Background: an optimization exercise with open tools, aiming at small area. Do not read the settings as production practice. At most, simulation tests tie the RTL to the original design; equivalence was not proved. Some runs may be left out. An edit can pass the tests and still lose a function that they never use. Function not checked in runs 8, 10 and 11: the RTL went through the layout flow alone. Power figures rest on the tool's default switching activity, not on a simulated workload.

run_1/pinout.png
Pins as bars across the die edge, other pins in gray.
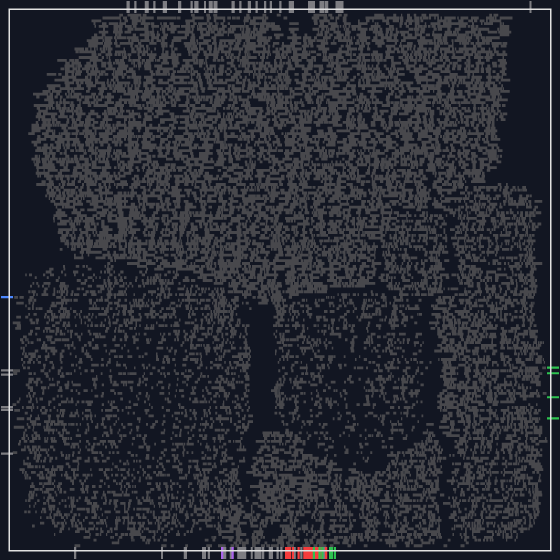
run_1/layers.png
Scale bar: 200 um. Only two layers are drawn.
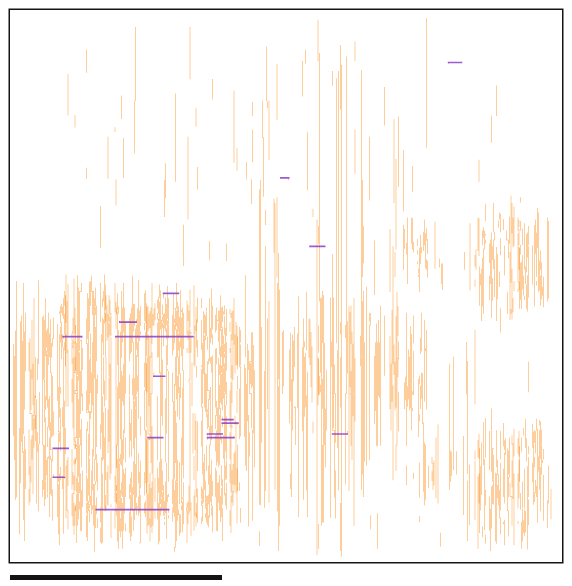
run_1/clock_nets.png
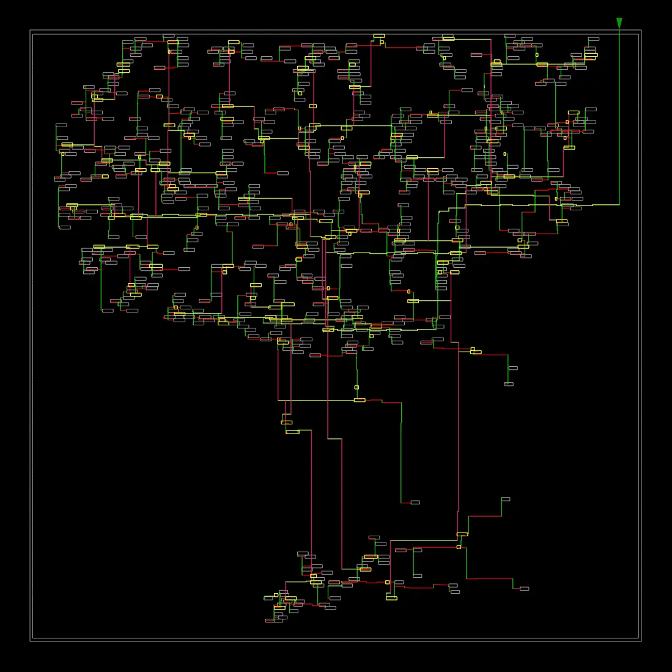
File: config.mk
export PLATFORM = sky130hd
export DESIGN_NAME = getPixel
export DESIGN_NICKNAME = getPixel
export VERILOG_FILES = /design/flow/design.v
export SDC_FILE = /design/flow/constraint.sdc
export NUM_CORES = 8
export LEC_CHECK = 0
export CAP_MARGIN = 20
export CORE_MARGIN = 2
export CORE_UTILIZATION = 40
export SLEW_MARGIN = 20
export SYNTH_MEMORY_MAX_BITS = 131072
File: constraint.sdc
create_clock -name core_clock -period 20.0 [get_ports {clk}]
set_input_delay 4.0000 -clock core_clock [delete_from_list [all_inputs] [get_ports {clk}]]
set_output_delay 4.0000 -clock core_clock [all_outputs]
set_load 0.01 [all_outputs]
File: design.v
`timescale 1ns / 1ps
module getPixel(
    input clk,
    input hstep,      
    input reset,
    input valid,
    input [1:0] song,
    input block_type,
    input press,
    input [9:0] progress,
    input [4:0] x, y,
    input [9:0] h_cnt, v_cnt,
    input [15:0] head_x, head_y,
    input [15:0] scroll_x_in, scroll_y_in,
    input tips_display,
    input tips_display_over,
    output reg[3:0] r,
    output reg[3:0] g,
    output reg[3:0] b
    );
    wire [11:0]imgout;
    wire [4:0] prog_y;
    wire [4:0] progdot_x;
    wire [4:0] prog1_x, prog2_x, prog3_x, progper_x;
    wire [1:0] prog1_type, prog2_type, progdot_type, prog3_type, progper_type;
    assign prog_y = (v_cnt>=16 && v_cnt<40) ? v_cnt-16 : 0;
    assign prog1_x = (h_cnt>=538 && h_cnt<556) ? h_cnt-538 : 0;
    assign prog2_x = (h_cnt>=556 && h_cnt<574) ? h_cnt-556 : 0;
    assign progdot_x = (h_cnt>=574 && h_cnt<582) ? h_cnt-574 : 0;
    assign prog3_x = (h_cnt>=582 && h_cnt<600) ? h_cnt-582 : 0;
    assign progper_x = (h_cnt>=600 && h_cnt<624) ? h_cnt-600 : 0;
    wire validdot, validnum;
    assign validnum = ((h_cnt>=538 && h_cnt<574) || (h_cnt>=582 && h_cnt<600)) && (v_cnt >= 10'd16 && v_cnt < 10'd40) && valid;
    assign validdot = ((h_cnt>=574 && h_cnt<582) || (h_cnt>=600 && h_cnt<624)) && (v_cnt >= 10'd16 && v_cnt < 10'd40) && valid;
    image_reader imager(
        .clk(clk),.block_type(block_type), .song(song), .x(x), .y(y), .dout(imgout)
        );
    number_rom_reader numr(
        .clk(clk), .progress(progress), 
        .x1(prog1_x), .x2(prog2_x), .x3(prog3_x), .y(prog_y), 
        .ui_pixel_type1(prog1_type), .ui_pixel_type2(prog2_type), .ui_pixel_type3(prog3_type)
        );
    dotper_rom_reader dotr(
        .clk(clk), .x1(progdot_x), .x2(progper_x), .y(prog_y),
        .ui_pixel_type1(progdot_type), .ui_pixel_type2(progper_type)
        );
    reg [15:0] x0, x1, x2, x3, x4, x5, x6, x7, x8, x9, x10, x11, x12, x13, x14, x15;
    reg [15:0] y0, y1, y2, y3, y4, y5, y6, y7, y8, y9, y10, y11, y12, y13, y14, y15;
    wire isbody;
    parameter BodyWidth = 7;
    parameter BodyHeight = 7;
    parameter start_x = 336;
    parameter start_y = 240;
    wire [15:0] scroll_x,scroll_y;
    assign scroll_x = scroll_x_in - 1;
    assign scroll_y = scroll_y_in - 1;
    reg [4:0]character;
    reg [9:0]x_tips;
    reg [4:0]y_tips;
    reg [4:0]character_q;
    reg [9:0]x_tips_q;
    reg [4:0]y_tips_q;
    always@(posedge clk or posedge reset)begin
        if(reset)begin
            character_q <= 5'd0;
            x_tips_q <= 10'd0;
            y_tips_q <= 5'd0;
        end else begin
            character_q <= character;
            x_tips_q <= x_tips;
            y_tips_q <= y_tips;
        end
    end
    wire font_type_tips;
    function [4:0] tips;
        input [4:0] i;
        case (i)
            5'd0: tips = 5'd28;
            5'd1: tips = 5'd0;
            5'd2: tips = 5'd20;
            5'd3: tips = 5'd15;
            5'd4: tips = 5'd0;
            5'd5: tips = 5'd20;
            5'd6: tips = 5'd21;
            5'd7: tips = 5'd18;
            5'd8: tips = 5'd14;
            5'd9: tips = 5'd0;
            5'd10: tips = 5'd1;
            5'd11: tips = 5'd0;
            5'd12: tips = 5'd3;
            5'd13: tips = 5'd15;
            5'd14: tips = 5'd18;
            5'd15: tips = 5'd14;
            5'd16: tips = 5'd5;
            5'd17: tips = 5'd18;
            5'd18: tips = 5'd0;
            5'd19: tips = 5'd0;
            5'd20: tips = 5'd29;
            5'd21: tips = 5'd0;
            5'd22: tips = 5'd20;
            5'd23: tips = 5'd15;
            5'd24: tips = 5'd0;
            5'd25: tips = 5'd18;
            5'd26: tips = 5'd5;
            5'd27: tips = 5'd19;
            5'd28: tips = 5'd20;
            5'd29: tips = 5'd1;
            5'd30: tips = 5'd18;
            5'd31: tips = 5'd20;
        endcase
    endfunction
    function [4:0] tips_over;
        input [4:0] i;
        case (i)
            5'd0: tips_over = 5'd7;
            5'd1: tips_over = 5'd1;
            5'd2: tips_over = 5'd13;
            5'd3: tips_over = 5'd5;
            5'd4: tips_over = 5'd0;
            5'd5: tips_over = 5'd15;
            5'd6: tips_over = 5'd22;
            5'd7: tips_over = 5'd5;
            5'd8: tips_over = 5'd18;
            5'd9: tips_over = 5'd27;
            5'd10: tips_over = 5'd0;
            5'd11: tips_over = 5'd0;
            5'd12: tips_over = 5'd29;
            5'd13: tips_over = 5'd0;
            5'd14: tips_over = 5'd20;
            5'd15: tips_over = 5'd15;
            5'd16: tips_over = 5'd0;
            5'd17: tips_over = 5'd18;
            5'd18: tips_over = 5'd5;
            5'd19: tips_over = 5'd19;
            5'd20: tips_over = 5'd1;
            5'd21: tips_over = 5'd18;
            5'd22: tips_over = 5'd20;
            5'd23: tips_over = 5'd0;
            5'd24: tips_over = 5'd0;
            5'd25: tips_over = 5'd0;
            5'd26: tips_over = 5'd0;
            5'd27: tips_over = 5'd0;
            5'd28: tips_over = 5'd0;
            5'd29: tips_over = 5'd0;
            5'd30: tips_over = 5'd0;
            5'd31: tips_over = 5'd0;
        endcase
    endfunction
    assign isbody = 
    ((h_cnt+scroll_x)>=(x0-BodyWidth)&&(h_cnt+scroll_x)<=(head_x+BodyWidth)&&(v_cnt+scroll_y)>=(y0-BodyWidth)&&(v_cnt+scroll_y)<=(head_y+BodyWidth))||
    ((h_cnt+scroll_x)>=(x1-BodyWidth)&&(h_cnt+scroll_x)<=(x0+BodyWidth)&&(v_cnt+scroll_y)>=(y1-BodyHeight)&&(v_cnt+scroll_y)<=(y0+BodyHeight))||
    ((h_cnt+scroll_x)>=(x2-BodyWidth)&&(h_cnt+scroll_x)<=(x1+BodyWidth)&&(v_cnt+scroll_y)>=(y2-BodyHeight)&&(v_cnt+scroll_y)<=(y1+BodyHeight))||
    ((h_cnt+scroll_x)>=(x3-BodyWidth)&&(h_cnt+scroll_x)<=(x2+BodyWidth)&&(v_cnt+scroll_y)>=(y3-BodyHeight)&&(v_cnt+scroll_y)<=(y2+BodyHeight))||
    ((h_cnt+scroll_x)>=(x4-BodyWidth)&&(h_cnt+scroll_x)<=(x3+BodyWidth)&&(v_cnt+scroll_y)>=(y4-BodyHeight)&&(v_cnt+scroll_y)<=(y3+BodyHeight))||
    ((h_cnt+scroll_x)>=(x5-BodyWidth)&&(h_cnt+scroll_x)<=(x4+BodyWidth)&&(v_cnt+scroll_y)>=(y5-BodyHeight)&&(v_cnt+scroll_y)<=(y4+BodyHeight))||
    ((h_cnt+scroll_x)>=(x6-BodyWidth)&&(h_cnt+scroll_x)<=(x5+BodyWidth)&&(v_cnt+scroll_y)>=(y6-BodyHeight)&&(v_cnt+scroll_y)<=(y5+BodyHeight))||
    ((h_cnt+scroll_x)>=(x7-BodyWidth)&&(h_cnt+scroll_x)<=(x6+BodyWidth)&&(v_cnt+scroll_y)>=(y7-BodyHeight)&&(v_cnt+scroll_y)<=(y6+BodyHeight))||
    ((h_cnt+scroll_x)>=(x8-BodyWidth)&&(h_cnt+scroll_x)<=(x7+BodyWidth)&&(v_cnt+scroll_y)>=(y8-BodyHeight)&&(v_cnt+scroll_y)<=(y7+BodyHeight))||
    ((h_cnt+scroll_x)>=(x9-BodyWidth)&&(h_cnt+scroll_x)<=(x8+BodyWidth)&&(v_cnt+scroll_y)>=(y9-BodyHeight)&&(v_cnt+scroll_y)<=(y8+BodyHeight))||
    ((h_cnt+scroll_x)>=(x10-BodyWidth)&&(h_cnt+scroll_x)<=(x9+BodyWidth)&&(v_cnt+scroll_y)>=(y10-BodyHeight)&&(v_cnt+scroll_y)<=(y9+BodyHeight))||
    ((h_cnt+scroll_x)>=(x11-BodyWidth)&&(h_cnt+scroll_x)<=(x10+BodyWidth)&&(v_cnt+scroll_y)>=(y11-BodyHeight)&&(v_cnt+scroll_y)<=(y10+BodyHeight))||
    ((h_cnt+scroll_x)>=(x12-BodyWidth)&&(h_cnt+scroll_x)<=(x11+BodyWidth)&&(v_cnt+scroll_y)>=(y12-BodyHeight)&&(v_cnt+scroll_y)<=(y11+BodyHeight))||
    ((h_cnt+scroll_x)>=(x13-BodyWidth)&&(h_cnt+scroll_x)<=(x12+BodyWidth)&&(v_cnt+scroll_y)>=(y13-BodyHeight)&&(v_cnt+scroll_y)<=(y12+BodyHeight))||
    ((h_cnt+scroll_x)>=(x14-BodyWidth)&&(h_cnt+scroll_x)<=(x13+BodyWidth)&&(v_cnt+scroll_y)>=(y14-BodyHeight)&&(v_cnt+scroll_y)<=(y13+BodyHeight))||
    ((h_cnt+scroll_x)>=(x15-BodyWidth)&&(h_cnt+scroll_x)<=(x14+BodyWidth)&&(v_cnt+scroll_y)>=(y15-BodyHeight)&&(v_cnt+scroll_y)<=(y14+BodyHeight));
    always@(posedge clk or posedge reset)begin
        if(reset)begin
            x0 <= start_x;x1 <= start_x;x2 <= start_x;x3 <= start_x;x4 <= start_x;
            x5 <= start_x;x6 <= start_x;x7 <= start_x;x8 <= start_x;x9 <= start_x;
            x10 <= start_x;x11 <= start_x;x12 <= start_x;x13 <= start_x;x14 <= start_x;
            x15 <= start_x;
            y0 <= start_y;y1 <= start_y;y2 <= start_y;y3 <= start_y;y4 <= start_y;
            y5 <= start_y;y6 <= start_y;y7 <= start_y;y8 <= start_y;y9 <= start_y;
            y10 <= start_y;y11 <= start_y;y12 <= start_y;y13 <= start_y;y14 <= start_y;
            y15 <= start_y;
        end else if (hstep && press) begin
            x0 <= head_x;y0 <= head_y;
            x1 <= x0;y1 <= y0;x2 <= x1;y2 <= y1;x3 <= x2;y3 <= y2;x4 <= x3;y4 <= y3;
            x5 <= x4;y5 <= y4;x6 <= x5;y6 <= y5;x7 <= x6;y7 <= y6;x8 <= x7;y8 <= y7;
            x9 <= x8;y9 <= y8;x10 <= x9;y10 <= y9;x11 <= x10;y11 <= y10;x12 <= x11;y12 <= y11;
            x13 <= x12;y13 <= y12;x14 <= x13;y14 <= y13;x15 <= x14;y15 <= y14;
        end
    end
    always @(*) begin
        character = character_q;
        x_tips = x_tips_q;
        y_tips = y_tips_q;
        if (~valid) begin
            r = 4'h0;
            g = 4'h0;
            b = 4'h0;
        end else begin
            if (h_cnt >= 10'd313 && h_cnt <= 10'd327 && v_cnt >= 10'd233 && v_cnt <= 10'd247) begin
                r = 4'hf;
                g = 4'h0;
                b = 4'h0;
            end else if(isbody) begin
                r = 4'hf;
                g = 4'h0;
                b = 4'h0; 
            end else if (h_cnt >= 10'd538 && h_cnt < 10'd556 && v_cnt >= 10'd16 && v_cnt < 10'd40) begin
                if (prog1_type == 2'b00) begin
                    r = imgout[11:8];
                    g = imgout[7:4];
                    b = imgout[3:0];
                end else if (prog1_type[1] == 1'b0) begin
                    r = 4'h0;
                    g = 4'h0;
                    b = 4'h0;
                end else begin
                    r = 4'hf;
                    g = 4'hf;
                    b = 4'hf;
                end
            end else if(h_cnt >= 10'd556 && h_cnt < 10'd574 && v_cnt >= 10'd16 && v_cnt < 10'd40) begin
                if (prog2_type == 2'b00) begin
                    r = imgout[11:8];
                    g = imgout[7:4];
                    b = imgout[3:0];
                end else if (prog2_type[1] == 1'b0) begin
                    r = 4'h0;
                    g = 4'h0;
                    b = 4'h0;
                end else begin
                    r = 4'hf;
                    g = 4'hf;
                    b = 4'hf;
                end
            end else if(h_cnt >= 10'd574 && h_cnt < 10'd582 && v_cnt >= 10'd16 && v_cnt < 10'd40) begin
                if (progdot_type == 2'b00) begin
                    r = imgout[11:8];
                    g = imgout[7:4];
                    b = imgout[3:0];
                end else if (progdot_type[1] == 1'b0) begin
                    r = 4'h0;
                    g = 4'h0;
                    b = 4'h0;
                end else begin
                    r = 4'hf;
                    g = 4'hf;
                    b = 4'hf;
                end
            end else if(h_cnt >= 10'd582 && h_cnt < 10'd600 && v_cnt >= 10'd16 && v_cnt < 10'd40) begin   
                if (prog3_type == 2'b00) begin   
                    r = imgout[11:8];
                    g = imgout[7:4];
                    b = imgout[3:0];
                end else if (prog3_type[1] == 1'b0) begin
                    r = 4'h0;
                    g = 4'h0;
                    b = 4'h0;
                end else begin
                    r = 4'hf;
                    g = 4'hf;
                    b = 4'hf;
                end   
            end else if(h_cnt >= 10'd600 && h_cnt < 10'd624 && v_cnt >= 10'd16 && v_cnt < 10'd40) begin
                if (progper_type == 2'b00) begin   
                     r = imgout[11:8];
                     g = imgout[7:4];
                     b = imgout[3:0];
                end else if (progper_type[1] == 1'b0) begin
                    r = 4'h0;
                    g = 4'h0;
                    b = 4'h0;
                end else begin
                    r = 4'hf;
                    g = 4'hf;
                    b = 4'hf;
                end 
            end else if(h_cnt >= 10'd48 && h_cnt < 10'd432 && v_cnt >= 10'd448 && v_cnt < 10'd466)begin
                character = (tips_display_over==1)?tips_over((h_cnt-48)/12):tips((h_cnt-48)/12);
                x_tips = (h_cnt-48) % 12; 
                y_tips = v_cnt - 448;                
                if(font_type_tips && (tips_display | tips_display_over))begin
                    r = 4'hf;
                    g = 4'hf;
                    b = 4'hf;
                end else begin
                    r = imgout[11:8];
                    g = imgout[7:4];
                    b = imgout[3:0];
                end
            end else begin
                r = imgout[11:8];
                g = imgout[7:4];
                b = imgout[3:0];
            end 
        end
    end
    hint_font_reader hf2(
        .clk            (clk),
        .character      (character),
        .x              (x_tips),
        .y              (y_tips),
        .font_type      (font_type_tips)
        );      
endmodule
module image_reader (
    input clk,
    input block_type,
    input [1:0] song,
    input [4:0] x, y,
	output [11:0] dout
    );
    wire [12:0] ir_in;
    assign ir_in = {song, block_type, y, x};
    image_rom ir(clk, ir_in, dout);
endmodule
module image_rom (
    input clk,
    input [12:0] in,
    output reg [11:0] dout
    );
    reg  [11:0] memory [0:8191];
    initial $readmemh("image_rom.hex", memory);
    always @(posedge clk) begin
        dout = memory[in];
    end
endmodule
`timescale 1ns / 1ps
module number_rom_reader(
    input clk,
    input [9:0]progress,
    input [4:0]x1,
    input [4:0]x2,
    input [4:0]x3,
    input [4:0]y,
    output [1:0] ui_pixel_type1,
    output [1:0] ui_pixel_type2,
    output [1:0] ui_pixel_type3
    );
    wire [3:0] prog1, prog2, prog3;
    wire [1:0] ui_pixel_type1_mid;
    assign ui_pixel_type1 = ui_pixel_type1_mid & {1'd0,prog1!=0};
    assign prog3 = progress % 10;
    assign prog2 = progress / 10 % 10;
    assign prog1 = (progress>=1000) ? 0 : progress / 100;
    wire [12:0] nbr_in1,nbr_in2,nbr_in3;
    assign nbr_in1 = 180*y+18*prog1+x1;
    assign nbr_in2 = 180*y+18*prog2+x2;
    assign nbr_in3 = 180*y+18*prog3+x3;
    number_rom nbr1(
        .clk        (clk),
        .nbr_in      (nbr_in1),
        .dout       (ui_pixel_type1_mid)
    );
    number_rom nbr2(
        .clk        (clk)   , 
        .nbr_in      (nbr_in2),
        .dout       (ui_pixel_type2)
    );
    number_rom nbr3(
        .clk        (clk),    
        .nbr_in      (nbr_in3),
        .dout       (ui_pixel_type3)
    );
endmodule
module number_rom(
    input clk,
    input [12:0]nbr_in,
    output reg[1:0] dout
    );
    reg  [1:0] memnumber [0:4319];
    initial $readmemh("number_rom.hex", memnumber);
    always @(posedge clk)begin
        dout = memnumber [nbr_in];
    end
endmodule
`timescale 1ns / 1ps
module hint_font_reader(
    input clk,
    input [4:0]character,
    input [9:0]x,
    input [4:0]y,
    output font_type
    );
    wire [12:0] hf_in;
    wire dout;
    hint_font_rom hfr(clk, hf_in, dout);
    assign hf_in = 12*character+x+348*y-12;
    assign font_type = (character==5'd0) ? 1'b0 : dout;
endmodule
module hint_font_rom(
    input clk,
    input [12:0] hf_in,
    output reg dout
    );
    reg  memfont [0:6263];
    initial $readmemh("hint_font_rom.hex", memfont);
    always @(posedge clk) begin
        dout = (hf_in < 13'd6264) ? memfont[hf_in] : 1'b0;
    end
endmodule
`timescale 1ns / 1ps
module dotper_rom_reader(
    input clk,
    input [4:0]x1,
    input [4:0]x2,
    input [4:0]y,
    output [1:0] ui_pixel_type1,
    output [1:0] ui_pixel_type2
    );
    wire [9:0] dpt_in1;
    wire [9:0] dpt_in2;
    dotper_rom dpr1(clk,dpt_in1, ui_pixel_type1);
    dotper_rom dpr2(clk,dpt_in2, ui_pixel_type2);
    assign dpt_in1 = 32*y+x1;
    assign dpt_in2 = 32*y+x2+8;
endmodule
module dotper_rom(
    input clk,
    input [9:0]dtr_in,
    output reg[1:0] dout
    );
    reg  [1:0] memdotper [0:767];
    initial $readmemh("dotper_rom.hex", memdotper);
    always @(posedge clk)begin
        dout = memdotper[dtr_in];
    end
endmodule
File: dotper_rom.hex
0
0
0
0
0
0
0
0
0
0
0
2
2
2
2
2
0
0
0
0
0
0
0
0
0
2
2
2
0
0
0
0
0
0
0
0
0
0
0
0
0
0
2
2
2
2
2
2
2
0
0
0
0
0
0
0
2
2
2
1
1
0
0
0
0
0
0
0
0
0
0
0
0
2
2
2
1
1
1
2
2
2
0
0
0
0
0
0
2
2
1
1
0
0
0
0
0
0
0
0
0
0
0
0
2
2
2
1
1
0
0
0
2
2
2
0
0
0
0
2
2
2
1
0
0
0
0
0
0
0
0
0
0
0
0
0
2
2
1
1
0
0
0
0
0
2
2
0
0
0
0
2
2
1
1
0
0
0
0
0
0
0
0
0
0
0
0
0
2
2
1
0
0
0
0
0
0
2
2
1
0
0
2
2
1
1
0
0
0
0
0
0
0
0
0
0
0
0
0
0
2
2
1
0
0
0
0
0
0
2
2
1
0
2
2
2
1
0
0
0
0
0
0
0
0
0
0
0
0
0
0
0
2
2
2
0
0
0
0
0
2
2
2
1
0
2
2
1
1
0
0
0
0
0
0
0
0
0
0
0
0
0
0
0
0
2
2
2
0
0
0
2
2
2
1
1
2
2
1
1
0
0
0
0
0
0
0
0
0
0
0
0
0
0
0
0
0
0
2
2
2
2
2
2
2
1
1
2
2
2
1
0
0
0
0
0
0
0
0
0
0
0
0
0
0
0
0
0
0
0
0
2
2
2
2
2
1
1
0
2
2
1
1
0
0
0
0
0
0
0
0
0
0
0
0
0
0
0
0
0
0
0
0
0
1
1
1
1
1
0
2
2
1
1
0
0
0
0
0
0
0
0
0
0
0
0
0
0
0
0
0
0
0
0
0
0
0
0
0
0
0
2
2
2
1
0
0
2
2
2
2
2
0
0
0
0
0
0
0
0
0
0
0
0
0
0
0
0
0
0
0
0
0
2
2
1
1
0
2
2
2
2
2
2
2
0
0
0
0
0
0
0
0
0
0
0
0
0
0
0
0
0
0
0
2
2
1
1
0
2
2
2
1
1
1
2
2
2
0
0
0
0
0
0
0
0
0
0
0
0
0
0
0
0
0
2
2
2
1
0
2
2
2
1
1
0
0
0
2
2
2
0
0
0
0
0
0
0
0
0
0
0
0
0
0
0
0
2
2
1
1
0
2
2
1
1
0
0
0
0
0
2
2
1
0
0
0
0
0
0
0
0
0
0
0
0
0
0
2
2
1
1
0
0
2
2
1
0
0
0
0
0
0
2
2
1
0
0
0
0
0
0
0
0
0
0
0
0
0
2
2
2
1
0
0
0
2
2
1
0
0
0
0
0
0
2
2
1
0
0
2
2
0
0
0
0
0
0
0
0
0
2
2
1
1
0
0
0
2
2
2
0
0
0
0
0
2
2
2
1
0
2
2
2
2
0
0
0
0
0
0
0
2
2
1
1
0
0
0
0
0
2
2
2
0
0
0
2
2
2
1
1
0
2
2
2
2
1
0
0
0
0
0
2
2
2
1
0
0
0
0
0
0
0
2
2
2
2
2
2
2
1
1
0
0
0
2
2
1
1
0
0
0
0
0
2
2
1
1
0
0
0
0
0
0
0
0
2
2
2
2
2
1
1
0
0
0
0
0
1
1
0
0
0
0
0
2
2
1
1
0
0
0
0
0
0
0
0
0
0
1
1
1
1
1
0
0
0
File: hint_font_rom.hex
0
0
0
0
0
0
0
0
0
0
0
0
0
0
0
0
0
0
0
0
0
0
0
0
0
0
0
0
0
0
0
0
0
0
0
0
0
0
0
0
0
0
0
0
0
0
0
0
0
0
0
0
0
0
0
0
0
0
0
0
0
0
0
0
0
0
0
0
0
0
0
0
0
0
0
0
0
0
0
0
0
0
0
0
0
0
0
0
0
0
0
0
0
0
0
0
0
0
0
0
0
0
0
0
0
0
0
0
0
0
0
0
0
0
0
0
0
0
0
0
0
0
0
0
0
0
0
0
0
0
0
0
0
0
0
0
0
0
0
0
0
0
0
0
0
0
0
0
0
0
0
0
0
0
0
0
0
0
0
0
0
0
0
0
0
0
0
0
0
0
0
0
0
0
0
0
0
0
0
0
0
0
0
0
0
0
0
0
0
0
0
0
0
0
0
0
0
0
0
0
0
0
0
0
0
0
0
0
0
0
0
0
0
0
0
0
0
0
0
0
0
0
0
0
0
0
0
0
0
0
0
0
0
0
0
0
0
0
0
0
0
0
0
0
0
0
0
0
0
0
0
0
0
0
0
0
0
0
0
0
0
0
0
0
0
0
0
0
0
0
0
0
0
0
0
0
0
0
0
0
0
0
0
0
0
0
0
0
0
0
0
0
0
0
0
0
0
0
0
0
0
0
0
0
0
0
0
0
0
0
0
0
0
0
0
0
0
1
1
0
0
0
0
0
0
0
0
0
0
0
0
0
0
0
0
0
0
0
0
0
0
0
0
0
0
0
0
0
0
0
0
0
0
1
1
0
0
0
0
0
0
1
1
1
1
1
0
0
0
0
0
0
0
0
0
0
0
1
1
1
0
0
0
0
0
1
1
1
0
0
0
0
0
0
0
0
0
1
1
1
1
1
1
1
1
1
0
0
0
1
1
1
1
1
1
1
1
1
1
0
0
0
0
0
0
1
1
0
0
0
0
0
0
1
1
0
0
0
0
0
0
1
1
0
0
0
0
0
0
1
1
0
0
0
0
0
0
0
0
0
0
0
0
0
1
1
1
0
0
1
1
0
0
0
0
0
0
1
1
0
0
1
1
0
0
0
0
0
0
0
0
0
0
1
1
1
0
0
0
0
1
1
1
0
0
1
1
0
0
0
0
0
0
1
1
0
0
0
0
0
1
1
1
0
0
0
0
0
0
1
1
1
1
1
0
0
0
0
0
0
0
0
0
0
1
1
1
0
0
0
0
0
0
1
1
1
1
1
0
0
0
0
0
0
0
0
0
0
1
1
1
0
0
0
0
0
0
1
1
1
1
1
1
1
1
1
1
0
0
1
1
0
0
0
0
0
0
1
1
0
1
1
0
0
0
0
0
0
0
1
1
0
1
1
0
0
0
1
1
0
0
1
1
1
0
1
1
0
0
0
0
0
0
1
1
0
1
1
1
0
0
0
0
0
0
1
1
0
0
1
1
1
1
1
1
1
1
1
1
0
0
0
0
0
0
1
1
0
0
0
0
0
0
0
0
0
0
0
0
0
0
0
0
0
0
0
0
0
0
0
0
0
0
0
0
0
0
0
0
0
0
1
1
0
0
0
0
0
0
1
1
1
1
1
1
1
1
0
0
0
0
0
0
1
1
1
1
1
1
0
0
0
0
1
1
1
1
1
1
1
0
0
0
0
0
1
1
1
1
1
1
1
1
1
0
0
0
1
1
1
1
1
1
1
1
1
1
0
0
0
0
1
1
1
1
1
1
0
0
0
0
1
1
0
0
0
0
0
0
1
1
0
0
0
0
0
0
1
1
0
0
0
0
0
0
0
0
0
0
0
0
0
1
1
1
0
0
1
1
0
0
0
0
0
1
1
0
0
0
1
1
0
0
0
0
0
0
0
0
0
0
1
1
1
0
0
0
0
1
1
1
0
0
1
1
1
0
0
0
0
0
1
1
0
0
0
0
1
1
1
1
1
1
0
0
0
0
1
1
1
1
1
1
1
1
0
0
0
0
0
0
1
1
1
1
1
1
0
0
0
0
1
1
1
1
1
1
1
1
0
0
0
0
0
0
1
1
1
1
1
1
0
0
0
0
1
1
1
1
1
1
1
1
1
1
0
0
1
1
0
0
0
0
0
0
1
1
0
1
1
1
0
0
0
0
0
0
1
1
0
1
1
0
0
0
1
1
0
0
1
1
0
0
1
1
1
0
0
0
0
1
1
0
0
0
1
1
0
0
0
0
0
0
1
1
0
0
1
1
1
1
1
1
1
1
1
1
0
0
0
0
0
0
1
1
0
0
0
0
0
0
0
0
0
0
0
0
0
0
0
0
0
0
0
0
0
0
0
0
0
0
0
0
0
0
0
0
0
1
1
1
0
0
0
0
0
0
1
1
0
0
0
0
1
1
1
0
0
0
0
1
1
1
0
0
0
1
1
0
0
0
1
1
0
0
0
1
1
1
0
0
0
0
1
1
0
0
0
0
0
0
0
0
0
0
1
1
0
0
0
0
0
0
0
0
0
0
0
1
1
1
0
0
1
1
1
0
0
0
1
1
0
0
0
0
0
0
1
1
0
0
0
0
0
0
1
1
0
0
0
0
0
0
0
0
0
0
0
0
0
1
1
1
0
0
1
1
0
0
0
0
1
1
0
0
0
0
1
1
0
0
0
0
0
0
0
0
0
0
1
1
1
0
0
0
0
1
1
1
0
0
1
1
1
0
0
0
0
0
1
1
0
0
0
1
1
1
0
0
1
1
1
0
0
0
1
1
0
0
0
0
1
1
1
0
0
0
0
1
1
1
0
0
1
1
1
0
0
0
1
1
0
0
0
0
1
1
1
0
0
0
0
1
1
0
0
0
1
1
1
0
0
0
0
0
0
0
1
1
0
0
0
0
0
0
1
1
0
0
0
0
0
0
1
1
0
0
1
1
0
0
0
0
0
0
1
1
0
1
1
0
0
0
1
1
0
0
1
1
0
0
0
1
1
0
0
0
0
1
1
0
0
0
1
1
0
0
0
0
0
1
1
0
0
0
0
0
0
0
0
0
0
1
1
0
0
0
0
0
0
0
1
1
0
0
0
0
0
0
0
0
0
0
0
0
0
0
0
0
0
0
0
0
0
0
0
0
0
0
0
0
0
0
0
0
0
1
1
1
1
0
0
0
0
0
1
1
0
0
0
0
0
1
1
0
0
0
0
1
1
0
0
0
0
0
1
1
0
0
1
1
0
0
0
0
1
1
1
0
0
0
1
1
0
0
0
0
0
0
0
0
0
0
1
1
0
0
0
0
0
0
0
0
0
0
0
1
1
0
0
0
0
1
1
0
0
0
1
1
0
0
0
0
0
0
1
1
0
0
0
0
0
0
1
1
0
0
0
0
0
0
0
0
0
0
0
0
0
1
1
1
0
0
1
1
0
0
0
1
1
1
0
0
0
0
1
1
0
0
0
0
0
0
0
0
0
0
1
1
1
0
0
0
1
1
1
1
0
0
1
1
1
1
0
0
0
0
1
1
0
0
1
1
1
0
0
0
0
1
1
0
0
0
1
1
0
0
0
0
0
0
1
1
0
0
1
1
1
0
0
0
0
1
1
0
0
0
1
1
0
0
0
0
0
1
1
1
0
0
1
1
1
0
0
0
0
1
1
0
0
0
0
0
0
0
1
1
0
0
0
0
0
0
1
1
0
0
0
0
0
0
1
1
0
0
1
1
0
0
0
0
0
1
1
1
0
1
1
0
0
1
1
1
0
0
1
1
0
0
0
1
1
0
0
0
1
1
0
0
0
0
0
1
1
0
0
0
0
1
1
0
0
0
0
0
0
0
0
0
0
1
1
0
0
0
0
0
0
0
1
1
0
0
0
0
0
0
1
1
1
1
1
1
1
1
1
1
0
0
1
1
1
1
1
1
1
1
1
1
0
0
0
0
0
1
1
1
1
0
0
0
0
0
1
1
0
0
0
0
0
1
1
1
0
0
1
1
1
0
0
0
0
0
1
1
0
0
1
1
0
0
0
0
0
1
1
0
0
0
1
1
0
0
0
0
0
0
0
0
0
0
1
1
0
0
0
0
0
0
0
0
0
0
1
1
1
0
0
0
0
1
1
1
0
0
1
1
0
0
0
0
0
0
1
1
0
0
0
0
0
0
1
1
0
0
0
0
0
0
0
0
0
0
0
0
0
1
1
1
0
0
1
1
0
0
1
1
1
0
0
0
0
0
1
1
0
0
0
0
0
0
0
0
0
0
1
1
1
1
0
0
1
1
1
1
0
0
1
1
1
1
0
0
0
0
1
1
0
0
1
1
0
0
0
0
0
1
1
1
0
0
1
1
0
0
0
0
0
0
1
1
0
0
1
1
0
0
0
0
0
1
1
1
0
0
1
1
0
0
0
0
0
0
1
1
0
0
1
1
0
0
0
0
0
1
1
0
0
0
0
0
0
0
1
1
0
0
0
0
0
0
1
1
0
0
0
0
0
0
1
1
0
0
1
1
1
0
0
0
0
1
1
0
0
0
1
1
0
1
1
1
0
0
1
1
0
0
0
0
1
1
0
0
1
1
0
0
0
0
0
1
1
0
0
0
1
1
0
0
0
0
0
0
0
0
0
0
1
1
0
0
0
0
0
0
0
0
1
1
0
0
0
0
0
0
1
1
1
0
0
0
0
0
1
1
0
0
1
1
1
1
1
1
1
1
1
1
0
0
0
0
1
1
0
1
1
0
0
0
0
0
1
1
0
0
0
0
0
1
1
1
0
0
1
1
0
0
0
0
0
0
1
1
0
0
1
1
0
0
0
0
0
1
1
1
0
0
1
1
0
0
0
0
0
0
0
0
0
0
1
1
0
0
0
0
0
0
0
0
0
0
1
1
0
0
0
0
0
0
1
1
0
0
1
1
0
0
0
0
0
0
1
1
0
0
0
0
0
0
1
1
0
0
0
0
0
0
0
0
0
0
0
0
0
1
1
1
0
0
1
1
0
0
1
1
0
0
0
0
0
0
1
1
0
0
0
0
0
0
0
0
0
0
1
1
1
1
0
0
1
1
1
1
0
0
1
1
1
1
0
0
0
0
1
1
0
0
1
1
0
0
0
0
0
0
1
1
0
0
1
1
0
0
0
0
0
0
1
1
0
0
1
1
0
0
0
0
0
0
1
1
0
0
1
1
0
0
0
0
0
0
1
1
0
0
1
1
1
0
0
0
0
0
0
0
0
0
0
0
0
0
1
1
0
0
0
0
0
0
1
1
0
0
0
0
0
0
1
1
0
0
0
1
1
0
0
0
0
1
1
0
0
0
1
1
0
1
1
1
1
0
1
1
0
0
0
0
1
1
0
1
1
0
0
0
0
0
0
0
1
1
0
0
1
1
0
0
0
0
0
0
0
0
0
1
1
1
0
0
0
0
0
0
0
0
1
1
0
0
0
0
0
0
1
1
1
0
0
1
1
1
1
1
0
0
1
1
1
1
0
0
1
1
1
1
0
0
0
0
1
1
0
0
1
1
0
0
0
0
1
1
0
0
0
0
0
1
1
0
0
0
1
1
0
0
0
0
0
0
0
0
0
0
1
1
0
0
0
0
0
0
1
1
0
0
1
1
0
0
0
0
0
0
0
0
0
0
1
1
0
0
0
0
0
0
0
0
0
0
1
1
0
0
0
0
0
0
0
0
0
0
1
1
0
0
0
0
0
0
1
1
0
0
0
0
0
0
1
1
0
0
0
0
0
0
0
0
0
0
0
0
0
1
1
1
0
0
1
1
0
1
1
0
0
0
0
0
0
0
1
1
0
0
0
0
0
0
0
0
0
0
1
1
1
1
0
0
1
1
1
1
0
0
1
1
0
1
1
0
0
0
1
1
0
0
1
1
0
0
0
0
0
0
1
1
0
0
1
1
0
0
0
0
0
0
1
1
0
0
1
1
0
0
0
0
0
0
1
1
0
0
1
1
0
0
0
0
0
1
1
1
0
0
0
1
1
1
0
0
0
0
0
0
0
0
0
0
0
0
1
1
0
0
0
0
0
0
1
1
0
0
0
0
0
0
1
1
0
0
0
1
1
0
0
0
0
1
1
0
0
0
1
1
0
1
0
1
1
0
1
1
0
0
0
0
0
1
1
1
1
0
0
0
0
0
0
0
1
1
0
1
1
0
0
0
0
0
0
0
0
0
0
1
1
0
0
0
0
0
0
0
0
0
1
1
0
0
0
0
0
0
1
1
0
0
0
0
0
1
1
1
0
0
1
1
1
1
0
0
1
1
1
1
0
0
0
0
1
1
0
0
1
1
0
0
0
0
1
1
1
1
1
1
1
1
0
0
0
0
1
1
0
0
0
0
0
0
0
0
0
0
1
1
0
0
0
0
0
0
1
1
0
0
1
1
1
1
1
1
1
1
1
0
0
0
1
1
0
0
0
0
0
0
0
0
0
0
1
1
0
0
0
0
0
0
0
0
0
0
1
1
1
1
1
1
1
1
1
1
0
0
0
0
0
0
1
1
0
0
0
0
0
0
0
0
0
0
0
0
0
1
1
1
0
0
1
1
1
1
1
0
0
0
0
0
0
0
1
1
0
0
0
0
0
0
0
0
0
0
1
1
1
1
0
0
1
0
1
1
0
0
1
1
0
1
1
0
0
0
1
1
0
0
1
1
0
0
0
0
0
0
1
1
0
0
1
1
0
0
0
0
0
1
1
1
0
0
1
1
0
0
0
0
0
0
1
1
0
0
1
1
0
0
0
0
1
1
1
0
0
0
0
0
1
1
1
1
0
0
0
0
0
0
0
0
0
0
1
1
0
0
0
0
0
0
1
1
0
0
0
0
0
0
1
1
0
0
0
1
1
0
0
0
1
1
0
0
0
0
1
1
0
1
0
1
1
0
1
1
0
0
0
0
0
1
1
1
0
0
0
0
0
0
0
0
0
1
1
1
1
0
0
0
0
0
0
0
0
0
1
1
0
0
0
0
0
0
0
0
0
0
1
1
0
0
0
0
0
0
1
1
0
0
1
1
0
0
1
1
0
0
1
1
0
0
0
0
0
0
1
1
0
0
0
0
1
1
0
0
1
1
0
0
0
0
1
1
1
1
1
1
1
1
0
0
0
0
1
1
0
0
0
0
0
0
0
0
0
0
1
1
0
0
0
0
0
0
1
1
0
0
1
1
1
1
1
1
1
1
1
0
0
0
1
1
1
1
1
1
1
1
0
0
0
0
1
1
0
0
0
1
1
1
1
1
0
0
1
1
1
1
1
1
1
1
1
1
0
0
0
0
0
0
1
1
0
0
0
0
0
0
0
0
0
0
0
0
0
1
1
1
0
0
1
1
1
1
1
1
0
0
0
0
0
0
1
1
0
0
0
0
0
0
0
0
0
0
1
1
0
1
0
0
1
0
1
1
0
0
1
1
0
0
1
1
0
0
1
1
0
0
1
1
0
0
0
0
0
0
1
1
0
0
1
1
1
1
1
1
1
1
1
0
0
0
1
1
0
0
0
0
0
0
1
1
0
0
1
1
1
1
1
1
1
1
0
0
0
0
0
0
0
1
1
1
1
1
0
0
0
0
0
0
0
0
1
1
0
0
0
0
0
0
1
1
0
0
0
0
0
0
1
1
0
0
0
1
1
1
0
0
1
1
0
0
0
0
1
1
0
1
0
1
1
0
1
1
0
0
0
0
0
0
1
1
0
0
0
0
0
0
0
0
0
1
1
1
0
0
0
0
0
0
0
0
0
0
1
1
0
0
0
0
0
0
0
0
0
0
1
1
0
0
0
0
0
0
1
1
1
1
1
1
0
0
1
1
0
0
1
1
1
1
0
0
1
1
1
1
0
0
0
1
1
0
0
0
1
1
0
0
0
0
1
1
0
0
0
0
0
1
1
0
0
0
1
1
0
0
0
0
0
0
0
0
0
0
1
1
0
0
0
0
0
0
1
1
0
0
1
1
0
0
0
0
0
0
0
0
0
0
1
1
0
0
0
0
0
0
0
0
0
0
1
1
0
0
0
1
1
1
1
1
0
0
1
1
0
0
0
0
0
0
1
1
0
0
0
0
0
0
1
1
0
0
0
0
0
0
0
0
0
0
0
0
0
1
1
1
0
0
1
1
1
0
1
1
1
0
0
0
0
0
1
1
0
0
0
0
0
0
0
0
0
0
1
1
0
1
1
1
1
0
1
1
0
0
1
1
0
0
1
1
0
0
1
1
0
0
1
1
0
0
0
0
0
0
1
1
0
0
1
1
1
1
1
1
1
1
0
0
0
0
1
1
0
0
0
0
0
0
1
1
0
0
1
1
1
1
1
1
1
0
0
0
0
0
0
0
0
0
0
1
1
1
1
0
0
0
0
0
0
0
1
1
0
0
0
0
0
0
1
1
0
0
0
0
0
0
1
1
0
0
0
0
1
1
0
0
1
1
0
0
0
0
1
1
0
1
0
0
1
0
1
0
0
0
0
0
0
1
1
1
1
0
0
0
0
0
0
0
0
0
1
1
0
0
0
0
0
0
0
0
0
1
1
0
0
0
0
0
0
0
0
0
0
0
1
1
0
0
0
0
0
0
1
1
0
0
1
1
0
0
1
1
0
0
1
1
1
1
0
0
1
1
1
1
0
0
0
1
1
1
1
1
1
1
1
0
0
0
1
1
0
0
0
0
0
0
1
1
0
0
1
1
0
0
0
0
0
0
1
1
0
0
1
1
0
0
0
0
0
0
1
1
0
0
1
1
0
0
0
0
0
0
0
0
0
0
1
1
0
0
0
0
0
0
0
0
0
0
1
1
0
0
0
0
0
0
1
1
0
0
1
1
0
0
0
0
0
0
1
1
0
0
0
0
0
0
1
1
0
0
0
0
0
0
1
1
0
0
0
0
0
1
1
1
0
0
1
1
0
0
0
1
1
0
0
0
0
0
1
1
0
0
0
0
0
0
0
0
0
0
1
1
0
1
1
1
1
0
1
1
0
0
1
1
0
0
0
1
1
0
1
1
0
0
1
1
0
0
0
0
0
0
1
1
0
0
1
1
0
0
0
0
0
0
0
0
0
0
1
1
0
0
0
0
0
0
1
1
0
0
1
1
0
0
0
1
1
0
0
0
0
0
0
0
0
0
0
0
0
1
1
1
0
0
0
0
0
0
1
1
0
0
0
0
0
0
1
1
0
0
0
0
0
0
1
1
0
0
0
0
1
1
0
0
1
1
0
0
0
0
1
1
1
1
0
0
1
1
1
0
0
0
0
0
0
1
1
1
1
0
0
0
0
0
0
0
0
0
1
1
0
0
0
0
0
0
0
0
1
1
1
0
0
0
0
0
0
0
0
0
0
0
1
1
0
0
0
0
0
0
1
1
0
0
0
0
0
0
1
1
0
0
1
1
1
1
1
1
1
1
1
1
0
0
0
1
1
1
1
1
1
1
1
0
0
0
1
1
0
0
0
0
0
0
1
1
0
0
1
1
0
0
0
0
0
0
1
1
0
0
1
1
0
0
0
0
0
1
1
1
0
0
1
1
0
0
0
0
0
0
0
0
0
0
1
1
0
0
0
0
0
0
0
0
0
0
1
1
0
0
0
0
0
0
1
1
0
0
1
1
0
0
0
0
0
0
1
1
0
0
0
0
0
0
1
1
0
0
0
0
0
0
1
1
0
0
0
0
0
1
1
0
0
0
1
1
0
0
0
1
1
1
0
0
0
0
1
1
0
0
0
0
0
0
0
0
0
0
1
1
0
1
1
1
1
0
1
1
0
0
1
1
0
0
0
1
1
0
1
1
0
0
1
1
0
0
0
0
0
0
1
1
0
0
1
1
0
0
0
0
0
0
0
0
0
0
1
1
0
0
0
1
1
0
1
1
0
0
1
1
0
0
0
0
1
1
0
0
0
0
1
1
0
0
0
0
0
0
1
1
0
0
0
0
0
0
1
1
0
0
0
0
0
0
1
1
0
0
0
0
0
0
1
1
0
0
0
0
1
1
0
1
1
0
0
0
0
0
1
1
1
1
0
0
1
1
1
0
0
0
0
0
1
1
0
0
1
1
0
0
0
0
0
0
0
0
1
1
0
0
0
0
0
0
0
0
1
1
0
0
0
0
0
0
0
0
0
0
0
0
1
0
0
0
0
0
0
0
1
1
1
0
0
0
0
1
1
1
0
0
1
1
1
1
1
1
1
1
1
1
0
0
1
1
1
0
0
0
0
1
1
0
0
0
1
1
0
0
0
0
0
0
1
1
0
0
1
1
1
0
0
0
0
0
1
1
0
0
1
1
0
0
0
0
0
1
1
0
0
0
1
1
0
0
0
0
0
0
0
0
0
0
1
1
0
0
0
0
0
0
0
0
0
0
1
1
1
0
0
0
0
0
1
1
0
0
1
1
0
0
0
0
0
0
1
1
0
0
0
0
0
0
1
1
0
0
0
0
0
0
1
1
0
0
0
0
0
1
1
0
0
0
1
1
0
0
0
0
1
1
0
0
0
0
1
1
0
0
0
0
0
0
0
0
0
0
1
1
0
1
1
1
0
0
1
1
0
0
1
1
0
0
0
0
1
1
1
1
0
0
1
1
0
0
0
0
0
1
1
1
0
0
1
1
0
0
0
0
0
0
0
0
0
0
1
1
0
0
0
1
1
1
1
1
0
0
1
1
0
0
0
0
1
1
0
0
0
0
1
1
0
0
0
0
0
0
1
1
0
0
0
0
0
0
1
1
0
0
0
0
0
0
1
1
0
0
0
0
0
0
1
1
0
0
0
0
0
1
1
1
1
0
0
0
0
0
0
1
1
1
0
0
1
1
1
0
0
0
0
1
1
1
0
0
1
1
0
0
0
0
0
0
0
0
1
1
0
0
0
0
0
0
0
1
1
0
0
0
0
0
0
0
0
0
0
0
0
0
0
0
0
0
0
0
0
0
1
1
1
1
1
1
1
1
1
1
0
0
1
1
1
1
1
1
1
1
1
1
0
0
1
1
0
0
0
0
0
1
1
1
0
0
1
1
0
0
0
0
0
1
1
1
0
0
0
1
1
0
0
0
0
1
1
1
0
0
1
1
0
0
0
0
1
1
1
0
0
0
1
1
0
0
0
0
0
0
0
0
0
0
1
1
0
0
0
0
0
0
0
0
0
0
0
1
1
0
0
0
0
1
1
1
0
0
1
1
0
0
0
0
0
0
1
1
0
0
0
0
0
0
1
1
0
0
0
0
0
0
1
1
1
0
0
0
0
1
1
0
0
0
1
1
0
0
0
0
1
1
1
0
0
0
1
1
0
0
0
0
0
0
0
0
0
0
1
1
0
0
1
1
0
0
1
1
0
0
1
1
0
0
0
0
1
1
1
1
0
0
1
1
1
0
0
0
0
1
1
0
0
0
1
1
0
0
0
0
0
0
0
0
0
0
1
1
1
0
0
0
1
1
1
0
0
0
1
1
0
0
0
0
0
1
1
0
0
0
1
1
0
0
0
0
0
1
1
1
0
0
0
0
0
0
1
1
0
0
0
0
0
0
1
1
0
0
0
0
0
1
1
1
0
0
0
0
0
1
1
1
1
0
0
0
0
0
0
1
1
0
0
0
1
1
1
0
0
0
0
1
1
0
0
0
0
1
1
0
0
0
0
0
0
0
1
1
0
0
0
0
0
0
0
1
1
0
0
0
0
0
0
0
0
0
0
0
0
0
0
0
0
0
0
0
0
0
0
0
0
0
0
0
0
0
0
0
0
0
0
0
0
0
0
0
0
0
0
0
0
0
1
1
0
0
0
0
0
0
1
1
0
0
1
1
0
0
0
0
1
1
1
0
0
0
0
1
1
1
0
0
0
1
1
0
0
0
1
1
0
0
0
1
1
1
0
0
0
0
1
1
0
0
0
0
0
0
0
0
0
0
1
1
0
0
0
0
0
0
0
0
0
0
0
1
1
1
0
0
0
1
1
1
0
0
1
1
0
0
0
0
0
0
1
1
0
0
0
0
0
0
1
1
0
0
0
0
0
0
0
1
1
1
0
0
1
1
1
0
0
0
1
1
0
0
0
0
0
1
1
0
0
0
1
1
0
0
0
0
0
0
0
0
0
0
1
1
0
0
1
1
0
0
1
1
0
0
1
1
0
0
0
0
1
1
1
1
0
0
0
1
1
1
0
0
1
1
1
0
0
0
1
1
0
0
0
0
0
0
0
0
0
0
0
1
1
1
0
0
1
1
1
0
0
0
1
1
0
0
0
0
0
1
1
0
0
0
1
1
1
0
0
0
0
1
1
0
0
0
0
0
0
0
1
1
0
0
0
0
0
0
0
1
1
0
0
0
1
1
1
0
0
0
0
0
0
1
1
1
0
0
0
0
0
0
0
1
1
0
0
0
1
1
1
0
0
0
1
1
1
0
0
0
0
1
1
0
0
0
0
0
0
0
1
1
0
0
0
0
0
0
1
1
0
0
0
0
0
0
0
0
0
0
0
0
0
1
1
1
0
0
0
0
0
0
0
0
0
0
0
0
0
0
0
0
0
0
0
0
0
0
0
0
0
0
0
0
0
0
1
1
0
0
0
0
0
0
1
1
0
0
1
1
1
1
1
1
1
1
1
0
0
0
0
0
1
1
1
1
1
1
0
0
0
0
1
1
1
1
1
1
1
0
0
0
0
0
1
1
1
1
1
1
1
1
1
1
0
0
1
1
0
0
0
0
0
0
0
0
0
0
0
0
1
1
1
1
1
1
1
1
0
0
1
1
0
0
0
0
0
0
1
1
0
0
0
0
0
0
1
1
0
0
0
0
0
0
0
0
1
1
1
1
1
1
0
0
0
0
1
1
0
0
0
0
0
1
1
1
0
0
1
1
1
1
1
1
1
1
1
1
0
0
1
1
0
0
1
1
0
0
1
1
0
0
1
1
0
0
0
0
0
1
1
1
0
0
0
0
1
1
1
1
1
1
0
0
0
0
1
1
0
0
0
0
0
0
0
0
0
0
0
0
1
1
1
1
1
1
1
0
0
0
1
1
0
0
0
0
0
1
1
1
0
0
0
1
1
1
1
1
1
1
0
0
0
0
0
0
0
0
1
1
0
0
0
0
0
0
0
1
1
1
1
1
1
1
1
0
0
0
0
0
0
0
1
1
0
0
0
0
0
0
0
1
1
0
0
0
1
1
1
0
0
0
1
1
0
0
0
0
0
1
1
1
0
0
0
0
0
0
1
1
0
0
0
0
0
0
1
1
1
1
1
1
1
1
1
1
0
0
0
0
0
1
1
1
0
0
0
0
0
0
0
0
0
0
0
0
0
0
0
0
0
0
0
0
0
0
0
0
0
0
0
0
0
1
1
1
0
0
0
0
0
0
1
1
1
0
1
1
1
1
1
1
0
0
0
0
0
0
0
0
0
0
1
1
1
0
0
0
0
0
1
1
1
1
0
0
0
0
0
0
0
0
1
1
1
1
1
1
1
1
1
1
0
0
1
1
0
0
0
0
0
0
0
0
0
0
0
0
0
0
1
1
0
0
1
1
0
0
1
1
0
0
0
0
0
0
1
1
0
0
0
0
0
0
1
1
0
0
0
0
0
0
0
0
0
1
1
1
0
0
0
0
0
0
1
1
0
0
0
0
0
0
1
1
0
0
1
1
1
1
1
1
1
1
1
1
0
0
1
1
0
0
1
1
0
0
1
1
0
0
1
1
0
0
0
0
0
1
1
1
0
0
0
0
0
1
1
1
0
0
0
0
0
0
1
1
0
0
0
0
0
0
0
0
0
0
0
0
0
1
1
1
0
1
1
0
0
0
1
1
0
0
0
0
0
0
1
1
0
0
0
0
0
1
1
1
1
0
0
0
0
0
0
0
0
0
1
1
0
0
0
0
0
0
0
0
0
1
1
1
1
0
0
0
0
0
0
0
0
0
1
1
0
0
0
0
0
0
0
1
1
0
0
0
0
1
0
0
0
1
1
1
0
0
0
0
0
0
1
1
0
0
0
0
0
0
1
1
0
0
0
0
0
0
1
1
1
1
1
1
1
1
1
1
0
0
0
0
0
1
1
1
0
0
0
0
0
0
0
0
0
0
0
0
0
0
0
0
0
0
0
0
0
0
0
0
0
0
0
0
0
File: image_rom.hex
543
543
543
543
543
764
764
543
543
543
543
543
543
764
543
543
543
543
543
543
543
543
764
764
543
543
543
543
543
543
543
543
543
875
875
875
875
875
875
875
875
875
875
875
875
a98
a98
a98
a98
a98
a98
a98
a98
875
875
875
875
875
875
875
a98
a98
a98
543
543
a98
a98
a98
a98
a98
a98
a98
a98
a98
a98
a98
a98
a98
a98
997
997
997
997
997
a98
a98
a98
a98
a98
a98
a98
a98
a98
997
986
543
543
a98
a98
a98
a98
a98
a98
a98
a98
a98
a98
997
997
997
997
997
997
997
997
997
997
997
997
997
997
997
986
986
997
997
986
543
543
a98
a98
997
997
997
997
997
997
997
997
997
997
997
986
986
997
997
997
997
997
997
997
997
986
986
986
986
997
997
986
543
543
a98
a98
997
997
997
997
986
997
997
997
997
997
997
986
986
986
986
997
997
997
997
997
997
997
986
986
986
997
997
986
543
764
875
a98
997
997
997
986
986
986
986
986
997
997
997
997
997
997
997
997
997
997
997
997
997
997
997
986
986
997
997
986
764
764
875
a98
997
997
997
986
986
997
986
997
997
997
997
997
997
997
997
997
997
997
997
997
997
997
997
997
997
997
997
986
764
543
875
a98
997
997
997
997
997
997
997
997
997
997
997
997
997
997
997
997
997
997
997
997
997
997
997
997
997
997
997
986
543
543
875
a98
987
987
987
987
997
997
997
997
997
997
987
987
987
987
987
987
987
987
987
987
987
987
987
987
987
987
987
986
543
543
875
a98
987
987
987
987
987
987
987
987
987
987
987
987
987
987
987
987
987
987
987
987
987
987
987
987
987
987
987
986
543
543
875
a98
987
986
986
987
987
987
987
987
987
987
987
987
987
987
987
987
987
987
987
987
987
986
986
986
987
987
987
986
543
543
a98
a98
987
986
986
986
986
986
987
987
987
987
986
986
987
987
986
986
986
987
987
987
986
986
986
986
987
986
986
986
543
764
a98
a98
987
986
986
986
986
986
986
986
986
986
986
986
986
986
986
986
986
986
986
987
986
986
986
986
986
986
986
986
764
543
a98
a98
986
986
986
986
986
986
986
986
986
986
986
986
986
986
986
986
986
986
986
986
986
986
986
986
986
543
543
543
543
543
543
543
543
543
543
543
543
543
543
764
543
543
543
543
543
543
543
543
543
543
543
543
543
543
764
764
543
543
543
543
543
543
543
543
543
543
543
543
543
543
543
764
543
543
543
543
543
543
543
543
543
543
543
543
543
543
764
764
543
543
543
543
543
a98
a98
a98
a98
a98
a98
a98
a98
a98
a98
a98
a98
a98
a98
875
543
543
875
875
a98
a98
a98
a98
a98
a98
a98
a98
a98
a98
a98
a98
a98
a98
997
997
997
997
997
997
997
997
997
997
997
997
997
986
543
543
a98
a98
a98
a98
a98
a98
a98
a98
a98
a98
a98
a98
a98
a98
a98
997
997
997
997
997
997
997
997
997
986
997
997
997
997
986
543
543
a98
a98
997
997
997
997
997
997
997
997
997
997
997
997
997
997
997
997
997
997
997
986
986
986
986
986
997
997
997
986
764
764
a98
a98
997
997
997
997
997
997
986
997
997
997
997
997
997
986
986
997
997
997
997
997
997
986
986
986
997
997
997
986
764
764
a98
a98
997
986
986
997
997
997
997
997
997
997
986
986
986
986
986
997
997
997
997
997
997
997
997
997
997
997
997
986
543
543
a98
a98
997
986
986
986
997
997
997
997
997
997
997
986
986
997
997
997
997
997
997
997
997
997
997
997
997
997
997
986
543
543
a98
a98
997
997
986
997
997
997
997
997
997
997
997
997
997
997
997
987
987
987
987
987
987
987
987
997
997
997
997
986
543
543
a98
a98
997
997
997
997
997
997
997
997
997
997
997
997
997
987
987
987
987
987
987
987
987
987
987
987
987
987
987
986
543
543
a98
a98
997
987
987
987
987
987
987
987
997
997
997
997
987
987
987
987
986
986
987
987
987
987
987
987
987
987
987
986
543
543
a98
a98
987
987
987
987
987
987
987
987
986
986
987
987
987
987
986
986
986
986
986
987
987
987
987
987
987
987
987
986
764
764
a98
a98
987
987
987
987
987
987
986
986
986
986
986
987
987
986
986
986
986
986
986
987
987
987
987
987
986
986
986
986
543
543
a98
a98
987
987
987
987
987
986
986
986
986
986
986
986
986
986
986
986
986
986
986
987
987
986
986
986
986
986
986
875
543
543
543
a98
987
987
987
986
986
986
986
986
986
986
986
986
986
875
875
875
875
875
986
986
986
986
986
986
986
986
986
875
543
543
543
a98
986
986
986
986
986
875
875
875
875
875
875
875
986
543
543
543
543
543
764
764
543
543
543
543
543
543
764
543
543
543
543
543
543
543
543
764
764
543
543
543
543
543
543
543
543
998
898
888
998
888
888
888
887
887
998
888
998
998
888
898
888
998
998
999
998
998
999
998
888
888
998
998
887
998
998
888
998
888
998
998
888
998
887
998
998
998
888
888
998
999
998
998
888
999
998
999
999
998
998
998
999
998
998
998
998
999
998
999
898
888
888
998
888
998
888
998
998
998
998
888
998
888
887
888
999
998
998
998
998
888
999
998
998
998
999
998
898
998
888
998
998
888
887
998
998
998
888
898
999
998
998
998
888
998
998
999
998
998
999
888
888
998
888
998
998
998
998
998
888
888
999
999
998
998
998
998
998
998
898
898
998
888
998
998
998
998
998
999
998
998
998
998
999
888
998
887
888
998
998
998
898
998
998
998
998
998
888
998
888
998
998
998
998
898
888
999
998
888
888
998
998
999
998
998
998
887
998
998
998
888
888
998
998
998
888
888
999
998
999
888
998
998
998
998
898
888
999
888
888
999
888
898
998
999
887
998
998
888
998
888
998
888
998
888
998
999
998
998
998
888
998
998
888
998
998
998
998
998
999
888
998
999
998
998
888
998
999
999
888
999
887
999
999
888
998
999
998
998
998
998
998
998
888
998
888
999
888
888
998
888
888
887
888
998
998
888
999
999
998
998
999
998
999
999
998
999
999
998
998
898
998
998
998
998
888
999
998
888
888
898
998
898
999
998
999
888
998
888
888
998
999
999
998
998
888
998
998
888
887
998
888
998
888
998
998
999
998
888
888
888
998
998
888
998
898
888
888
998
888
998
888
999
888
998
888
998
888
888
888
998
998
998
998
998
888
998
999
888
888
998
888
999
888
998
888
888
998
999
998
999
998
999
888
898
999
998
888
998
898
999
888
998
888
898
998
888
888
887
999
998
999
888
888
998
998
888
888
998
998
898
888
888
888
887
999
888
999
888
888
999
998
998
999
999
998
999
998
998
998
998
998
998
888
998
998
998
998
998
998
998
998
888
998
999
888
998
888
998
998
998
998
888
888
998
998
998
998
998
998
888
888
999
998
998
998
898
999
888
887
998
998
998
998
998
998
998
999
888
998
998
998
998
898
888
999
888
888
999
888
898
998
999
887
998
998
887
998
888
998
888
998
998
998
888
998
998
998
998
888
898
998
888
998
998
998
888
998
888
998
888
887
888
888
888
998
998
998
998
998
998
998
998
998
998
998
888
888
998
888
888
998
998
998
998
998
888
998
998
998
998
888
998
998
998
998
998
888
998
887
888
888
998
999
999
888
998
998
898
998
999
998
888
888
998
998
998
898
998
998
998
998
998
998
998
999
999
998
888
998
998
998
999
998
999
888
999
888
998
998
998
998
998
888
998
999
999
999
998
999
998
999
888
998
998
998
888
999
998
888
888
998
998
999
999
998
888
998
999
999
998
998
998
888
888
998
888
898
898
888
998
998
998
998
998
998
998
998
888
888
898
998
998
998
998
888
887
999
998
888
998
998
998
898
998
998
998
998
998
888
998
998
998
999
998
998
898
999
998
998
888
998
998
999
998
998
888
888
999
999
998
999
998
888
898
999
888
888
999
998
998
999
998
998
998
898
998
998
998
998
888
999
998
888
998
888
999
998
888
888
998
998
999
998
999
888
999
888
998
998
998
998
998
888
998
999
999
999
998
999
998
999
888
998
998
998
888
999
998
888
888
998
998
998
998
998
998
898
998
998
998
998
999
888
898
888
998
999
998
898
999
998
998
998
998
999
998
888
888
888
898
999
998
888
888
998
888
888
998
888
998
888
998
999
888
998
898
998
888
887
998
999
999
888
998
888
998
888
998
998
999
888
888
998
888
999
888
888
998
998
898
998
998
998
888
888
998
888
888
998
888
998
888
998
998
888
998
999
888
998
998
998
998
998
888
888
998
999
998
998
998
998
998
998
998
998
998
898
898
998
888
998
998
998
998
998
999
998
998
998
998
999
888
998
887
888
998
998
998
898
999
999
998
888
998
998
998
888
998
998
887
888
888
999
888
999
998
999
888
998
998
998
898
998
999
998
888
998
888
998
998
998
888
999
998
888
898
998
898
998
998
998
888
999
888
998
998
999
998
888
998
888
998
888
888
999
998
887
999
998
998
998
888
998
998
998
888
888
998
888
888
998
998
998
998
998
888
998
998
998
998
888
998
998
998
998
998
888
998
887
998
998
998
998
998
998
998
998
999
999
998
999
998
998
998
888
888
998
998
898
898
998
998
998
998
999
888
888
998
998
998
998
998
998
998
998
998
888
888
888
998
998
999
998
888
998
888
999
888
888
999
999
998
888
998
998
999
998
888
998
898
887
998
888
998
888
998
998
998
998
000
000
000
000
000
000
000
000
000
000
000
000
000
000
000
000
000
000
000
000
000
000
000
000
000
000
000
000
000
000
000
000
000
000
000
000
000
000
000
000
000
000
000
000
000
000
000
000
000
000
000
000
000
000
000
000
000
000
000
000
000
000
000
000
000
000
000
000
000
000
000
000
000
000
000
000
000
000
000
000
000
000
000
000
000
000
000
000
000
000
000
000
000
000
000
000
000
000
000
000
000
000
000
000
000
000
000
000
000
000
000
000
000
000
000
000
000
000
000
000
000
000
000
000
000
000
000
000
000
000
000
000
000
000
000
000
000
000
000
000
000
000
000
000
000
000
000
000
000
000
000
000
000
000
000
000
000
000
000
000
000
000
000
000
000
000
000
000
000
000
000
000
000
000
000
000
000
000
000
000
000
000
000
000
000
000
000
000
000
000
000
000
000
000
000
000
000
000
000
000
000
000
000
000
000
000
000
000
000
000
000
000
000
000
000
000
000
000
000
000
000
000
000
000
000
000
000
000
000
000
000
000
000
000
000
000
000
000
000
000
000
000
000
000
000
000
000
000
000
000
000
000
000
000
000
000
000
000
000
000
000
000
000
000
000
000
000
000
000
000
000
000
000
000
000
000
000
000
000
000
000
000
000
000
000
000
000
000
000
000
000
000
000
000
000
000
000
000
000
000
000
000
000
000
000
000
000
000
000
000
000
000
000
000
000
000
000
000
000
000
000
000
000
000
000
000
000
000
000
000
000
000
000
000
000
000
000
000
000
000
000
000
000
000
000
000
000
000
000
000
000
000
000
000
000
000
000
000
000
000
000
000
000
000
000
000
000
000
000
000
000
000
000
000
000
000
000
000
000
000
000
000
000
000
000
000
000
000
000
000
000
000
000
000
000
000
000
000
000
000
000
000
000
000
000
000
000
000
000
000
000
000
000
000
000
000
000
000
000
000
000
000
000
000
000
000
000
000
000
000
000
000
000
000
000
000
000
000
000
000
000
000
000
000
000
000
000
000
000
000
000
000
000
000
000
000
000
000
000
000
000
000
000
000
000
000
000
000
000
000
000
000
000
000
000
000
000
000
000
000
000
000
000
000
000
000
000
000
000
000
000
000
000
000
000
000
000
000
000
000
000
000
000
000
000
000
000
000
000
000
000
000
000
000
000
000
000
000
000
000
000
000
000
000
000
000
000
000
000
000
000
000
000
000
000
000
000
000
000
000
000
000
000
000
000
000
000
000
000
000
000
000
000
000
000
000
000
000
000
000
000
000
000
000
000
000
000
000
000
000
000
000
000
000
000
000
000
000
000
000
000
000
000
000
000
000
000
000
000
000
000
000
000
000
000
000
000
000
000
000
000
000
000
000
000
000
000
000
000
000
000
000
000
000
000
000
000
000
000
000
000
000
000
000
000
000
000
000
000
000
000
000
000
000
000
000
000
000
000
000
000
000
000
000
000
000
000
000
000
000
000
000
000
000
000
000
000
000
000
000
000
000
000
000
000
000
000
000
000
000
000
000
000
000
000
000
000
000
000
000
000
000
000
000
000
000
000
000
000
000
000
000
000
000
000
000
000
000
000
000
000
000
000
000
000
000
000
000
000
000
000
000
000
000
000
000
000
000
000
000
000
000
000
000
000
000
000
000
000
000
000
000
000
000
000
000
000
000
000
000
000
000
000
000
000
000
000
000
000
000
000
000
000
000
000
000
000
000
000
000
000
000
000
000
000
000
000
000
000
000
000
000
000
000
000
000
000
000
000
000
000
000
000
000
000
000
000
000
000
000
000
000
000
000
000
000
000
000
000
000
000
000
000
000
000
000
000
000
000
000
000
000
000
000
000
000
000
000
000
000
000
000
000
000
000
000
000
000
000
000
000
000
000
000
000
000
000
000
000
000
000
000
000
000
000
000
000
000
000
000
000
000
000
000
000
000
000
000
000
000
000
000
000
000
000
000
000
000
000
000
000
000
000
000
000
000
000
000
000
000
000
000
000
000
000
000
000
000
000
000
000
000
000
000
000
000
000
000
000
000
000
000
000
000
000
000
000
000
000
000
000
000
000
000
000
000
000
000
000
000
000
000
000
000
000
000
000
000
000
000
000
000
000
000
000
000
000
000
000
000
000
000
000
000
000
000
000
000
000
000
000
000
000
000
000
000
000
000
000
000
000
000
000
000
000
000
000
000
000
000
000
000
000
000
000
000
000
000
000
000
000
000
000
000
000
000
000
000
000
000
000
000
000
000
000
000
000
000
000
000
000
000
000
000
000
000
000
000
000
000
000
000
000
000
000
000
000
000
000
000
000
000
000
000
fff
fff
fff
fff
fff
fff
fff
fff
fff
fff
fff
fff
fff
fff
fff
fff
fff
fff
fff
fff
fff
fff
fff
fff
fff
fff
fff
fff
fff
fff
fff
fff
fff
fff
fff
fff
fff
fff
fff
fff
fff
fff
fff
fff
fff
fff
fff
fff
fff
fff
fff
fff
fff
fff
fff
fff
fff
fff
fff
fff
fff
fff
fff
fff
fff
fff
fff
fff
fff
fff
fff
fff
fff
fff
fff
fff
fff
fff
fff
fff
fff
fff
fff
fff
fff
fff
fff
fff
fff
fff
fff
fff
fff
fff
fff
fff
fff
fff
fff
fff
fff
fff
fff
fff
fff
fff
fff
fff
fff
fff
fff
fff
fff
fff
fff
fff
fff
fff
fff
fff
fff
fff
fff
fff
fff
fff
fff
fff
fff
fff
fff
fff
fff
fff
fff
fff
fff
fff
fff
fff
fff
fff
fff
fff
fff
fff
fff
fff
fff
fff
fff
fff
fff
fff
fff
fff
fff
fff
fff
fff
fff
fff
fff
fff
fff
fff
fff
fff
fff
fff
fff
fff
fff
fff
fff
fff
fff
fff
fff
fff
fff
fff
fff
fff
fff
fff
fff
fff
fff
fff
fff
fff
fff
fff
fff
fff
fff
fff
fff
fff
fff
fff
fff
fff
fff
fff
fff
fff
fff
fff
fff
fff
fff
fff
fff
fff
fff
fff
fff
fff
fff
fff
fff
fff
fff
fff
fff
fff
fff
fff
fff
fff
fff
fff
fff
fff
fff
fff
fff
fff
fff
fff
fff
fff
fff
fff
fff
fff
fff
fff
fff
fff
fff
fff
fff
fff
fff
fff
fff
fff
fff
fff
fff
fff
fff
fff
fff
fff
fff
fff
fff
fff
fff
fff
fff
fff
fff
fff
fff
fff
fff
fff
fff
fff
fff
fff
fff
fff
fff
fff
fff
fff
fff
fff
fff
fff
fff
fff
fff
fff
fff
fff
fff
fff
fff
fff
fff
fff
fff
fff
fff
fff
fff
fff
fff
fff
fff
fff
fff
fff
fff
fff
fff
fff
fff
fff
fff
fff
fff
fff
fff
fff
fff
fff
fff
fff
fff
fff
fff
fff
fff
fff
fff
fff
fff
fff
fff
fff
fff
fff
fff
fff
fff
fff
fff
fff
fff
fff
fff
fff
fff
fff
fff
fff
fff
fff
fff
fff
fff
fff
fff
fff
fff
fff
fff
fff
fff
fff
fff
fff
fff
fff
fff
fff
fff
fff
fff
fff
fff
fff
fff
fff
fff
fff
fff
fff
fff
fff
fff
fff
fff
fff
fff
fff
fff
fff
fff
fff
fff
fff
fff
fff
fff
fff
fff
fff
fff
fff
fff
fff
fff
fff
fff
fff
fff
fff
fff
fff
fff
fff
fff
fff
fff
fff
fff
fff
fff
fff
fff
fff
fff
fff
fff
fff
fff
fff
fff
fff
fff
fff
fff
fff
fff
fff
fff
fff
fff
fff
fff
fff
fff
fff
fff
fff
fff
fff
fff
fff
fff
fff
fff
fff
fff
fff
fff
fff
fff
fff
fff
fff
fff
fff
fff
fff
fff
fff
fff
fff
fff
fff
fff
fff
fff
fff
fff
fff
fff
fff
fff
fff
fff
fff
fff
fff
fff
fff
fff
fff
fff
fff
fff
fff
fff
fff
fff
fff
fff
fff
fff
fff
fff
fff
fff
fff
fff
fff
fff
fff
fff
fff
fff
fff
fff
fff
fff
fff
fff
fff
fff
fff
fff
fff
fff
fff
fff
fff
fff
fff
fff
fff
fff
fff
fff
fff
fff
fff
fff
fff
fff
fff
fff
fff
fff
fff
fff
fff
fff
fff
fff
fff
fff
fff
fff
fff
fff
fff
fff
fff
fff
fff
fff
fff
fff
fff
fff
fff
fff
fff
fff
fff
fff
fff
fff
fff
fff
fff
fff
fff
fff
fff
fff
fff
fff
fff
fff
fff
fff
fff
fff
fff
fff
fff
fff
fff
fff
fff
fff
fff
fff
fff
fff
fff
fff
fff
fff
fff
fff
fff
fff
fff
fff
fff
fff
fff
fff
fff
fff
fff
fff
fff
fff
fff
fff
fff
fff
fff
fff
fff
fff
fff
fff
fff
fff
fff
fff
fff
fff
fff
fff
fff
fff
fff
fff
fff
fff
fff
fff
fff
fff
fff
fff
fff
fff
fff
fff
fff
fff
fff
fff
fff
fff
fff
fff
fff
fff
fff
fff
fff
fff
fff
fff
fff
fff
fff
fff
fff
fff
fff
fff
fff
fff
fff
fff
fff
fff
fff
fff
fff
fff
fff
fff
fff
fff
fff
fff
fff
fff
fff
fff
fff
fff
fff
fff
fff
fff
fff
fff
fff
fff
fff
fff
fff
fff
fff
fff
fff
fff
fff
fff
fff
fff
fff
fff
fff
fff
fff
fff
fff
fff
fff
fff
fff
fff
fff
fff
fff
fff
fff
fff
fff
fff
fff
fff
fff
fff
fff
fff
fff
fff
fff
fff
fff
fff
fff
fff
fff
fff
fff
fff
fff
fff
fff
fff
fff
fff
fff
fff
fff
fff
fff
fff
fff
fff
fff
fff
fff
fff
fff
fff
fff
fff
fff
fff
fff
fff
fff
fff
fff
fff
fff
fff
fff
fff
fff
fff
fff
fff
fff
fff
fff
fff
fff
fff
fff
fff
fff
fff
fff
fff
fff
fff
fff
fff
fff
fff
fff
fff
fff
fff
fff
fff
fff
fff
fff
fff
fff
fff
fff
fff
fff
fff
fff
fff
fff
fff
fff
fff
fff
fff
fff
fff
fff
fff
fff
fff
fff
fff
fff
fff
fff
fff
fff
fff
fff
fff
fff
fff
fff
fff
fff
fff
fff
fff
fff
fff
fff
fff
fff
fff
fff
fff
fff
fff
fff
fff
fff
fff
fff
fff
fff
fff
fff
fff
fff
fff
fff
fff
fff
fff
fff
fff
fff
fff
fff
fff
fff
fff
fff
fff
fff
fff
fff
fff
fff
fff
fff
fff
fff
fff
fff
fff
fff
fff
fff
fff
fff
fff
fff
fff
fff
fff
fff
fff
fff
fff
fff
fff
fff
fff
fff
fff
fff
fff
fff
fff
fff
fff
fff
fff
fff
fff
fff
fff
fff
fff
fff
fff
fff
fff
fff
fff
fff
fff
fff
fff
fff
fff
fff
fff
fff
fff
fff
fff
fff
fff
fff
fff
fff
fff
fff
fff
fff
fff
fff
fff
fff
fff
fff
fff
fff
fff
fff
fff
fff
fff
fff
fff
fff
fff
fff
fff
fff
fff
fff
fff
fff
fff
fff
fff
fff
fff
fff
fff
fff
890
670
bb0
bb0
670
bb0
bb0
bb0
890
bb0
890
bb0
bb0
670
bb0
bb0
bb0
bb0
bb0
890
bb0
890
bb0
bb0
bb0
bb0
890
bb0
bb0
bb0
bb0
bb0
670
bb0
bb0
670
bb0
bb0
bb0
bb0
890
bb0
890
670
bb0
670
bb0
bb0
bb0
bb0
890
670
bb0
bb0
bb0
bb0
bb0
890
670
bb0
bb0
890
bb0
bb0
890
bb0
bb0
670
bb0
bb0
890
bb0
bb0
bb0
bb0
670
bb0
bb0
bb0
bb0
bb0
890
bb0
670
bb0
bb0
bb0
bb0
890
bb0
670
bb0
890
bb0
bb0
670
890
bb0
bb0
890
bb0
bb0
890
670
bb0
bb0
bb0
670
bb0
bb0
bb0
bb0
bb0
890
bb0
670
bb0
670
bb0
bb0
890
bb0
670
bb0
890
bb0
bb0
670
890
bb0
890
670
bb0
bb0
890
670
bb0
bb0
bb0
670
890
bb0
bb0
670
bb0
890
bb0
670
bb0
670
bb0
bb0
890
bb0
670
bb0
890
bb0
bb0
670
890
bb0
890
670
bb0
bb0
890
670
bb0
bb0
bb0
bb0
890
bb0
bb0
670
bb0
890
bb0
bb0
890
670
bb0
bb0
890
bb0
bb0
bb0
890
670
bb0
670
890
bb0
890
670
890
bb0
890
670
890
bb0
bb0
bb0
890
bb0
bb0
670
bb0
890
bb0
bb0
890
670
bb0
670
890
bb0
bb0
bb0
890
670
890
bb0
bb0
bb0
890
bb0
890
bb0
bb0
670
890
bb0
bb0
bb0
890
bb0
890
670
bb0
bb0
bb0
bb0
890
670
bb0
670
bb0
bb0
bb0
670
bb0
670
890
bb0
bb0
bb0
890
bb0
890
bb0
bb0
670
890
670
bb0
bb0
890
bb0
890
670
bb0
bb0
bb0
670
890
bb0
bb0
670
bb0
bb0
bb0
670
bb0
670
890
670
bb0
670
bb0
bb0
890
bb0
bb0
bb0
890
670
bb0
bb0
890
bb0
890
670
bb0
bb0
bb0
670
890
bb0
bb0
670
bb0
780
890
670
bb0
bb0
890
670
bb0
670
bb0
bb0
890
bb0
890
bb0
bb0
670
bb0
890
bb0
bb0
890
bb0
bb0
bb0
890
670
bb0
bb0
bb0
670
780
670
890
670
bb0
bb0
890
670
bb0
670
bb0
bb0
890
bb0
890
bb0
bb0
670
bb0
890
bb0
bb0
890
bb0
bb0
bb0
780
670
bb0
bb0
bb0
780
bb0
670
890
670
bb0
670
890
670
bb0
670
bb0
bb0
890
bb0
890
bb0
bb0
670
bb0
890
bb0
bb0
890
bb0
bb0
780
890
670
bb0
bb0
bb0
780
bb0
670
890
670
bb0
670
bb0
670
890
670
bb0
bb0
bb0
bb0
890
bb0
bb0
bb0
bb0
890
670
bb0
890
bb0
780
bb0
890
bb0
bb0
670
bb0
780
bb0
670
890
bb0
bb0
670
bb0
bb0
890
670
bb0
bb0
bb0
670
890
bb0
bb0
bb0
bb0
890
670
bb0
bb0
bb0
780
bb0
890
bb0
bb0
670
bb0
780
bb0
670
bb0
bb0
bb0
670
bb0
bb0
890
bb0
bb0
bb0
bb0
670
bb0
bb0
890
bb0
bb0
bb0
670
bb0
bb0
bb0
780
bb0
bb0
bb0
890
670
bb0
780
bb0
bb0
bb0
bb0
bb0
670
bb0
bb0
890
bb0
bb0
890
bb0
670
bb0
890
bb0
bb0
bb0
bb0
670
bb0
bb0
bb0
780
670
bb0
bb0
890
670
bb0
bb0
890
bb0
bb0
bb0
890
670
bb0
bb0
890
bb0
670
890
bb0
670
bb0
890
bb0
890
bb0
bb0
670
bb0
bb0
bb0
780
670
bb0
bb0
890
670
bb0
bb0
890
bb0
670
bb0
890
bb0
bb0
bb0
890
bb0
670
890
bb0
670
bb0
890
bb0
890
bb0
bb0
bb0
bb0
780
bb0
780
670
bb0
bb0
890
bb0
bb0
bb0
890
bb0
670
bb0
890
bb0
bb0
bb0
bb0
bb0
670
890
bb0
670
bb0
890
bb0
890
bb0
bb0
bb0
780
bb0
890
bb0
670
bb0
bb0
890
bb0
bb0
bb0
890
bb0
670
bb0
890
670
bb0
bb0
bb0
bb0
670
890
bb0
bb0
bb0
890
bb0
890
670
890
780
bb0
bb0
890
bb0
670
bb0
bb0
bb0
bb0
bb0
670
890
bb0
670
bb0
890
670
bb0
bb0
bb0
890
670
890
bb0
bb0
bb0
890
bb0
890
670
890
780
bb0
670
890
bb0
670
bb0
bb0
670
bb0
890
670
bb0
bb0
670
bb0
bb0
670
bb0
670
bb0
890
bb0
bb0
bb0
bb0
bb0
bb0
bb0
bb0
670
890
780
bb0
670
890
bb0
670
890
bb0
670
bb0
890
670
bb0
bb0
bb0
bb0
bb0
670
bb0
670
bb0
890
bb0
bb0
bb0
bb0
890
bb0
bb0
bb0
670
890
780
bb0
670
890
bb0
bb0
890
bb0
670
bb0
890
670
bb0
bb0
bb0
bb0
bb0
670
bb0
670
bb0
890
bb0
bb0
bb0
890
bb0
670
bb0
bb0
670
890
780
bb0
670
890
bb0
bb0
890
bb0
670
bb0
890
670
bb0
bb0
780
670
bb0
bb0
bb0
670
bb0
890
bb0
bb0
bb0
890
bb0
670
bb0
890
670
bb0
780
bb0
670
bb0
bb0
bb0
890
bb0
670
bb0
890
670
bb0
780
890
670
bb0
bb0
bb0
670
bb0
bb0
bb0
890
bb0
890
bb0
670
890
bb0
bb0
bb0
bb0
890
bb0
bb0
bb0
bb0
bb0
bb0
670
bb0
bb0
bb0
780
bb0
890
670
bb0
bb0
bb0
670
bb0
bb0
890
bb0
bb0
890
bb0
670
890
bb0
bb0
bb0
890
bb0
bb0
bb0
bb0
bb0
bb0
bb0
bb0
bb0
bb0
890
780
bb0
890
670
bb0
bb0
bb0
bb0
bb0
bb0
890
bb0
670
890
bb0
670
890
bb0
bb0
bb0
890
bb0
bb0
670
bb0
bb0
670
bb0
bb0
bb0
890
bb0
780
670
890
670
bb0
bb0
bb0
bb0
890
bb0
890
bb0
670
bb0
bb0
670
890
bb0
890
bb0
890
bb0
670
bb0
bb0
bb0
670
bb0
bb0
890
bb0
bb0
780
670
890
bb0
bb0
bb0
bb0
bb0
890
bb0
890
bb0
670
bb0
bb0
670
890
bb0
890
bb0
890
670
bb0
bb0
bb0
bb0
670
bb0
bb0
890
bb0
bb0
780
670
bb0
bb0
bb0
bb0
bb0
bb0
890
bb0
890
bb0
670
bb0
bb0
bb0
890
bb0
890
bb0
890
670
bb0
bb0
bb0
bb0
670
bb0
bb0
890
bb0
bb0
bb0
670
bb0
bb0
bb0
bb0
bb0
bb0
d84
d84
d84
d84
d84
d84
d84
d84
d84
d84
d84
d84
d74
d85
d84
d84
d84
d84
d84
d74
d84
d84
d84
d84
d84
d84
d84
d84
d84
d84
d84
d84
d84
d84
d74
d84
c94
d84
d84
d74
d85
c94
d84
d84
d84
d85
d74
d84
d84
d84
c94
d84
d84
c94
d84
c94
d84
c94
d84
d84
d74
d84
d84
d84
d84
d84
d84
d74
d84
d84
d84
d84
d84
d84
d84
d84
d84
d84
d84
c94
d84
d84
d74
d74
d84
d84
d85
d84
c94
d84
d84
d84
d84
d84
d84
d84
d84
d84
c94
c94
d74
d84
d84
d84
d84
d84
d84
d84
c94
d84
d84
d74
d84
c94
d85
d74
d84
d84
d84
d84
d84
d84
d84
d84
d84
d84
d85
d84
d84
d84
d84
c94
d84
c94
d84
d84
d84
d84
d84
d84
d84
d84
d84
d84
d84
d84
d84
d84
d84
d84
c94
d74
d84
d84
d84
d84
d84
d84
d84
d84
d84
c94
d84
c94
d84
d84
d84
d84
d84
d84
c94
d84
d84
d84
d84
d84
c94
d84
d74
d84
d84
c94
d84
d74
d84
d84
d84
d84
d84
d84
d84
d84
d84
d84
d84
d84
d74
d84
d84
d84
d84
d84
d84
d84
d85
d74
d84
d84
d84
d84
d84
c94
d84
ccc
aaa
d84
d84
d84
d84
d74
d84
d84
d84
d84
d84
d84
d84
d84
c94
d84
d84
d84
d84
d85
d84
c94
d74
d84
d84
d84
c94
d84
d74
d84
ccc
ccc
ccc
aaa
c94
d84
d84
d84
d84
d84
d84
d84
d84
d84
d84
d85
d84
d84
d84
d84
d84
d84
d85
d74
d84
d84
d84
c94
c94
d84
d84
d84
ccc
ccc
ccc
aaa
aaa
c94
d84
d84
d84
d84
d84
d84
d84
c94
d84
d74
d84
d84
d84
d84
d84
d84
d84
d74
d84
d85
d84
d84
be1
d84
d84
ccc
ccc
ccc
ccc
aaa
aaa
d84
d84
d84
d74
d84
d84
d74
d84
d84
d84
d84
d84
d84
d84
d84
d84
d84
d84
c94
d84
d84
d84
d84
be1
be1
d84
be1
be1
be1
d84
d74
d74
d85
d84
d84
d84
d84
d85
d84
d84
d84
d84
c94
d85
d84
d84
d84
c94
c94
d84
d84
d84
d84
d84
c94
be1
be1
be1
be1
be1
be1
d85
d84
d85
c94
c94
d84
d74
d84
c94
d84
c94
c94
d84
d84
d85
d85
d85
d84
d84
d84
d74
d84
d84
d84
d84
d84
c94
c94
d84
c94
d84
c94
c94
d84
d84
d84
d84
d74
d74
d84
d84
d84
d84
d84
d84
d84
d84
d84
c94
c94
d84
d84
d84
d84
d84
d84
d85
d84
c94
c94
d84
c94
d84
c94
c94
d84
d84
d84
d84
d84
d84
d84
d84
d74
d84
d84
d84
d84
d84
d84
d84
d84
d84
d84
d84
d84
d84
d84
d84
d74
c94
d84
d84
c94
d84
d84
d84
d74
d84
d84
d74
d84
d84
d84
d84
d84
d84
d84
d84
d84
d84
d84
c94
d84
d84
d84
d84
d84
d84
d85
d84
d84
d84
d84
d85
d84
d84
d84
d84
c94
d74
d84
c94
d84
d84
d84
d74
d84
d84
d84
d84
d84
d84
c94
d84
d84
d74
d84
d74
d84
d84
d74
d84
d84
d84
d84
d84
d84
d84
d84
d84
d74
c94
d84
d84
d85
d84
d84
d84
c94
d74
d84
d84
d84
d84
d84
d84
d84
d84
d84
d84
d74
d84
d84
d74
d84
d84
d74
d74
d74
d84
d84
d84
d84
d74
d84
d84
d84
d84
d84
d84
d84
d84
d84
d84
d84
d84
d84
d74
d84
d84
d84
d84
d84
d84
d84
d84
d84
d84
d84
d84
c94
d84
d84
d84
d74
c94
d84
d84
d84
d84
d84
c94
d84
c94
c94
d84
d84
d84
d84
d84
d84
d84
d84
d84
d84
d74
c94
d84
d84
d74
d84
d74
d84
d84
c94
d84
c94
d84
d84
d84
c94
d84
d84
d84
d84
d84
d84
d84
d84
d84
d84
d84
d84
d84
d84
d84
d84
d84
d84
d84
d84
c94
d84
d84
d84
d84
d84
d84
d84
d84
d84
d84
d84
d84
d84
d84
d84
c94
d84
d84
d84
d84
d84
d84
ccc
aaa
d84
d84
d84
d84
d84
d84
d84
d84
d84
d84
d84
d84
d84
d84
d84
d84
d84
d84
d84
d84
d84
d84
d84
d84
d84
d84
d84
d84
d84
ccc
ccc
aaa
aaa
d74
d84
d84
d84
d84
d84
c94
d84
d84
d74
d84
d84
d84
d84
d84
d84
d84
d84
d84
d84
d84
d84
d84
d84
d84
d84
d84
ccc
ccc
ccc
ccc
aaa
aaa
c94
d84
d84
d84
be1
d84
be1
d84
d84
d84
d84
d84
d84
d84
d84
d84
d84
d84
d84
d84
d84
d84
d84
d84
d84
d74
ccc
ccc
ccc
ccc
aaa
d74
d84
d84
be1
be1
be1
be1
be1
be1
d84
d84
d84
d74
d84
d84
d84
d84
c94
d84
d84
d84
d84
d84
d84
d84
d84
d84
d84
d85
c94
d84
d84
d74
d74
d85
d84
c94
c94
d84
d84
d84
d84
d74
d85
d84
d84
d84
d84
d84
d84
d84
d84
d84
d84
d84
d84
d84
c94
d74
d84
d84
c94
d84
d84
d84
d84
d84
d84
d84
d84
d84
d84
c94
d84
c94
d84
d84
d84
d84
d84
d84
d74
d84
d84
d84
d84
d84
d84
d84
d84
d84
d85
d84
d84
d84
d85
d84
d84
c94
c94
d84
d84
d84
d84
d84
d84
d84
d74
d84
d84
d84
d84
d84
d84
c94
d84
d85
d84
d84
c94
d84
c94
d84
d84
d84
d84
d84
d84
d84
d85
d85
d84
d84
d84
d84
c94
d84
d84
d84
d84
d84
d84
d84
d84
d84
d84
d84
d84
d84
d74
d84
d84
d84
d84
d84
d84
d74
d84
c94
d84
d84
d84
d84
d84
d84
d84
d84
d84
d84
d84
d84
d84
d84
d84
d84
d84
d84
d84
d84
d84
d84
c94
d84
d84
d84
d84
d84
d84
d84
d84
d84
c94
d84
d84
d84
c94
d74
c94
d84
d84
d84
d74
d84
d84
d84
d84
c94
d85
d84
d74
d84
d84
d84
d84
d84
d84
d84
d84
d84
d84
d84
d84
d84
d84
d84
d84
d74
d84
c94
d84
d84
d84
d84
d84
d84
d84
d84
d84
d84
d84
d85
d84
d84
d84
d84
d84
600
801
901
901
901
901
901
901
901
901
901
901
901
901
901
901
901
901
901
901
901
901
901
901
901
901
901
901
901
901
801
600
801
600
801
901
901
901
901
901
901
901
901
901
901
901
901
901
901
901
901
901
901
901
901
901
901
901
901
901
901
801
600
801
901
801
600
801
901
901
901
901
901
901
901
901
901
901
901
901
901
901
901
901
901
901
901
901
901
901
901
901
801
600
801
901
901
901
801
600
801
901
901
901
901
901
901
901
901
901
901
901
901
901
901
901
901
901
901
901
901
901
901
801
600
801
901
901
901
901
901
801
600
801
901
901
901
901
901
901
901
901
901
901
901
901
901
901
901
901
901
901
901
901
801
600
801
901
901
901
901
901
901
901
ff0
600
801
901
901
901
901
901
901
901
901
901
901
901
901
901
901
901
901
901
901
801
600
801
901
901
901
901
901
ccc
901
ff0
ff0
901
ccc
801
901
901
901
901
901
901
901
901
901
901
901
901
901
901
901
901
801
600
801
901
901
901
901
901
901
ccc
901
ff0
ff0
901
ccc
600
801
901
901
901
901
901
901
901
901
901
901
901
901
901
901
801
600
801
901
901
901
901
901
901
901
ccc
ffd
ffd
ffd
ffd
ccc
801
600
801
901
901
901
901
901
901
901
901
901
901
901
901
801
600
801
901
901
901
901
901
901
901
901
ccc
ffd
ffd
ffd
ffd
ccc
901
801
600
801
901
901
901
901
901
901
901
901
901
901
801
600
801
901
901
901
901
901
901
901
901
901
ccc
ffd
ffd
ffd
ffd
ccc
901
901
801
600
801
901
901
901
901
901
901
901
901
801
600
801
901
901
901
901
901
901
901
901
901
901
ccc
ffd
ffd
ffd
ffd
ccc
901
901
901
801
600
801
901
901
901
901
901
901
801
600
801
901
901
901
901
901
901
901
901
901
901
901
ccc
ccc
ccc
ccc
ccc
ccc
901
901
901
901
801
600
801
901
901
901
901
801
600
801
901
901
901
901
901
901
901
901
901
901
901
901
901
901
901
901
901
901
901
901
901
901
901
801
600
801
901
901
801
600
801
901
901
901
901
901
901
901
901
901
901
901
901
901
901
901
901
901
901
901
901
901
901
901
901
901
801
600
801
801
600
801
901
901
901
901
901
901
901
901
901
901
901
901
901
901
901
901
901
901
901
901
901
901
901
901
901
901
901
801
600
600
801
901
901
901
901
901
901
901
901
901
901
901
901
901
901
901
901
901
901
901
901
901
901
901
901
901
901
901
901
801
600
600
801
901
901
901
901
901
901
901
901
901
901
901
901
901
901
901
901
901
901
901
901
901
901
901
901
901
901
901
801
600
801
801
600
801
901
901
901
901
901
901
901
901
901
901
901
901
901
901
901
901
901
901
901
901
901
901
901
901
901
801
600
801
901
901
801
600
801
901
901
901
901
901
901
901
901
901
901
901
901
901
901
901
901
901
901
901
901
901
901
901
801
600
801
901
901
901
901
801
600
801
901
901
901
901
901
901
901
901
901
901
901
901
901
901
901
901
901
901
901
901
901
801
600
801
901
901
901
901
901
901
801
600
801
901
901
901
901
901
901
901
901
901
901
901
901
901
901
901
901
901
901
901
801
600
801
901
901
901
901
901
901
901
901
801
600
901
901
901
901
901
901
901
901
901
901
901
901
901
901
901
901
901
901
801
600
801
901
901
901
901
901
901
901
901
901
901
801
600
801
901
901
901
901
901
901
901
901
901
901
901
901
901
901
901
801
600
801
901
901
901
901
901
901
901
901
901
901
901
901
801
600
801
901
901
901
901
901
901
901
901
901
901
901
901
901
801
600
801
901
901
901
901
901
901
901
901
901
901
901
901
901
901
801
600
ff0
901
901
901
901
901
901
901
901
901
901
901
801
600
801
901
901
901
901
901
901
901
901
901
901
901
901
901
901
ccc
901
ff0
ff0
901
ccc
901
901
901
901
901
901
901
901
801
600
801
901
901
901
901
901
901
901
901
901
901
901
901
901
901
901
ccc
901
ff0
ff0
600
ccc
901
901
901
901
901
901
901
801
600
801
901
901
901
901
901
901
901
901
901
901
901
901
901
901
901
901
ccc
ffd
ffd
ffd
ffd
ccc
801
901
901
901
901
901
801
600
801
901
901
901
901
901
901
901
901
901
901
901
901
901
901
901
901
901
ccc
ffd
ffd
ffd
ffd
ccc
600
801
901
901
901
801
600
801
901
901
901
901
901
901
901
901
901
901
901
901
901
901
901
901
901
901
ccc
ffd
ffd
ffd
ffd
ccc
801
600
801
901
801
600
801
901
901
901
901
901
901
901
901
901
901
901
901
901
901
901
901
901
901
901
ccc
ffd
ffd
ffd
ffd
ccc
901
801
600
801
600
801
901
901
901
901
901
901
901
901
901
901
901
901
901
901
901
901
901
901
901
901
ccc
ccc
ccc
ccc
ccc
ccc
901
901
801
600
654
654
654
654
654
654
654
654
654
654
654
654
654
654
654
654
654
654
654
654
654
654
654
654
654
654
654
654
654
654
654
654
654
898
898
898
898
898
898
898
898
898
898
898
898
898
898
898
898
898
898
898
898
898
898
898
898
898
898
898
898
898
898
654
654
898
898
898
898
898
898
898
898
898
898
898
898
898
898
898
898
898
898
898
898
898
898
898
898
898
898
898
898
898
898
654
654
898
898
cbb
cbb
cbb
898
898
898
898
cbb
cbb
cbb
cbb
cbb
cbb
cbb
cbb
cbb
898
898
898
898
898
cbb
cbb
cbb
cbb
cbb
898
898
654
654
898
898
cbb
cbb
cbb
cbb
cbb
cbb
cbb
cbb
cbb
cbb
cbb
cbb
cbb
cbb
cbb
cbb
cbb
cbb
cbb
cbb
cbb
cbb
cbb
cbb
cbb
cbb
898
898
654
654
898
898
cbb
cbb
cbb
cbb
cbb
cbb
cbb
cbb
cbb
cbb
cbb
cbb
cbb
cbb
cbb
cbb
cbb
cbb
cbb
cbb
cbb
cbb
aba
cbb
cbb
cbb
898
898
654
654
898
898
898
cbb
cbb
cbb
cbb
cbb
cbb
cbb
cbb
cbb
cbb
cbb
cbb
cbb
cbb
cbb
cbb
cbb
cbb
cbb
cbb
cbb
cbb
cbb
cbb
cbb
898
898
654
654
898
898
898
cbb
cbb
cbb
cbb
cbb
cbb
aba
cbb
cbb
cbb
cbb
cbb
cbb
cbb
cbb
cbb
cbb
cbb
cbb
cbb
cbb
cbb
cbb
cbb
cbb
898
898
654
654
898
898
898
cbb
cbb
cbb
cbb
cbb
cbb
cbb
cbb
cbb
cbb
cbb
cbb
cbb
cbb
cbb
cbb
aba
cbb
cbb
cbb
cbb
cbb
cbb
cbb
cbb
898
898
654
654
898
898
cbb
cbb
cbb
cbb
cbb
cbb
cbb
cbb
cbb
cbb
cbb
cbb
cbb
cbb
cbb
cbb
cbb
cbb
cbb
cbb
cbb
cbb
cbb
cbb
cbb
898
898
898
654
654
898
898
cbb
cbb
cbb
cbb
cbb
cbb
cbb
cbb
cbb
cbb
cbb
cbb
cbb
cbb
cbb
cbb
cbb
cbb
cbb
cbb
cbb
cbb
cbb
cbb
cbb
898
898
898
654
654
898
898
cbb
cbb
cbb
cbb
cbb
cbb
cbb
cbb
cbb
cbb
cbb
cbb
aba
cbb
cbb
cbb
cbb
cbb
cbb
cbb
cbb
cbb
cbb
cbb
cbb
898
898
898
654
654
898
898
cbb
cbb
cbb
cbb
cbb
cbb
cbb
cbb
cbb
cbb
cbb
cbb
cbb
cbb
cbb
cbb
cbb
cbb
cbb
cbb
cbb
cbb
cbb
cbb
cbb
898
898
898
654
654
898
898
cbb
cbb
cbb
cbb
cbb
cbb
cbb
cbb
cbb
cbb
cbb
cbb
cbb
cbb
cbb
cbb
cbb
cbb
cbb
cbb
cbb
cbb
cbb
cbb
cbb
898
898
898
654
654
898
898
cbb
cbb
cbb
cbb
cbb
aba
cbb
cbb
cbb
cbb
cbb
aba
cbb
cbb
cbb
cbb
cbb
cbb
cbb
aba
cbb
cbb
cbb
cbb
cbb
cbb
898
898
654
654
898
898
cbb
cbb
cbb
cbb
cbb
cbb
cbb
cbb
cbb
cbb
cbb
cbb
cbb
cbb
cbb
cbb
cbb
cbb
cbb
cbb
cbb
cbb
cbb
cbb
cbb
cbb
898
898
654
654
898
898
cbb
cbb
cbb
cbb
cbb
cbb
cbb
cbb
cbb
cbb
cbb
cbb
cbb
cbb
cbb
cbb
cbb
cbb
cbb
cbb
cbb
cbb
cbb
cbb
cbb
cbb
898
898
654
654
898
898
cbb
cbb
cbb
cbb
cbb
cbb
cbb
cbb
cbb
cbb
cbb
cbb
cbb
aba
cbb
cbb
cbb
cbb
cbb
cbb
cbb
cbb
cbb
cbb
cbb
cbb
898
898
654
654
898
898
cbb
cbb
cbb
cbb
cbb
cbb
cbb
cbb
cbb
cbb
cbb
cbb
cbb
cbb
cbb
cbb
cbb
cbb
cbb
cbb
cbb
cbb
aba
cbb
cbb
898
898
898
654
654
898
898
898
cbb
cbb
cbb
cbb
cbb
cbb
cbb
cbb
cbb
cbb
cbb
cbb
cbb
cbb
cbb
cbb
cbb
cbb
cbb
cbb
cbb
aba
cbb
cbb
898
898
898
654
654
898
898
898
cbb
cbb
cbb
cbb
cbb
cbb
cbb
cbb
cbb
cbb
cbb
cbb
cbb
cbb
cbb
cbb
cbb
cbb
cbb
cbb
cbb
cbb
cbb
cbb
898
898
898
654
654
898
898
898
cbb
cbb
cbb
cbb
cbb
cbb
cbb
cbb
cbb
cbb
cbb
cbb
cbb
cbb
cbb
cbb
cbb
cbb
cbb
cbb
cbb
cbb
cbb
cbb
898
898
898
654
654
898
898
898
cbb
cbb
cbb
cbb
cbb
cbb
cbb
cbb
cbb
aba
cbb
cbb
cbb
cbb
cbb
cbb
cbb
cbb
cbb
cbb
cbb
cbb
cbb
cbb
cbb
898
898
654
654
898
898
898
cbb
cbb
cbb
cbb
aba
cbb
cbb
cbb
cbb
cbb
cbb
cbb
cbb
cbb
cbb
cbb
cbb
cbb
aba
cbb
cbb
cbb
cbb
cbb
cbb
898
898
654
654
898
898
cbb
cbb
cbb
cbb
cbb
cbb
cbb
cbb
cbb
cbb
cbb
cbb
cbb
cbb
cbb
cbb
cbb
cbb
cbb
cbb
cbb
cbb
cbb
cbb
cbb
cbb
898
898
654
654
898
898
cbb
cbb
cbb
cbb
cbb
cbb
cbb
cbb
cbb
cbb
cbb
cbb
cbb
cbb
cbb
cbb
cbb
cbb
cbb
cbb
cbb
cbb
cbb
aba
cbb
cbb
898
898
654
654
898
898
cbb
cbb
cbb
cbb
cbb
cbb
cbb
cbb
cbb
cbb
cbb
cbb
cbb
cbb
cbb
cbb
cbb
cbb
cbb
cbb
cbb
cbb
cbb
cbb
cbb
898
898
898
654
654
898
898
cbb
cbb
cbb
cbb
cbb
cbb
cbb
cbb
cbb
cbb
cbb
cbb
cbb
cbb
cbb
cbb
cbb
cbb
cbb
cbb
cbb
cbb
cbb
cbb
cbb
898
898
898
654
654
898
898
cbb
cbb
cbb
cbb
898
898
898
898
cbb
cbb
cbb
898
898
898
cbb
cbb
cbb
cbb
898
898
898
cbb
cbb
cbb
cbb
cbb
898
898
654
654
898
898
898
898
898
898
898
898
898
898
898
898
898
898
898
898
898
898
898
898
898
898
898
898
898
898
898
898
898
898
654
654
898
898
898
898
898
898
898
898
898
898
898
898
898
898
898
898
898
898
898
898
898
898
898
898
898
898
898
898
898
898
654
654
654
654
654
654
654
654
654
654
654
654
654
654
654
654
654
654
654
654
654
654
654
654
654
654
654
654
654
654
654
654
654
File: number_rom.hex
0
0
0
0
0
2
2
2
2
2
2
0
0
0
0
0
0
0
0
0
0
0
0
2
2
2
2
2
0
0
0
0
0
0
0
0
0
0
0
0
0
0
2
2
2
2
2
2
0
0
0
0
0
0
0
0
0
0
0
2
2
2
2
2
2
0
0
0
0
0
0
0
0
0
0
0
0
0
0
0
0
0
0
0
2
0
0
0
0
0
0
0
0
0
2
2
2
2
2
2
2
2
2
2
0
0
0
0
0
0
0
0
0
0
0
0
0
0
2
2
0
0
0
0
0
0
0
0
2
2
2
2
2
2
2
2
2
2
2
2
2
2
0
0
0
0
0
0
0
2
2
2
2
2
2
0
0
0
0
0
0
0
0
0
0
0
0
2
2
2
2
2
0
0
0
0
0
0
0
0
0
0
0
2
2
2
2
2
2
2
2
2
0
0
0
0
0
0
0
0
0
0
2
2
2
2
2
2
1
0
0
0
0
0
0
0
0
0
0
0
2
2
2
2
2
2
2
2
2
0
0
0
0
0
0
0
0
0
2
2
2
2
2
2
2
2
2
0
0
0
0
0
0
0
0
0
0
0
0
0
0
0
0
0
2
1
0
0
0
0
0
0
0
0
2
2
2
2
2
2
2
2
2
2
1
0
0
0
0
0
0
0
0
0
0
0
0
2
2
1
1
0
0
0
0
0
0
0
2
2
2
2
2
2
2
2
2
2
2
2
2
1
1
0
0
0
0
2
2
2
2
2
2
2
2
2
2
0
0
0
0
0
0
0
0
2
2
2
2
2
2
2
2
2
0
0
0
0
0
0
0
0
2
2
2
2
1
1
1
1
2
2
2
0
0
0
0
0
0
0
0
0
0
1
1
1
2
2
1
0
0
0
0
0
0
0
0
0
0
2
2
2
1
1
1
1
1
2
2
2
0
0
0
0
0
0
0
2
2
2
1
1
1
1
1
2
2
2
0
0
0
0
0
0
0
0
0
0
0
0
0
0
0
2
2
1
0
0
0
0
0
0
0
0
2
2
1
1
1
1
1
1
1
1
1
0
0
0
0
0
0
0
0
0
0
0
2
2
2
1
0
0
0
0
0
0
0
0
0
1
1
1
1
1
1
1
1
1
1
2
2
1
0
0
0
0
2
2
2
1
1
1
1
1
1
2
2
2
0
0
0
0
0
0
2
2
2
1
1
1
1
1
2
2
2
0
0
0
0
0
0
0
2
2
1
1
1
0
0
0
0
1
2
2
0
0
0
0
0
0
0
0
0
0
0
0
2
2
1
0
0
0
0
0
0
0
0
0
2
2
2
1
1
0
0
0
0
0
1
2
2
0
0
0
0
0
2
2
1
1
1
0
0
0
0
0
2
2
2
0
0
0
0
0
0
0
0
0
0
0
0
0
2
2
2
1
0
0
0
0
0
0
0
2
2
1
1
0
0
0
0
0
0
0
0
0
0
0
0
0
0
0
0
0
0
0
2
2
1
1
0
0
0
0
0
0
0
0
0
0
0
0
0
0
0
0
0
0
2
2
1
1
0
0
0
2
2
2
1
1
0
0
0
0
0
0
2
2
2
0
0
0
0
2
2
1
1
1
0
0
0
0
0
1
2
2
0
0
0
0
0
2
2
1
1
0
0
0
0
0
0
0
2
2
2
0
0
0
0
0
0
0
0
0
0
0
2
2
1
0
0
0
0
0
0
0
0
0
2
2
1
1
0
0
0
0
0
0
0
2
2
2
0
0
0
2
2
2
1
0
0
0
0
0
0
0
0
2
2
1
0
0
0
0
0
0
0
0
0
0
0
2
2
2
2
1
0
0
0
0
0
0
0
2
2
1
0
0
0
0
0
0
0
0
0
0
0
0
0
0
0
0
0
0
0
2
2
1
1
0
0
0
0
0
0
0
0
0
0
0
0
0
0
0
0
0
0
0
2
2
1
0
0
0
0
2
2
1
1
0
0
0
0
0
0
0
0
2
2
1
0
0
2
2
2
1
0
0
0
0
0
0
0
0
2
2
2
0
0
0
0
2
2
1
0
0
0
0
0
0
0
0
0
2
2
1
0
0
0
0
0
0
0
0
0
0
2
2
1
0
0
0
0
0
0
0
0
2
2
1
1
0
0
0
0
0
0
0
0
0
2
2
1
0
0
2
2
1
1
0
0
0
0
0
0
0
0
2
2
1
0
0
0
0
0
0
0
0
0
0
0
2
2
2
2
1
0
0
0
0
0
0
0
2
2
1
0
0
0
0
0
0
0
0
0
0
0
0
0
0
0
0
0
0
2
2
2
1
0
0
0
0
0
0
0
0
0
0
0
0
0
0
0
0
0
0
0
2
2
1
1
0
0
0
0
2
2
1
0
0
0
0
0
0
0
0
0
2
2
1
0
0
2
2
1
1
0
0
0
0
0
0
0
0
0
2
2
1
0
0
2
2
2
1
0
0
0
0
0
0
0
0
0
2
2
1
0
0
0
0
0
0
0
0
0
0
2
2
1
0
0
0
0
0
0
0
0
2
2
1
0
0
0
0
0
0
0
0
0
0
2
2
1
0
0
0
1
1
0
0
0
0
0
0
0
0
0
2
2
1
0
0
0
0
0
0
0
0
0
0
2
2
1
2
2
1
0
0
0
0
0
0
0
2
2
1
0
0
0
0
0
0
0
0
0
0
0
0
0
0
0
0
0
0
2
2
1
1
0
0
0
0
0
0
0
0
0
0
0
0
0
0
0
0
0
0
2
2
2
1
0
0
0
0
0
2
2
1
0
0
0
0
0
0
0
0
0
2
2
1
0
0
2
2
1
0
0
0
0
0
0
0
0
0
0
2
2
1
0
0
2
2
1
1
0
0
0
0
0
0
0
0
0
0
2
2
0
0
0
0
0
0
0
0
0
0
2
2
1
0
0
0
0
0
0
0
0
0
1
1
0
0
0
0
0
0
0
0
0
0
2
2
1
0
0
0
0
0
0
0
0
0
0
0
0
0
2
2
2
1
0
0
0
0
0
0
0
0
0
2
2
2
1
2
2
1
0
0
0
0
0
0
0
2
2
1
0
0
0
0
0
0
0
0
0
0
0
0
0
0
0
0
0
2
2
1
1
0
0
0
0
0
0
0
0
0
0
0
0
0
0
0
0
0
0
0
2
2
1
1
0
0
0
0
0
0
2
2
0
0
0
0
0
0
0
0
2
2
1
1
0
0
2
2
1
0
0
0
0
0
0
0
0
0
0
2
2
1
0
0
2
2
1
0
0
0
0
0
0
0
0
0
0
0
2
2
1
0
0
0
0
0
0
0
0
0
2
2
1
0
0
0
0
0
0
0
0
0
0
0
0
0
0
0
0
0
0
0
0
0
2
2
1
0
0
0
0
0
0
0
0
0
0
0
2
2
2
2
1
1
0
0
0
0
0
0
0
0
0
2
2
1
1
2
2
1
0
0
0
0
0
0
2
2
2
2
2
2
2
2
0
0
0
0
0
0
0
0
0
0
0
0
2
2
2
1
0
0
0
0
0
0
0
0
0
0
0
0
0
0
0
0
0
0
0
2
2
2
1
0
0
0
0
0
0
0
2
2
2
2
0
0
0
0
0
2
2
2
1
0
0
0
2
2
2
0
0
0
0
0
0
0
0
0
0
2
2
1
0
0
2
2
1
0
0
0
0
0
0
0
0
0
0
0
2
2
1
0
0
0
0
0
0
0
0
0
2
2
1
0
0
0
0
0
0
0
0
0
0
0
0
0
0
0
0
0
0
0
0
2
2
1
1
0
0
0
0
0
0
0
0
2
2
2
2
2
2
1
1
0
0
0
0
0
0
0
0
0
2
2
1
1
0
2
2
1
0
0
0
0
0
0
2
2
2
2
2
2
2
2
2
2
0
0
0
0
0
0
0
0
0
0
2
2
1
1
0
0
0
0
0
0
0
0
0
0
0
0
0
0
0
0
0
0
0
2
2
1
1
0
0
0
0
0
0
0
0
1
2
2
2
2
2
2
2
2
1
1
1
0
0
0
0
2
2
2
0
0
0
0
0
0
0
0
2
2
1
1
0
0
2
2
1
0
0
0
0
0
0
0
0
0
0
0
2
2
1
0
0
0
0
0
0
0
0
0
2
2
1
0
0
0
0
0
0
0
0
0
0
0
0
0
0
0
0
0
0
0
2
2
2
1
0
0
0
0
0
0
0
0
0
2
2
2
2
2
2
1
0
0
0
0
0
0
0
0
0
2
2
1
1
0
0
2
2
1
0
0
0
0
0
0
2
2
1
1
1
1
1
1
2
2
2
0
0
0
0
0
0
0
0
2
2
2
2
2
2
2
2
0
0
0
0
0
0
0
0
0
0
0
0
0
0
0
2
2
2
1
0
0
0
0
0
0
0
0
0
2
2
2
2
2
2
2
2
2
2
0
0
0
0
0
0
0
2
2
2
0
0
0
0
0
0
2
2
2
1
0
0
0
2
2
1
0
0
0
0
0
0
0
0
0
0
0
2
2
1
0
0
0
0
0
0
0
0
0
2
2
1
0
0
0
0
0
0
0
0
0
0
0
0
0
0
0
0
0
0
0
2
2
1
1
0
0
0
0
0
0
0
0
0
0
1
1
2
2
2
2
2
0
0
0
0
0
0
0
0
2
2
1
0
0
0
2
2
1
0
0
0
0
0
0
0
1
1
0
0
0
0
0
0
1
2
2
0
0
0
0
0
0
2
2
2
2
2
2
2
2
2
2
0
0
0
0
0
0
0
0
0
0
0
0
0
0
2
2
1
1
0
0
0
0
0
0
0
0
2
2
2
1
1
1
1
1
1
2
2
2
0
0
0
0
0
0
0
2
2
2
2
2
2
2
2
2
2
1
1
0
0
0
2
2
1
0
0
0
0
0
0
0
0
0
0
0
2
2
1
0
0
0
0
0
0
0
0
0
2
2
1
0
0
0
0
0
0
0
0
0
0
0
0
0
0
0
0
0
0
2
2
1
1
0
0
0
0
0
0
0
0
0
0
0
0
0
0
1
2
2
2
1
0
0
0
0
0
0
2
2
1
1
0
0
0
2
2
1
0
0
0
0
0
0
0
0
0
0
0
0
0
0
0
0
2
2
2
0
0
0
0
0
2
2
2
1
1
1
1
1
2
2
2
2
0
0
0
0
0
0
0
0
0
0
0
2
2
1
1
0
0
0
0
0
0
0
0
2
2
2
1
1
0
0
0
0
0
0
2
2
2
0
0
0
0
0
0
0
1
2
2
2
2
2
2
2
2
1
0
0
0
0
2
2
1
0
0
0
0
0
0
0
0
0
0
0
2
2
1
0
0
0
0
0
0
0
0
0
2
2
1
0
0
0
0
0
0
0
0
0
0
0
0
0
0
0
0
0
2
2
1
1
0
0
0
0
0
0
0
0
0
0
0
0
0
0
0
0
0
2
2
2
0
0
0
0
0
2
2
1
1
0
0
0
0
2
2
1
0
0
0
0
0
0
0
0
0
0
0
0
0
0
0
0
0
2
2
1
0
0
0
0
2
2
1
1
0
0
0
0
0
1
2
2
1
0
0
0
0
0
0
0
0
0
0
2
2
1
0
0
0
0
0
0
0
0
0
2
2
1
1
0
0
0
0
0
0
0
0
2
2
2
0
0
0
0
0
0
0
0
1
1
1
1
2
2
1
1
0
0
0
0
2
2
1
0
0
0
0
0
0
0
0
0
0
0
2
2
1
0
0
0
0
0
0
0
0
0
2
2
1
0
0
0
0
0
0
0
0
0
0
0
0
0
0
0
0
2
2
1
1
0
0
0
0
0
0
0
0
0
0
0
0
0
0
0
0
0
0
0
2
2
1
0
0
0
2
2
2
1
0
0
0
0
0
2
2
1
0
0
0
0
0
0
0
0
0
0
0
0
0
0
0
0
0
2
2
1
0
0
0
2
2
1
1
0
0
0
0
0
0
0
2
2
2
0
0
0
0
0
0
0
0
0
2
2
1
1
0
0
0
0
0
0
0
0
2
2
1
1
0
0
0
0
0
0
0
0
0
0
2
2
1
0
0
0
0
0
0
0
0
0
0
2
2
1
1
0
0
0
0
0
2
2
1
0
0
0
0
0
0
0
0
0
0
0
2
2
1
0
0
0
0
0
0
0
0
0
2
2
1
0
0
0
0
0
0
0
0
0
0
0
0
0
0
0
2
2
1
1
0
0
0
0
0
0
0
0
0
0
0
0
0
0
0
0
0
0
0
0
2
2
1
0
0
0
2
2
1
1
0
0
0
0
0
2
2
1
0
0
0
0
0
0
0
0
0
0
0
0
0
0
0
0
0
2
2
1
0
0
0
2
2
1
0
0
0
0
0
0
0
0
0
2
2
1
0
0
0
0
0
0
0
0
2
2
1
0
0
0
0
0
0
0
0
0
2
2
1
0
0
0
0
0
0
0
0
0
0
0
2
2
1
0
0
0
0
0
0
0
0
0
2
2
2
1
0
0
0
0
0
0
2
2
2
0
0
0
0
0
0
0
0
0
0
2
2
1
1
0
0
0
0
0
0
0
0
0
2
2
1
0
0
0
0
0
0
0
0
0
0
0
0
0
0
2
2
1
1
0
0
0
0
0
0
0
2
2
0
0
0
0
0
0
0
0
0
0
0
0
2
2
1
0
0
2
2
2
2
2
2
2
2
2
2
2
2
2
2
2
0
0
0
0
0
0
0
0
0
0
0
0
0
0
0
2
2
1
0
0
0
2
2
1
0
0
0
0
0
0
0
0
0
2
2
1
0
0
0
0
0
0
0
2
2
1
1
0
0
0
0
0
0
0
0
0
2
2
1
0
0
0
0
0
0
0
0
0
0
0
2
2
1
0
0
0
0
0
0
0
0
0
2
2
1
1
0
0
0
0
0
0
0
2
2
1
0
0
0
0
0
0
0
0
0
2
2
1
0
0
0
0
0
0
0
0
0
0
2
2
1
0
0
0
0
0
0
0
0
0
0
0
0
0
2
2
1
1
0
0
0
0
0
0
0
0
2
2
1
0
0
0
0
0
0
0
0
0
0
0
2
2
1
0
2
2
2
2
2
2
2
2
2
2
2
2
2
2
2
2
1
0
2
2
0
0
0
0
0
0
0
0
0
0
0
2
2
1
0
0
0
2
2
1
0
0
0
0
0
0
0
0
0
2
2
1
0
0
0
0
0
0
0
2
2
1
0
0
0
0
0
0
0
0
0
0
2
2
1
0
0
0
0
0
0
0
0
0
0
0
2
2
1
0
0
0
0
0
0
0
0
2
2
1
1
0
0
0
0
0
0
0
0
2
2
1
0
0
0
0
0
0
0
0
2
2
2
1
0
0
0
0
0
0
0
0
0
0
2
2
1
0
0
0
0
0
0
0
0
0
0
0
0
2
2
1
1
0
0
0
0
0
0
0
0
0
0
2
2
0
0
0
0
0
0
0
0
0
0
2
2
1
1
0
0
1
1
1
1
1
1
1
1
1
1
2
2
1
1
1
1
0
2
2
2
0
0
0
0
0
0
0
0
0
2
2
1
1
0
0
0
2
2
2
0
0
0
0
0
0
0
0
0
2
2
1
0
0
0
0
0
0
2
2
1
1
0
0
0
0
0
0
0
0
0
0
2
2
2
0
0
0
0
0
0
0
0
0
0
2
2
1
1
0
0
0
0
0
0
0
2
2
1
1
0
0
0
0
0
0
0
0
0
0
2
2
0
0
0
0
0
0
0
0
2
2
1
1
0
0
0
0
0
0
0
0
0
0
2
2
1
0
0
0
0
0
0
0
0
0
0
0
2
2
1
1
0
0
0
0
0
0
0
0
0
0
0
2
2
2
0
0
0
0
0
0
0
0
2
2
2
1
0
0
0
0
0
0
0
0
0
0
0
0
0
2
2
1
0
0
0
0
0
2
2
1
0
0
0
0
0
0
0
2
2
2
1
0
0
0
0
0
2
2
1
0
0
0
0
0
0
0
2
2
1
1
0
0
0
0
0
0
2
2
1
0
0
0
0
0
0
0
0
0
0
0
0
2
2
1
0
0
0
0
0
0
0
0
2
2
2
1
0
0
0
0
0
0
0
2
2
2
1
0
0
0
0
0
0
0
0
0
0
0
2
2
2
2
0
0
0
0
2
2
2
1
1
0
0
0
0
0
0
0
0
0
0
0
2
2
1
0
0
0
0
0
0
0
0
0
0
2
2
1
1
0
0
0
0
0
0
0
0
0
0
0
0
0
2
2
2
0
0
0
0
0
0
2
2
2
1
1
0
0
0
0
0
0
0
0
0
0
0
0
0
2
2
1
0
0
0
0
0
2
2
2
2
0
0
0
0
0
2
2
2
1
1
0
0
0
0
0
2
2
2
2
0
0
0
0
2
2
2
2
1
0
0
0
0
0
0
2
2
1
1
0
0
0
0
0
0
0
0
0
0
0
0
0
2
2
2
0
0
0
0
0
0
2
2
2
1
1
0
0
0
0
0
0
0
2
2
1
1
0
0
0
0
0
0
0
0
0
0
0
0
2
2
2
2
2
2
2
2
2
1
1
0
0
0
0
0
0
0
0
0
0
0
0
2
2
1
0
0
0
0
0
0
0
0
0
2
2
2
2
2
2
2
2
2
2
2
2
2
2
0
0
0
0
0
2
2
2
2
2
2
2
2
2
2
1
1
0
0
0
0
0
0
0
0
0
0
0
0
0
0
2
2
1
0
0
0
0
0
0
1
2
2
2
2
2
2
2
2
2
1
1
0
0
0
0
0
0
0
2
2
2
2
2
2
2
2
2
1
1
1
0
0
0
0
0
0
2
2
1
0
0
0
0
0
0
0
0
0
0
0
0
0
0
0
2
2
2
2
2
2
2
2
2
2
1
1
0
0
0
0
0
0
0
2
2
1
1
0
0
0
0
0
0
0
0
0
0
0
0
0
0
1
2
2
2
2
2
2
1
1
0
0
0
0
0
0
0
0
0
0
0
0
0
2
2
1
0
0
0
0
0
0
0
0
2
2
2
2
2
2
2
2
2
2
2
2
2
2
2
1
0
0
0
0
0
1
2
2
2
2
2
2
1
1
1
0
0
0
0
0
0
0
0
0
0
0
0
0
0
0
2
2
1
0
0
0
0
0
0
0
0
2
2
2
2
2
2
1
1
1
0
0
0
0
0
0
0
0
0
1
2
2
2
2
2
2
1
1
0
0
0
0
0
0
0
2
2
1
1
0
0
0
0
0
0
0
0
0
0
0
0
0
0
0
0
1
2
2
2
2
2
2
1
1
1
0
0
0
0
0
0
0
2
2
1
1
0
0
0
0
0
0
0
0
0
0
0
0
0
0
0
0
0
1
1
1
1
1
1
0
0
0
0
0
0
0
0
0
0
0
0
0
0
0
1
1
0
0
0
0
0
0
0
0
0
1
1
1
1
1
1
1
1
1
1
1
1
1
1
1
0
0
0
0
0
0
0
1
1
1
1
1
1
0
0
0
0
0
0
0
0
0
0
0
0
0
0
0
0
0
0
1
1
0
0
0
0
0
0
0
0
0
1
1
1
1
1
1
0
0
0
0
0
0
0
0
0
0
0
0
0
1
1
1
1
1
1
0
0
0
0
0
0
0
0
0
1
1
0
0
0
0
0
0
0
0
0
0
0
0
0
0
0
0
0
0
0
1
1
1
1
1
1
0
0
0
0
0
0
0
0
0
0
1
1
0
0
0
0
0
0
0
0
0
0
0
0
File: run.sh
#!/bin/bash
# synth_recipe.tcl (not shown) runs the flow's synth.tcl, then flattens the netlist and writes it again
# the make line also repeats each setting of config.mk as NAME=value (left out here)
make -C /OpenROAD-flow-scripts/flow DESIGN_CONFIG=/design/flow/config.mk WORK_HOME=/design/flow/orfs CLKGATE_MAP_FILE= SYNTH_SCRIPT=/design/flow/synth_recipe.tcl finish
==> impl_metrics.tcl, run 1 <==
set metrics [dict create \
    pwr_density_cell_nw_per_um2 212.7 \
    yosys.area_share.simple 0.2118 \
    drive_gt1_frac 0.09552 \
    critPathLaunchType "primary input" \
    syn_area_per_cell_um2 7.177 \
    vias 123100 \
    path_common_cell "a21oi_1" \
    cp_slowest_cell "a2111oi_0" \
    max_slew_margin 0.09947 \
    min_period_ns 19.02 \
    synth_xor_area_frac 0.08687 \
    comb_power_share 0.826 \
    seq_share 0.1215 \
    timing.final.max_slew_violations 0 \
    synth_cell_types 103 \
    wl_met1_um 227600 \
    critPathBufInv 6 \
    gp_congestion 1.097 \
    multi_input_gates 12670 \
    clockRootBuffer "clkbuf_16" \
    total_power_mw 24.33 \
    synthTopCellsByArea "ha_1 (16%), dfrtp_1 (9.9%), a21oi_1 (6.4%), nand2_1 (5.7%), o21ai_0 (5.5%)" \
    max_stage_delay_ns 0.98 \
    pwr-share-clk 0.062 \
    cts_hold_buf 0 \
    n_clock_buffer 99 \
    met2_length_um 227600 \
    ys_seq_area_frac 0.1302 \
    placed_cells_incl_taps 17660 \
    critPathArrivalTime_ns 15.02 \
    fin_crit_sh 0.9512 \
    cts_tree "done" \
    seq_cells 554 \
    drcViolationCount 0 \
    r2r_slack_ns 7.10 \
    syn-num-nets 16400 \
    synth_mux_area_frac 0.06049 \
    hold_path_class "reg2reg" \
    synth_area_leader_cell "ha_1" \
    final_cell_mix "nand2_1 (1612), ha_1 (1382), a21oi_1 (1364)" \
    pre_cts_slack_ns 1.292 \
    hold_viol 0 \
    non_clock_buffer_count 549 \
    min_from "y15[1]$_DFFE_PP0P_" \
    holdPathEnd "y15[1]$_DFFE_PP0P_" \
    final_common_cell "nand2_1" \
    ioPinCount 126 \
    sequentialPowerShare 0.112 \
    async_reset_ff_frac 0.9603 \
    ctsResizeCount 0 \
    synthAdderAreaFrac 0.1692 \
    synth_compound_area_frac 0.2835 \
    buffer_area_frac 0.03994 \
    synth_most_common_cell "nand2_1" \
    worst_slew_pin_slew_ns 1.343 \
    cp-startpoint "scroll_x_in[0]" \
    clock_cell_area_share 0.02374 \
    reg2reg_depth 33 \
    final.setup.worst_slack_ns 0.9768 \
    maxUsedRoutingLayer "met5" \
    multi_input_area_um2 87360 \
    core_area_um2 265100 \
    top_power_group "combinational logic" \
    cp.depth 37 \
    ctsLongestPathBuffers 3 \
    grt_max_degree 175 \
    stdcell_count 17840 \
    netlist_area_um2 106700 \
    crit_family "compound AO/OA/AOI/OAI gates" \
    cap_violations 0 \
    netlist_instances 14860 \
    top_area_cell_class "multi-input gates" \
    post_dp_cell_area_um2 111500 \
    regArea_um2 13890 \
    comb-power_mw 20.1 \
    grt-ovfl-total 0 \
    synth_top_family_by_area "compound AO/OA/AOI/OAI gates" \
    status "timing/DRC/antenna clean" \
    numCtsBuffers 77 \
    worstPathRequired_ns 16.00 \
    swShare 0.6240 \
    rsz0062_at_grt "no" \
    std_cell_rows 189 \
    multi_input_area_share 0.7639 \
    power.leakage_nw 45.49 \
    dp.final_hpwl_um 406300 \
    ys_top_cells_by_count "nand2_1 (1616), ha_1 (1387), a21oi_1 (1364)" \
    met2_usage 0.5686 \
    wl_met3_um 65840 \
    p_seq_mw 2.72 \
    max_freq_mhz 52.57 \
    ys_seq_elements 554 \
    insertedDiodeCount 33 \
    ys.flop_type "dfrtp_1" \
    r2r-end "hf2.hfr.dout$_SDFF_PP0_" \
    switchingPower_mw 15.18 \
]
Back to the opening pictures, pinout.png:
`scroll_x_in` -> red  # pins 16, direction input, edge bottom
`song` -> purple  # pins 2, direction input, edge bottom
`reset` -> blue  # pins 1, direction input, edge left
`progress` -> green  # pins 10, direction input, edge 6 bottom, 4 right
all pins by edge = 64 bottom, 52 top, 6 left, 4 right
Die Ht: 520.4 um
port bufs: 125
die width: 520.4 um

Back to the opening pictures, layers.png:
M5 -> purple  # wire length 346 um
M4 -> orange  # wire length 46.5 mm
GRT Total Usage: 0.4008
DR WL/cell: 31.84 um

Back to the opening pictures, clock_nets.png:
skew final: 0.09581 ns
worst skew pair latency: 0.79 ns
clock sinks: 554
Clock group: 1.52 mW

run_1/m3.png
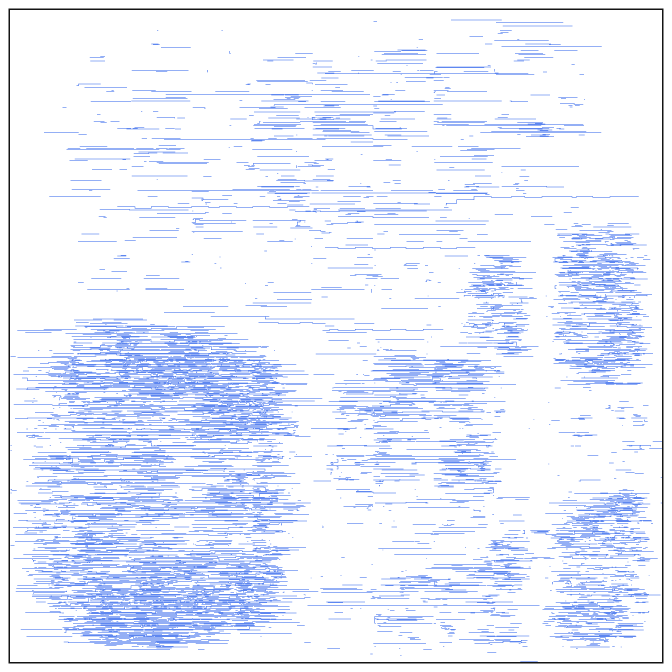

==> run 2: too many edits to list; what changed since run 1 <==
design.v: 421 -> 5774 lines; modules unchanged: 0
  getPixel: edited, 297 -> 164 lines
  image_idx: new, 2535 lines
  image_pal: new, 41 lines
  glyph_rom: new, 1760 lines
  font_rom: new, 1224 lines
  tips_code: new, 49 lines
  removed: image_reader, image_rom, number_rom_reader, number_rom, hint_font_reader, hint_font_rom, dotper_rom_reader, dotper_rom
==> module getPixel as of run 2 <==
module getPixel(
    input clk,
    input hstep,      
    input reset,
    input valid,
    input [1:0] song,
    input block_type,
    input press,
    input [9:0] progress,
    input [4:0] x, y,
    input [9:0] h_cnt, v_cnt,
    input [15:0] head_x, head_y,
    input [15:0] scroll_x_in, scroll_y_in,
    input tips_display,
    input tips_display_over,
    output reg [3:0] r,
    output reg [3:0] g,
    output reg [3:0] b
    );
    reg [255:0] bx, by;
    always @(posedge clk or posedge reset) begin
        if (reset) begin
            bx <= {16{16'd336}};
            by <= {16{16'd240}};
        end else if (hstep && press) begin
            bx <= {bx[239:0], head_x};
            by <= {by[239:0], head_y};
        end
    end
    function le16;
        input [15:0] a, b;
        integer i;
        reg c;
        begin
            c = 1'b1;
            for (i = 0; i < 16; i = i + 1)
                c = (~a[i] & b[i]) | (~a[i] & c) | (b[i] & c);
            le16 = c;
        end
    endfunction
    wire [15:0] sx = scroll_x_in - 16'd1;
    wire [15:0] sy = scroll_y_in - 16'd1;
    wire [16:0] ax = {7'd0, h_cnt} + {1'b0, sx};
    wire [16:0] ay = {7'd0, v_cnt} + {1'b0, sy};
    wire [17:0] px = {1'b0, ax} + 18'd7;
    wire [17:0] py = {1'b0, ay} + 18'd7;
    wire [16:0] mx = ax - 17'd7;
    wire [16:0] my = ay - 17'd7;
    wire axs = (ax[16:3] == 14'd0) && (ax[2:0] != 3'd7);
    wire ays = (ay[16:3] == 14'd0) && (ay[2:0] != 3'd7);
    function lo;
        input [15:0] v;
        input [17:0] p;
        lo = ((|v[15:3]) | (&v[2:0])) & ((|p[17:16]) | le16(v, p[15:0]));
    endfunction
    function hi;
        input [15:0] u;
        input [16:0] m;
        input sml;
        hi = sml | (~m[16] & le16(m[15:0], u));
    endfunction
    wire [255:0] ux = {bx[239:0], head_x};
    wire [255:0] uy = {by[239:0], head_y};
    reg isbody;
    integer k;
    always @(*) begin
        isbody = 1'b0;
        for (k = 0; k < 16; k = k + 1)
            isbody = isbody | (lo(bx[16*k +: 16], px) & hi(ux[16*k +: 16], mx, axs) &
                               lo(by[16*k +: 16], py) & hi(uy[16*k +: 16], my, ays));
    end
    wire vprog = (v_cnt >= 10'd16) && (v_cnt < 10'd40);
    wire r1 = (h_cnt >= 10'd538) && (h_cnt < 10'd556);
    wire r2 = (h_cnt >= 10'd556) && (h_cnt < 10'd574);
    wire rd = (h_cnt >= 10'd574) && (h_cnt < 10'd582);
    wire r3 = (h_cnt >= 10'd582) && (h_cnt < 10'd600);
    wire rp = (h_cnt >= 10'd600) && (h_cnt < 10'd624);
    wire [2:0] kc = r1 ? 3'd1 : r2 ? 3'd2 : rd ? 3'd3 : r3 ? 3'd4 : rp ? 3'd5 : 3'd0;
    wire [4:0] hl = h_cnt[4:0];
    wire [4:0] oc = r1 ? hl - 5'd26 : r2 ? hl - 5'd12 : rd ? hl - 5'd30 : r3 ? hl - 5'd6 : hl - 5'd16;
    reg [4:0] yq;
    reg [2:0] kq;
    reg [4:0] oq;
    reg [9:0] pq;
    always @(posedge clk) begin
        yq <= vprog ? v_cnt[4:0] - 5'd16 : 5'd0;
        kq <= kc;
        oq <= oc;
        pq <= progress;
    end
    function [3:0] add3;
        input [3:0] v;
        add3 = (v >= 4'd5) ? v + 4'd3 : v;
    endfunction
    reg [21:0] bcd;
    integer j;
    always @(*) begin
        bcd = {12'd0, pq};
        for (j = 0; j < 10; j = j + 1) begin
            bcd[13:10] = add3(bcd[13:10]);
            bcd[17:14] = add3(bcd[17:14]);
            bcd[21:18] = add3(bcd[21:18]);
            bcd = bcd << 1;
        end
    end
    wire [3:0] d1 = bcd[21:18] == 4'd10 ? 4'd0 : bcd[21:18];
    wire [3:0] d2 = bcd[17:14];
    wire [3:0] d3 = bcd[13:10];
    wire [3:0] gsel = r1 ? d1 : r2 ? d2 : r3 ? d3 : 4'd10;
    wire [4:0] xsel = (kq == kc) ? oq : (rp ? 5'd8 : 5'd0);
    wire [1:0] gt;
    glyph_rom gr(.a({gsel, yq, xsel}), .d(gt));
    wire nz1 = (progress >= 10'd100) && (progress < 10'd1000);
    wire [1:0] ptype = r1 ? {1'b0, gt[0] & nz1} : gt;
    wire [2:0] iidx;
    image_idx ii(.a({song, block_type, y, x}), .d(iidx));
    reg [2:0] itex, iq;
    always @(posedge clk) begin
        itex <= {song, block_type};
        iq <= iidx;
    end
    wire [11:0] img;
    image_pal ip(.a({itex, iq}), .d(img));
    wire inmsg = (h_cnt >= 10'd48) && (h_cnt < 10'd432) && (v_cnt >= 10'd448) && (v_cnt < 10'd466);
    wire [7:0] hq = h_cnt[9:2];
    wire [4:0] pos = hq / 3 - 5'd4;
    wire [1:0] mpos = hq % 3;
    wire [3:0] ncode;
    tips_code tc(.a({tips_display_over, pos}), .d(ncode));
    reg clr;
    reg [3:0] cq;
    reg [1:0] mq, rq;
    reg [4:0] fyq;
    always @(posedge clk or posedge reset)
        if (reset) clr <= 1'b1;
        else clr <= 1'b0;
    wire use_new = valid & ~isbody & inmsg;
    wire [3:0] cc = use_new ? ncode : clr ? 4'd0 : cq;
    wire [1:0] mc = use_new ? mpos : clr ? 2'd0 : mq;
    wire [1:0] rc = use_new ? h_cnt[1:0] : clr ? 2'd0 : rq;
    wire [4:0] fyc = use_new ? v_cnt[4:0] : clr ? 5'd0 : fyq;
    always @(posedge clk) begin
        cq <= cc;
        mq <= mc;
        rq <= rc;
        fyq <= fyc;
    end
    wire fbit;
    font_rom fr(.a({cq, mq, rq, fyq}), .d(fbit));
    always @(*) begin
        if (~valid)
            {r, g, b} = 12'h000;
        else if (h_cnt >= 10'd313 && h_cnt <= 10'd327 && v_cnt >= 10'd233 && v_cnt <= 10'd247)
            {r, g, b} = 12'hf00;
        else if (isbody)
            {r, g, b} = 12'hf00;
        else if (vprog && (r1 | r2 | rd | r3 | rp))
            {r, g, b} = ptype == 2'b00 ? img : ptype[1] ? 12'hfff : 12'h000;
        else if (inmsg)
            {r, g, b} = (ncode != 4'd0 && fbit && (tips_display | tips_display_over)) ? 12'hfff : img;
        else
            {r, g, b} = img;
    end
endmodule
==> module tips_code as of run 2 <==
module tips_code(input [5:0] a, output reg [3:0] d);
    always @(*) begin
        case (a)
        6'd0: d = 4'd14;
        6'd2: d = 4'd10;
        6'd3: d = 4'd7;
        6'd5: d = 4'd10;
        6'd6: d = 4'd11;
        6'd7: d = 4'd8;
        6'd8: d = 4'd6;
        6'd10: d = 4'd1;
        6'd12: d = 4'd2;
        6'd13: d = 4'd7;
        6'd14: d = 4'd8;
        6'd15: d = 4'd6;
        6'd16: d = 4'd3;
        6'd17: d = 4'd8;
        6'd20: d = 4'd15;
        6'd22: d = 4'd10;
        6'd23: d = 4'd7;
        6'd25: d = 4'd8;
        6'd26: d = 4'd3;
        6'd27: d = 4'd9;
        6'd28: d = 4'd10;
        6'd29: d = 4'd1;
        6'd30: d = 4'd8;
        6'd31: d = 4'd10;
        6'd32: d = 4'd4;
        6'd33: d = 4'd1;
        6'd34: d = 4'd5;
        6'd35: d = 4'd3;
        6'd37: d = 4'd7;
        6'd38: d = 4'd12;
        6'd39: d = 4'd3;
        6'd40: d = 4'd8;
        6'd41: d = 4'd13;
        6'd44: d = 4'd15;
        6'd46: d = 4'd10;
        6'd47: d = 4'd7;
        6'd49: d = 4'd8;
        6'd50: d = 4'd3;
        6'd51: d = 4'd9;
        6'd52: d = 4'd1;
        6'd53: d = 4'd8;
        6'd54: d = 4'd10;
        default: d = 4'd0;
        endcase
    end
endmodule
==> module image_pal as of run 2 <==
module image_pal(input [5:0] a, output reg [11:0] d);
    always @(*) begin
        case (a)
        6'd0: d = 12'd2455;
        6'd1: d = 12'd2438;
        6'd2: d = 12'd2439;
        6'd3: d = 12'd1347;
        6'd4: d = 12'd2712;
        6'd5: d = 12'd2165;
        6'd6: d = 12'd1892;
        6'd8: d = 12'd2456;
        6'd9: d = 12'd2184;
        6'd10: d = 12'd2457;
        6'd11: d = 12'd2200;
        6'd12: d = 12'd2183;
        6'd24: d = 12'd4095;
        6'd32: d = 12'd2992;
        6'd33: d = 12'd2192;
        6'd34: d = 12'd1648;
        6'd35: d = 12'd1920;
        6'd40: d = 12'd3460;
        6'd41: d = 12'd3220;
        6'd42: d = 12'd3444;
        6'd43: d = 12'd3461;
        6'd44: d = 12'd3276;
        6'd45: d = 12'd3041;
        6'd46: d = 12'd2730;
        6'd48: d = 12'd2305;
        6'd49: d = 12'd2049;
        6'd50: d = 12'd1536;
        6'd51: d = 12'd3276;
        6'd52: d = 12'd4093;
        6'd53: d = 12'd4080;
        6'd56: d = 12'd3259;
        6'd57: d = 12'd2200;
        6'd58: d = 12'd1620;
        6'd59: d = 12'd2746;
        default: d = 12'd0;
        endcase
    end
endmodule
==> flow/run.sh (new file) <==
#!/bin/bash
set -euo pipefail
W=$PWD
# ORFS synth.tcl with only the abc call changed
sed 's#log_cmd abc {\*}\$abc_args#log_cmd abc -script '"$W"'/flow/abc.script {*}[lrange $abc_args 2 end]#' \
    "$FLOW_HOME/scripts/synth.tcl" > "$W/synth_core.tcl"
grep -q "flow/abc.script" "$W/synth_core.tcl"
sed 's#source \$::env(SCRIPTS_DIR)/synth.tcl#source '"$W"'/synth_core.tcl#' synth_recipe.tcl > "$W/my_synth.tcl"
grep -q "synth_core.tcl" "$W/my_synth.tcl"
sed 's#SYNTH_SCRIPT=[^ ]*#SYNTH_SCRIPT='"$W"'/my_synth.tcl#' standard.sh > "$W/my_standard.sh"
grep -q "my_synth.tcl" "$W/my_standard.sh"
bash "$W/my_standard.sh" finish > "$W/make_finish.log" 2>&1
==> flow/abc.script (new file) <==
strash
dch
map -a
topo
==> standard.sh (new file) <==
#!/bin/bash
# synth_recipe.tcl (not shown) runs the flow's synth.tcl, then flattens the netlist and writes it again
# the make line also repeats each setting of config.mk as NAME=value (left out here)
make -C /OpenROAD-flow-scripts/flow DESIGN_CONFIG=/design/flow/config.mk WORK_HOME=/design/flow/orfs CLKGATE_MAP_FILE= SYNTH_SCRIPT=/design/flow/synth_recipe.tcl "${@:-finish}"
--- a/config.mk
+++ b/config.mk
@@ -6,4 +6,5 @@
 export NUM_CORES = 8
 export LEC_CHECK = 0
+export ABC_AREA = 1
 export CAP_MARGIN = 20
 export CORE_MARGIN = 2
removed: dotper_rom.hex
removed: hint_font_rom.hex
removed: image_rom.hex
removed: number_rom.hex
removed: run.sh
run_2/m3.png
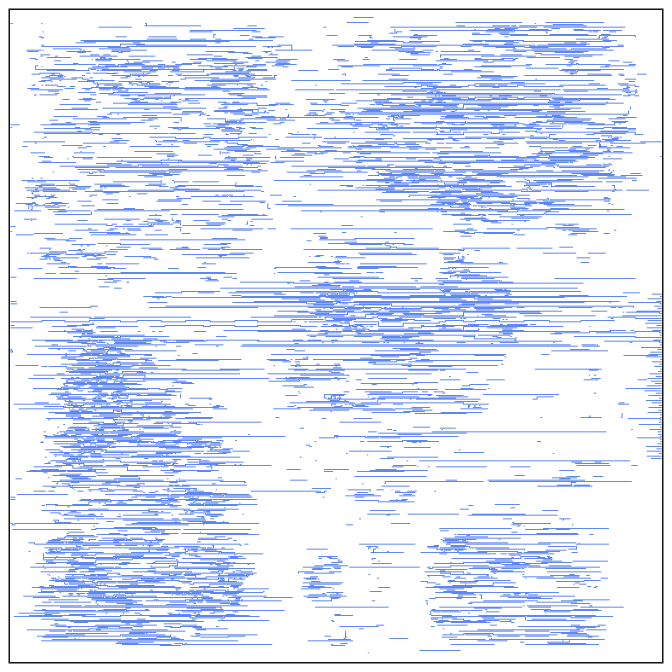
longest straight run = 217 um
share of all routed wire = 15%
nets with wire on the layer = 1862
drt total wl: 320600 um
M3 GR Usage: 0.1726
vias: 71760

run_2/clock_nets.png
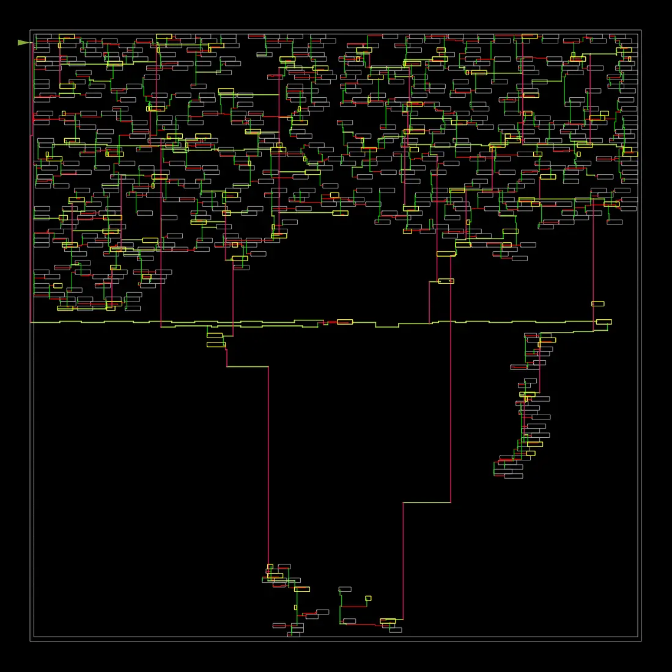
skew final: 0.02724 ns
Clock group: 1.24 mW
clock sinks: 555

==> run 2 against run 1 <==
Still clean on timing, DRC and antenna. Die area is 50% lower. Combinational power is 87% lower. Core utilization is 2.5 points higher. Via count is 42% lower. Cell count is 41% lower. Critical path depth is 1 lower. Total power is 77% lower. Register-to-register slack better by 6.2 ns. Final area is 48% lower. Non-clock buffer count is 232 lower. Flip-flop and latch count is 1 higher. Critical endpoint is now g[2]. Highest routed layer unchanged.
==> impl_metrics.tcl, run 2 <==
set metrics [dict create \
    rsz0062_at_grt "no" \
    status "timing/DRC/antenna clean" \
    synth_edf_count 13 \
    cts_hold_buf 0 \
    wl_met1_um 121200 \
    non_clock_buffer_count 317 \
    met2_usage 0.6491 \
    netlist_area_um2 52700 \
    die_h_um 367.0 \
    die_width_um 367.0 \
    timing.final.max_slew_violations 0 \
    ctsResizeCount 0 \
    total_power_mw 5.583 \
    crit_type "in2out" \
    synth_compound_area_frac 0.3312 \
    synthTopCellsByArea "dfrtp_1 (19%), o21ai_0 (12%), clkinv_1 (9.0%), nor2_1 (8.9%), nand2_1 (8.8%)" \
    min_period_ns 18.31 \
    ioPinCount 126 \
    path_common_cell "nor2_1" \
    stdcell_count 10480 \
    top_regs "bx (256), by (256), pq (10)" \
    synth_xor_area_frac 0.008808 \
    synth_cell_types 58 \
    swShare 0.4896 \
    wl_met3_um 47910 \
    critPathArrivalTime_ns 14.31 \
    met2_length_um 128100 \
    gp_congestion 1.199 \
    grt-ovfl-total 0 \
    yosys.area_share.simple 0.2559 \
    comb_power_share 0.478 \
    r2r-end "cq[0]$_SDFFCE_PN0P_" \
    clockRootBuffer "clkbuf_16" \
    ys_top_cells_by_count "clkinv_1 (1270), o21ai_0 (1260), nor2_1 (1244)" \
    min_from "by[127]$_DFFE_PP0P_" \
    port_buffers 125 \
    placed_cells_incl_taps 10340 \
    synth_area_leader_cell "dfrtp_1" \
    pwr-share-clk 0.223 \
    synthAdderAreaFrac 0.04829 \
    cp-startpoint "h_cnt[1]" \
    insertedDiodeCount 12 \
    clock_cell_area_share 0.03620 \
    syn_area_per_cell_um2 6.369 \
    dp.final_hpwl_um 242800 \
    critPathLaunchType "primary input" \
    grt_max_degree 258 \
    worst_slew_pin_slew_ns 1.259 \
    reg2reg_depth 28 \
    ys_seq_elements 555 \
    syn-num-nets 8497 \
    comb-power_mw 2.67 \
    max_freq_mhz 54.62 \
    post_dp_cell_area_um2 57680 \
    grtUsageMet1 0.5885 \
    n_clock_buffer 104 \
    clk_latency_ns 0.69 \
    initial_utilization 0.4019 \
    synth_warnings 6 \
    top_area_cell_class "multi-input gates" \
    wl_per_cell_um 30.60 \
    switchingPower_mw 2.733 \
    fin_crit_sh 0.9154 \
    max_stage_delay_ns 0.87 \
    ys.flop_type "dfrtp_1" \
    holdPathEnd "by[127]$_DFFE_PP0P_" \
    regArea_um2 13950 \
    worstPathRequired_ns 16.00 \
    core_area_um2 131100 \
    synth_top_family_by_area "compound AO/OA/AOI/OAI gates" \
    final_cell_mix "clkinv_1 (1266), o21ai_0 (1257), nor2_1 (1236)" \
    cts_setup_buffers 0 \
    std_cell_rows 133 \
    pwr_density_cell_nw_per_um2 93.20 \
    seq_share 0.2329 \
    hold_path_class "reg2reg" \
    p_seq_mw 1.67 \
    pre_cts_slack_ns 2.207 \
    buffer_area_frac 0.04549 \
    antenna_left 0 \
    multi_input_area_um2 34060 \
    synth_mux_area_frac 0.0004274 \
    multi_input_gates 6448 \
    numCtsBuffers 66 \
    hold_viol 0 \
    max_slew_margin 0.1520 \
    drive_gt1_frac 0.05316 \
    final_common_cell "clkinv_1" \
    drcViolationCount 0 \
    critPathBufInv 6 \
    grt.total_usage 0.4548 \
    netlist_instances 8274 \
    multi_input_area_share 0.5686 \
    seq_cells 555 \
    top_power_group "combinational logic" \
    cp.depth 36 \
    synth_most_common_cell "clkinv_1" \
    sequentialPowerShare 0.299 \
    maxUsedRoutingLayer "met5" \
    crit_family "simple AND/OR/NAND/NOR gates" \
    cp_slowest_cell "nor2_1" \
    async_reset_ff_frac 0.9243 \
    ys_seq_area_frac 0.2647 \
    ctsLongestPathBuffers 3 \
    cts_tree "done" \
    cap_violations 0 \
    end_kind "primary output" \
    power.leakage_nw 22.42 \
]
run_2/pinout.png
Pins as bars across the die edge, other pins in gray.
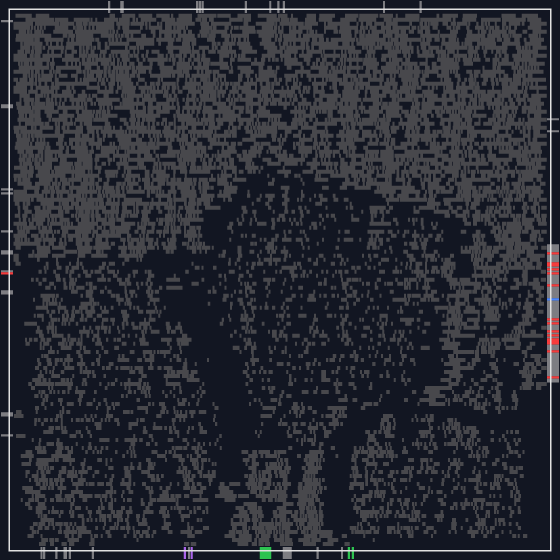

==> run 2 -> run 3 <==
==> run.sh (new file) <==
#!/bin/bash
# synth_recipe.tcl (not shown) runs the flow's synth.tcl, then flattens the netlist and writes it again
# the make line also repeats each setting of config.mk as NAME=value (left out here)
make -C /OpenROAD-flow-scripts/flow DESIGN_CONFIG=/design/flow/config.mk WORK_HOME=/design/flow/orfs CLKGATE_MAP_FILE= SYNTH_SCRIPT=/design/flow/synth_recipe.tcl finish
removed: flow/run.sh
removed: flow/abc.script
removed: standard.sh
run_3/pinout.png
Pins as bars across the die edge, other pins in gray.
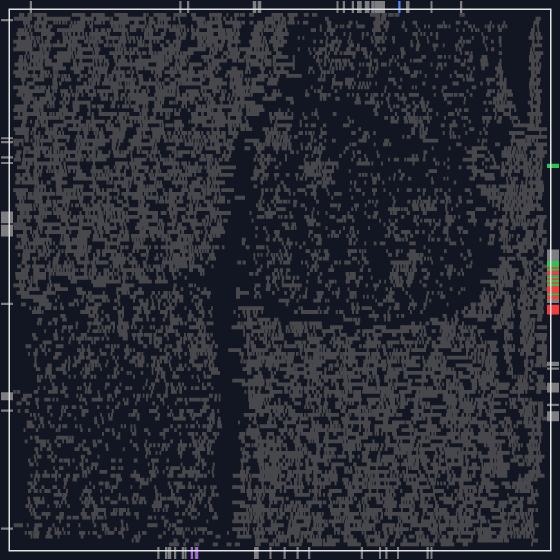
`scroll_x_in` -> red  # pins 16, direction input, edge right
`song` -> purple  # pins 2, direction input, edge bottom
`progress` -> green  # pins 10, direction input, edge right
`reset` -> blue  # pins 1, direction input, edge top
all pins by edge = 49 right, 30 top, 24 left, 23 bottom
die width: 385.7 um
Die Ht: 385.7 um

run_3/m3.png
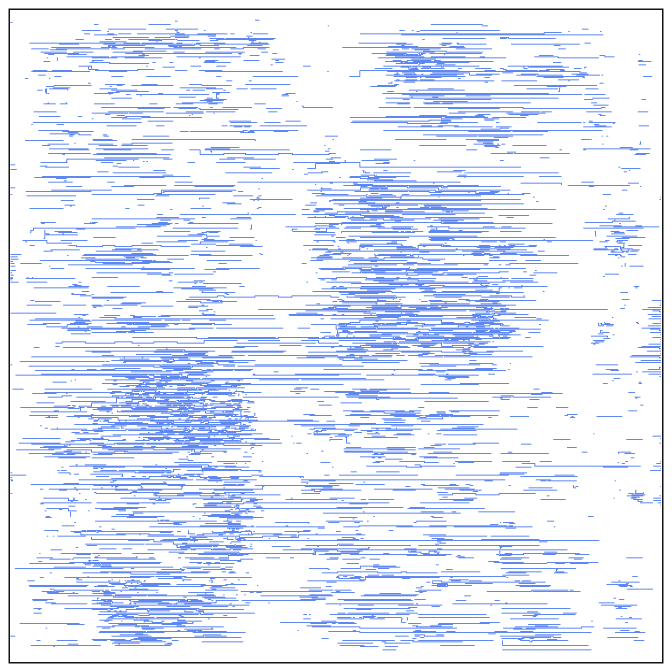
wire length on this layer = 44.8 mm
longest straight run = 214 um
nets with wire on the layer = 1599
drt total wl: 341000 um
vias: 74850
M3 GR Usage: 0.1546

==> run 3 against run 2 <==
Cell count up 12%. Final area up 6.9%. Register-to-register slack better by 1.3 ns. Non-clock buffer count down 33. Clock skew up 0.024 ns. Critical path depth down 2. Wire length up 6.4%. Count of clock-buffer cells in the layout up 1. Worst setup slack better by 2.1 ns. Synthesized cell count up 19%. Sequential share of layout area down 1.5 points. Worst hold slack worse by 0.0097 ns. Critical endpoint is now b[0].
==> impl_metrics.tcl, run 3 <==
set metrics [dict create \
    initial_utilization 0.4013 \
    switchingPower_mw 3.012 \
    clockRootBuffer "clkbuf_16" \
    dp.final_hpwl_um 257900 \
    ys_seq_elements 555 \
    multi_input_area_share 0.5793 \
    port_buffers 125 \
    p_seq_mw 1.65 \
    cts_tree "done" \
    syn_area_per_cell_um2 5.918 \
    core_area_um2 145200 \
    grtUsageMet1 0.5771 \
    multi_input_area_um2 37090 \
    cap_violations 0 \
    worst_slew_pin_slew_ns 1.226 \
    stdcell_count 11780 \
    synthAdderAreaFrac 0.03645 \
    max_freq_mhz 61.58 \
    synth_top_family_by_area "simple AND/OR/NAND/NOR gates" \
    drive_gt1_frac 0.06747 \
    p_int_mw 3.000 \
    synth_most_common_cell "nand2_1" \
    rsz0062_at_grt "no" \
    cp-startpoint "h_cnt[1]" \
    seq_cells 555 \
    seq_share 0.2179 \
    pre_cts_slack_ns 4.035 \
    wl_met1_um 133800 \
    hold_viol 0 \
    path_common_cell "nand2_1" \
    max_stage_delay_ns 0.78 \
    critPathBufInv 6 \
    top_area_cell_class "multi-input gates" \
    cts_setup_buffers 0 \
    n_clock_buffer 105 \
    clk-power_mw 1.37 \
    grt-ovfl-total 0 \
    ctsResizeCount 0 \
    end_kind "primary output" \
    cp_slowest_cell "ha_1" \
    ys.flop_type "dfrtp_1" \
    max_slew_margin 0.1799 \
    worstPathRequired_ns 16.00 \
    clock_skew_ns 0.05127 \
    busiest_layer "met2" \
    ys_seq_area_frac 0.2394 \
    synth_top_area_share 0.1717 \
    async_reset_ff_frac 0.9243 \
    sequentialPowerShare 0.275 \
    antenna_left 0 \
    pwr_density_cell_nw_per_um2 93.91 \
    critPathArrivalTime_ns 12.24 \
    wl_per_cell_um 28.96 \
    top_power_group "combinational logic" \
    gp_congestion 1.155 \
    grt.total_usage 0.4435 \
    r2r-end "cq[1]$_SDFFCE_PN0P_" \
    syn-num-nets 10070 \
    std_cell_rows 140 \
    timing.final.max_slew_violations 0 \
    hold_path_class "reg2reg" \
    synth_cell_types 90 \
    min_period_ns 16.24 \
    synth_area_leader_cell "dfrtp_1" \
    clock_cell_area_share 0.03827 \
    crit_family "simple AND/OR/NAND/NOR gates" \
    pwr-share-clk 0.227 \
    ioPinCount 126 \
    synth_xor_area_frac 0.01230 \
    ys_top_cells_by_count "nand2_1 (2645), inv_1 (1411), o21ai_0 (1011)" \
    r2r_slack_ns 14.58 \
    viasPerCell 6.357 \
    insertedDiodeCount 17 \
    non_clock_buffer_count 284 \
    ctsLongestPathBuffers 3 \
    yosys.area_share.simple 0.3494 \
    cts_hold_buf 0 \
    final.setup.worst_slack_ns 3.760 \
    min_from "bx[175]$_DFFE_PP0P_" \
    netlist_instances 9848 \
    synthTopCellsByArea "dfrtp_1 (17%), nand2_1 (17%), inv_1 (9.1%), o21ai_0 (8.7%), nor2_1 (5.9%)" \
    critPathLaunchType "primary input" \
    met2_usage 0.6383 \
    top_regs "bx (256), by (256), pq (10)" \
    comb-power_mw 2.99 \
    total_power_mw 6.012 \
    clk_latency_ns 0.72 \
    post_dp_cell_area_um2 61510 \
    comb_power_share 0.498 \
    grt_max_degree 240 \
    holdPathEnd "bx[175]$_DFFE_PP0P_" \
    fin_crit_sh 0.8120 \
    final_cell_mix "nand2_1 (2644), inv_1 (1408), o21ai_0 (1010)" \
    buffer_area_frac 0.03813 \
    wl_met3_um 44820 \
    cp.depth 34 \
    crit_type "in2out" \
    status "timing/DRC/antenna clean" \
    final_common_cell "nand2_1" \
    met2_length_um 138900 \
    synth_mux_area_frac 0.0009446 \
    power.leakage_nw 30.92 \
    maxUsedRoutingLayer "met5" \
    regArea_um2 13950 \
    synth_compound_area_frac 0.2351 \
    placed_cells_incl_taps 11630 \
    drcViolationCount 0 \
]
run_3/layers.png
Scale bar: 100 um. Only two layers are drawn.
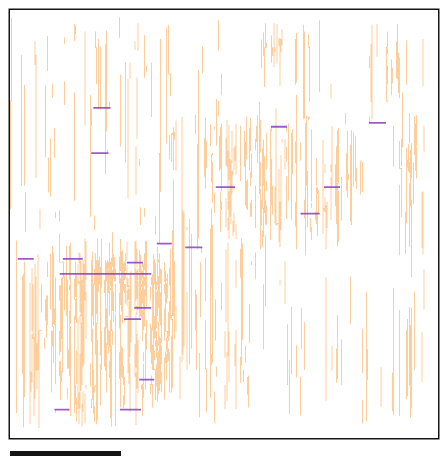

==> run 3 -> run 4 <==
--- a/design.v
+++ b/design.v
@@ -20,55 +20,73 @@
     );
     reg [255:0] bx, by;
+    reg [15:0] bv;
+    wire push = hstep & press;
+    wire pushn = ~push;
     always @(posedge clk or posedge reset) begin
-        if (reset) begin
-            bx <= {16{16'd336}};
-            by <= {16{16'd240}};
-        end else if (hstep && press) begin
-            bx <= {bx[239:0], head_x};
-            by <= {by[239:0], head_y};
+        if (reset)
+            bv <= 16'd0;
+        else if (push)
+            bv <= {bv[14:0], 1'b1};
+    end
+    wire [255:0] nbx, nby;
+    genvar k;
+    generate
+        for (k = 0; k < 256; k = k + 1) begin : hold
+            trail_hold hx(.e(push), .en(pushn), .d(k < 16 ? head_x[k % 16] : bx[(k + 240) % 256]), .q(bx[k]), .y(nbx[k]));
+            trail_hold hy(.e(push), .en(pushn), .d(k < 16 ? head_y[k % 16] : by[(k + 240) % 256]), .q(by[k]), .y(nby[k]));
         end
+    endgenerate
+    always @(posedge clk) begin
+        bx <= nbx;
+        by <= nby;
     end
-    function le16;
-        input [15:0] a, b;
-        integer i;
-        reg c;
-        begin
-            c = 1'b1;
-            for (i = 0; i < 16; i = i + 1)
-                c = (~a[i] & b[i]) | (~a[i] & c) | (b[i] & c);
-            le16 = c;
-        end
-    endfunction
     wire [15:0] sx = scroll_x_in - 16'd1;
     wire [15:0] sy = scroll_y_in - 16'd1;
     wire [16:0] ax = {7'd0, h_cnt} + {1'b0, sx};
     wire [16:0] ay = {7'd0, v_cnt} + {1'b0, sy};
-    wire [17:0] px = {1'b0, ax} + 18'd7;
-    wire [17:0] py = {1'b0, ay} + 18'd7;
-    wire [16:0] mx = ax - 17'd7;
+    wire [16:0] px = ax + 17'd7;      
+    wire [16:0] py = ay + 17'd7;
+    wire [16:0] mx = ax - 17'd7;      
     wire [16:0] my = ay - 17'd7;
     wire axs = (ax[16:3] == 14'd0) && (ax[2:0] != 3'd7);
     wire ays = (ay[16:3] == 14'd0) && (ay[2:0] != 3'd7);
-    function lo;
-        input [15:0] v;
-        input [17:0] p;
-        lo = ((|v[15:3]) | (&v[2:0])) & ((|p[17:16]) | le16(v, p[15:0]));
-    endfunction
-    function hi;
-        input [15:0] u;
-        input [16:0] m;
-        input sml;
-        hi = sml | (~m[16] & le16(m[15:0], u));
-    endfunction
-    wire [255:0] ux = {bx[239:0], head_x};
-    wire [255:0] uy = {by[239:0], head_y};
-    reg isbody;
-    integer k;
-    always @(*) begin
-        isbody = 1'b0;
-        for (k = 0; k < 16; k = k + 1)
-            isbody = isbody | (lo(bx[16*k +: 16], px) & hi(ux[16*k +: 16], mx, axs) &
-                               lo(by[16*k +: 16], py) & hi(uy[16*k +: 16], my, ays));
-    end
+    wire [15:0] npx = ~px[15:0], npy = ~py[15:0];
+    wire [15:0] nmx = ~mx[15:0], nmy = ~my[15:0];
+    wire [15:0] lx, ly;
+    wire [16:0] ux, uy;    
+    generate
+        for (k = 0; k < 16; k = k + 1) begin : cmp
+            wire [15:0] vx = bx[16*k +: 16];
+            wire [15:0] vy = by[16*k +: 16];
+            wire gx, gy;
+            vle16 lcx(.v(vx), .np(npx), .gt(gx));
+            vle16 lcy(.v(vy), .np(npy), .gt(gy));
+            assign lx[k] = ((|vx[15:3]) | (&vx[2:0])) & (px[16] | ~gx);
+            assign ly[k] = ((|vy[15:3]) | (&vy[2:0])) & (py[16] | ~gy);
+            if (k < 15) begin : up
+                wire cx, cy;
+                mle16 ucx(.nm(nmx), .u(vx), .le(cx));
+                mle16 ucy(.nm(nmy), .u(vy), .le(cy));
+                assign ux[k + 1] = axs | (~mx[16] & cx);
+                assign uy[k + 1] = ays | (~my[16] & cy);
+            end else begin : noup
+                assign ux[k + 1] = 1'b0;
+                assign uy[k + 1] = 1'b0;
+            end
+        end
+    endgenerate
+    wire chx, chy;
+    mle16 hcx(.nm(nmx), .u(head_x), .le(chx));
+    mle16 hcy(.nm(nmy), .u(head_y), .le(chy));
+    assign ux[0] = axs | (~mx[16] & chx);
+    assign uy[0] = ays | (~my[16] & chy);
+    wire lxc = px >= 17'd336;
+    wire lyc = py >= 17'd240;
+    wire uxc = axs | (~mx[16] & (mx[15:0] <= 16'd336));
+    wire uyc = ays | (~my[16] & (my[15:0] <= 16'd240));
+    wire [15:0] bvu = {bv[14:0], 1'b1};
+    wire [15:0] real_hit = bv & lx & ly & ux[15:0] & uy[15:0];
+    wire [15:0] edge_hit = bvu & ~bv & ux[15:0] & uy[15:0];
+    wire isbody = (|real_hit) | (lxc & lyc & ((|edge_hit) | (~bv[14] & uxc & uyc)));
     wire vprog = (v_cnt >= 10'd16) && (v_cnt < 10'd40);
     wire r1 = (h_cnt >= 10'd538) && (h_cnt < 10'd556);
@@ -164,4 +182,32 @@
     end
 endmodule
+module trail_hold(input e, input en, input d, input q, output y);
+    assign y = (e & d) | (en & q);
+endmodule
+module maj3(input a, input b, input c, output y);
+    assign y = (a & b) | (a & c) | (b & c);
+endmodule
+module vle16(input [15:0] v, input [15:0] np, output gt);
+    wire [16:0] c;
+    assign c[1] = v[0] & np[0];
+    genvar i;
+    generate
+        for (i = 1; i < 16; i = i + 1) begin : b
+            maj3 m(.a(v[i]), .b(np[i]), .c(c[i]), .y(c[i + 1]));
+        end
+    endgenerate
+    assign gt = c[16];
+endmodule
+module mle16(input [15:0] nm, input [15:0] u, output le);
+    wire [16:0] c;
+    assign c[1] = nm[0] | u[0];
+    genvar i;
+    generate
+        for (i = 1; i < 16; i = i + 1) begin : b
+            maj3 m(.a(nm[i]), .b(u[i]), .c(c[i]), .y(c[i + 1]));
+        end
+    endgenerate
+    assign le = c[16];
+endmodule
 module image_idx(input [12:0] a, output reg [2:0] d);
     always @(*) begin
==> flow/run.sh (new file) <==
#!/bin/bash
set -euo pipefail
W=$PWD
# ORFS synth.tcl with only the abc call changed
sed 's#log_cmd abc {\*}\$abc_args#log_cmd abc -script '"$W"'/flow/abc.script {*}[lrange $abc_args 2 end]#' \
    "$FLOW_HOME/scripts/synth.tcl" > "$W/synth_core.tcl"
grep -q "flow/abc.script" "$W/synth_core.tcl"
sed 's#source \$::env(SCRIPTS_DIR)/synth.tcl#source '"$W"'/synth_core.tcl#' synth_recipe.tcl > "$W/my_synth.tcl"
grep -q "synth_core.tcl" "$W/my_synth.tcl"
sed 's#SYNTH_SCRIPT=[^ ]*#SYNTH_SCRIPT='"$W"'/my_synth.tcl#' standard.sh > "$W/my_standard.sh"
grep -q "my_synth.tcl" "$W/my_standard.sh"
bash "$W/my_standard.sh" finish > "$W/make_finish.log" 2>&1
==> flow/abc.script (new file) <==
strash
dch
map -a
topo
==> standard.sh (new file) <==
#!/bin/bash
# synth_recipe.tcl (not shown) runs the flow's synth.tcl, then flattens the netlist and writes it again
# the make line also repeats each setting of config.mk as NAME=value (left out here)
make -C /OpenROAD-flow-scripts/flow DESIGN_CONFIG=/design/flow/config.mk WORK_HOME=/design/flow/orfs CLKGATE_MAP_FILE= SYNTH_SCRIPT=/design/flow/synth_recipe.tcl "${@:-finish}"
--- a/config.mk
+++ b/config.mk
@@ -6,8 +6,8 @@
 export NUM_CORES = 8
 export LEC_CHECK = 0
-export ABC_AREA = 1
 export CAP_MARGIN = 20
 export CORE_MARGIN = 2
 export CORE_UTILIZATION = 40
 export SLEW_MARGIN = 20
+export SYNTH_HIERARCHICAL = 1
 export SYNTH_MEMORY_MAX_BITS = 131072
removed: run.sh
run_4/layers.png
Scale bar: 100 um. Only two layers are drawn.
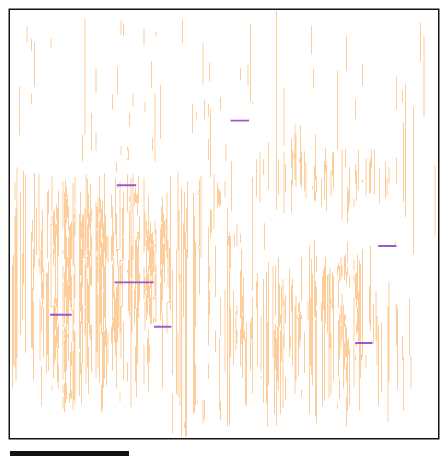
M4 -> orange  # wire length 22.9 mm
M5 -> purple  # wire length 116 um
DR WL/cell: 34.93 um
vias: 62940
GRT Total Usage: 0.4596
drt total wl: 312700 um

run_4/pinout.png
Pins as bars across the die edge, other pins in gray.
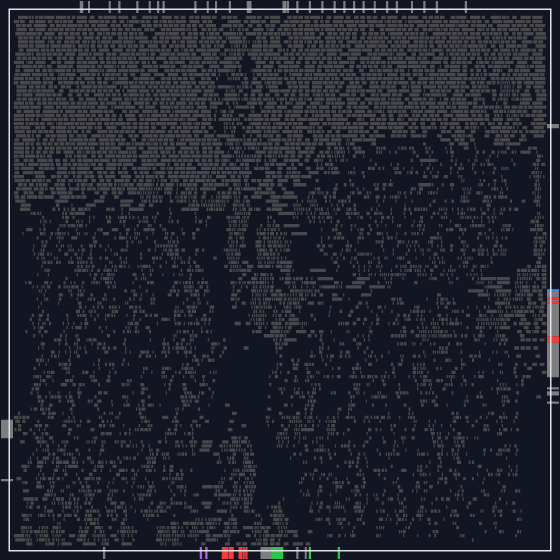
`scroll_x_in` -> red  # pins 16, direction input, edge 11 bottom, 5 right
`song` -> purple  # pins 2, direction input, edge bottom
`progress` -> green  # pins 10, direction input, edge bottom
`reset` -> blue  # pins 1, direction input, edge right
all pins by edge = 49 right, 34 bottom, 33 top, 10 left
die width: 359.9 um
Die Ht: 359.9 um

==> run 4 against run 3 <==
Largest power group unchanged. Sequential share of layout area shrank 1.7 points. First-iteration DRC count shrank 11%. Count of clock-buffer cells in the layout shrank 26. Highest routed layer unchanged.
==> impl_metrics.tcl, run 4 <==
set metrics [dict create \
    multi_input_gates 5546 \
    busiest_layer "met2" \
    n_clock_buffer 79 \
    r2r_slack_ns 10.20 \
    ctsLongestPathBuffers 3 \
    synth_top_area_share 0.2137 \
    ys.flop_type "dfxtp_1" \
    wl_met1_um 122800 \
    synth_warnings 12 \
    fin_crit_sh 0.9520 \
    core_area_um2 125700 \
    wl_met3_um 44270 \
    hold_viol 0 \
    total_power_mw 5.384 \
    pwr_density_cell_nw_per_um2 92.78 \
    path_common_cell "maj3_1" \
    cp-startpoint "scroll_y_in[0]" \
    seq_cells 571 \
    swShare 0.4496 \
    yosys.area_share.simple 0.2224 \
    ys_seq_area_frac 0.2299 \
    antenna_left 0 \
    clk_latency_ns 0.75 \
    post_dp_cell_area_um2 55820 \
    comb-power_mw 2.47 \
    cap_violations 0 \
    use_met3 0.1702 \
    netlist_area_um2 50670 \
    drcViolationCount 0 \
    crit_type "in2out" \
    syn_area_per_cell_um2 7.429 \
    max_slew_margin 0.1219 \
    drive_gt1_frac 0.1346 \
    syn-num-nets 7050 \
    synth_top_family_by_area "compound AO/OA/AOI/OAI gates" \
    ctsResizeCount 0 \
    port_buffers 125 \
    ioPinCount 126 \
    top_area_cell_class "multi-input gates" \
    max_freq_mhz 52.52 \
    clockRootBuffer "clkbuf_16" \
    cp_slowest_cell "fa_1" \
    grt-ovfl-total 0 \
    seq_share 0.2007 \
    critPathLaunchType "primary input" \
    synth_area_leader_cell "dfxtp_1" \
    initial_utilization 0.4030 \
    clock_cell_area_share 0.03662 \
    end_kind "primary output" \
    cts_tree "done" \
    dp.final_hpwl_um 234600 \
    met2_length_um 122600 \
    synthAdderAreaFrac 0.2185 \
    cts_hold_buf 0 \
    status "timing/DRC/antenna clean" \
    netlist_instances 6821 \
    hold_path_class "reg2reg" \
    final_common_cell "nor2_1" \
    rsz0062_at_grt "no" \
    std_cell_rows 130 \
    final_cell_mix "nor2_1 (1218), maj3_1 (960), clkinv_1 (700)" \
    power.leakage_nw 21.05 \
    buffer_area_frac 0.05037 \
    cts_sinks 571 \
    placed_cells_incl_taps 8818 \
    insertedDiodeCount 19 \
    cts_setup_buffers 0 \
    stdcell_count 8951 \
    gp_congestion 1.168 \
    async_reset_ff_frac 0.02977 \
    p_int_mw 2.963 \
    reg2reg_depth 26 \
    timing.final.max_slew_violations 0 \
    critPathBufInv 5 \
    non_clock_buffer_count 348 \
    worstPathRequired_ns 16.00 \
    grt_max_degree 155 \
    clk-power_mw 1.23 \
    holdPathEnd "bv[15]$_DFFE_PP0P_" \
]
run_4/m2.png
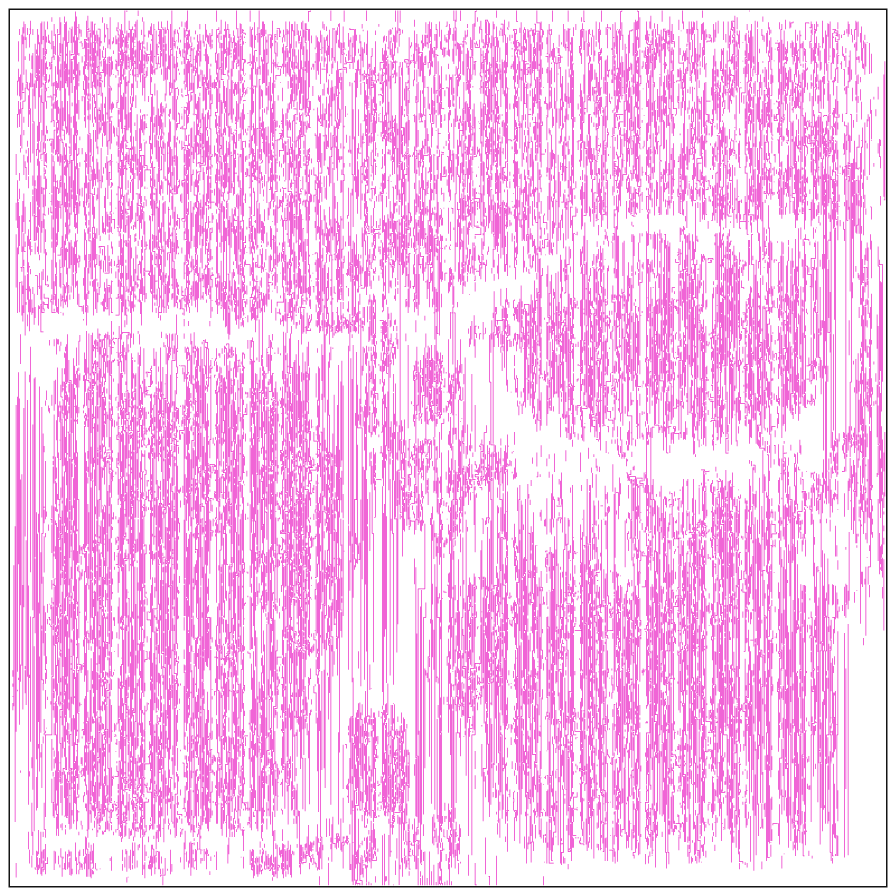

==> run 4 -> run 5 <==
==> flow/run.sh (replaced) <==
#!/bin/bash
# The standard layout (standard.sh) with these changes:
#  - synthesis: Yosys's abc maps with flow/abc.script (area-oriented), then every
#    combinational cell is set to its smallest drive (flow/downsize.txt); the later
#    repair steps size cells up where timing, slew or capacitance need it
#  - ports are buffered with buf_1 cells (BUFFER_PORTS_ARGS)
#  - CTS without dummy loads, with the buffers in CTS_BUFS
# Each tool's full output is in the ORFS logs under orfs/logs; make's output in make_*.log.
set -euo pipefail
W=$PWD
F=$W/flow
CTS_BUFS="${CTS_BUFS:-sky130_fd_sc_hd__clkbuf_4 sky130_fd_sc_hd__clkbuf_8}"
{
  echo "log_cmd abc -script $F/abc.script {*}[lrange \$abc_args 2 end]"
  while IFS=: read -r from to; do
    [ -n "$from" ] && echo "chtype -map sky130_fd_sc_hd__$from sky130_fd_sc_hd__$to"
  done < "$F/downsize.txt"
} > "$W/abc_step.tcl"
# ORFS synth.tcl with only the abc call replaced
sed 's#^\(\s*\)log_cmd abc {\*}\$abc_args#\1source '"$W"'/abc_step.tcl#' \
    "$FLOW_HOME/scripts/synth.tcl" > "$W/synth_core.tcl"
grep -q "abc_step.tcl" "$W/synth_core.tcl"
sed 's#source \$::env(SCRIPTS_DIR)/synth.tcl#source '"$W"'/synth_core.tcl#' synth_recipe.tcl > "$W/my_synth.tcl"
grep -q "synth_core.tcl" "$W/my_synth.tcl"
sed -e 's#SYNTH_SCRIPT=[^ ]*#SYNTH_SCRIPT='"$W"'/my_synth.tcl#' \
    -e 's#make -C #make BUFFER_PORTS_ARGS="-buffer_cell sky130_fd_sc_hd__buf_1" CTS_ARGS="-sink_clustering_enable -repair_clock_nets -dont_use_dummy_load -buf_list {'"$CTS_BUFS"'}" -C #' \
    standard.sh > "$W/my_standard.sh"
grep -q "my_synth.tcl" "$W/my_standard.sh"
grep -q "BUFFER_PORTS_ARGS" "$W/my_standard.sh"
bash "$W/my_standard.sh" finish > "$W/make_finish.log" 2>&1
==> flow/downsize.txt (new file) <==
a2111o_2:a2111o_1
a2111o_4:a2111o_1
a2111oi_2:a2111oi_1
a2111oi_4:a2111oi_1
a211o_2:a211o_1
a211o_4:a211o_1
a211oi_2:a211oi_1
a211oi_4:a211oi_1
a21bo_2:a21bo_1
a21bo_4:a21bo_1
a21boi_2:a21boi_1
a21boi_4:a21boi_1
a21o_2:a21o_1
a21o_4:a21o_1
a21oi_2:a21oi_1
a21oi_4:a21oi_1
a221o_2:a221o_1
a221o_4:a221o_1
a221oi_2:a221oi_1
a221oi_4:a221oi_1
a22o_2:a22o_1
a22o_4:a22o_1
a22oi_2:a22oi_1
a22oi_4:a22oi_1
a2bb2o_2:a2bb2o_1
a2bb2o_4:a2bb2o_1
a2bb2oi_2:a2bb2oi_1
a2bb2oi_4:a2bb2oi_1
a311o_2:a311o_1
a311o_4:a311o_1
a311oi_2:a311oi_1
a311oi_4:a311oi_1
a31o_2:a31o_1
a31o_4:a31o_1
a31oi_2:a31oi_1
a31oi_4:a31oi_1
a32o_2:a32o_1
a32o_4:a32o_1
a32oi_2:a32oi_1
a32oi_4:a32oi_1
a41o_2:a41o_1
a41o_4:a41o_1
a41oi_2:a41oi_1
a41oi_4:a41oi_1
and2_2:and2_1
and2_4:and2_1
and2b_2:and2b_1
and2b_4:and2b_1
and3_2:and3_1
and3_4:and3_1
and3b_2:and3b_1
and3b_4:and3b_1
and4_2:and4_1
and4_4:and4_1
and4b_2:and4b_1
and4b_4:and4b_1
and4bb_2:and4bb_1
and4bb_4:and4bb_1
fa_2:fa_1
fa_4:fa_1
ha_2:ha_1
ha_4:ha_1
maj3_2:maj3_1
maj3_4:maj3_1
mux2_2:mux2_1
mux2_4:mux2_1
mux2_8:mux2_1
mux2i_2:mux2i_1
mux2i_4:mux2i_1
mux4_2:mux4_1
mux4_4:mux4_1
nand2_2:nand2_1
nand2_4:nand2_1
nand2_8:nand2_1
nand2b_2:nand2b_1
nand2b_4:nand2b_1
nand3_2:nand3_1
nand3_4:nand3_1
nand3b_2:nand3b_1
nand3b_4:nand3b_1
nand4_2:nand4_1
nand4_4:nand4_1
nand4b_2:nand4b_1
nand4b_4:nand4b_1
nand4bb_2:nand4bb_1
nand4bb_4:nand4bb_1
nor2_2:nor2_1
nor2_4:nor2_1
nor2_8:nor2_1
nor2b_2:nor2b_1
nor2b_4:nor2b_1
nor3_2:nor3_1
nor3_4:nor3_1
nor3b_2:nor3b_1
nor3b_4:nor3b_1
nor4_2:nor4_1
nor4_4:nor4_1
nor4b_2:nor4b_1
nor4b_4:nor4b_1
nor4bb_2:nor4bb_1
nor4bb_4:nor4bb_1
o2111a_2:o2111a_1
o2111a_4:o2111a_1
o2111ai_2:o2111ai_1
o2111ai_4:o2111ai_1
o211a_2:o211a_1
o211a_4:o211a_1
o211ai_2:o211ai_1
o211ai_4:o211ai_1
o21a_2:o21a_1
o21a_4:o21a_1
o21ai_2:o21ai_1
o21ai_4:o21ai_1
o21ba_2:o21ba_1
o21ba_4:o21ba_1
o21bai_2:o21bai_1
o21bai_4:o21bai_1
o221a_2:o221a_1
o221a_4:o221a_1
o221ai_2:o221ai_1
o221ai_4:o221ai_1
o22a_2:o22a_1
o22a_4:o22a_1
o22ai_2:o22ai_1
o22ai_4:o22ai_1
o2bb2a_2:o2bb2a_1
o2bb2a_4:o2bb2a_1
o2bb2ai_2:o2bb2ai_1
o2bb2ai_4:o2bb2ai_1
o311a_2:o311a_1
o311a_4:o311a_1
o311ai_2:o311ai_1
o311ai_4:o311ai_1
o31a_2:o31a_1
o31a_4:o31a_1
o31ai_2:o31ai_1
o31ai_4:o31ai_1
o32a_2:o32a_1
o32a_4:o32a_1
o32ai_2:o32ai_1
o32ai_4:o32ai_1
o41a_2:o41a_1
o41a_4:o41a_1
o41ai_2:o41ai_1
o41ai_4:o41ai_1
or2_2:or2_1
or2_4:or2_1
or2b_2:or2b_1
or2b_4:or2b_1
or3_2:or3_1
or3_4:or3_1
or3b_2:or3b_1
or3b_4:or3b_1
or4_2:or4_1
or4_4:or4_1
or4b_2:or4b_1
or4b_4:or4b_1
or4bb_2:or4bb_1
or4bb_4:or4bb_1
xnor2_2:xnor2_1
xnor2_4:xnor2_1
xnor3_2:xnor3_1
xnor3_4:xnor3_1
xor2_2:xor2_1
xor2_4:xor2_1
xor3_2:xor3_1
xor3_4:xor3_1
--- a/config.mk
+++ b/config.mk
@@ -9,4 +9,5 @@
 export CORE_MARGIN = 2
 export CORE_UTILIZATION = 40
+export SETUP_SLACK_MARGIN = 0.3
 export SLEW_MARGIN = 20
 export SYNTH_HIERARCHICAL = 1
run_5/m2.png
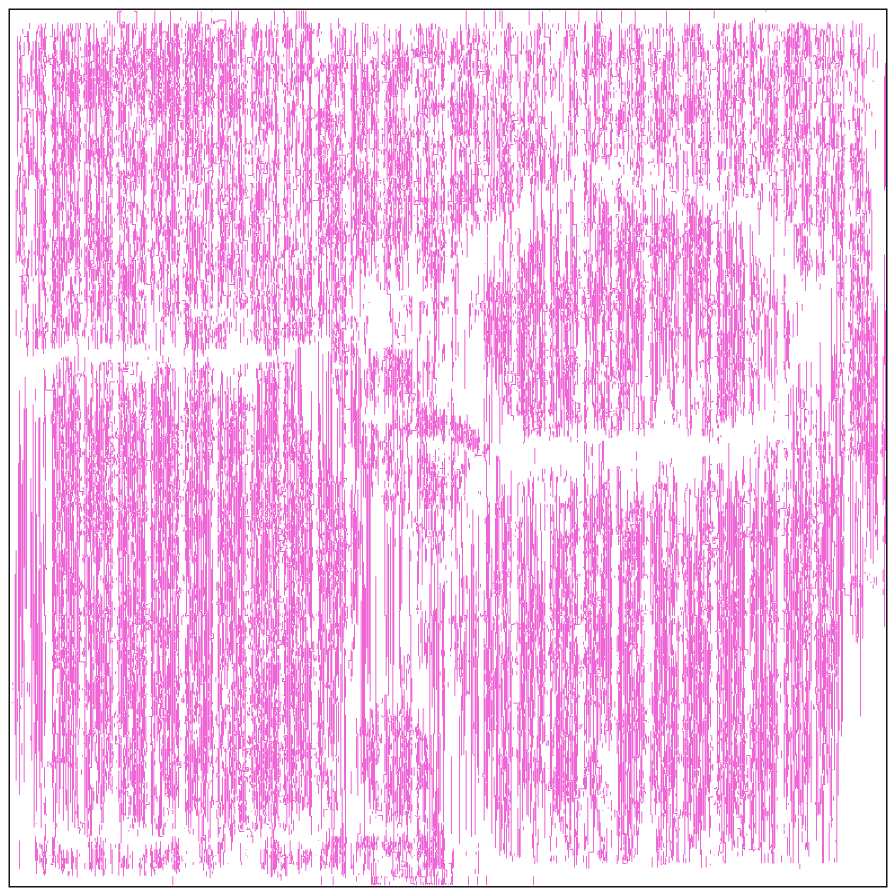
wire length on this layer = 122 mm
share of all routed wire = 39%
nets with wire on the layer = 6369
longest straight run = 165 um
main direction = vertical
vias: 63250
M2 GR Usage: 0.6490
drt total wl: 313300 um

==> run 5 against run 4 <==
Wire length up 0.20%. Largest cell class unchanged. Area after synthesis down 1.4%. Sequential share of layout area rose by 0.85 points. First-iteration DRC count decreased by 2.3%. Critical endpoint is now b[2]. Cell count is 0.45% lower. Synthesized cell count unchanged. Critical path depth up 21. Global-route usage rose by 1.1 points. Core utilization decreased by 1.2 points. Die area shrank 1.4%. Clock skew up 0.068 ns. Still clean on timing, DRC and antenna.
==> impl_metrics.tcl, run 5 <==
set metrics [dict create \
    synth_area_leader_cell "dfxtp_1" \
    n_clock_buffer 96 \
    clockRootBuffer "clkbuf_8" \
    critPathBufInv 16 \
    fin_crit_sh 0.9425 \
    multi_input_area_um2 35890 \
    seq_share 0.2092 \
    r2r-end "cq[3]$_SDFFCE_PN0P_" \
    non_clock_buffer_count 336 \
    cp_slowest_cell "nor2_1" \
    crit_family "simple AND/OR/NAND/NOR gates" \
    regArea_um2 11650 \
    core_area_um2 123800 \
    viasPerCell 7.098 \
    die_width_um 357.4 \
    max_freq_mhz 53.05 \
    top_area_cell_class "multi-input gates" \
    seq_cells 571 \
    timing.final.max_slew_violations 0 \
    port_buffers 125 \
    dp.final_hpwl_um 236800 \
    synth_cell_types 60 \
    worstPathRequired_ns 16.00 \
    power.leakage_nw 20.00 \
    cts_hold_buf 0 \
    grt_max_degree 166 \
    insertedDiodeCount 22 \
    max_slew_margin 0.1499 \
    r2r_slack_ns 10.55 \
    ys.flop_type "dfxtp_1" \
    ioPinCount 126 \
    netlist_area_um2 49960 \
    syn-num-nets 7050 \
    yosys.area_share.simple 0.2243 \
    rsz0062_at_grt "no" \
    switchingPower_mw 2.327 \
    grt-ovfl-total 0 \
    synth_most_common_cell "nor2_1" \
    std_cell_rows 129 \
    comb-power_mw 2.39 \
    die_h_um 357.4 \
    busiest_layer "met2" \
    stdcell_count 8911 \
    synth_top_area_share 0.2168 \
    ys_top_cells_by_count "nor2_1 (1230), maj3_1 (960), clkinv_1 (703)" \
    reg2reg_depth 26 \
    crit_type "in2out" \
    critPathLaunchType "primary input" \
    cp.depth 54 \
    netlist_instances 6821 \
    min_from "by[167]$_DFF_P_" \
    critPathArrivalTime_ns 14.85 \
    async_reset_ff_frac 0.02977 \
    synth_mux_area_frac 0 \
    grtUsageMet1 0.6119 \
    use_met3 0.1847 \
    sequentialPowerShare 0.339 \
    max_stage_delay_ns 0.65 \
    end_kind "primary output" \
    holdPathEnd "by[183]$_DFF_P_" \
    synth_top_family_by_area "compound AO/OA/AOI/OAI gates" \
    maxUsedRoutingLayer "met5" \
    multi_input_gates 5546 \
    post_dp_cell_area_um2 54200 \
    final_cell_mix "nor2_1 (1219), maj3_1 (960), clkinv_1 (701)" \
    cts_setup_buffers 0 \
    clock_cell_area_share 0.02373 \
    pwr-share-clk 0.179 \
    status "timing/DRC/antenna clean" \
    synth_xor_area_frac 0.01648 \
    wl_met3_um 45380 \
    pwr_density_cell_nw_per_um2 89.08 \
    multi_input_area_share 0.6447 \
    ys_seq_area_frac 0.2331 \
    synthAdderAreaFrac 0.2216 \
    clk-power_mw 0.889 \
    top_regs "bx (256), by (256), bv (16)" \
    final_common_cell "nor2_1" \
    synth_compound_area_frac 0.2515 \
    top_power_group "combinational logic" \
    clk_pin_slew_worst_paths_ns 0.06 \
    synth_edf_count 13 \
    clk_latency_ns 0.83 \
    cts_tree "done" \
    p_int_mw 2.633 \
    swShare 0.4691 \
    buffer_area_frac 0.03699 \
    min_period_ns 18.85 \
    wl_met1_um 122100 \
    total_power_mw 4.959 \
    final.setup.worst_slack_ns 1.149 \
    drive_gt1_frac 0.04744 \
    cts_sinks 571 \
    p_seq_mw 1.68 \
    worst_slew_pin_slew_ns 1.265 \
    placed_cells_incl_taps 8790 \
    drcViolationCount 0 \
]
run_5/layers.png
Scale bar: 100 um. Only two layers are drawn.
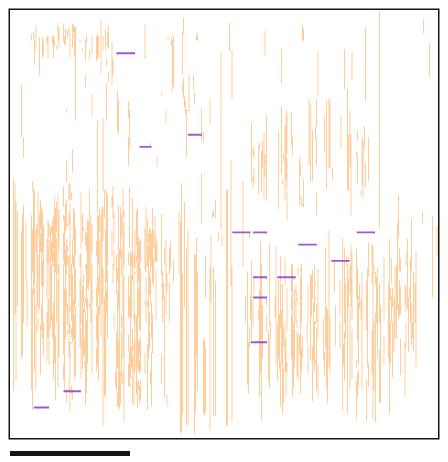
M5 -> purple  # wire length 167 um
M4 -> orange  # wire length 23.8 mm
DR WL/cell: 35.16 um
GRT Total Usage: 0.4702

run_5/pinout.png
Pins as bars across the die edge, other pins in gray.
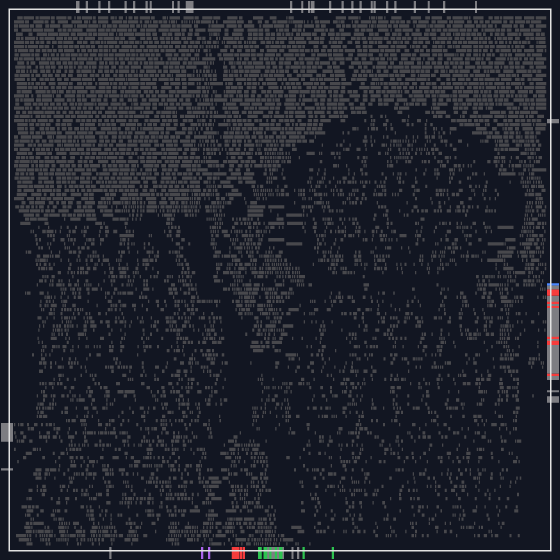

==> run 5 -> run 6 <==
--- a/config.mk
+++ b/config.mk
@@ -9,4 +9,5 @@
 export CORE_MARGIN = 2
 export CORE_UTILIZATION = 40
+export GPL_TIMING_DRIVEN = 0
 export SETUP_SLACK_MARGIN = 0.3
 export SLEW_MARGIN = 20
run_6/pinout.png
Pins as bars across the die edge, other pins in gray.
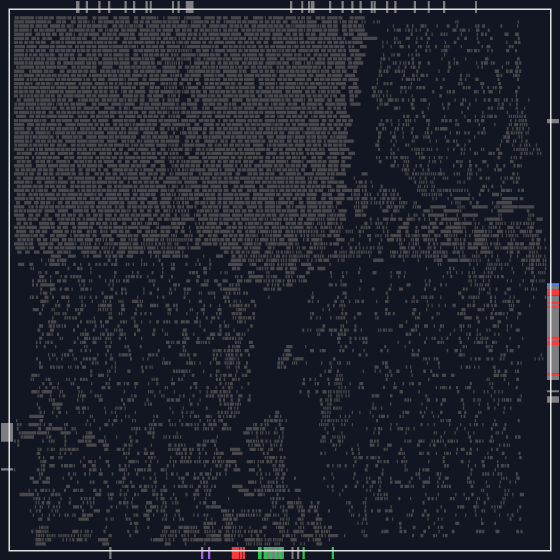
`reset` -> blue  # pins 1, direction input, edge right
`progress` -> green  # pins 10, direction input, edge bottom
`song` -> purple  # pins 2, direction input, edge bottom
`scroll_x_in` -> red  # pins 16, direction input, edge 9 right, 7 bottom
Die Ht: 357.4 um
die width: 357.4 um

==> run 6 against run 5 <==
Synthesized cell count unchanged. Clock skew up 0.039 ns. Cell count down 1.7%. Sequential power about the same. Critical path type unchanged. Critical path depth down 21. Still clean. Sequential share of layout area up 0.085 points. Final area down 0.41%. Clock power down 0.8%. Wire length down 4.1%. Global-route usage down 1.9 points. First-iteration DRC count down 8.6%.
==> impl_metrics.tcl, run 6 <==
set metrics [dict create \
    rsz0062_at_grt "no" \
    max_slew_margin 0.1179 \
    clockRootBuffer "clkbuf_8" \
    multi_input_gates 5546 \
    cts_hold_buf 0 \
    multi_input_area_um2 36130 \
    yosys.area_share.simple 0.2243 \
    comb_power_share 0.476 \
    wl_per_cell_um 34.28 \
    min_from "by[12]$_DFF_P_" \
    clock_cell_area_share 0.02358 \
    r2r-end "fyq[3]$_SDFFCE_PN0P_" \
    synth_compound_area_frac 0.2515 \
    initial_utilization 0.4035 \
    clk_latency_ns 0.84 \
    p_seq_mw 1.67 \
    drcViolationCount 0 \
    pwr-share-clk 0.181 \
    pre_cts_slack_ns 0.5762 \
    netlist_instances 6821 \
    use_met3 0.1287 \
    cts_sinks 571 \
    synth_top_area_share 0.2168 \
    reg2reg_depth 24 \
    cp-startpoint "h_cnt[4]" \
    synthAdderAreaFrac 0.2216 \
    cp.depth 33 \
    crit_family "simple AND/OR/NAND/NOR gates" \
    stdcell_count 8760 \
    crit_type "in2out" \
    ys_top_cells_by_count "nor2_1 (1230), maj3_1 (960), clkinv_1 (703)" \
    swShare 0.4589 \
    top_power_group "combinational logic" \
    ys_seq_elements 571 \
    buffer_area_frac 0.02868 \
    ioPinCount 126 \
    std_cell_rows 129 \
    n_clock_buffer 95 \
    clock_skew_ns 0.1760 \
    viasPerCell 7.009 \
    path_common_cell "clkinv_1" \
    clk_pin_slew_worst_paths_ns 0.06 \
    hold_viol 0 \
    power.leakage_nw 19.57 \
    synth_warnings 12 \
    cts_setup_buffers 0 \
    grt-ovfl-total 0 \
    status "timing/DRC/antenna clean" \
    numCtsBuffers 95 \
    switchingPower_mw 2.235 \
    p_int_mw 2.636 \
    total_power_mw 4.872 \
    r2r_slack_ns 10.30 \
    async_reset_ff_frac 0.02977 \
    synth_top_family_by_area "compound AO/OA/AOI/OAI gates" \
    post_dp_cell_area_um2 54030 \
    final.setup.worst_slack_ns 0.6376 \
    comb-power_mw 2.32 \
    syn_area_per_cell_um2 7.324 \
    max_freq_mhz 51.65 \
    antenna_left 0 \
    top_regs "bx (256), by (256), bv (16)" \
    wl_met1_um 117700 \
    worstPathRequired_ns 16.00 \
    pwr_density_cell_nw_per_um2 87.86 \
    hold_path_class "reg2reg" \
    cts_tree "done" \
    synth_edf_count 13 \
    dp.final_hpwl_um 227500 \
    synth_mux_area_frac 0 \
    sequentialPowerShare 0.343 \
    ys.flop_type "dfxtp_1" \
    critPathBufInv 10 \
    min_period_ns 19.36 \
    fin_crit_sh 0.9681 \
    clk-power_mw 0.882 \
    seq_cells 571 \
    final_common_cell "nor2_1" \
    met2_usage 0.6612 \
    synth_area_leader_cell "dfxtp_1" \
    final_cell_mix "nor2_1 (1201), maj3_1 (960), clkinv_1 (686)" \
    max_stage_delay_ns 1.16 \
    netlist_area_um2 49960 \
    drive_gt1_frac 0.03770 \
    ctsLongestPathBuffers 3 \
    synth_most_common_cell "nor2_1" \
    grtUsageMet1 0.5777 \
    critPathLaunchType "primary input" \
    synthTopCellsByArea "dfxtp_1 (22%), maj3_1 (19%), nor2_1 (9.2%), a22o_1 (9.0%), clkinv_1 (5.3%)" \
    ctsResizeCount 0 \
    maxUsedRoutingLayer "met5" \
    insertedDiodeCount 15 \
]
run_6/layers.png
Scale bar: 100 um. Only two layers are drawn.
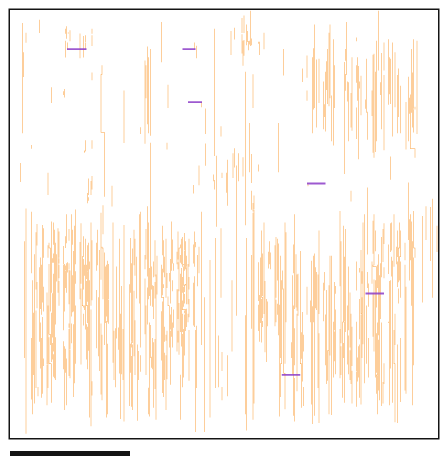
M4 -> orange  # wire length 23.7 mm
M5 -> purple  # wire length 75.4 um
drt total wl: 300300 um
GRT Total Usage: 0.4513
vias: 61400

run_6/clock_nets.png
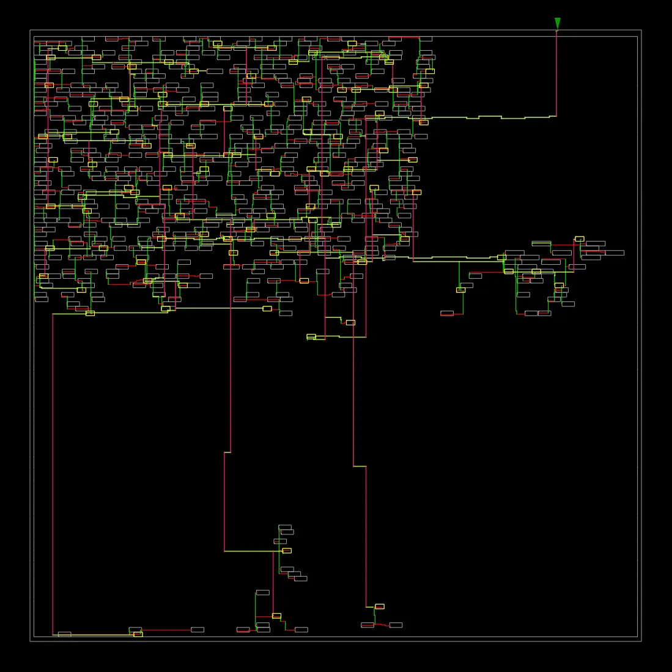

==> run 6 -> run 7 <==
--- a/flow/run.sh
+++ b/flow/run.sh
@@ -5,10 +5,11 @@
 #    repair steps size cells up where timing, slew or capacitance need it
 #  - ports are buffered with buf_1 cells (BUFFER_PORTS_ARGS)
-#  - CTS without dummy loads, with the buffers in CTS_BUFS
+#  - CTS without dummy loads, with the buffers in CTS_BUFS and the clustering in CTS_EXTRA
 # Each tool's full output is in the ORFS logs under orfs/logs; make's output in make_*.log.
 set -euo pipefail
 W=$PWD
 F=$W/flow
-CTS_BUFS="${CTS_BUFS:-sky130_fd_sc_hd__clkbuf_4 sky130_fd_sc_hd__clkbuf_8}"
+CTS_BUFS="sky130_fd_sc_hd__clkbuf_8"
+CTS_EXTRA="-sink_clustering_size 24 -sink_clustering_max_diameter 60"
 {
   echo "log_cmd abc -script $F/abc.script {*}[lrange \$abc_args 2 end]"
@@ -24,5 +25,5 @@
 grep -q "synth_core.tcl" "$W/my_synth.tcl"
 sed -e 's#SYNTH_SCRIPT=[^ ]*#SYNTH_SCRIPT='"$W"'/my_synth.tcl#' \
-    -e 's#make -C #make BUFFER_PORTS_ARGS="-buffer_cell sky130_fd_sc_hd__buf_1" CTS_ARGS="-sink_clustering_enable -repair_clock_nets -dont_use_dummy_load -buf_list {'"$CTS_BUFS"'}" -C #' \
+    -e 's#make -C #make BUFFER_PORTS_ARGS="-buffer_cell sky130_fd_sc_hd__buf_1" CTS_ARGS="-sink_clustering_enable -repair_clock_nets -dont_use_dummy_load -buf_list {'"$CTS_BUFS"'} '"$CTS_EXTRA"'" -C #' \
     standard.sh > "$W/my_standard.sh"
 grep -q "my_synth.tcl" "$W/my_standard.sh"
==> flow/abc.script (replaced) <==
strash
dc2
&get -n
&dch
&nf -R 1000 -F 10 -A 10 -p
&put
run_7/clock_nets.png
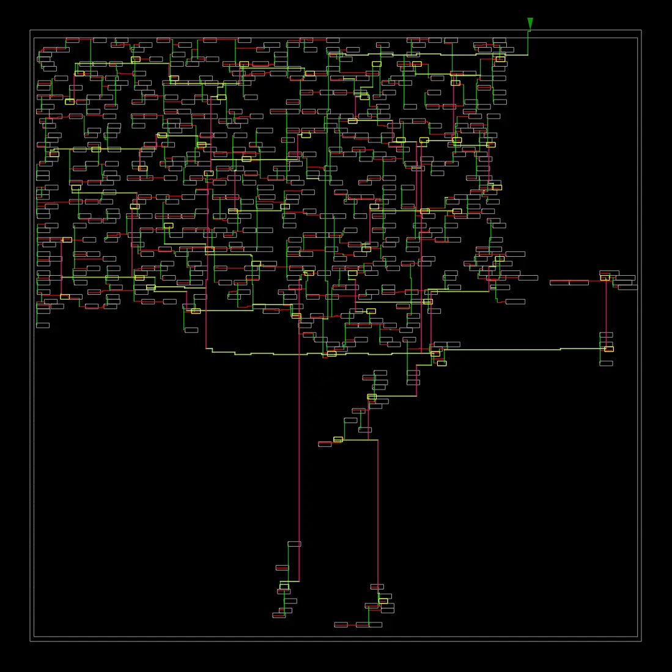
worst skew pair latency: 0.76 ns
sequential cell count: 571

run_7/m3.png
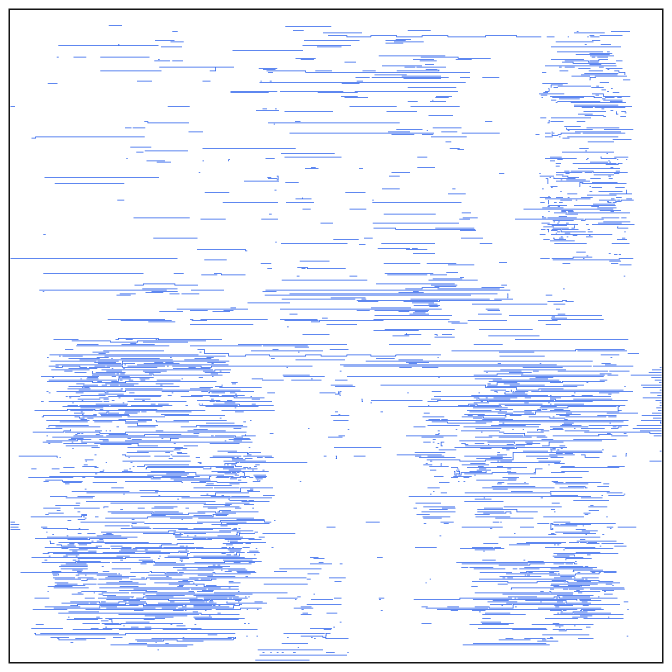
wire length on this layer = 26.9 mm
nets with wire on the layer = 1015
share of all routed wire = 11%
longest straight run = 138 um
main direction = horizontal
drt total wl: 250600 um
vias: 54670
M3 GR Usage: 0.1005

==> run 7 against run 6 <==
Still clean. Critical path depth is 4 lower. Clock skew shrank 0.10 ns. Cell count down 11%. Non-clock buffer count is 46 higher. Total power is 2.2% lower. Sequential share of layout area rose by 0.73 points. Synthesized cell count down 14%. Clock power fell by 25%. Global-route usage is 5.9 points lower. Critical endpoint is now g[0].
==> impl_metrics.tcl, run 7 <==
set metrics [dict create \
    non_clock_buffer_count 239 \
    final_common_cell "maj3_1" \
    synth_xor_area_frac 0.02397 \
    critPathArrivalTime_ns 15.07 \
    timing.final.max_slew_violations 0 \
    fin_crit_sh 0.9537 \
    regArea_um2 11650 \
    synth_cell_types 74 \
    holdPathEnd "by[240]$_DFF_P_" \
    netlist_area_um2 47870 \
    syn-num-nets 6093 \
    cp.depth 29 \
    worstPathRequired_ns 16.00 \
    port_buffers 125 \
    busiest_layer "met2" \
    cap_violations 0 \
    grt_max_degree 120 \
    hold_viol 0 \
    sequentialPowerShare 0.348 \
    max_freq_mhz 52.43 \
    top_regs "bx (256), by (256), bv (16)" \
    critPathBufInv 4 \
    grt-ovfl-total 0 \
    cts_setup_buffers 0 \
    synth_area_leader_cell "dfxtp_1" \
    buffer_area_frac 0.04140 \
    max_stage_delay_ns 0.94 \
    synth_mux_area_frac 0.005698 \
    cts_hold_buf 0 \
    comb_power_share 0.513 \
    maxUsedRoutingLayer "met5" \
    end_kind "primary output" \
    wl_met3_um 26850 \
    max_slew_margin 0.1499 \
    numCtsBuffers 57 \
    pwr_density_cell_nw_per_um2 88.96 \
    p_seq_mw 1.66 \
    die_width_um 350.0 \
    cts_sinks 571 \
    post_dp_cell_area_um2 52740 \
    wl_per_cell_um 32.26 \
    met2_length_um 102500 \
    pwr-share-clk 0.138 \
    ys_seq_area_frac 0.2433 \
    clockRootBuffer "clkbuf_8" \
    drive_gt1_frac 0.04757 \
    dp.final_hpwl_um 185600 \
    final_cell_mix "maj3_1 (960), dfxtp_1 (541), nand2_1 (533)" \
    met2_usage 0.5656 \
    switchingPower_mw 2.173 \
    crit_type "in2out" \
    syn_area_per_cell_um2 8.164 \
    ys_top_cells_by_count "maj3_1 (960), nand2_1 (543), dfxtp_1 (541)" \
    top_power_group "combinational logic" \
    seq_share 0.2174 \
    min_from "by[240]$_DFF_P_" \
    critPathLaunchType "primary input" \
    clock_skew_ns 0.07612 \
    status "timing/DRC/antenna clean" \
    min_period_ns 19.07 \
    antenna_left 0 \
    crit_family "adder cells" \
    rsz0062_at_grt "no" \
    yosys.area_share.simple 0.2076 \
    reg2reg_depth 26 \
    p_int_mw 2.594 \
    final.setup.worst_slack_ns 0.9261 \
    synth_top_area_share 0.2262 \
    gp_congestion 1.080 \
    synthTopCellsByArea "dfxtp_1 (23%), maj3_1 (20%), a22o_1 (9.5%), nand2_1 (4.3%), a21oi_1 (4.1%)" \
    n_clock_buffer 57 \
    r2r-end "fyq[2]$_SDFFCE_PN0P_" \
    grt.total_usage 0.3921 \
    multi_input_gates 5201 \
    insertedDiodeCount 10 \
    initial_utilization 0.4043 \
    multi_input_area_um2 36560 \
    drcViolationCount 0 \
    clk-power_mw 0.659 \
    swShare 0.4559 \
    r2r_slack_ns 9.71 \
    path_common_cell "maj3_1" \
    synth_compound_area_frac 0.2809 \
    clock_cell_area_share 0.01464 \
    synth_warnings 12 \
    ioPinCount 126 \
    synth_top_family_by_area "compound AO/OA/AOI/OAI gates" \
]
run_7/m2.png
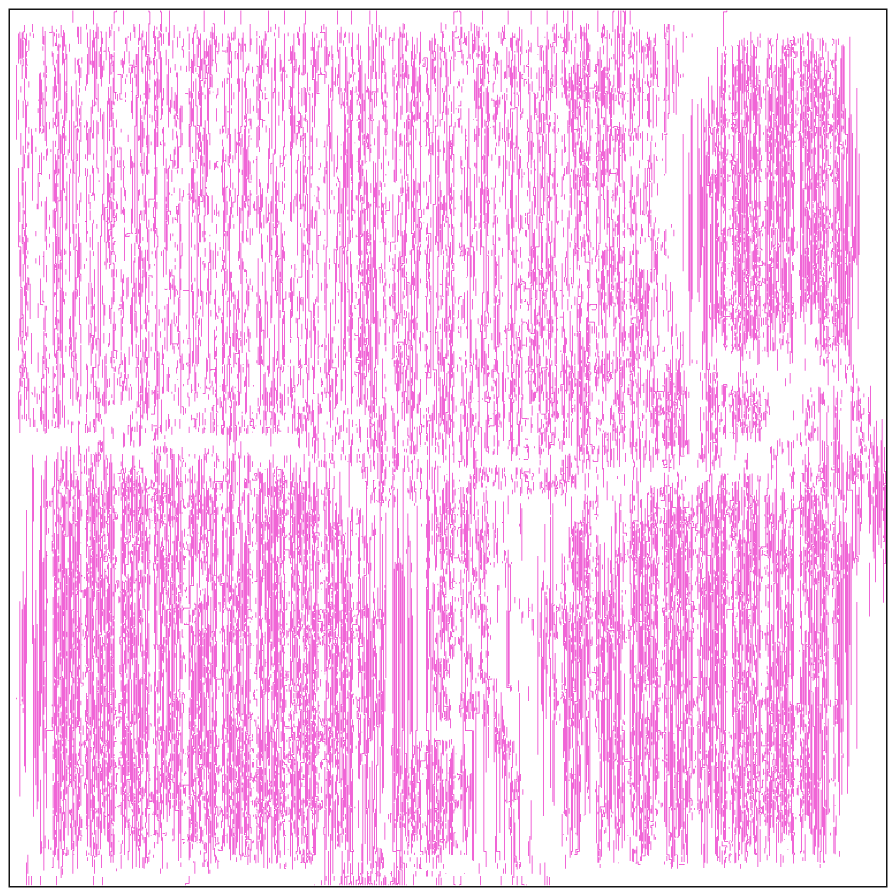

--- run 8: outline of the changes from run 7 ---
design.v: 5820 -> 3816 lines; modules unchanged: 5
  getPixel: edited, 182 -> 190 lines
  image_idx: edited, 2535 -> 2075 lines
  glyph_rom: edited, 1760 -> 1015 lines
  font_rom: edited, 1224 -> 417 lines
  tips_code: edited, 49 -> 49 lines
==> module getPixel as of run 8 <==
module getPixel(
    input clk,
    input hstep,      
    input reset,
    input valid,
    input [1:0] song,
    input block_type,
    input press,
    input [9:0] progress,
    input [4:0] x, y,
    input [9:0] h_cnt, v_cnt,
    input [15:0] head_x, head_y,
    input [15:0] scroll_x_in, scroll_y_in,
    input tips_display,
    input tips_display_over,
    output reg [3:0] r,
    output reg [3:0] g,
    output reg [3:0] b
    );
    reg [255:0] bx, by;
    reg [15:0] bv, bf;
    wire push = hstep & press;
    wire pushn = ~push;
    always @(posedge clk or posedge reset) begin
        if (reset)
            bv <= 16'd0;
        else if (push)
            bv <= {bv[14:0], 1'b1};
    end
    wire [255:0] nbx, nby;
    genvar k;
    generate
        for (k = 0; k < 256; k = k + 1) begin : hold
            trail_hold hx(.e(push), .en(pushn), .d(k < 16 ? head_x[k % 16] : bx[(k + 240) % 256]), .q(bx[k]), .y(nbx[k]));
            trail_hold hy(.e(push), .en(pushn), .d(k < 16 ? head_y[k % 16] : by[(k + 240) % 256]), .q(by[k]), .y(nby[k]));
        end
    endgenerate
    wire [15:0] nbf;
    wire f_head = ((|head_x[15:3]) | (&head_x[2:0])) & ((|head_y[15:3]) | (&head_y[2:0]));
    generate
        for (k = 0; k < 16; k = k + 1) begin : holdf
            trail_hold hf(.e(push), .en(pushn), .d(k == 0 ? f_head : bf[(k + 15) % 16]), .q(bf[k]), .y(nbf[k]));
        end
    endgenerate
    always @(posedge clk) begin
        bx <= nbx;
        by <= nby;
        bf <= nbf;
    end
    wire [15:0] sx = scroll_x_in - 16'd1;
    wire [15:0] sy = scroll_y_in - 16'd1;
    wire [16:0] ax = {7'd0, h_cnt} + {1'b0, sx};
    wire [16:0] ay = {7'd0, v_cnt} + {1'b0, sy};
    wire [16:0] px = ax + 17'd7;      
    wire [16:0] py = ay + 17'd7;
    wire [16:0] mx = ax - 17'd7;      
    wire [16:0] my = ay - 17'd7;
    wire axs = (ax[16:3] == 14'd0) && (ax[2:0] != 3'd7);
    wire ays = (ay[16:3] == 14'd0) && (ay[2:0] != 3'd7);
    wire [15:0] npx = ~px[15:0], npy = ~py[15:0];
    wire [15:0] nmx = ~mx[15:0], nmy = ~my[15:0];
    wire [15:0] lx, ly;
    wire [16:0] ux, uy;    
    generate
        for (k = 0; k < 16; k = k + 1) begin : cmp
            wire [15:0] vx = bx[16*k +: 16];
            wire [15:0] vy = by[16*k +: 16];
            wire gx, gy;
            vle16 lcx(.v(vx), .np(npx), .gt(gx));
            vle16 lcy(.v(vy), .np(npy), .gt(gy));
            assign lx[k] = px[16] | ~gx;
            assign ly[k] = py[16] | ~gy;
            if (k < 15) begin : up
                wire cx, cy;
                mle16 ucx(.nm(nmx), .u(vx), .le(cx));
                mle16 ucy(.nm(nmy), .u(vy), .le(cy));
                assign ux[k + 1] = axs | (~mx[16] & cx);
                assign uy[k + 1] = ays | (~my[16] & cy);
            end else begin : noup
                assign ux[k + 1] = 1'b0;
                assign uy[k + 1] = 1'b0;
            end
        end
    endgenerate
    wire chx, chy;
    mle16 hcx(.nm(nmx), .u(head_x), .le(chx));
    mle16 hcy(.nm(nmy), .u(head_y), .le(chy));
    assign ux[0] = axs | (~mx[16] & chx);
    assign uy[0] = ays | (~my[16] & chy);
    wire lxc = px >= 17'd336;
    wire lyc = py >= 17'd240;
    wire uxc = axs | (~mx[16] & (mx[15:0] <= 16'd336));
    wire uyc = ays | (~my[16] & (my[15:0] <= 16'd240));
    wire [15:0] bvu = {bv[14:0], 1'b1};
    wire [15:0] real_hit = bv & bf & lx & ly & ux[15:0] & uy[15:0];
    wire [15:0] edge_hit = bvu & ~bv & ux[15:0] & uy[15:0];
    wire isbody = (|real_hit) | (lxc & lyc & ((|edge_hit) | (~bv[14] & uxc & uyc)));
    wire vprog = (v_cnt >= 10'd16) && (v_cnt < 10'd40);
    wire r1 = (h_cnt >= 10'd538) && (h_cnt < 10'd556);
    wire r2 = (h_cnt >= 10'd556) && (h_cnt < 10'd574);
    wire rd = (h_cnt >= 10'd574) && (h_cnt < 10'd582);
    wire r3 = (h_cnt >= 10'd582) && (h_cnt < 10'd600);
    wire rp = (h_cnt >= 10'd600) && (h_cnt < 10'd624);
    wire [2:0] kc = r1 ? 3'd1 : r2 ? 3'd2 : rd ? 3'd3 : r3 ? 3'd4 : rp ? 3'd5 : 3'd0;
    wire [4:0] hl = h_cnt[4:0];
    wire [4:0] oc = r1 ? hl - 5'd26 : r2 ? hl - 5'd12 : rd ? hl - 5'd30 : r3 ? hl - 5'd6 : hl - 5'd16;
    reg [4:0] yq;
    reg [2:0] kq;
    reg [4:0] oq;
    reg [9:0] pq;
    always @(posedge clk) begin
        yq <= vprog ? v_cnt[4:0] - 5'd16 : 5'd0;
        kq <= kc;
        oq <= oc;
        pq <= progress;
    end
    function [3:0] add3;
        input [3:0] v;
        add3 = (v >= 4'd5) ? v + 4'd3 : v;
    endfunction
    reg [21:0] bcd;
    integer j;
    always @(*) begin
        bcd = {12'd0, pq};
        for (j = 0; j < 10; j = j + 1) begin
            bcd[13:10] = add3(bcd[13:10]);
            bcd[17:14] = add3(bcd[17:14]);
            bcd[21:18] = add3(bcd[21:18]);
            bcd = bcd << 1;
        end
    end
    wire [3:0] d1 = bcd[21:18] == 4'd10 ? 4'd0 : bcd[21:18];
    wire [3:0] d2 = bcd[17:14];
    wire [3:0] d3 = bcd[13:10];
    wire [3:0] gsel = r1 ? d1 : r2 ? d2 : r3 ? d3 : 4'd10;
    wire [4:0] xsel = (kq == kc) ? oq : (rp ? 5'd8 : 5'd0);
    wire [1:0] gt;
    glyph_rom gr(.a({gsel, yq, xsel}), .d(gt));
    wire nz1 = (progress >= 10'd100) && (progress < 10'd1000);
    wire [1:0] ptype = r1 ? {1'b0, gt[0] & nz1} : gt;
    wire [2:0] iidx;
    image_idx ii(.a({song, block_type, y, x}), .d(iidx));
    reg [2:0] itex, iq;
    always @(posedge clk) begin
        itex <= {song, block_type};
        iq <= iidx;
    end
    wire [11:0] img;
    image_pal ip(.a({itex, iq}), .d(img));
    wire inmsg = (h_cnt >= 10'd48) && (h_cnt < 10'd432) && (v_cnt >= 10'd448) && (v_cnt < 10'd466);
    wire [7:0] hq = h_cnt[9:2];
    wire [4:0] pos = hq / 3 - 5'd4;
    wire [1:0] mpos = hq % 3;
    wire [3:0] ncode;
    tips_code tc(.a({tips_display_over, pos}), .d(ncode));
    reg clr;
    reg [3:0] cq;
    reg [1:0] mq, rq;
    reg [4:0] fyq;
    always @(posedge clk or posedge reset)
        if (reset) clr <= 1'b1;
        else clr <= 1'b0;
    wire use_new = valid & ~isbody & inmsg;
    wire [3:0] cc = use_new ? ncode : clr ? 4'd0 : cq;
    wire [1:0] mc = use_new ? mpos : clr ? 2'd0 : mq;
    wire [1:0] rc = use_new ? h_cnt[1:0] : clr ? 2'd0 : rq;
    wire [4:0] fyc = use_new ? v_cnt[4:0] : clr ? 5'd0 : fyq;
    always @(posedge clk) begin
        cq <= cc;
        mq <= mc;
        rq <= rc;
        fyq <= fyc;
    end
    wire fbit;
    font_rom fr(.a({cq, mq, rq, fyq}), .d(fbit));
    always @(*) begin
        if (~valid)
            {r, g, b} = 12'h000;
        else if (h_cnt >= 10'd313 && h_cnt <= 10'd327 && v_cnt >= 10'd233 && v_cnt <= 10'd247)
            {r, g, b} = 12'hf00;
        else if (isbody)
            {r, g, b} = 12'hf00;
        else if (vprog && (r1 | r2 | rd | r3 | rp))
            {r, g, b} = ptype == 2'b00 ? img : ptype[1] ? 12'hfff : 12'h000;
        else if (inmsg)
            {r, g, b} = (ncode != 4'd0 && fbit && (tips_display | tips_display_over)) ? 12'hfff : img;
        else
            {r, g, b} = img;
    end
endmodule
==> module tips_code as of run 8 <==
module tips_code(input [5:0] a, output reg [3:0] d);
    always @(*) begin
        case (a)
        6'd0: d = 4'd3;
        6'd2: d = 4'd12;
        6'd3: d = 4'd7;
        6'd5: d = 4'd12;
        6'd6: d = 4'd1;
        6'd7: d = 4'd2;
        6'd8: d = 4'd13;
        6'd10: d = 4'd10;
        6'd12: d = 4'd5;
        6'd13: d = 4'd7;
        6'd14: d = 4'd2;
        6'd15: d = 4'd13;
        6'd16: d = 4'd6;
        6'd17: d = 4'd2;
        6'd20: d = 4'd9;
        6'd22: d = 4'd12;
        6'd23: d = 4'd7;
        6'd25: d = 4'd2;
        6'd26: d = 4'd6;
        6'd27: d = 4'd8;
        6'd28: d = 4'd12;
        6'd29: d = 4'd10;
        6'd30: d = 4'd2;
        6'd31: d = 4'd12;
        6'd32: d = 4'd14;
        6'd33: d = 4'd10;
        6'd34: d = 4'd4;
        6'd35: d = 4'd6;
        6'd37: d = 4'd7;
        6'd38: d = 4'd11;
        6'd39: d = 4'd6;
        6'd40: d = 4'd2;
        6'd41: d = 4'd15;
        6'd44: d = 4'd9;
        6'd46: d = 4'd12;
        6'd47: d = 4'd7;
        6'd49: d = 4'd2;
        6'd50: d = 4'd6;
        6'd51: d = 4'd8;
        6'd52: d = 4'd10;
        6'd53: d = 4'd2;
        6'd54: d = 4'd12;
        default: d = 4'd0;
        endcase
    end
endmodule
--- a/flow/run.sh
+++ b/flow/run.sh
@@ -11,5 +11,5 @@
 F=$W/flow
 CTS_BUFS="sky130_fd_sc_hd__clkbuf_8"
-CTS_EXTRA="-sink_clustering_size 24 -sink_clustering_max_diameter 60"
+CTS_EXTRA="-sink_clustering_size 20 -sink_clustering_max_diameter 60"
 {
   echo "log_cmd abc -script $F/abc.script {*}[lrange \$abc_args 2 end]"
run_8/m2.png
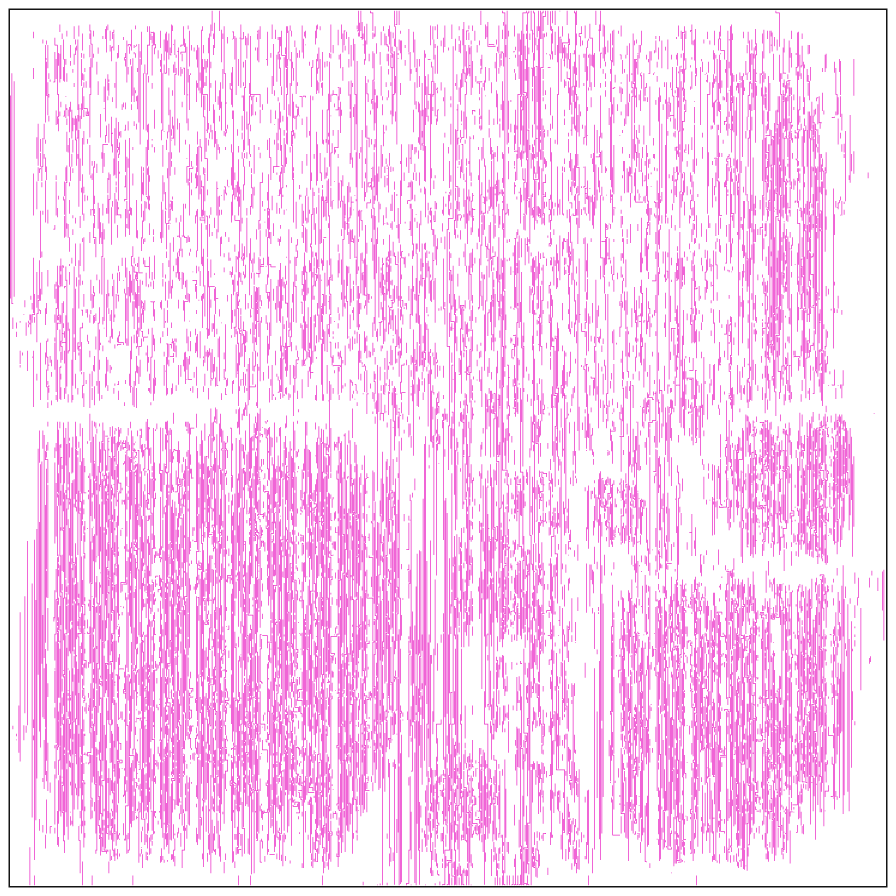
share of all routed wire = 40%
nets with wire on the layer = 4478
wire length on this layer = 83.6 mm
longest straight run = 132 um
main direction = vertical
drt total wl: 210800 um
vias: 45500

run_8/m3.png
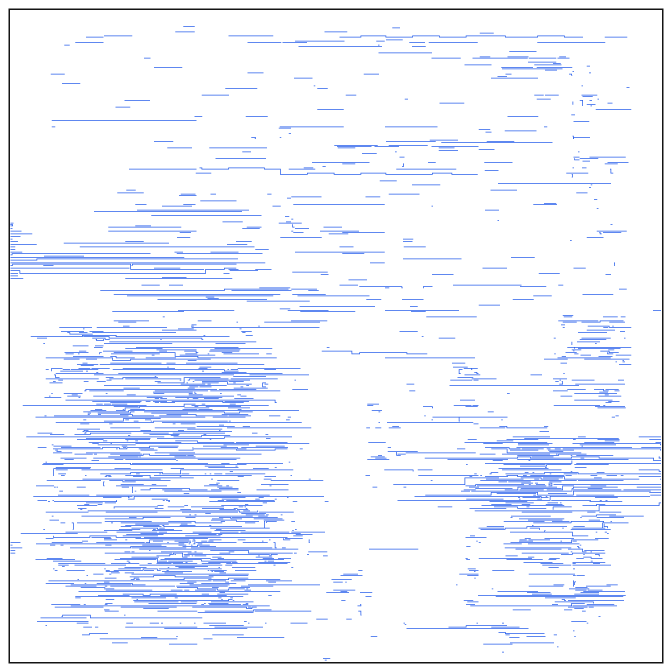
wire length on this layer = 21.6 mm
longest straight run = 131 um
share of all routed wire = 10%
M3 GR Usage: 0.1025

==> run 8 against run 7 <==
Worst setup slack got worse by 0.055 ns. Die area down 7.8%. Register-to-register slack got worse by 0.38 ns. Sequential share of layout area grew 2.7 points. Critical path type unchanged. Total power fell by 4.1%. First-iteration DRC count fell by 21%. Largest cell class unchanged.
==> impl_metrics.tcl, run 8 <==
set metrics [dict create \
    buffer_area_frac 0.03201 \
    crit_family "adder cells" \
    multi_input_area_share 0.6572 \
    p_seq_mw 1.64 \
    seq_cells 587 \
    viasPerCell 6.708 \
    clock_skew_ns 0.08896 \
    syn_area_per_cell_um2 8.741 \
    std_cell_rows 121 \
    wl_per_cell_um 31.08 \
    max_stage_delay_ns 0.73 \
    critPathLaunchType "primary input" \
    wl_met3_um 21610 \
    wl_met1_um 93050 \
    final_common_cell "maj3_1" \
    ys_seq_area_frac 0.2715 \
    ioPinCount 126 \
    dp.final_hpwl_um 153300 \
    crit_type "in2out" \
    holdPathEnd "bf[6]$_DFF_P_" \
    cp.depth 33 \
    top_regs "bx (256), by (256)" \
    switchingPower_mw 2.002 \
    port_buffers 125 \
    met2_length_um 83640 \
    synth_top_family_by_area "adder cells" \
    r2r-end "fyq[0]$_SDFFCE_PN0P_" \
    status "timing/DRC/antenna clean" \
    final_cell_mix "maj3_1 (960), dfxtp_1 (556), a22o_1 (535)" \
    end_kind "primary output" \
    p_int_mw 2.569 \
    path_common_cell "maj3_1" \
    syn-num-nets 5336 \
    min_from "bf[5]$_DFF_P_" \
    comb-power_mw 2.27 \
    top_area_cell_class "multi-input gates" \
    gp_congestion 1.095 \
    max_slew_margin 0.1329 \
    yosys.area_share.simple 0.1553 \
    multi_input_gates 4313 \
    cts_sinks 587 \
    sequentialPowerShare 0.358 \
    placed_cells_incl_taps 6706 \
    netlist_instances 5043 \
    pwr-share-clk 0.145 \
    min_period_ns 19.13 \
    cp-startpoint "h_cnt[1]" \
    hold_viol 0 \
    clockRootBuffer "clkbuf_8" \
    grt_max_degree 129 \
    pre_cts_slack_ns -0.1673 \
    drive_gt1_frac 0.04349 \
]
run_8/layers.png
Scale bar: 100 um. Only two layers are drawn.
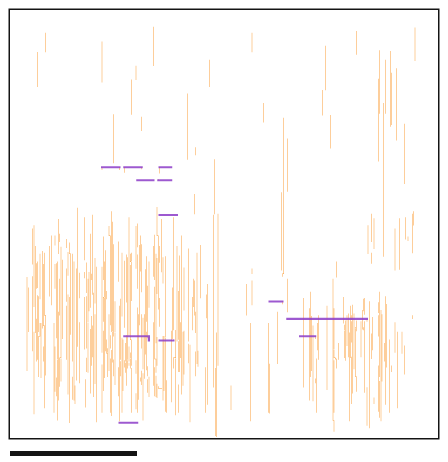

==> run 8 -> run 9 <==
--- a/design.v
+++ b/design.v
@@ -49,14 +49,16 @@
         bf <= nbf;
     end
-    wire [15:0] sx = scroll_x_in - 16'd1;
-    wire [15:0] sy = scroll_y_in - 16'd1;
-    wire [16:0] ax = {7'd0, h_cnt} + {1'b0, sx};
-    wire [16:0] ay = {7'd0, v_cnt} + {1'b0, sy};
-    wire [16:0] px = ax + 17'd7;      
-    wire [16:0] py = ay + 17'd7;
-    wire [16:0] mx = ax - 17'd7;      
-    wire [16:0] my = ay - 17'd7;
-    wire axs = (ax[16:3] == 14'd0) && (ax[2:0] != 3'd7);
-    wire ays = (ay[16:3] == 14'd0) && (ay[2:0] != 3'd7);
+    wire zx = (scroll_x_in == 16'd0);
+    wire zy = (scroll_y_in == 16'd0);
+    wire [10:0] h6 = {1'b0, h_cnt} + 11'd6;
+    wire [10:0] v6 = {1'b0, v_cnt} + 11'd6;
+    wire [16:0] qx = {1'b0, scroll_x_in} + {6'd0, h6};
+    wire [16:0] qy = {1'b0, scroll_y_in} + {6'd0, v6};
+    wire [16:0] px = {qx[16] | zx, qx[15:0]};
+    wire [16:0] py = {qy[16] | zy, qy[15:0]};
+    wire [16:0] mx = px - 17'd14;
+    wire [16:0] my = py - 17'd14;
+    wire axs = (px < 17'd14);
+    wire ays = (py < 17'd14);
     wire [15:0] npx = ~px[15:0], npy = ~py[15:0];
     wire [15:0] nmx = ~mx[15:0], nmy = ~my[15:0];
--- a/flow/run.sh
+++ b/flow/run.sh
@@ -11,5 +11,5 @@
 F=$W/flow
 CTS_BUFS="sky130_fd_sc_hd__clkbuf_8"
-CTS_EXTRA="-sink_clustering_size 20 -sink_clustering_max_diameter 60"
+CTS_EXTRA="-sink_clustering_size 16 -sink_clustering_max_diameter 60"
 {
   echo "log_cmd abc -script $F/abc.script {*}[lrange \$abc_args 2 end]"
run_9/layers.png
Scale bar: 100 um. Only two layers are drawn.
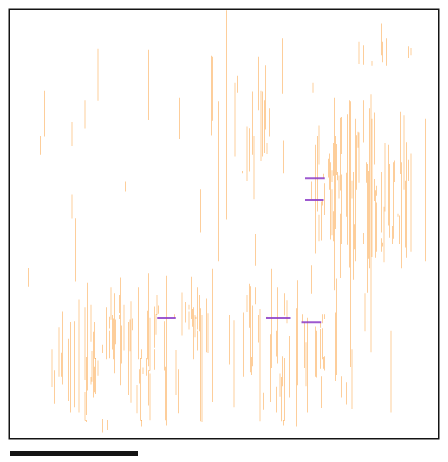
M5 -> purple  # wire length 70.8 um
M4 -> orange  # wire length 9400 um
drt total wl: 218100 um
DR WL/cell: 33.07 um
vias: 45010
GRT Total Usage: 0.3773

run_9/m2.png
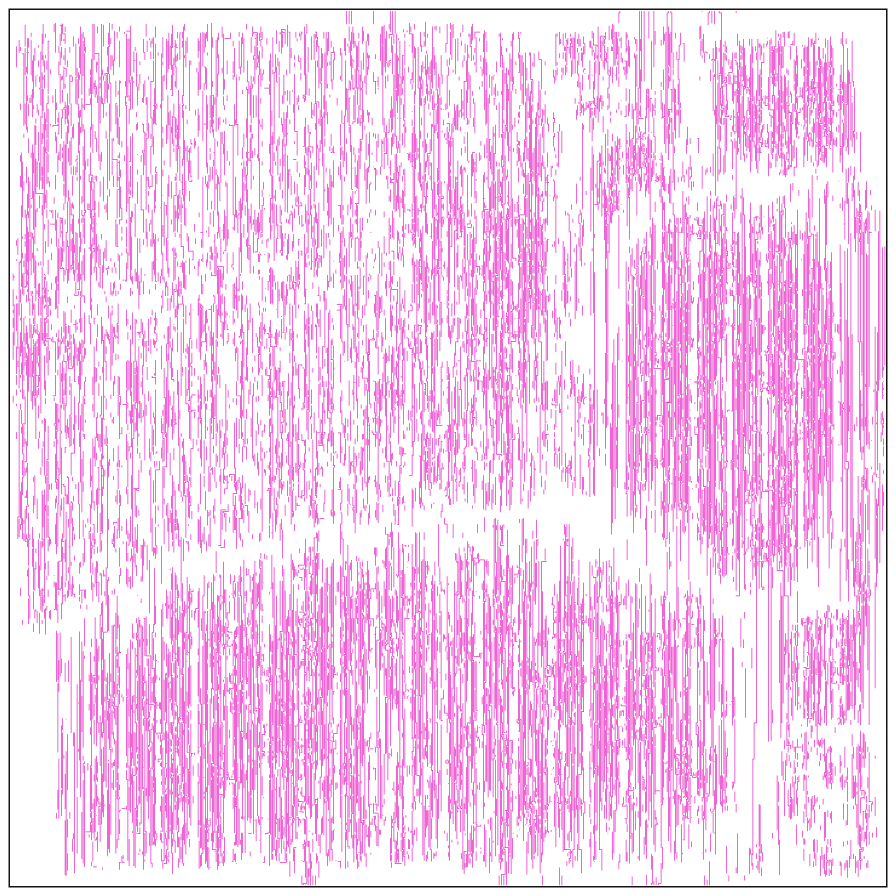
longest straight run = 133 um
share of all routed wire = 39%
M2 GR Usage: 0.5170

==> run 9 against run 8 <==
Critical endpoint is now g[2]. Total power shrank 1.5%. Worst hold slack gained 0.0011 ns. Clock power is essentially flat. Largest power group unchanged. Worst setup slack worse by 0.20 ns. First-iteration DRC count shrank 8.8%. Largest cell class unchanged. Die area is 1.6% lower. Non-clock buffer count is 1 higher. Critical path type unchanged. Via count is 1.1% lower. Wire length is 3.4% higher. Still clean on timing, DRC and antenna. Sequential share of layout area grew 0.42 points. Synthesized cell count down 2.1%.
==> impl_metrics.tcl, run 9 <==
set metrics [dict create \
    clock_skew_ns 0.09340 \
    crit_family "adder cells" \
    synth_warnings 9 \
    busiest_layer "met1" \
    top_power_group "combinational logic" \
    synthAdderAreaFrac 0.2776 \
    fin_crit_sh 0.9666 \
    synth_top_family_by_area "adder cells" \
    yosys.area_share.simple 0.1465 \
    synth_mux_area_frac 0.006203 \
    grt_max_degree 124 \
    clockRootBuffer "clkbuf_8" \
    n_clock_buffer 59 \
    syn_area_per_cell_um2 8.788 \
    max_stage_delay_ns 0.81 \
    end_kind "primary output" \
    netlist_instances 4935 \
    worstPathRequired_ns 16.00 \
    drcViolationCount 0 \
    async_reset_ff_frac 0.02896 \
    critPathArrivalTime_ns 15.33 \
    synth_compound_area_frac 0.2643 \
    cts_hold_buf 0 \
    cts_tree "done" \
    status "timing/DRC/antenna clean" \
    cp-startpoint "h_cnt[1]" \
    switchingPower_mw 1.947 \
    netlist_area_um2 43370 \
    dp.final_hpwl_um 162000 \
    synth_xor_area_frac 0.01575 \
    critPathLaunchType "primary input" \
    ctsLongestPathBuffers 3 \
    cap_violations 0 \
    pwr_density_cell_nw_per_um2 93.61 \
    stdcell_count 6594 \
    maxUsedRoutingLayer "met5" \
    ys_top_cells_by_count "maj3_1 (960), dfxtp_1 (557), a22o_1 (533)" \
    grt-ovfl-total 0 \
    ioPinCount 126 \
    comb_power_share 0.488 \
    wl_met3_um 24910 \
    core_area_um2 107400 \
    path_common_cell "maj3_1" \
    cp.depth 32 \
    holdPathEnd "by[250]$_DFF_P_" \
    antenna_left 0 \
    synth_cell_types 75 \
    synthTopCellsByArea "dfxtp_1 (26%), maj3_1 (22%), a22o_1 (11%), ha_1 (5.5%), nand2_1 (3.6%)" \
    final.setup.worst_slack_ns 0.6674 \
    final_common_cell "maj3_1" \
    r2r_slack_ns 9.42 \
    ys.flop_type "dfxtp_1" \
    viasPerCell 6.826 \
    placed_cells_incl_taps 6528 \
    gp_congestion 1.084 \
    p_seq_mw 1.64 \
    die_h_um 333.3 \
    max_freq_mhz 51.73 \
    sequentialPowerShare 0.365 \
    ys_seq_area_frac 0.2759 \
    hold_path_class "reg2reg" \
    timing.final.max_slew_violations 0 \
    ys_seq_elements 587 \
    power.leakage_nw 16.99 \
    cts_sinks 587 \
    post_dp_cell_area_um2 47190 \
    cts_setup_buffers 0 \
    crit_type "in2out" \
    top_area_cell_class "multi-input gates" \
    multi_input_area_um2 31320 \
    synth_area_leader_cell "dfxtp_1" \
    buffer_area_frac 0.03321 \
    clock_cell_area_share 0.01689 \
    multi_input_area_share 0.6514 \
    grtUsageMet1 0.5331 \
    synth_edf_count 13 \
    worst_slew_pin_slew_ns 1.327 \
    wl_met1_um 98280 \
    initial_utilization 0.4040 \
    hold_viol 0 \
    r2r-end "cq[0]$_SDFFCE_PN0P_" \
    swShare 0.4326 \
    drive_gt1_frac 0.04417 \
    multi_input_gates 4190 \
    syn-num-nets 5242 \
    synth_most_common_cell "maj3_1" \
]
run_9/m3.png
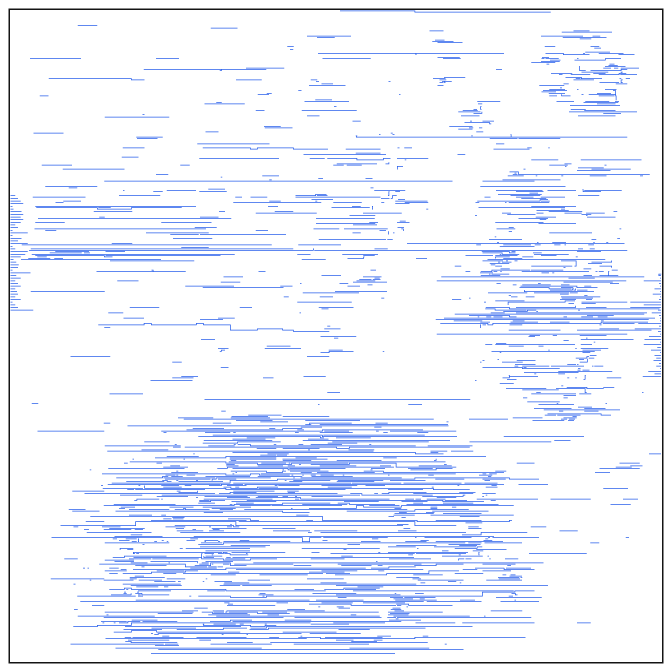

## Run 10: large edit since run 9, in outline
design.v: 3818 -> 3698 lines; modules unchanged: 8
  image_idx: edited, 2075 -> 1978 lines
  font_rom: edited, 417 -> 394 lines
--- a/flow/run.sh
+++ b/flow/run.sh
@@ -6,5 +6,7 @@
 #  - ports are buffered with buf_1 cells (BUFFER_PORTS_ARGS)
 #  - CTS without dummy loads, with the buffers in CTS_BUFS and the clustering in CTS_EXTRA
-# Each tool's full output is in the ORFS logs under orfs/logs; make's output in make_*.log.
+#  - MAKE_EXTRA: further ORFS variables for the make call; ADDER_MAP_FILE= skips
+#    extract_fa (adders are left to abc like the rest of the logic)
+# Each tool's full output is in the ORFS logs under orfs/logs; make's output in make_finish.log.
 set -euo pipefail
 W=$PWD
@@ -12,4 +14,5 @@
 CTS_BUFS="sky130_fd_sc_hd__clkbuf_8"
 CTS_EXTRA="-sink_clustering_size 16 -sink_clustering_max_diameter 60"
+MAKE_EXTRA="ADDER_MAP_FILE="
 {
   echo "log_cmd abc -script $F/abc.script {*}[lrange \$abc_args 2 end]"
@@ -25,5 +28,5 @@
 grep -q "synth_core.tcl" "$W/my_synth.tcl"
 sed -e 's#SYNTH_SCRIPT=[^ ]*#SYNTH_SCRIPT='"$W"'/my_synth.tcl#' \
-    -e 's#make -C #make BUFFER_PORTS_ARGS="-buffer_cell sky130_fd_sc_hd__buf_1" CTS_ARGS="-sink_clustering_enable -repair_clock_nets -dont_use_dummy_load -buf_list {'"$CTS_BUFS"'} '"$CTS_EXTRA"'" -C #' \
+    -e 's#make -C #make BUFFER_PORTS_ARGS="-buffer_cell sky130_fd_sc_hd__buf_1" CTS_ARGS="-sink_clustering_enable -repair_clock_nets -dont_use_dummy_load -buf_list {'"$CTS_BUFS"'} '"$CTS_EXTRA"'" '"$MAKE_EXTRA"' -C #' \
     standard.sh > "$W/my_standard.sh"
 grep -q "my_synth.tcl" "$W/my_standard.sh"
==> flow/abc.script (replaced) <==
strash
dc2
&get -n
&dch
&nf -R 1000 -F 20 -A 20 -C 32 -p
&put
run_10/m3.png
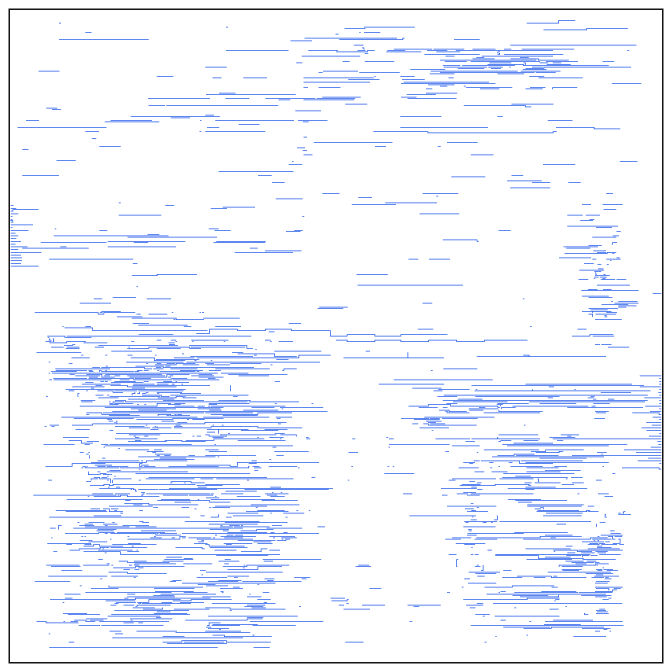
share of all routed wire = 9.4%
main direction = horizontal
vias: 42880
M3 GR Usage: 0.08002
drt total wl: 194500 um

run_10/pinout.png
Pins as bars across the die edge, other pins in gray.
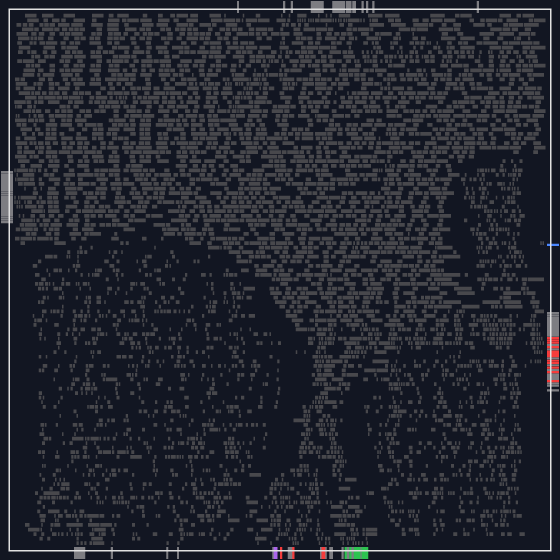
`song` -> purple  # pins 2, direction input, edge bottom
`scroll_x_in` -> red  # pins 16, direction input, edge 12 right, 4 bottom
`progress` -> green  # pins 10, direction input, edge bottom
`reset` -> blue  # pins 1, direction input, edge right
Die Ht: 323.0 um
die width: 323.0 um

==> run 10 against run 9 <==
Register-to-register slack got worse by 0.05 ns. Non-clock buffer count is 8 higher. Global-route usage shrank 1.9 points. Wire length fell by 11%. Clock power up 1%. Flip-flop and latch count is the same. Core utilization grew 0.11 points. Largest power group unchanged.
==> impl_metrics.tcl, run 10 <==
set metrics [dict create \
    syn-num-nets 4738 \
    fin_crit_sh 0.9649 \
    ys_top_cells_by_count "maj3_1 (962), dfxtp_1 (557), a22o_1 (530)" \
    multi_input_area_share 0.6408 \
    stdcell_count 6253 \
    drive_gt1_frac 0.04957 \
    seq_cells 587 \
    hold_path_class "reg2reg" \
    antenna_left 0 \
    cap_violations 0 \
    rsz0062_at_grt "no" \
    placed_cells_incl_taps 6190 \
    met2_usage 0.5266 \
    synth_warnings 9 \
    clk_latency_ns 0.80 \
    cts_tree "done" \
    initial_utilization 0.4019 \
    wl_met1_um 83610 \
    multi_input_area_um2 29140 \
    drcViolationCount 0 \
    synth_top_family_by_area "compound AO/OA/AOI/OAI gates" \
    synthAdderAreaFrac 0.2365 \
    total_power_mw 4.069 \
    multi_input_gates 3993 \
    ioPinCount 126 \
    p_int_mw 2.415 \
    critPathBufInv 3 \
    wl_met3_um 18200 \
    min_period_ns 19.30 \
    top_area_cell_class "multi-input gates" \
    ys_seq_area_frac 0.2940 \
    synth_area_leader_cell "dfxtp_1" \
    comb_power_share 0.432 \
    status "timing/DRC/antenna clean" \
    insertedDiodeCount 3 \
    grt_max_degree 118 \
    worst_slew_pin_slew_ns 1.320 \
    grt.total_usage 0.3584 \
    clk_pin_slew_worst_paths_ns 0.11 \
    hold_viol 0 \
]
run_10/clock_nets.png
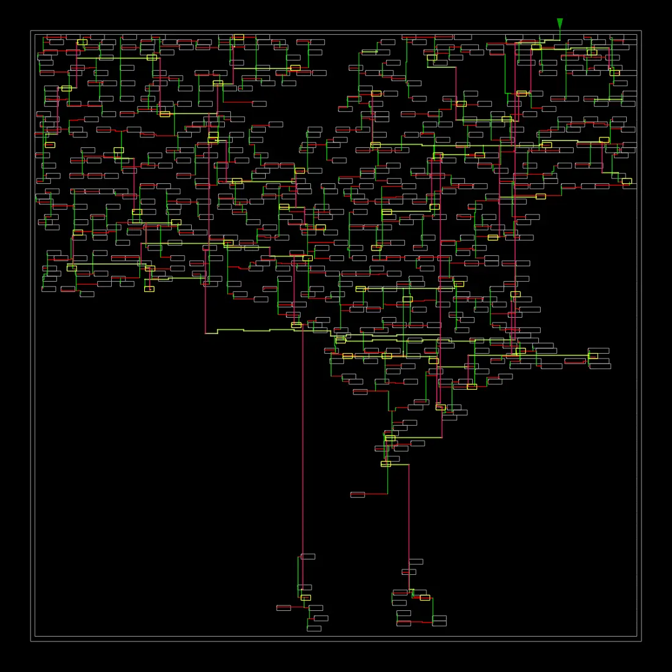

==> run 10 -> run 11 <==
--- a/config.mk
+++ b/config.mk
@@ -10,4 +10,5 @@
 export CORE_UTILIZATION = 40
 export GPL_TIMING_DRIVEN = 0
+export PLACE_DENSITY = 0.75
 export SETUP_SLACK_MARGIN = 0.3
 export SLEW_MARGIN = 20
run_11/clock_nets.png
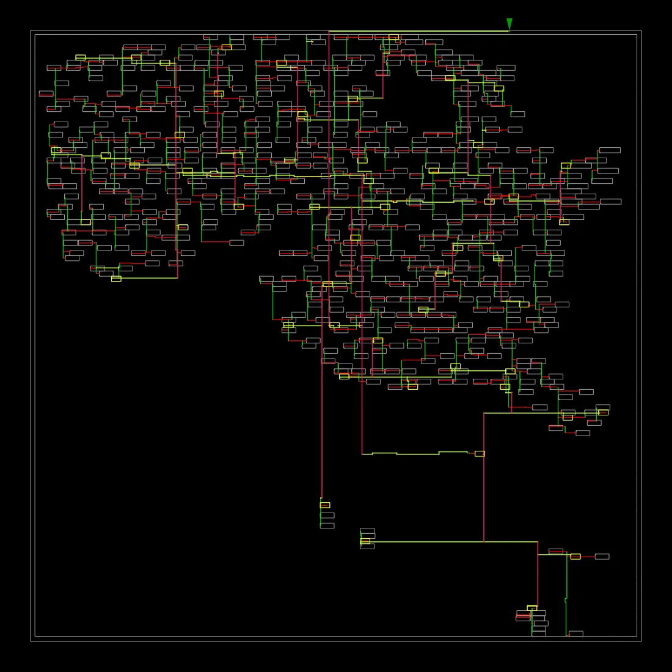
CTS Buf Count: 54
clock sinks: 587
clock buffer count: 54

==> run 11 against run 10 <==
Core utilization fell by 0.12 points. Sequential power barely moved. Critical path depth rose by 1. Critical path type unchanged. Highest routed layer unchanged. Die area did not move. Clock skew fell by 0.083 ns. Still clean on timing, DRC and antenna.
==> impl_metrics.tcl, run 11 <==
set metrics [dict create \
    maxUsedRoutingLayer "met5" \
    buffer_area_frac 0.03551 \
    synthAdderAreaFrac 0.2365 \
    synth_cell_types 70 \
    multi_input_area_um2 29130 \
    fin_crit_sh 0.9372 \
    grt-ovfl-total 0 \
    stdcell_count 6243 \
    critPathArrivalTime_ns 14.74 \
    dp.final_hpwl_um 137000 \
    placed_cells_incl_taps 6181 \
    post_dp_cell_area_um2 44550 \
    top_power_group "combinational logic" \
    grtUsageMet1 0.4464 \
    r2r_slack_ns 9.96 \
    clock_skew_ns 0.04937 \
    ctsResizeCount 0 \
    hold_viol 0 \
    yosys.area_share.simple 0.1632 \
    cp-startpoint "v_cnt[1]" \
    top_area_cell_class "multi-input gates" \
    wl_met1_um 77320 \
    grt_max_degree 124 \
    ys_seq_area_frac 0.2940 \
    worst_slew_pin_slew_ns 1.333 \
    cp.depth 29 \
    port_buffers 125 \
    cts_hold_buf 0 \
    seq_share 0.2640 \
    async_reset_ff_frac 0.02896 \
    multi_input_gates 3993 \
    insertedDiodeCount 7 \
    synth_edf_count 13 \
    viasPerCell 6.852 \
    max_freq_mhz 53.35 \
    cts_tree "done" \
    netlist_area_um2 40710 \
    clk_latency_ns 0.74 \
    status "timing/DRC/antenna clean" \
    path_common_cell "maj3_1" \
    cap_violations 0 \
    regArea_um2 11970 \
    holdPathEnd "bx[241]$_DFF_P_" \
    p_int_mw 2.386 \
    power.leakage_nw 15.27 \
    ctsLongestPathBuffers 3 \
    pwr_density_cell_nw_per_um2 87.91 \
    reg2reg_depth 25 \
    antenna_left 0 \
    core_area_um2 101300 \
    use_met3 0.09160 \
    synth_compound_area_frac 0.2738 \
    cts_setup_buffers 0 \
    synth_xor_area_frac 0.02345 \
    synth_mux_area_frac 0.004918 \
    final_cell_mix "maj3_1 (962), dfxtp_1 (554), a22o_1 (530)" \
    pwr-share-clk 0.159 \
    ys_seq_elements 587 \
    min_period_ns 18.74 \
    synth_area_leader_cell "dfxtp_1" \
    pre_cts_slack_ns 1.491 \
]
run_11/layers.png
Scale bar: 100 um. Only two layers are drawn.
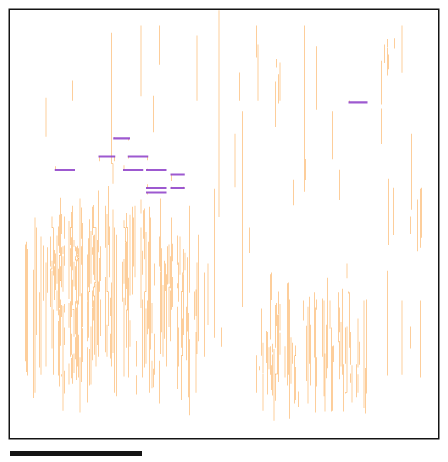
M5 -> purple  # wire length 136 um
M4 -> orange  # wire length 12000 um
DR WL/cell: 30.07 um
GRT Total Usage: 0.3466
vias: 42780
drt total wl: 187800 um

run_11/m2.png
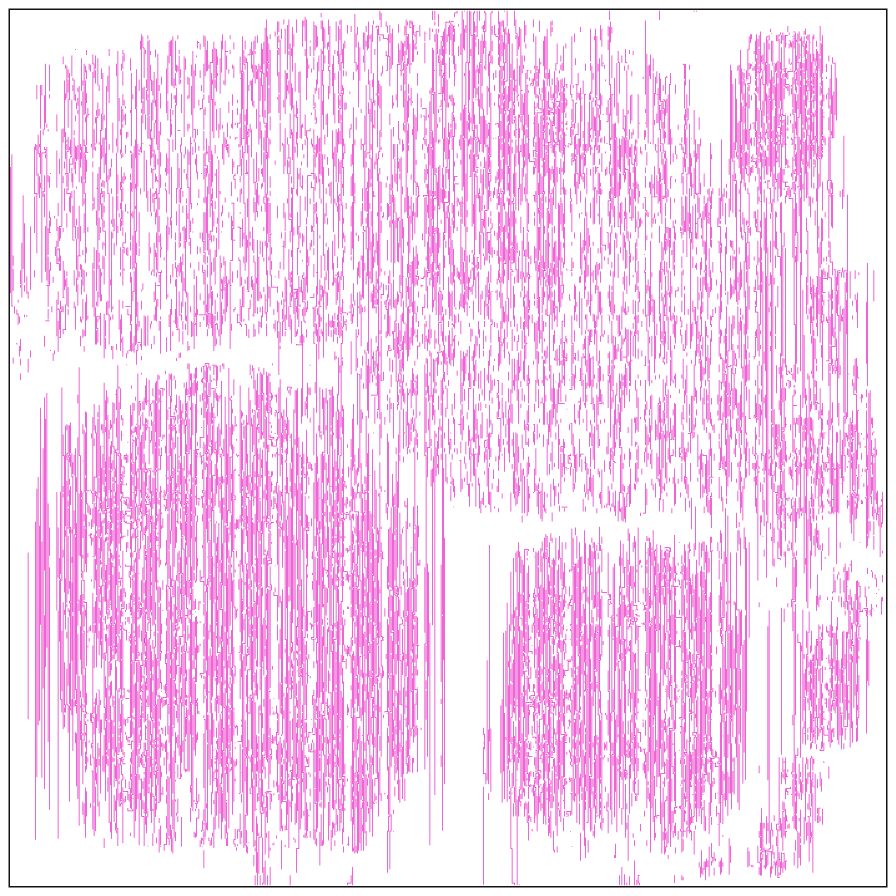

==> run 11 -> run 12 <==
--- a/design.v
+++ b/design.v
@@ -19,16 +19,23 @@
     output reg [3:0] b
     );
+    genvar k;
     reg [255:0] bx, by;
-    reg [15:0] bv, bf;
+    reg [15:0] bf;
+    reg [4:0] nv;
     wire push = hstep & press;
     wire pushn = ~push;
     always @(posedge clk or posedge reset) begin
         if (reset)
-            bv <= 16'd0;
-        else if (push)
-            bv <= {bv[14:0], 1'b1};
+            nv <= 5'd0;
+        else if (push && !nv[4])
+            nv <= nv + 5'd1;
     end
+    wire [15:0] bv;
+    generate
+        for (k = 0; k < 16; k = k + 1) begin : pushed
+            assign bv[k] = nv > k;
+        end
+    endgenerate
     wire [255:0] nbx, nby;
-    genvar k;
     generate
         for (k = 0; k < 256; k = k + 1) begin : hold
run_12/m2.png
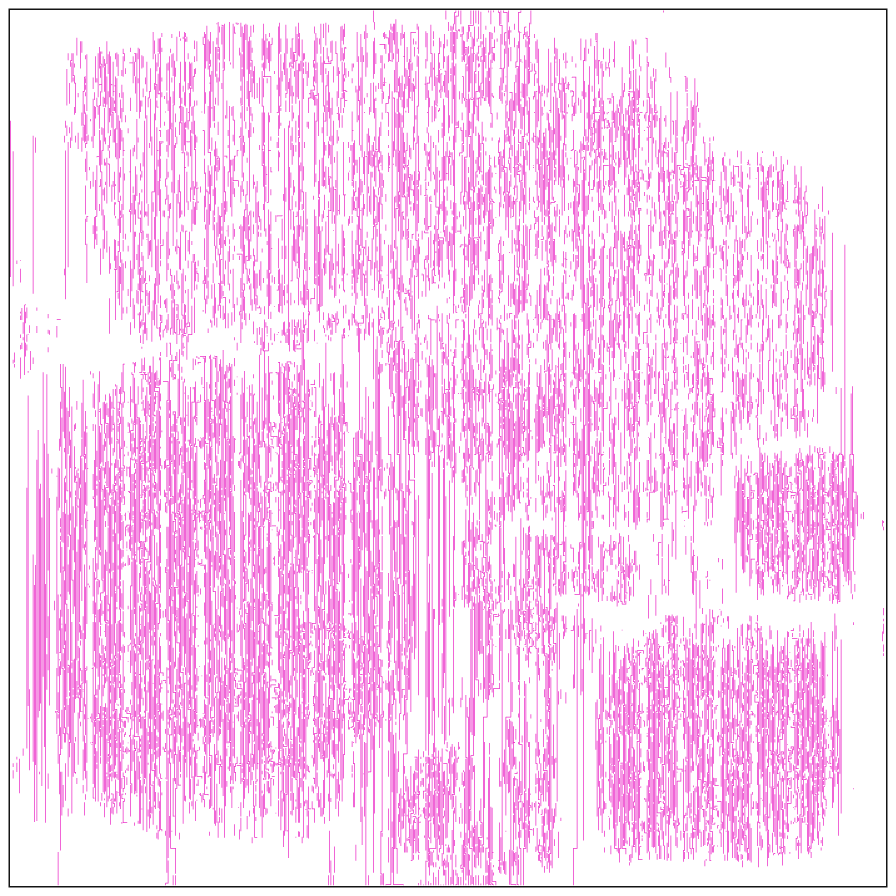
share of all routed wire = 42%
main direction = vertical
wire length on this layer = 78.6 mm
longest straight run = 250 um
M2 GR Usage: 0.5233
drt total wl: 186300 um

run_12/m3.png
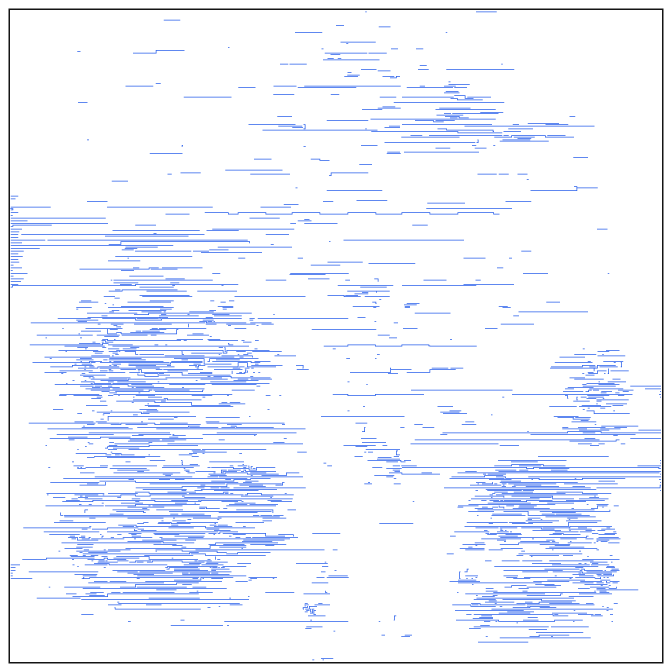
wire length on this layer = 19300 um
longest straight run = 99.6 um
share of all routed wire = 10%
vias: 43190
M3 GR Usage: 0.09644

==> run 12 against run 11 <==
Still clean. Total power down 0.43%. Clock skew grew 0.093 ns. Flip-flop and latch count decreased by 11. Final area fell by 0.34%. Critical endpoint is now g[0].
==> impl_metrics.tcl, run 12 <==
set metrics [dict create \
    status "timing/DRC/antenna clean" \
    maxUsedRoutingLayer "met5" \
    p_seq_mw 1.62 \
    ctsResizeCount 0 \
    clock_cell_area_share 0.01523 \
    multi_input_gates 4024 \
    stdcell_count 6264 \
    synth_area_leader_cell "dfxtp_1" \
    insertedDiodeCount 20 \
    top_area_cell_class "multi-input gates" \
    grt.total_usage 0.3474 \
    critPathArrivalTime_ns 14.65 \
    end_kind "primary output" \
    antenna_left 0 \
    clk_pin_slew_worst_paths_ns 0.09 \
    port_buffers 125 \
    power.leakage_nw 15.27 \
    n_clock_buffer 50 \
    drcViolationCount 0 \
    async_reset_ff_frac 0.01042 \
    drive_gt1_frac 0.04870 \
    timing.final.max_slew_violations 0 \
    path_common_cell "maj3_1" \
    total_power_mw 3.970 \
    clk-power_mw 0.607 \
    hold_viol 0 \
    switchingPower_mw 1.619 \
    dp.final_hpwl_um 136000 \
    cts_tree "done" \
    top_regs "bx (256), by (256), bf (16)" \
    final_cell_mix "maj3_1 (963), dfxtp_1 (554), a22o_1 (531)" \
    cts_setup_buffers 0 \
    cp_slowest_cell "buf_1" \
    buffer_area_frac 0.03682 \
    top_power_group "combinational logic" \
    ctsLongestPathBuffers 3 \
    core_area_um2 100300 \
    worstPathRequired_ns 16.00 \
    pwr_density_cell_nw_per_um2 87.84 \
    synth_warnings 9 \
    numCtsBuffers 50 \
    seq_share 0.2588 \
    cap_violations 0 \
    pre_cts_slack_ns 1.383 \
    std_cell_rows 116 \
    die_width_um 322.2 \
    sequentialPowerShare 0.408 \
    grt_max_degree 124 \
    reg2reg_depth 28 \
    ys_seq_elements 576 \
    placed_cells_incl_taps 6192 \
    synth_top_family_by_area "compound AO/OA/AOI/OAI gates" \
    met2_length_um 78560 \
    post_dp_cell_area_um2 44390 \
    cp.depth 32 \
]
run_12/layers.png
Scale bar: 100 um. Only two layers are drawn.
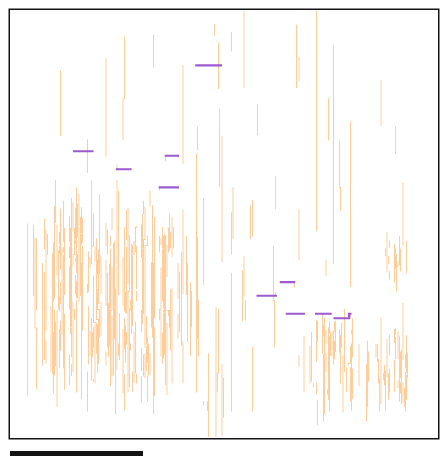

==> run 13: too many edits to list; what changed since run 12 <==
design.v: 3705 -> 3710 lines; modules unchanged: 9
  glyph_rom: edited, 1015 -> 1020 lines
--- a/flow/run.sh
+++ b/flow/run.sh
@@ -12,6 +12,6 @@
 W=$PWD
 F=$W/flow
-CTS_BUFS="sky130_fd_sc_hd__clkbuf_8"
-CTS_EXTRA="-sink_clustering_size 16 -sink_clustering_max_diameter 60"
+CTS_BUFS="sky130_fd_sc_hd__clkbuf_16"
+CTS_EXTRA="-sink_clustering_size 30 -sink_clustering_max_diameter 90"
 MAKE_EXTRA="ADDER_MAP_FILE="
 {
run_13/layers.png
Scale bar: 100 um. Only two layers are drawn.
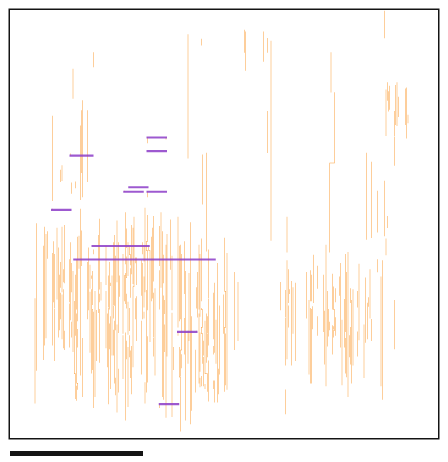
M4 -> orange  # wire length 11500 um
M5 -> purple  # wire length 275 um
DR WL/cell: 30.21 um
vias: 43500
drt total wl: 185600 um
GRT Total Usage: 0.3445

==> run 13 against run 12 <==
Worst setup slack worse by 0.49 ns. Area after synthesis about the same. Non-clock buffer count down 7. First-iteration DRC count shrank 0.27%. Largest power group unchanged. Clock power increased by 6.8%. Highest routed layer unchanged. Count of clock-buffer cells in the layout fell by 20. Total power grew 0.51%. Final area decreased by 0.55%. Synthesized cell count down 0.41%. Sequential share of layout area increased by 0.14 points. Combinational power barely moved.
==> impl_metrics.tcl, run 13 <==
set metrics [dict create \
    end_kind "primary output" \
    clk-power_mw 0.648 \
    pwr_density_cell_nw_per_um2 88.78 \
    stdcell_count 6144 \
    total_power_mw 3.990 \
    n_clock_buffer 30 \
    placed_cells_incl_taps 6108 \
    seq_share 0.2602 \
    pwr-share-clk 0.162 \
    ys.flop_type "dfxtp_1" \
    antenna_left 0 \
    final.setup.worst_slack_ns 0.8561 \
    ys_top_cells_by_count "maj3_1 (962), dfxtp_1 (557), a22o_1 (531)" \
    std_cell_rows 116 \
    cts_setup_buffers 0 \
    max_freq_mhz 52.24 \
    synth_cell_types 71 \
    cap_violations 0 \
    buffer_area_frac 0.03549 \
    cts_sinks 576 \
    reg2reg_depth 25 \
    cp.depth 29 \
    viasPerCell 7.079 \
    comb-power_mw 1.73 \
    final_cell_mix "maj3_1 (962), dfxtp_1 (554), a22o_1 (531)" \
    cts_tree "done" \
    ioPinCount 126 \
    drcViolationCount 0 \
    top_regs "bx (256), by (256), bf (16)" \
    min_period_ns 19.14 \
    seq_cells 576 \
    clk_pin_slew_worst_paths_ns 0.07 \
    power.leakage_nw 15.21 \
    final_common_cell "maj3_1" \
    drive_gt1_frac 0.04193 \
    clk_latency_ns 0.67 \
    synth_mux_area_frac 0.001608 \
    core_area_um2 100100 \
    p_int_mw 2.384 \
    min_from "bx[240]$_DFF_P_" \
    fin_crit_sh 0.9572 \
    switchingPower_mw 1.606 \
    multi_input_area_um2 29120 \
    grtUsageMet1 0.4587 \
    synth_top_area_share 0.2756 \
    comb_power_share 0.433 \
    cp-startpoint "v_cnt[0]" \
    synth_warnings 9 \
    status "timing/DRC/antenna clean" \
    top_power_group "combinational logic" \
    synth_xor_area_frac 0.02359 \
    syn_area_per_cell_um2 8.758 \
    critPathArrivalTime_ns 15.14 \
    hold_path_class "reg2reg" \
    regArea_um2 11700 \
    gp_congestion 1.103 \
    use_met3 0.09878 \
    cp_slowest_cell "buf_1" \
    synth_compound_area_frac 0.2776 \
    ctsResizeCount 0 \
    synthAdderAreaFrac 0.2380 \
    busiest_layer "met2" \
    worstPathRequired_ns 16.00 \
    clock_skew_ns 0.06029 \
    maxUsedRoutingLayer "met5" \
    grt_max_degree 114 \
    timing.final.max_slew_violations 0 \
    crit_family "adder cells" \
    top_area_cell_class "multi-input gates" \
    synth_area_leader_cell "dfxtp_1" \
    max_slew_margin 0.1431 \
    wl_met1_um 76460 \
    multi_input_gates 4005 \
    max_stage_delay_ns 0.73 \
    clockRootBuffer "clkbuf_16" \
    dp.final_hpwl_um 134200 \
    worst_slew_pin_slew_ns 1.281 \
    swShare 0.4025 \
    critPathBufInv 4 \
    synthTopCellsByArea "dfxtp_1 (28%), maj3_1 (24%), a22o_1 (11%), nand2_1 (3.3%), nor2_1 (3.3%)" \
    crit_type "in2out" \
    yosys.area_share.simple 0.1665 \
    synth_edf_count 13 \
    wl_met3_um 20530 \
    p_seq_mw 1.62 \
    ctsLongestPathBuffers 3 \
    numCtsBuffers 30 \
    syn-num-nets 4734 \
    pre_cts_slack_ns 1.077 \
    post_dp_cell_area_um2 44150 \
    synth_most_common_cell "maj3_1" \
    clock_cell_area_share 0.01670 \
    ys_seq_elements 576 \
]
run_13/pinout.png
Pins as bars across the die edge, other pins in gray.
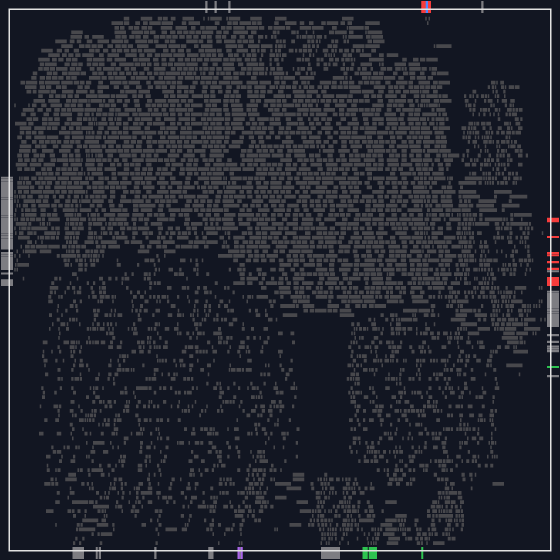
`song` -> purple  # pins 2, direction input, edge bottom
`scroll_x_in` -> red  # pins 16, direction input, edge 11 right, 5 top
`reset` -> blue  # pins 1, direction input, edge top
`progress` -> green  # pins 10, direction input, edge 9 bottom, 1 right
all pins by edge = 44 left, 37 bottom, 35 right, 10 top
die width: 322.1 um
Die Ht: 322.1 um

run_13/m2.png
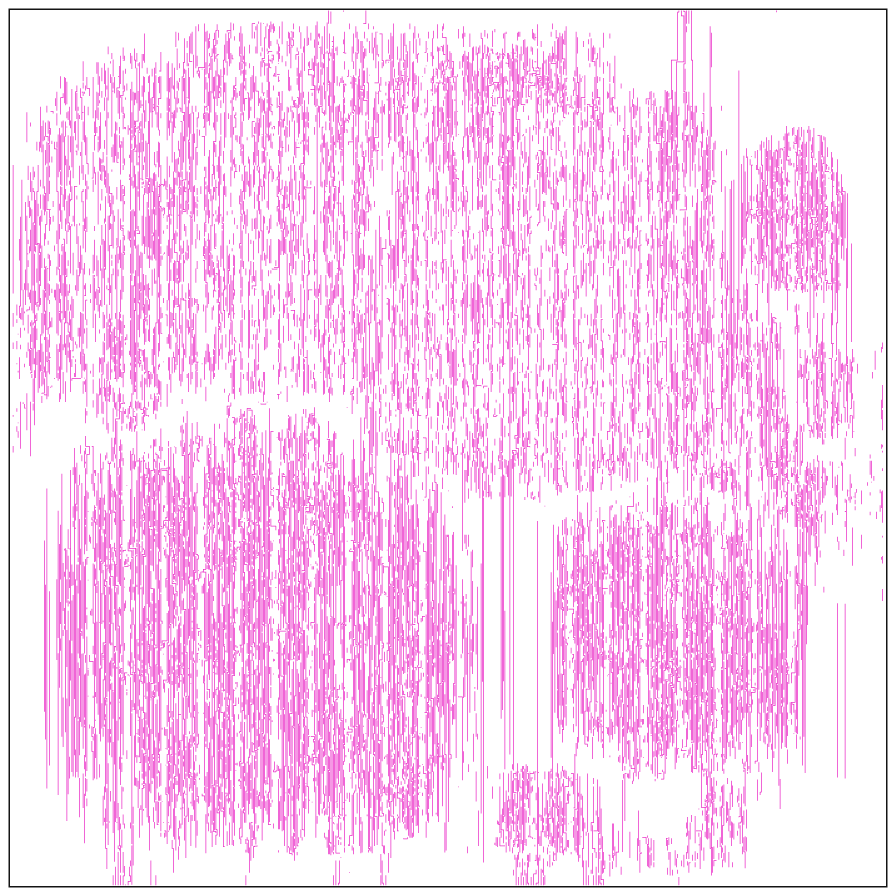

==> run 13 -> run 14 <==
--- a/flow/run.sh
+++ b/flow/run.sh
@@ -12,6 +12,6 @@
 W=$PWD
 F=$W/flow
-CTS_BUFS="sky130_fd_sc_hd__clkbuf_16"
-CTS_EXTRA="-sink_clustering_size 30 -sink_clustering_max_diameter 90"
+CTS_BUFS="sky130_fd_sc_hd__clkbuf_8"
+CTS_EXTRA="-sink_clustering_size 16 -sink_clustering_max_diameter 60"
 MAKE_EXTRA="ADDER_MAP_FILE="
 {
==> flow/abc.script (replaced) <==
strash
&get -n
&dch
&nf -R 1000 -F 20 -A 20 -C 32 -p
&put
run_14/m2.png
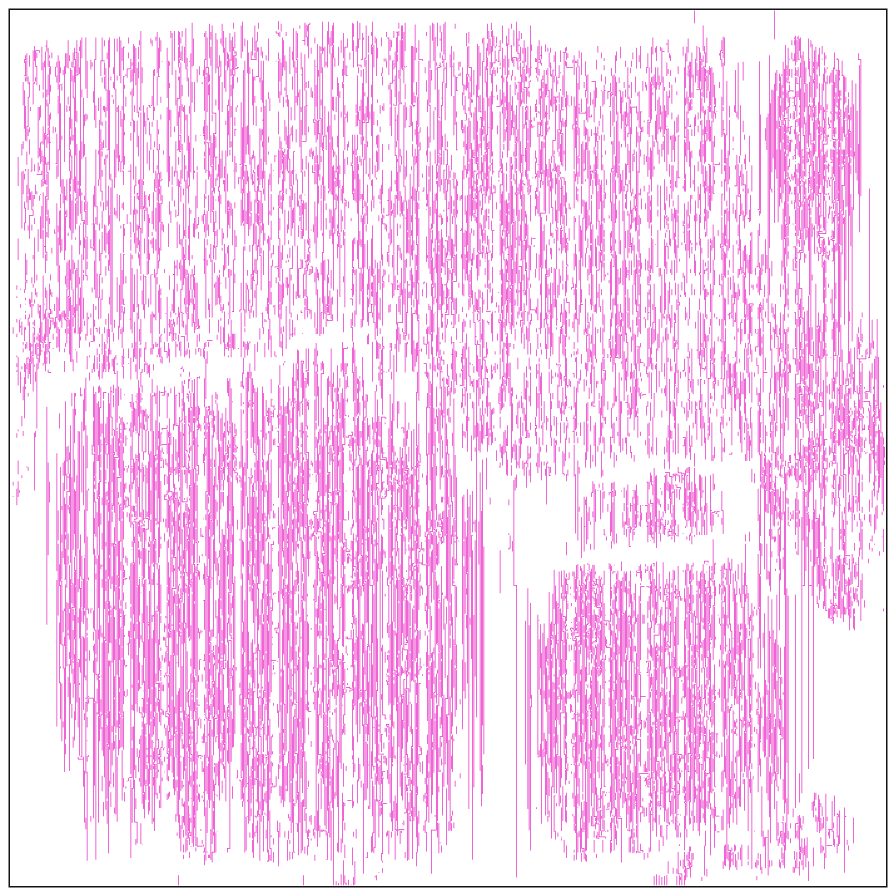
share of all routed wire = 42%
nets with wire on the layer = 4305
wire length on this layer = 81.1 mm
main direction = vertical
longest straight run = 131 um
vias: 43010
M2 GR Usage: 0.5382
drt total wl: 194000 um

==> run 14 against run 13 <==
Die area down 0.15%. Area after synthesis down 0.15%. Non-clock buffer count up 8. Fmax up 2.3%. Critical endpoint is now g[1].
==> impl_metrics.tcl, run 14 <==
set metrics [dict create \
    cts_tree "done" \
    drive_gt1_frac 0.04992 \
    rsz0062_at_grt "no" \
    min_period_ns 18.71 \
    clockRootBuffer "clkbuf_8" \
    total_power_mw 3.987 \
    fin_crit_sh 0.9356 \
    critPathLaunchType "primary input" \
    synth_most_common_cell "maj3_1" \
    drcViolationCount 0 \
    path_common_cell "maj3_1" \
    syn_area_per_cell_um2 8.752 \
    worst_slew_pin_slew_ns 1.291 \
    cp-startpoint "h_cnt[0]" \
    ys.flop_type "dfxtp_1" \
    comb_power_share 0.437 \
    critPathArrivalTime_ns 14.71 \
    cp_slowest_cell "buf_1" \
    met2_length_um 81130 \
    r2r_slack_ns 10.38 \
    cts_setup_buffers 0 \
    clk-power_mw 0.618 \
    seq_cells 576 \
    netlist_area_um2 40400 \
    min_from "by[252]$_DFF_P_" \
    top_power_group "combinational logic" \
    grt_max_degree 107 \
    synth_edf_count 13 \
    max_slew_margin 0.1373 \
    multi_input_area_share 0.6452 \
    stdcell_count 6175 \
    synth_mux_area_frac 0.001301 \
    synthAdderAreaFrac 0.2383 \
    max_freq_mhz 53.44 \
    clock_cell_area_share 0.01615 \
    use_met3 0.07665 \
    die_h_um 321.8 \
    maxUsedRoutingLayer "met5" \
    max_stage_delay_ns 0.82 \
    ys_seq_elements 576 \
    pwr_density_cell_nw_per_um2 88.25 \
    pre_cts_slack_ns 1.065 \
    syn-num-nets 4730 \
    ctsResizeCount 0 \
    end_kind "primary output" \
    sequentialPowerShare 0.408 \
    synth_warnings 9 \
    synth_area_leader_cell "dfxtp_1" \
    core_area_um2 100100 \
    antenna_left 0 \
    status "timing/DRC/antenna clean" \
    cts_hold_buf 0 \
    yosys.area_share.simple 0.1668 \
    reg2reg_depth 24 \
]
run_14/layers.png
Scale bar: 100 um. Only two layers are drawn.
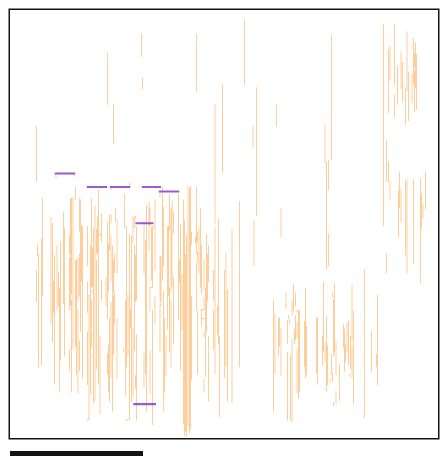
M5 -> purple  # wire length 95.7 um
M4 -> orange  # wire length 12800 um
GRT Total Usage: 0.3611
DR WL/cell: 31.42 um

run_14/pinout.png
Pins as bars across the die edge, other pins in gray.
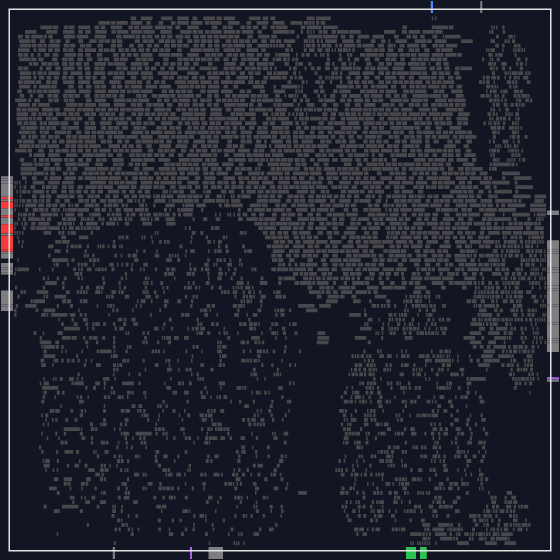

==> run 14 -> run 15 <==
==> flow/abc.script (replaced) <==
strash
dc2
&get -n
&dch
&nf -R 1000 -F 20 -A 20 -C 32 -p
&put
--- a/config.mk
+++ b/config.mk
@@ -6,5 +6,5 @@
 export NUM_CORES = 8
 export LEC_CHECK = 0
-export CAP_MARGIN = 20
+export CAP_MARGIN = 15
 export CORE_MARGIN = 2
 export CORE_UTILIZATION = 40
@@ -12,5 +12,5 @@
 export PLACE_DENSITY = 0.75
 export SETUP_SLACK_MARGIN = 0.3
-export SLEW_MARGIN = 20
+export SLEW_MARGIN = 15
 export SYNTH_HIERARCHICAL = 1
 export SYNTH_MEMORY_MAX_BITS = 131072
run_15/pinout.png
Pins as bars across the die edge, other pins in gray.
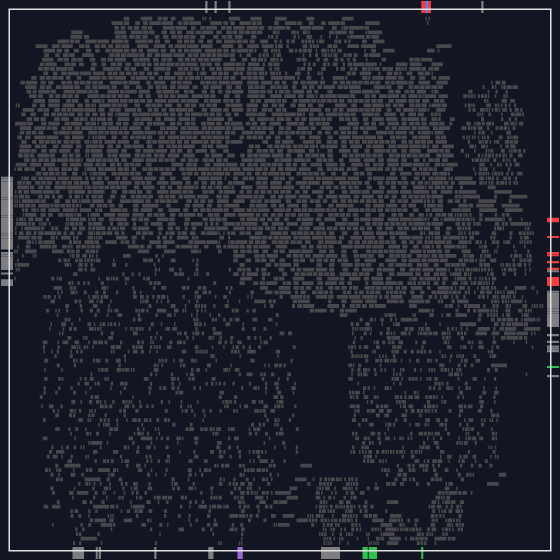
`song` -> purple  # pins 2, direction input, edge bottom
`progress` -> green  # pins 10, direction input, edge 9 bottom, 1 right
`reset` -> blue  # pins 1, direction input, edge top
`scroll_x_in` -> red  # pins 16, direction input, edge 11 right, 5 top
all pins by edge = 44 left, 37 bottom, 35 right, 10 top

run_15/m3.png
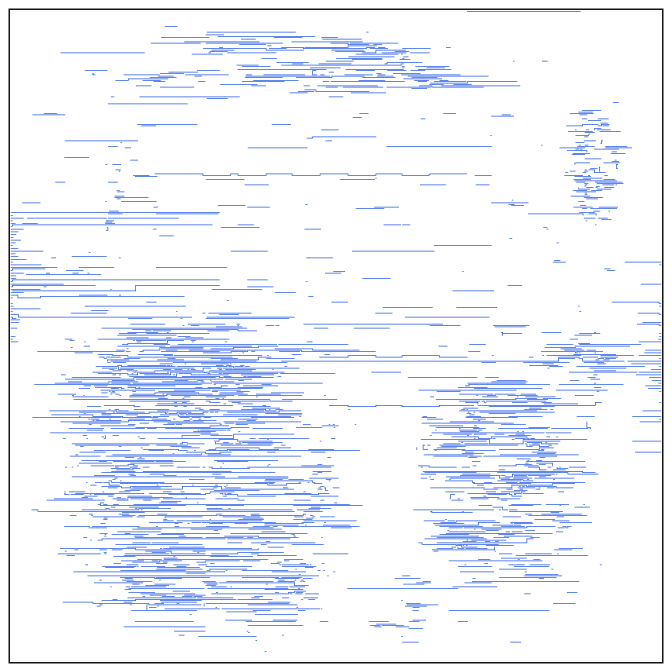
nets with wire on the layer = 803
main direction = horizontal
wire length on this layer = 21.1 mm
share of all routed wire = 11%
longest straight run = 137 um
drt total wl: 185400 um
M3 GR Usage: 0.1029
vias: 43490

==> run 15 against run 14 <==
Still clean on timing, DRC and antenna. Via count up 1.1%. Cell count about the same. Synthesized cell count about the same. Register-to-register slack worse by 0.68 ns. Wire length down 4.4%. Critical path depth up 1. Final area down 0.56%. Total power down 0.21%.
==> impl_metrics.tcl, run 15 <==
set metrics [dict create \
    status "timing/DRC/antenna clean" \
    clk-power_mw 0.639 \
    grt-ovfl-total 0 \
    holdPathEnd "bx[255]$_DFF_P_" \
    cp_slowest_cell "buf_1" \
    met2_length_um 75990 \
    pwr_density_cell_nw_per_um2 88.56 \
    seq_share 0.2603 \
    crit_family "adder cells" \
    viasPerCell 7.047 \
    total_power_mw 3.979 \
    critPathBufInv 4 \
    non_clock_buffer_count 191 \
    max_stage_delay_ns 0.73 \
    grt_max_degree 114 \
    placed_cells_incl_taps 6109 \
    final.setup.worst_slack_ns 0.9240 \
    ys_top_cells_by_count "maj3_1 (962), dfxtp_1 (557), a22o_1 (531)" \
    synth_xor_area_frac 0.02359 \
    ctsLongestPathBuffers 3 \
    hold_viol 0 \
    synth_cell_types 71 \
    clockRootBuffer "clkbuf_8" \
    core_area_um2 100100 \
    critPathLaunchType "primary input" \
    port_buffers 125 \
    die_h_um 322.1 \
    std_cell_rows 116 \
    switchingPower_mw 1.618 \
    synthAdderAreaFrac 0.2380 \
    hold_path_class "reg2reg" \
    met2_usage 0.5032 \
    dp.final_hpwl_um 134300 \
    comb-power_mw 1.72 \
    synth_warnings 9 \
    synth_compound_area_frac 0.2776 \
    netlist_area_um2 40460 \
    top_power_group "combinational logic" \
    r2r-end "rq[1]$_SDFFCE_PN0P_" \
    gp_congestion 1.103 \
    wl_per_cell_um 30.05 \
    netlist_instances 4620 \
    end_kind "primary output" \
]

-- port drivers added, routing unchanged --
In the flow no input, the clock included, has a driving cell. The finished layouts below were timed again as built, in two steps. Step 1, drivers: a clkbuf_16 drives clk and a buf_2 each remaining input, both assumed. Step 2 times the ports against the registers' clock, not the clock port: input delays grow and output delays shrink by t, the midpoint of the rising clock arrivals with the driver on. a / b / c = ideal ports / drivers / drivers and shift; a / b = the first two.
| run | shift t [ns] | setup WS [ns] | hold WS [ns] | slew at the worst register clock pin (ns) |
|---|---|---|---|---|
| run 1 | 0.834 | 0.977 / 0.955 / 0.897 | 0.513 / 0.513 / 0.513 | 0.08 / 0.08 |
| run 2 | 0.759 | 1.692 / 1.641 / 1.641 | 0.493 / 0.493 / 0.493 | 0.07 / 0.07 |
| run 3 | 0.775 | 3.760 / 3.626 / 3.626 | 0.483 / 0.483 / 0.483 | 0.07 / 0.07 |
| run 4 | 0.779 | 0.960 / 0.933 / 0.933 | 0.516 / 0.516 / 0.516 | 0.08 / 0.08 |
| run 5 | 0.866 | 1.149 / 0.978 / 0.978 | 0.448 / 0.448 / 0.448 | 0.07 / 0.07 |
| run 6 | 0.832 | 0.638 / 0.533 / 0.533 | 0.475 / 0.475 / 0.475 | 0.07 / 0.07 |
| run 7 | 0.804 | 0.926 / 0.850 / 0.850 | 0.500 / 0.500 / 0.500 | 0.12 / 0.12 |
| run 8 | 0.774 | 0.871 / 0.704 / 0.704 | 0.474 / 0.474 / 0.474 | 0.12 / 0.12 |
| run 9 | 0.764 | 0.667 / 0.608 / 0.608 | 0.475 / 0.475 / 0.475 | 0.11 / 0.11 |
| run 10 | 0.802 | 0.702 / 0.671 / 0.671 | 0.467 / 0.467 / 0.467 | 0.11 / 0.11 |
| run 11 | 0.758 | 1.255 / 1.222 / 1.222 | 0.475 / 0.475 / 0.475 | 0.11 / 0.11 |
| run 12 | 0.748 | 1.348 / 1.308 / 1.308 | 0.435 / 0.435 / 0.435 | 0.11 / 0.11 |
| run 13 | 0.693 | 0.856 / 0.827 / 0.827 | 0.474 / 0.474 / 0.474 | 0.12 / 0.12 |
| run 14 | 0.756 | 1.288 / 1.257 / 1.257 | 0.476 / 0.476 / 0.476 | 0.10 / 0.10 |
| run 15 | 0.778 | 0.924 / 0.893 / 0.893 | 0.475 / 0.475 / 0.475 | 0.10 / 0.10 |
After both steps setup and hold are still met in every run listed. The setup slack of run 5, which loses most, moves by -0.171 ns with the drivers and by -0.171 ns with both steps.
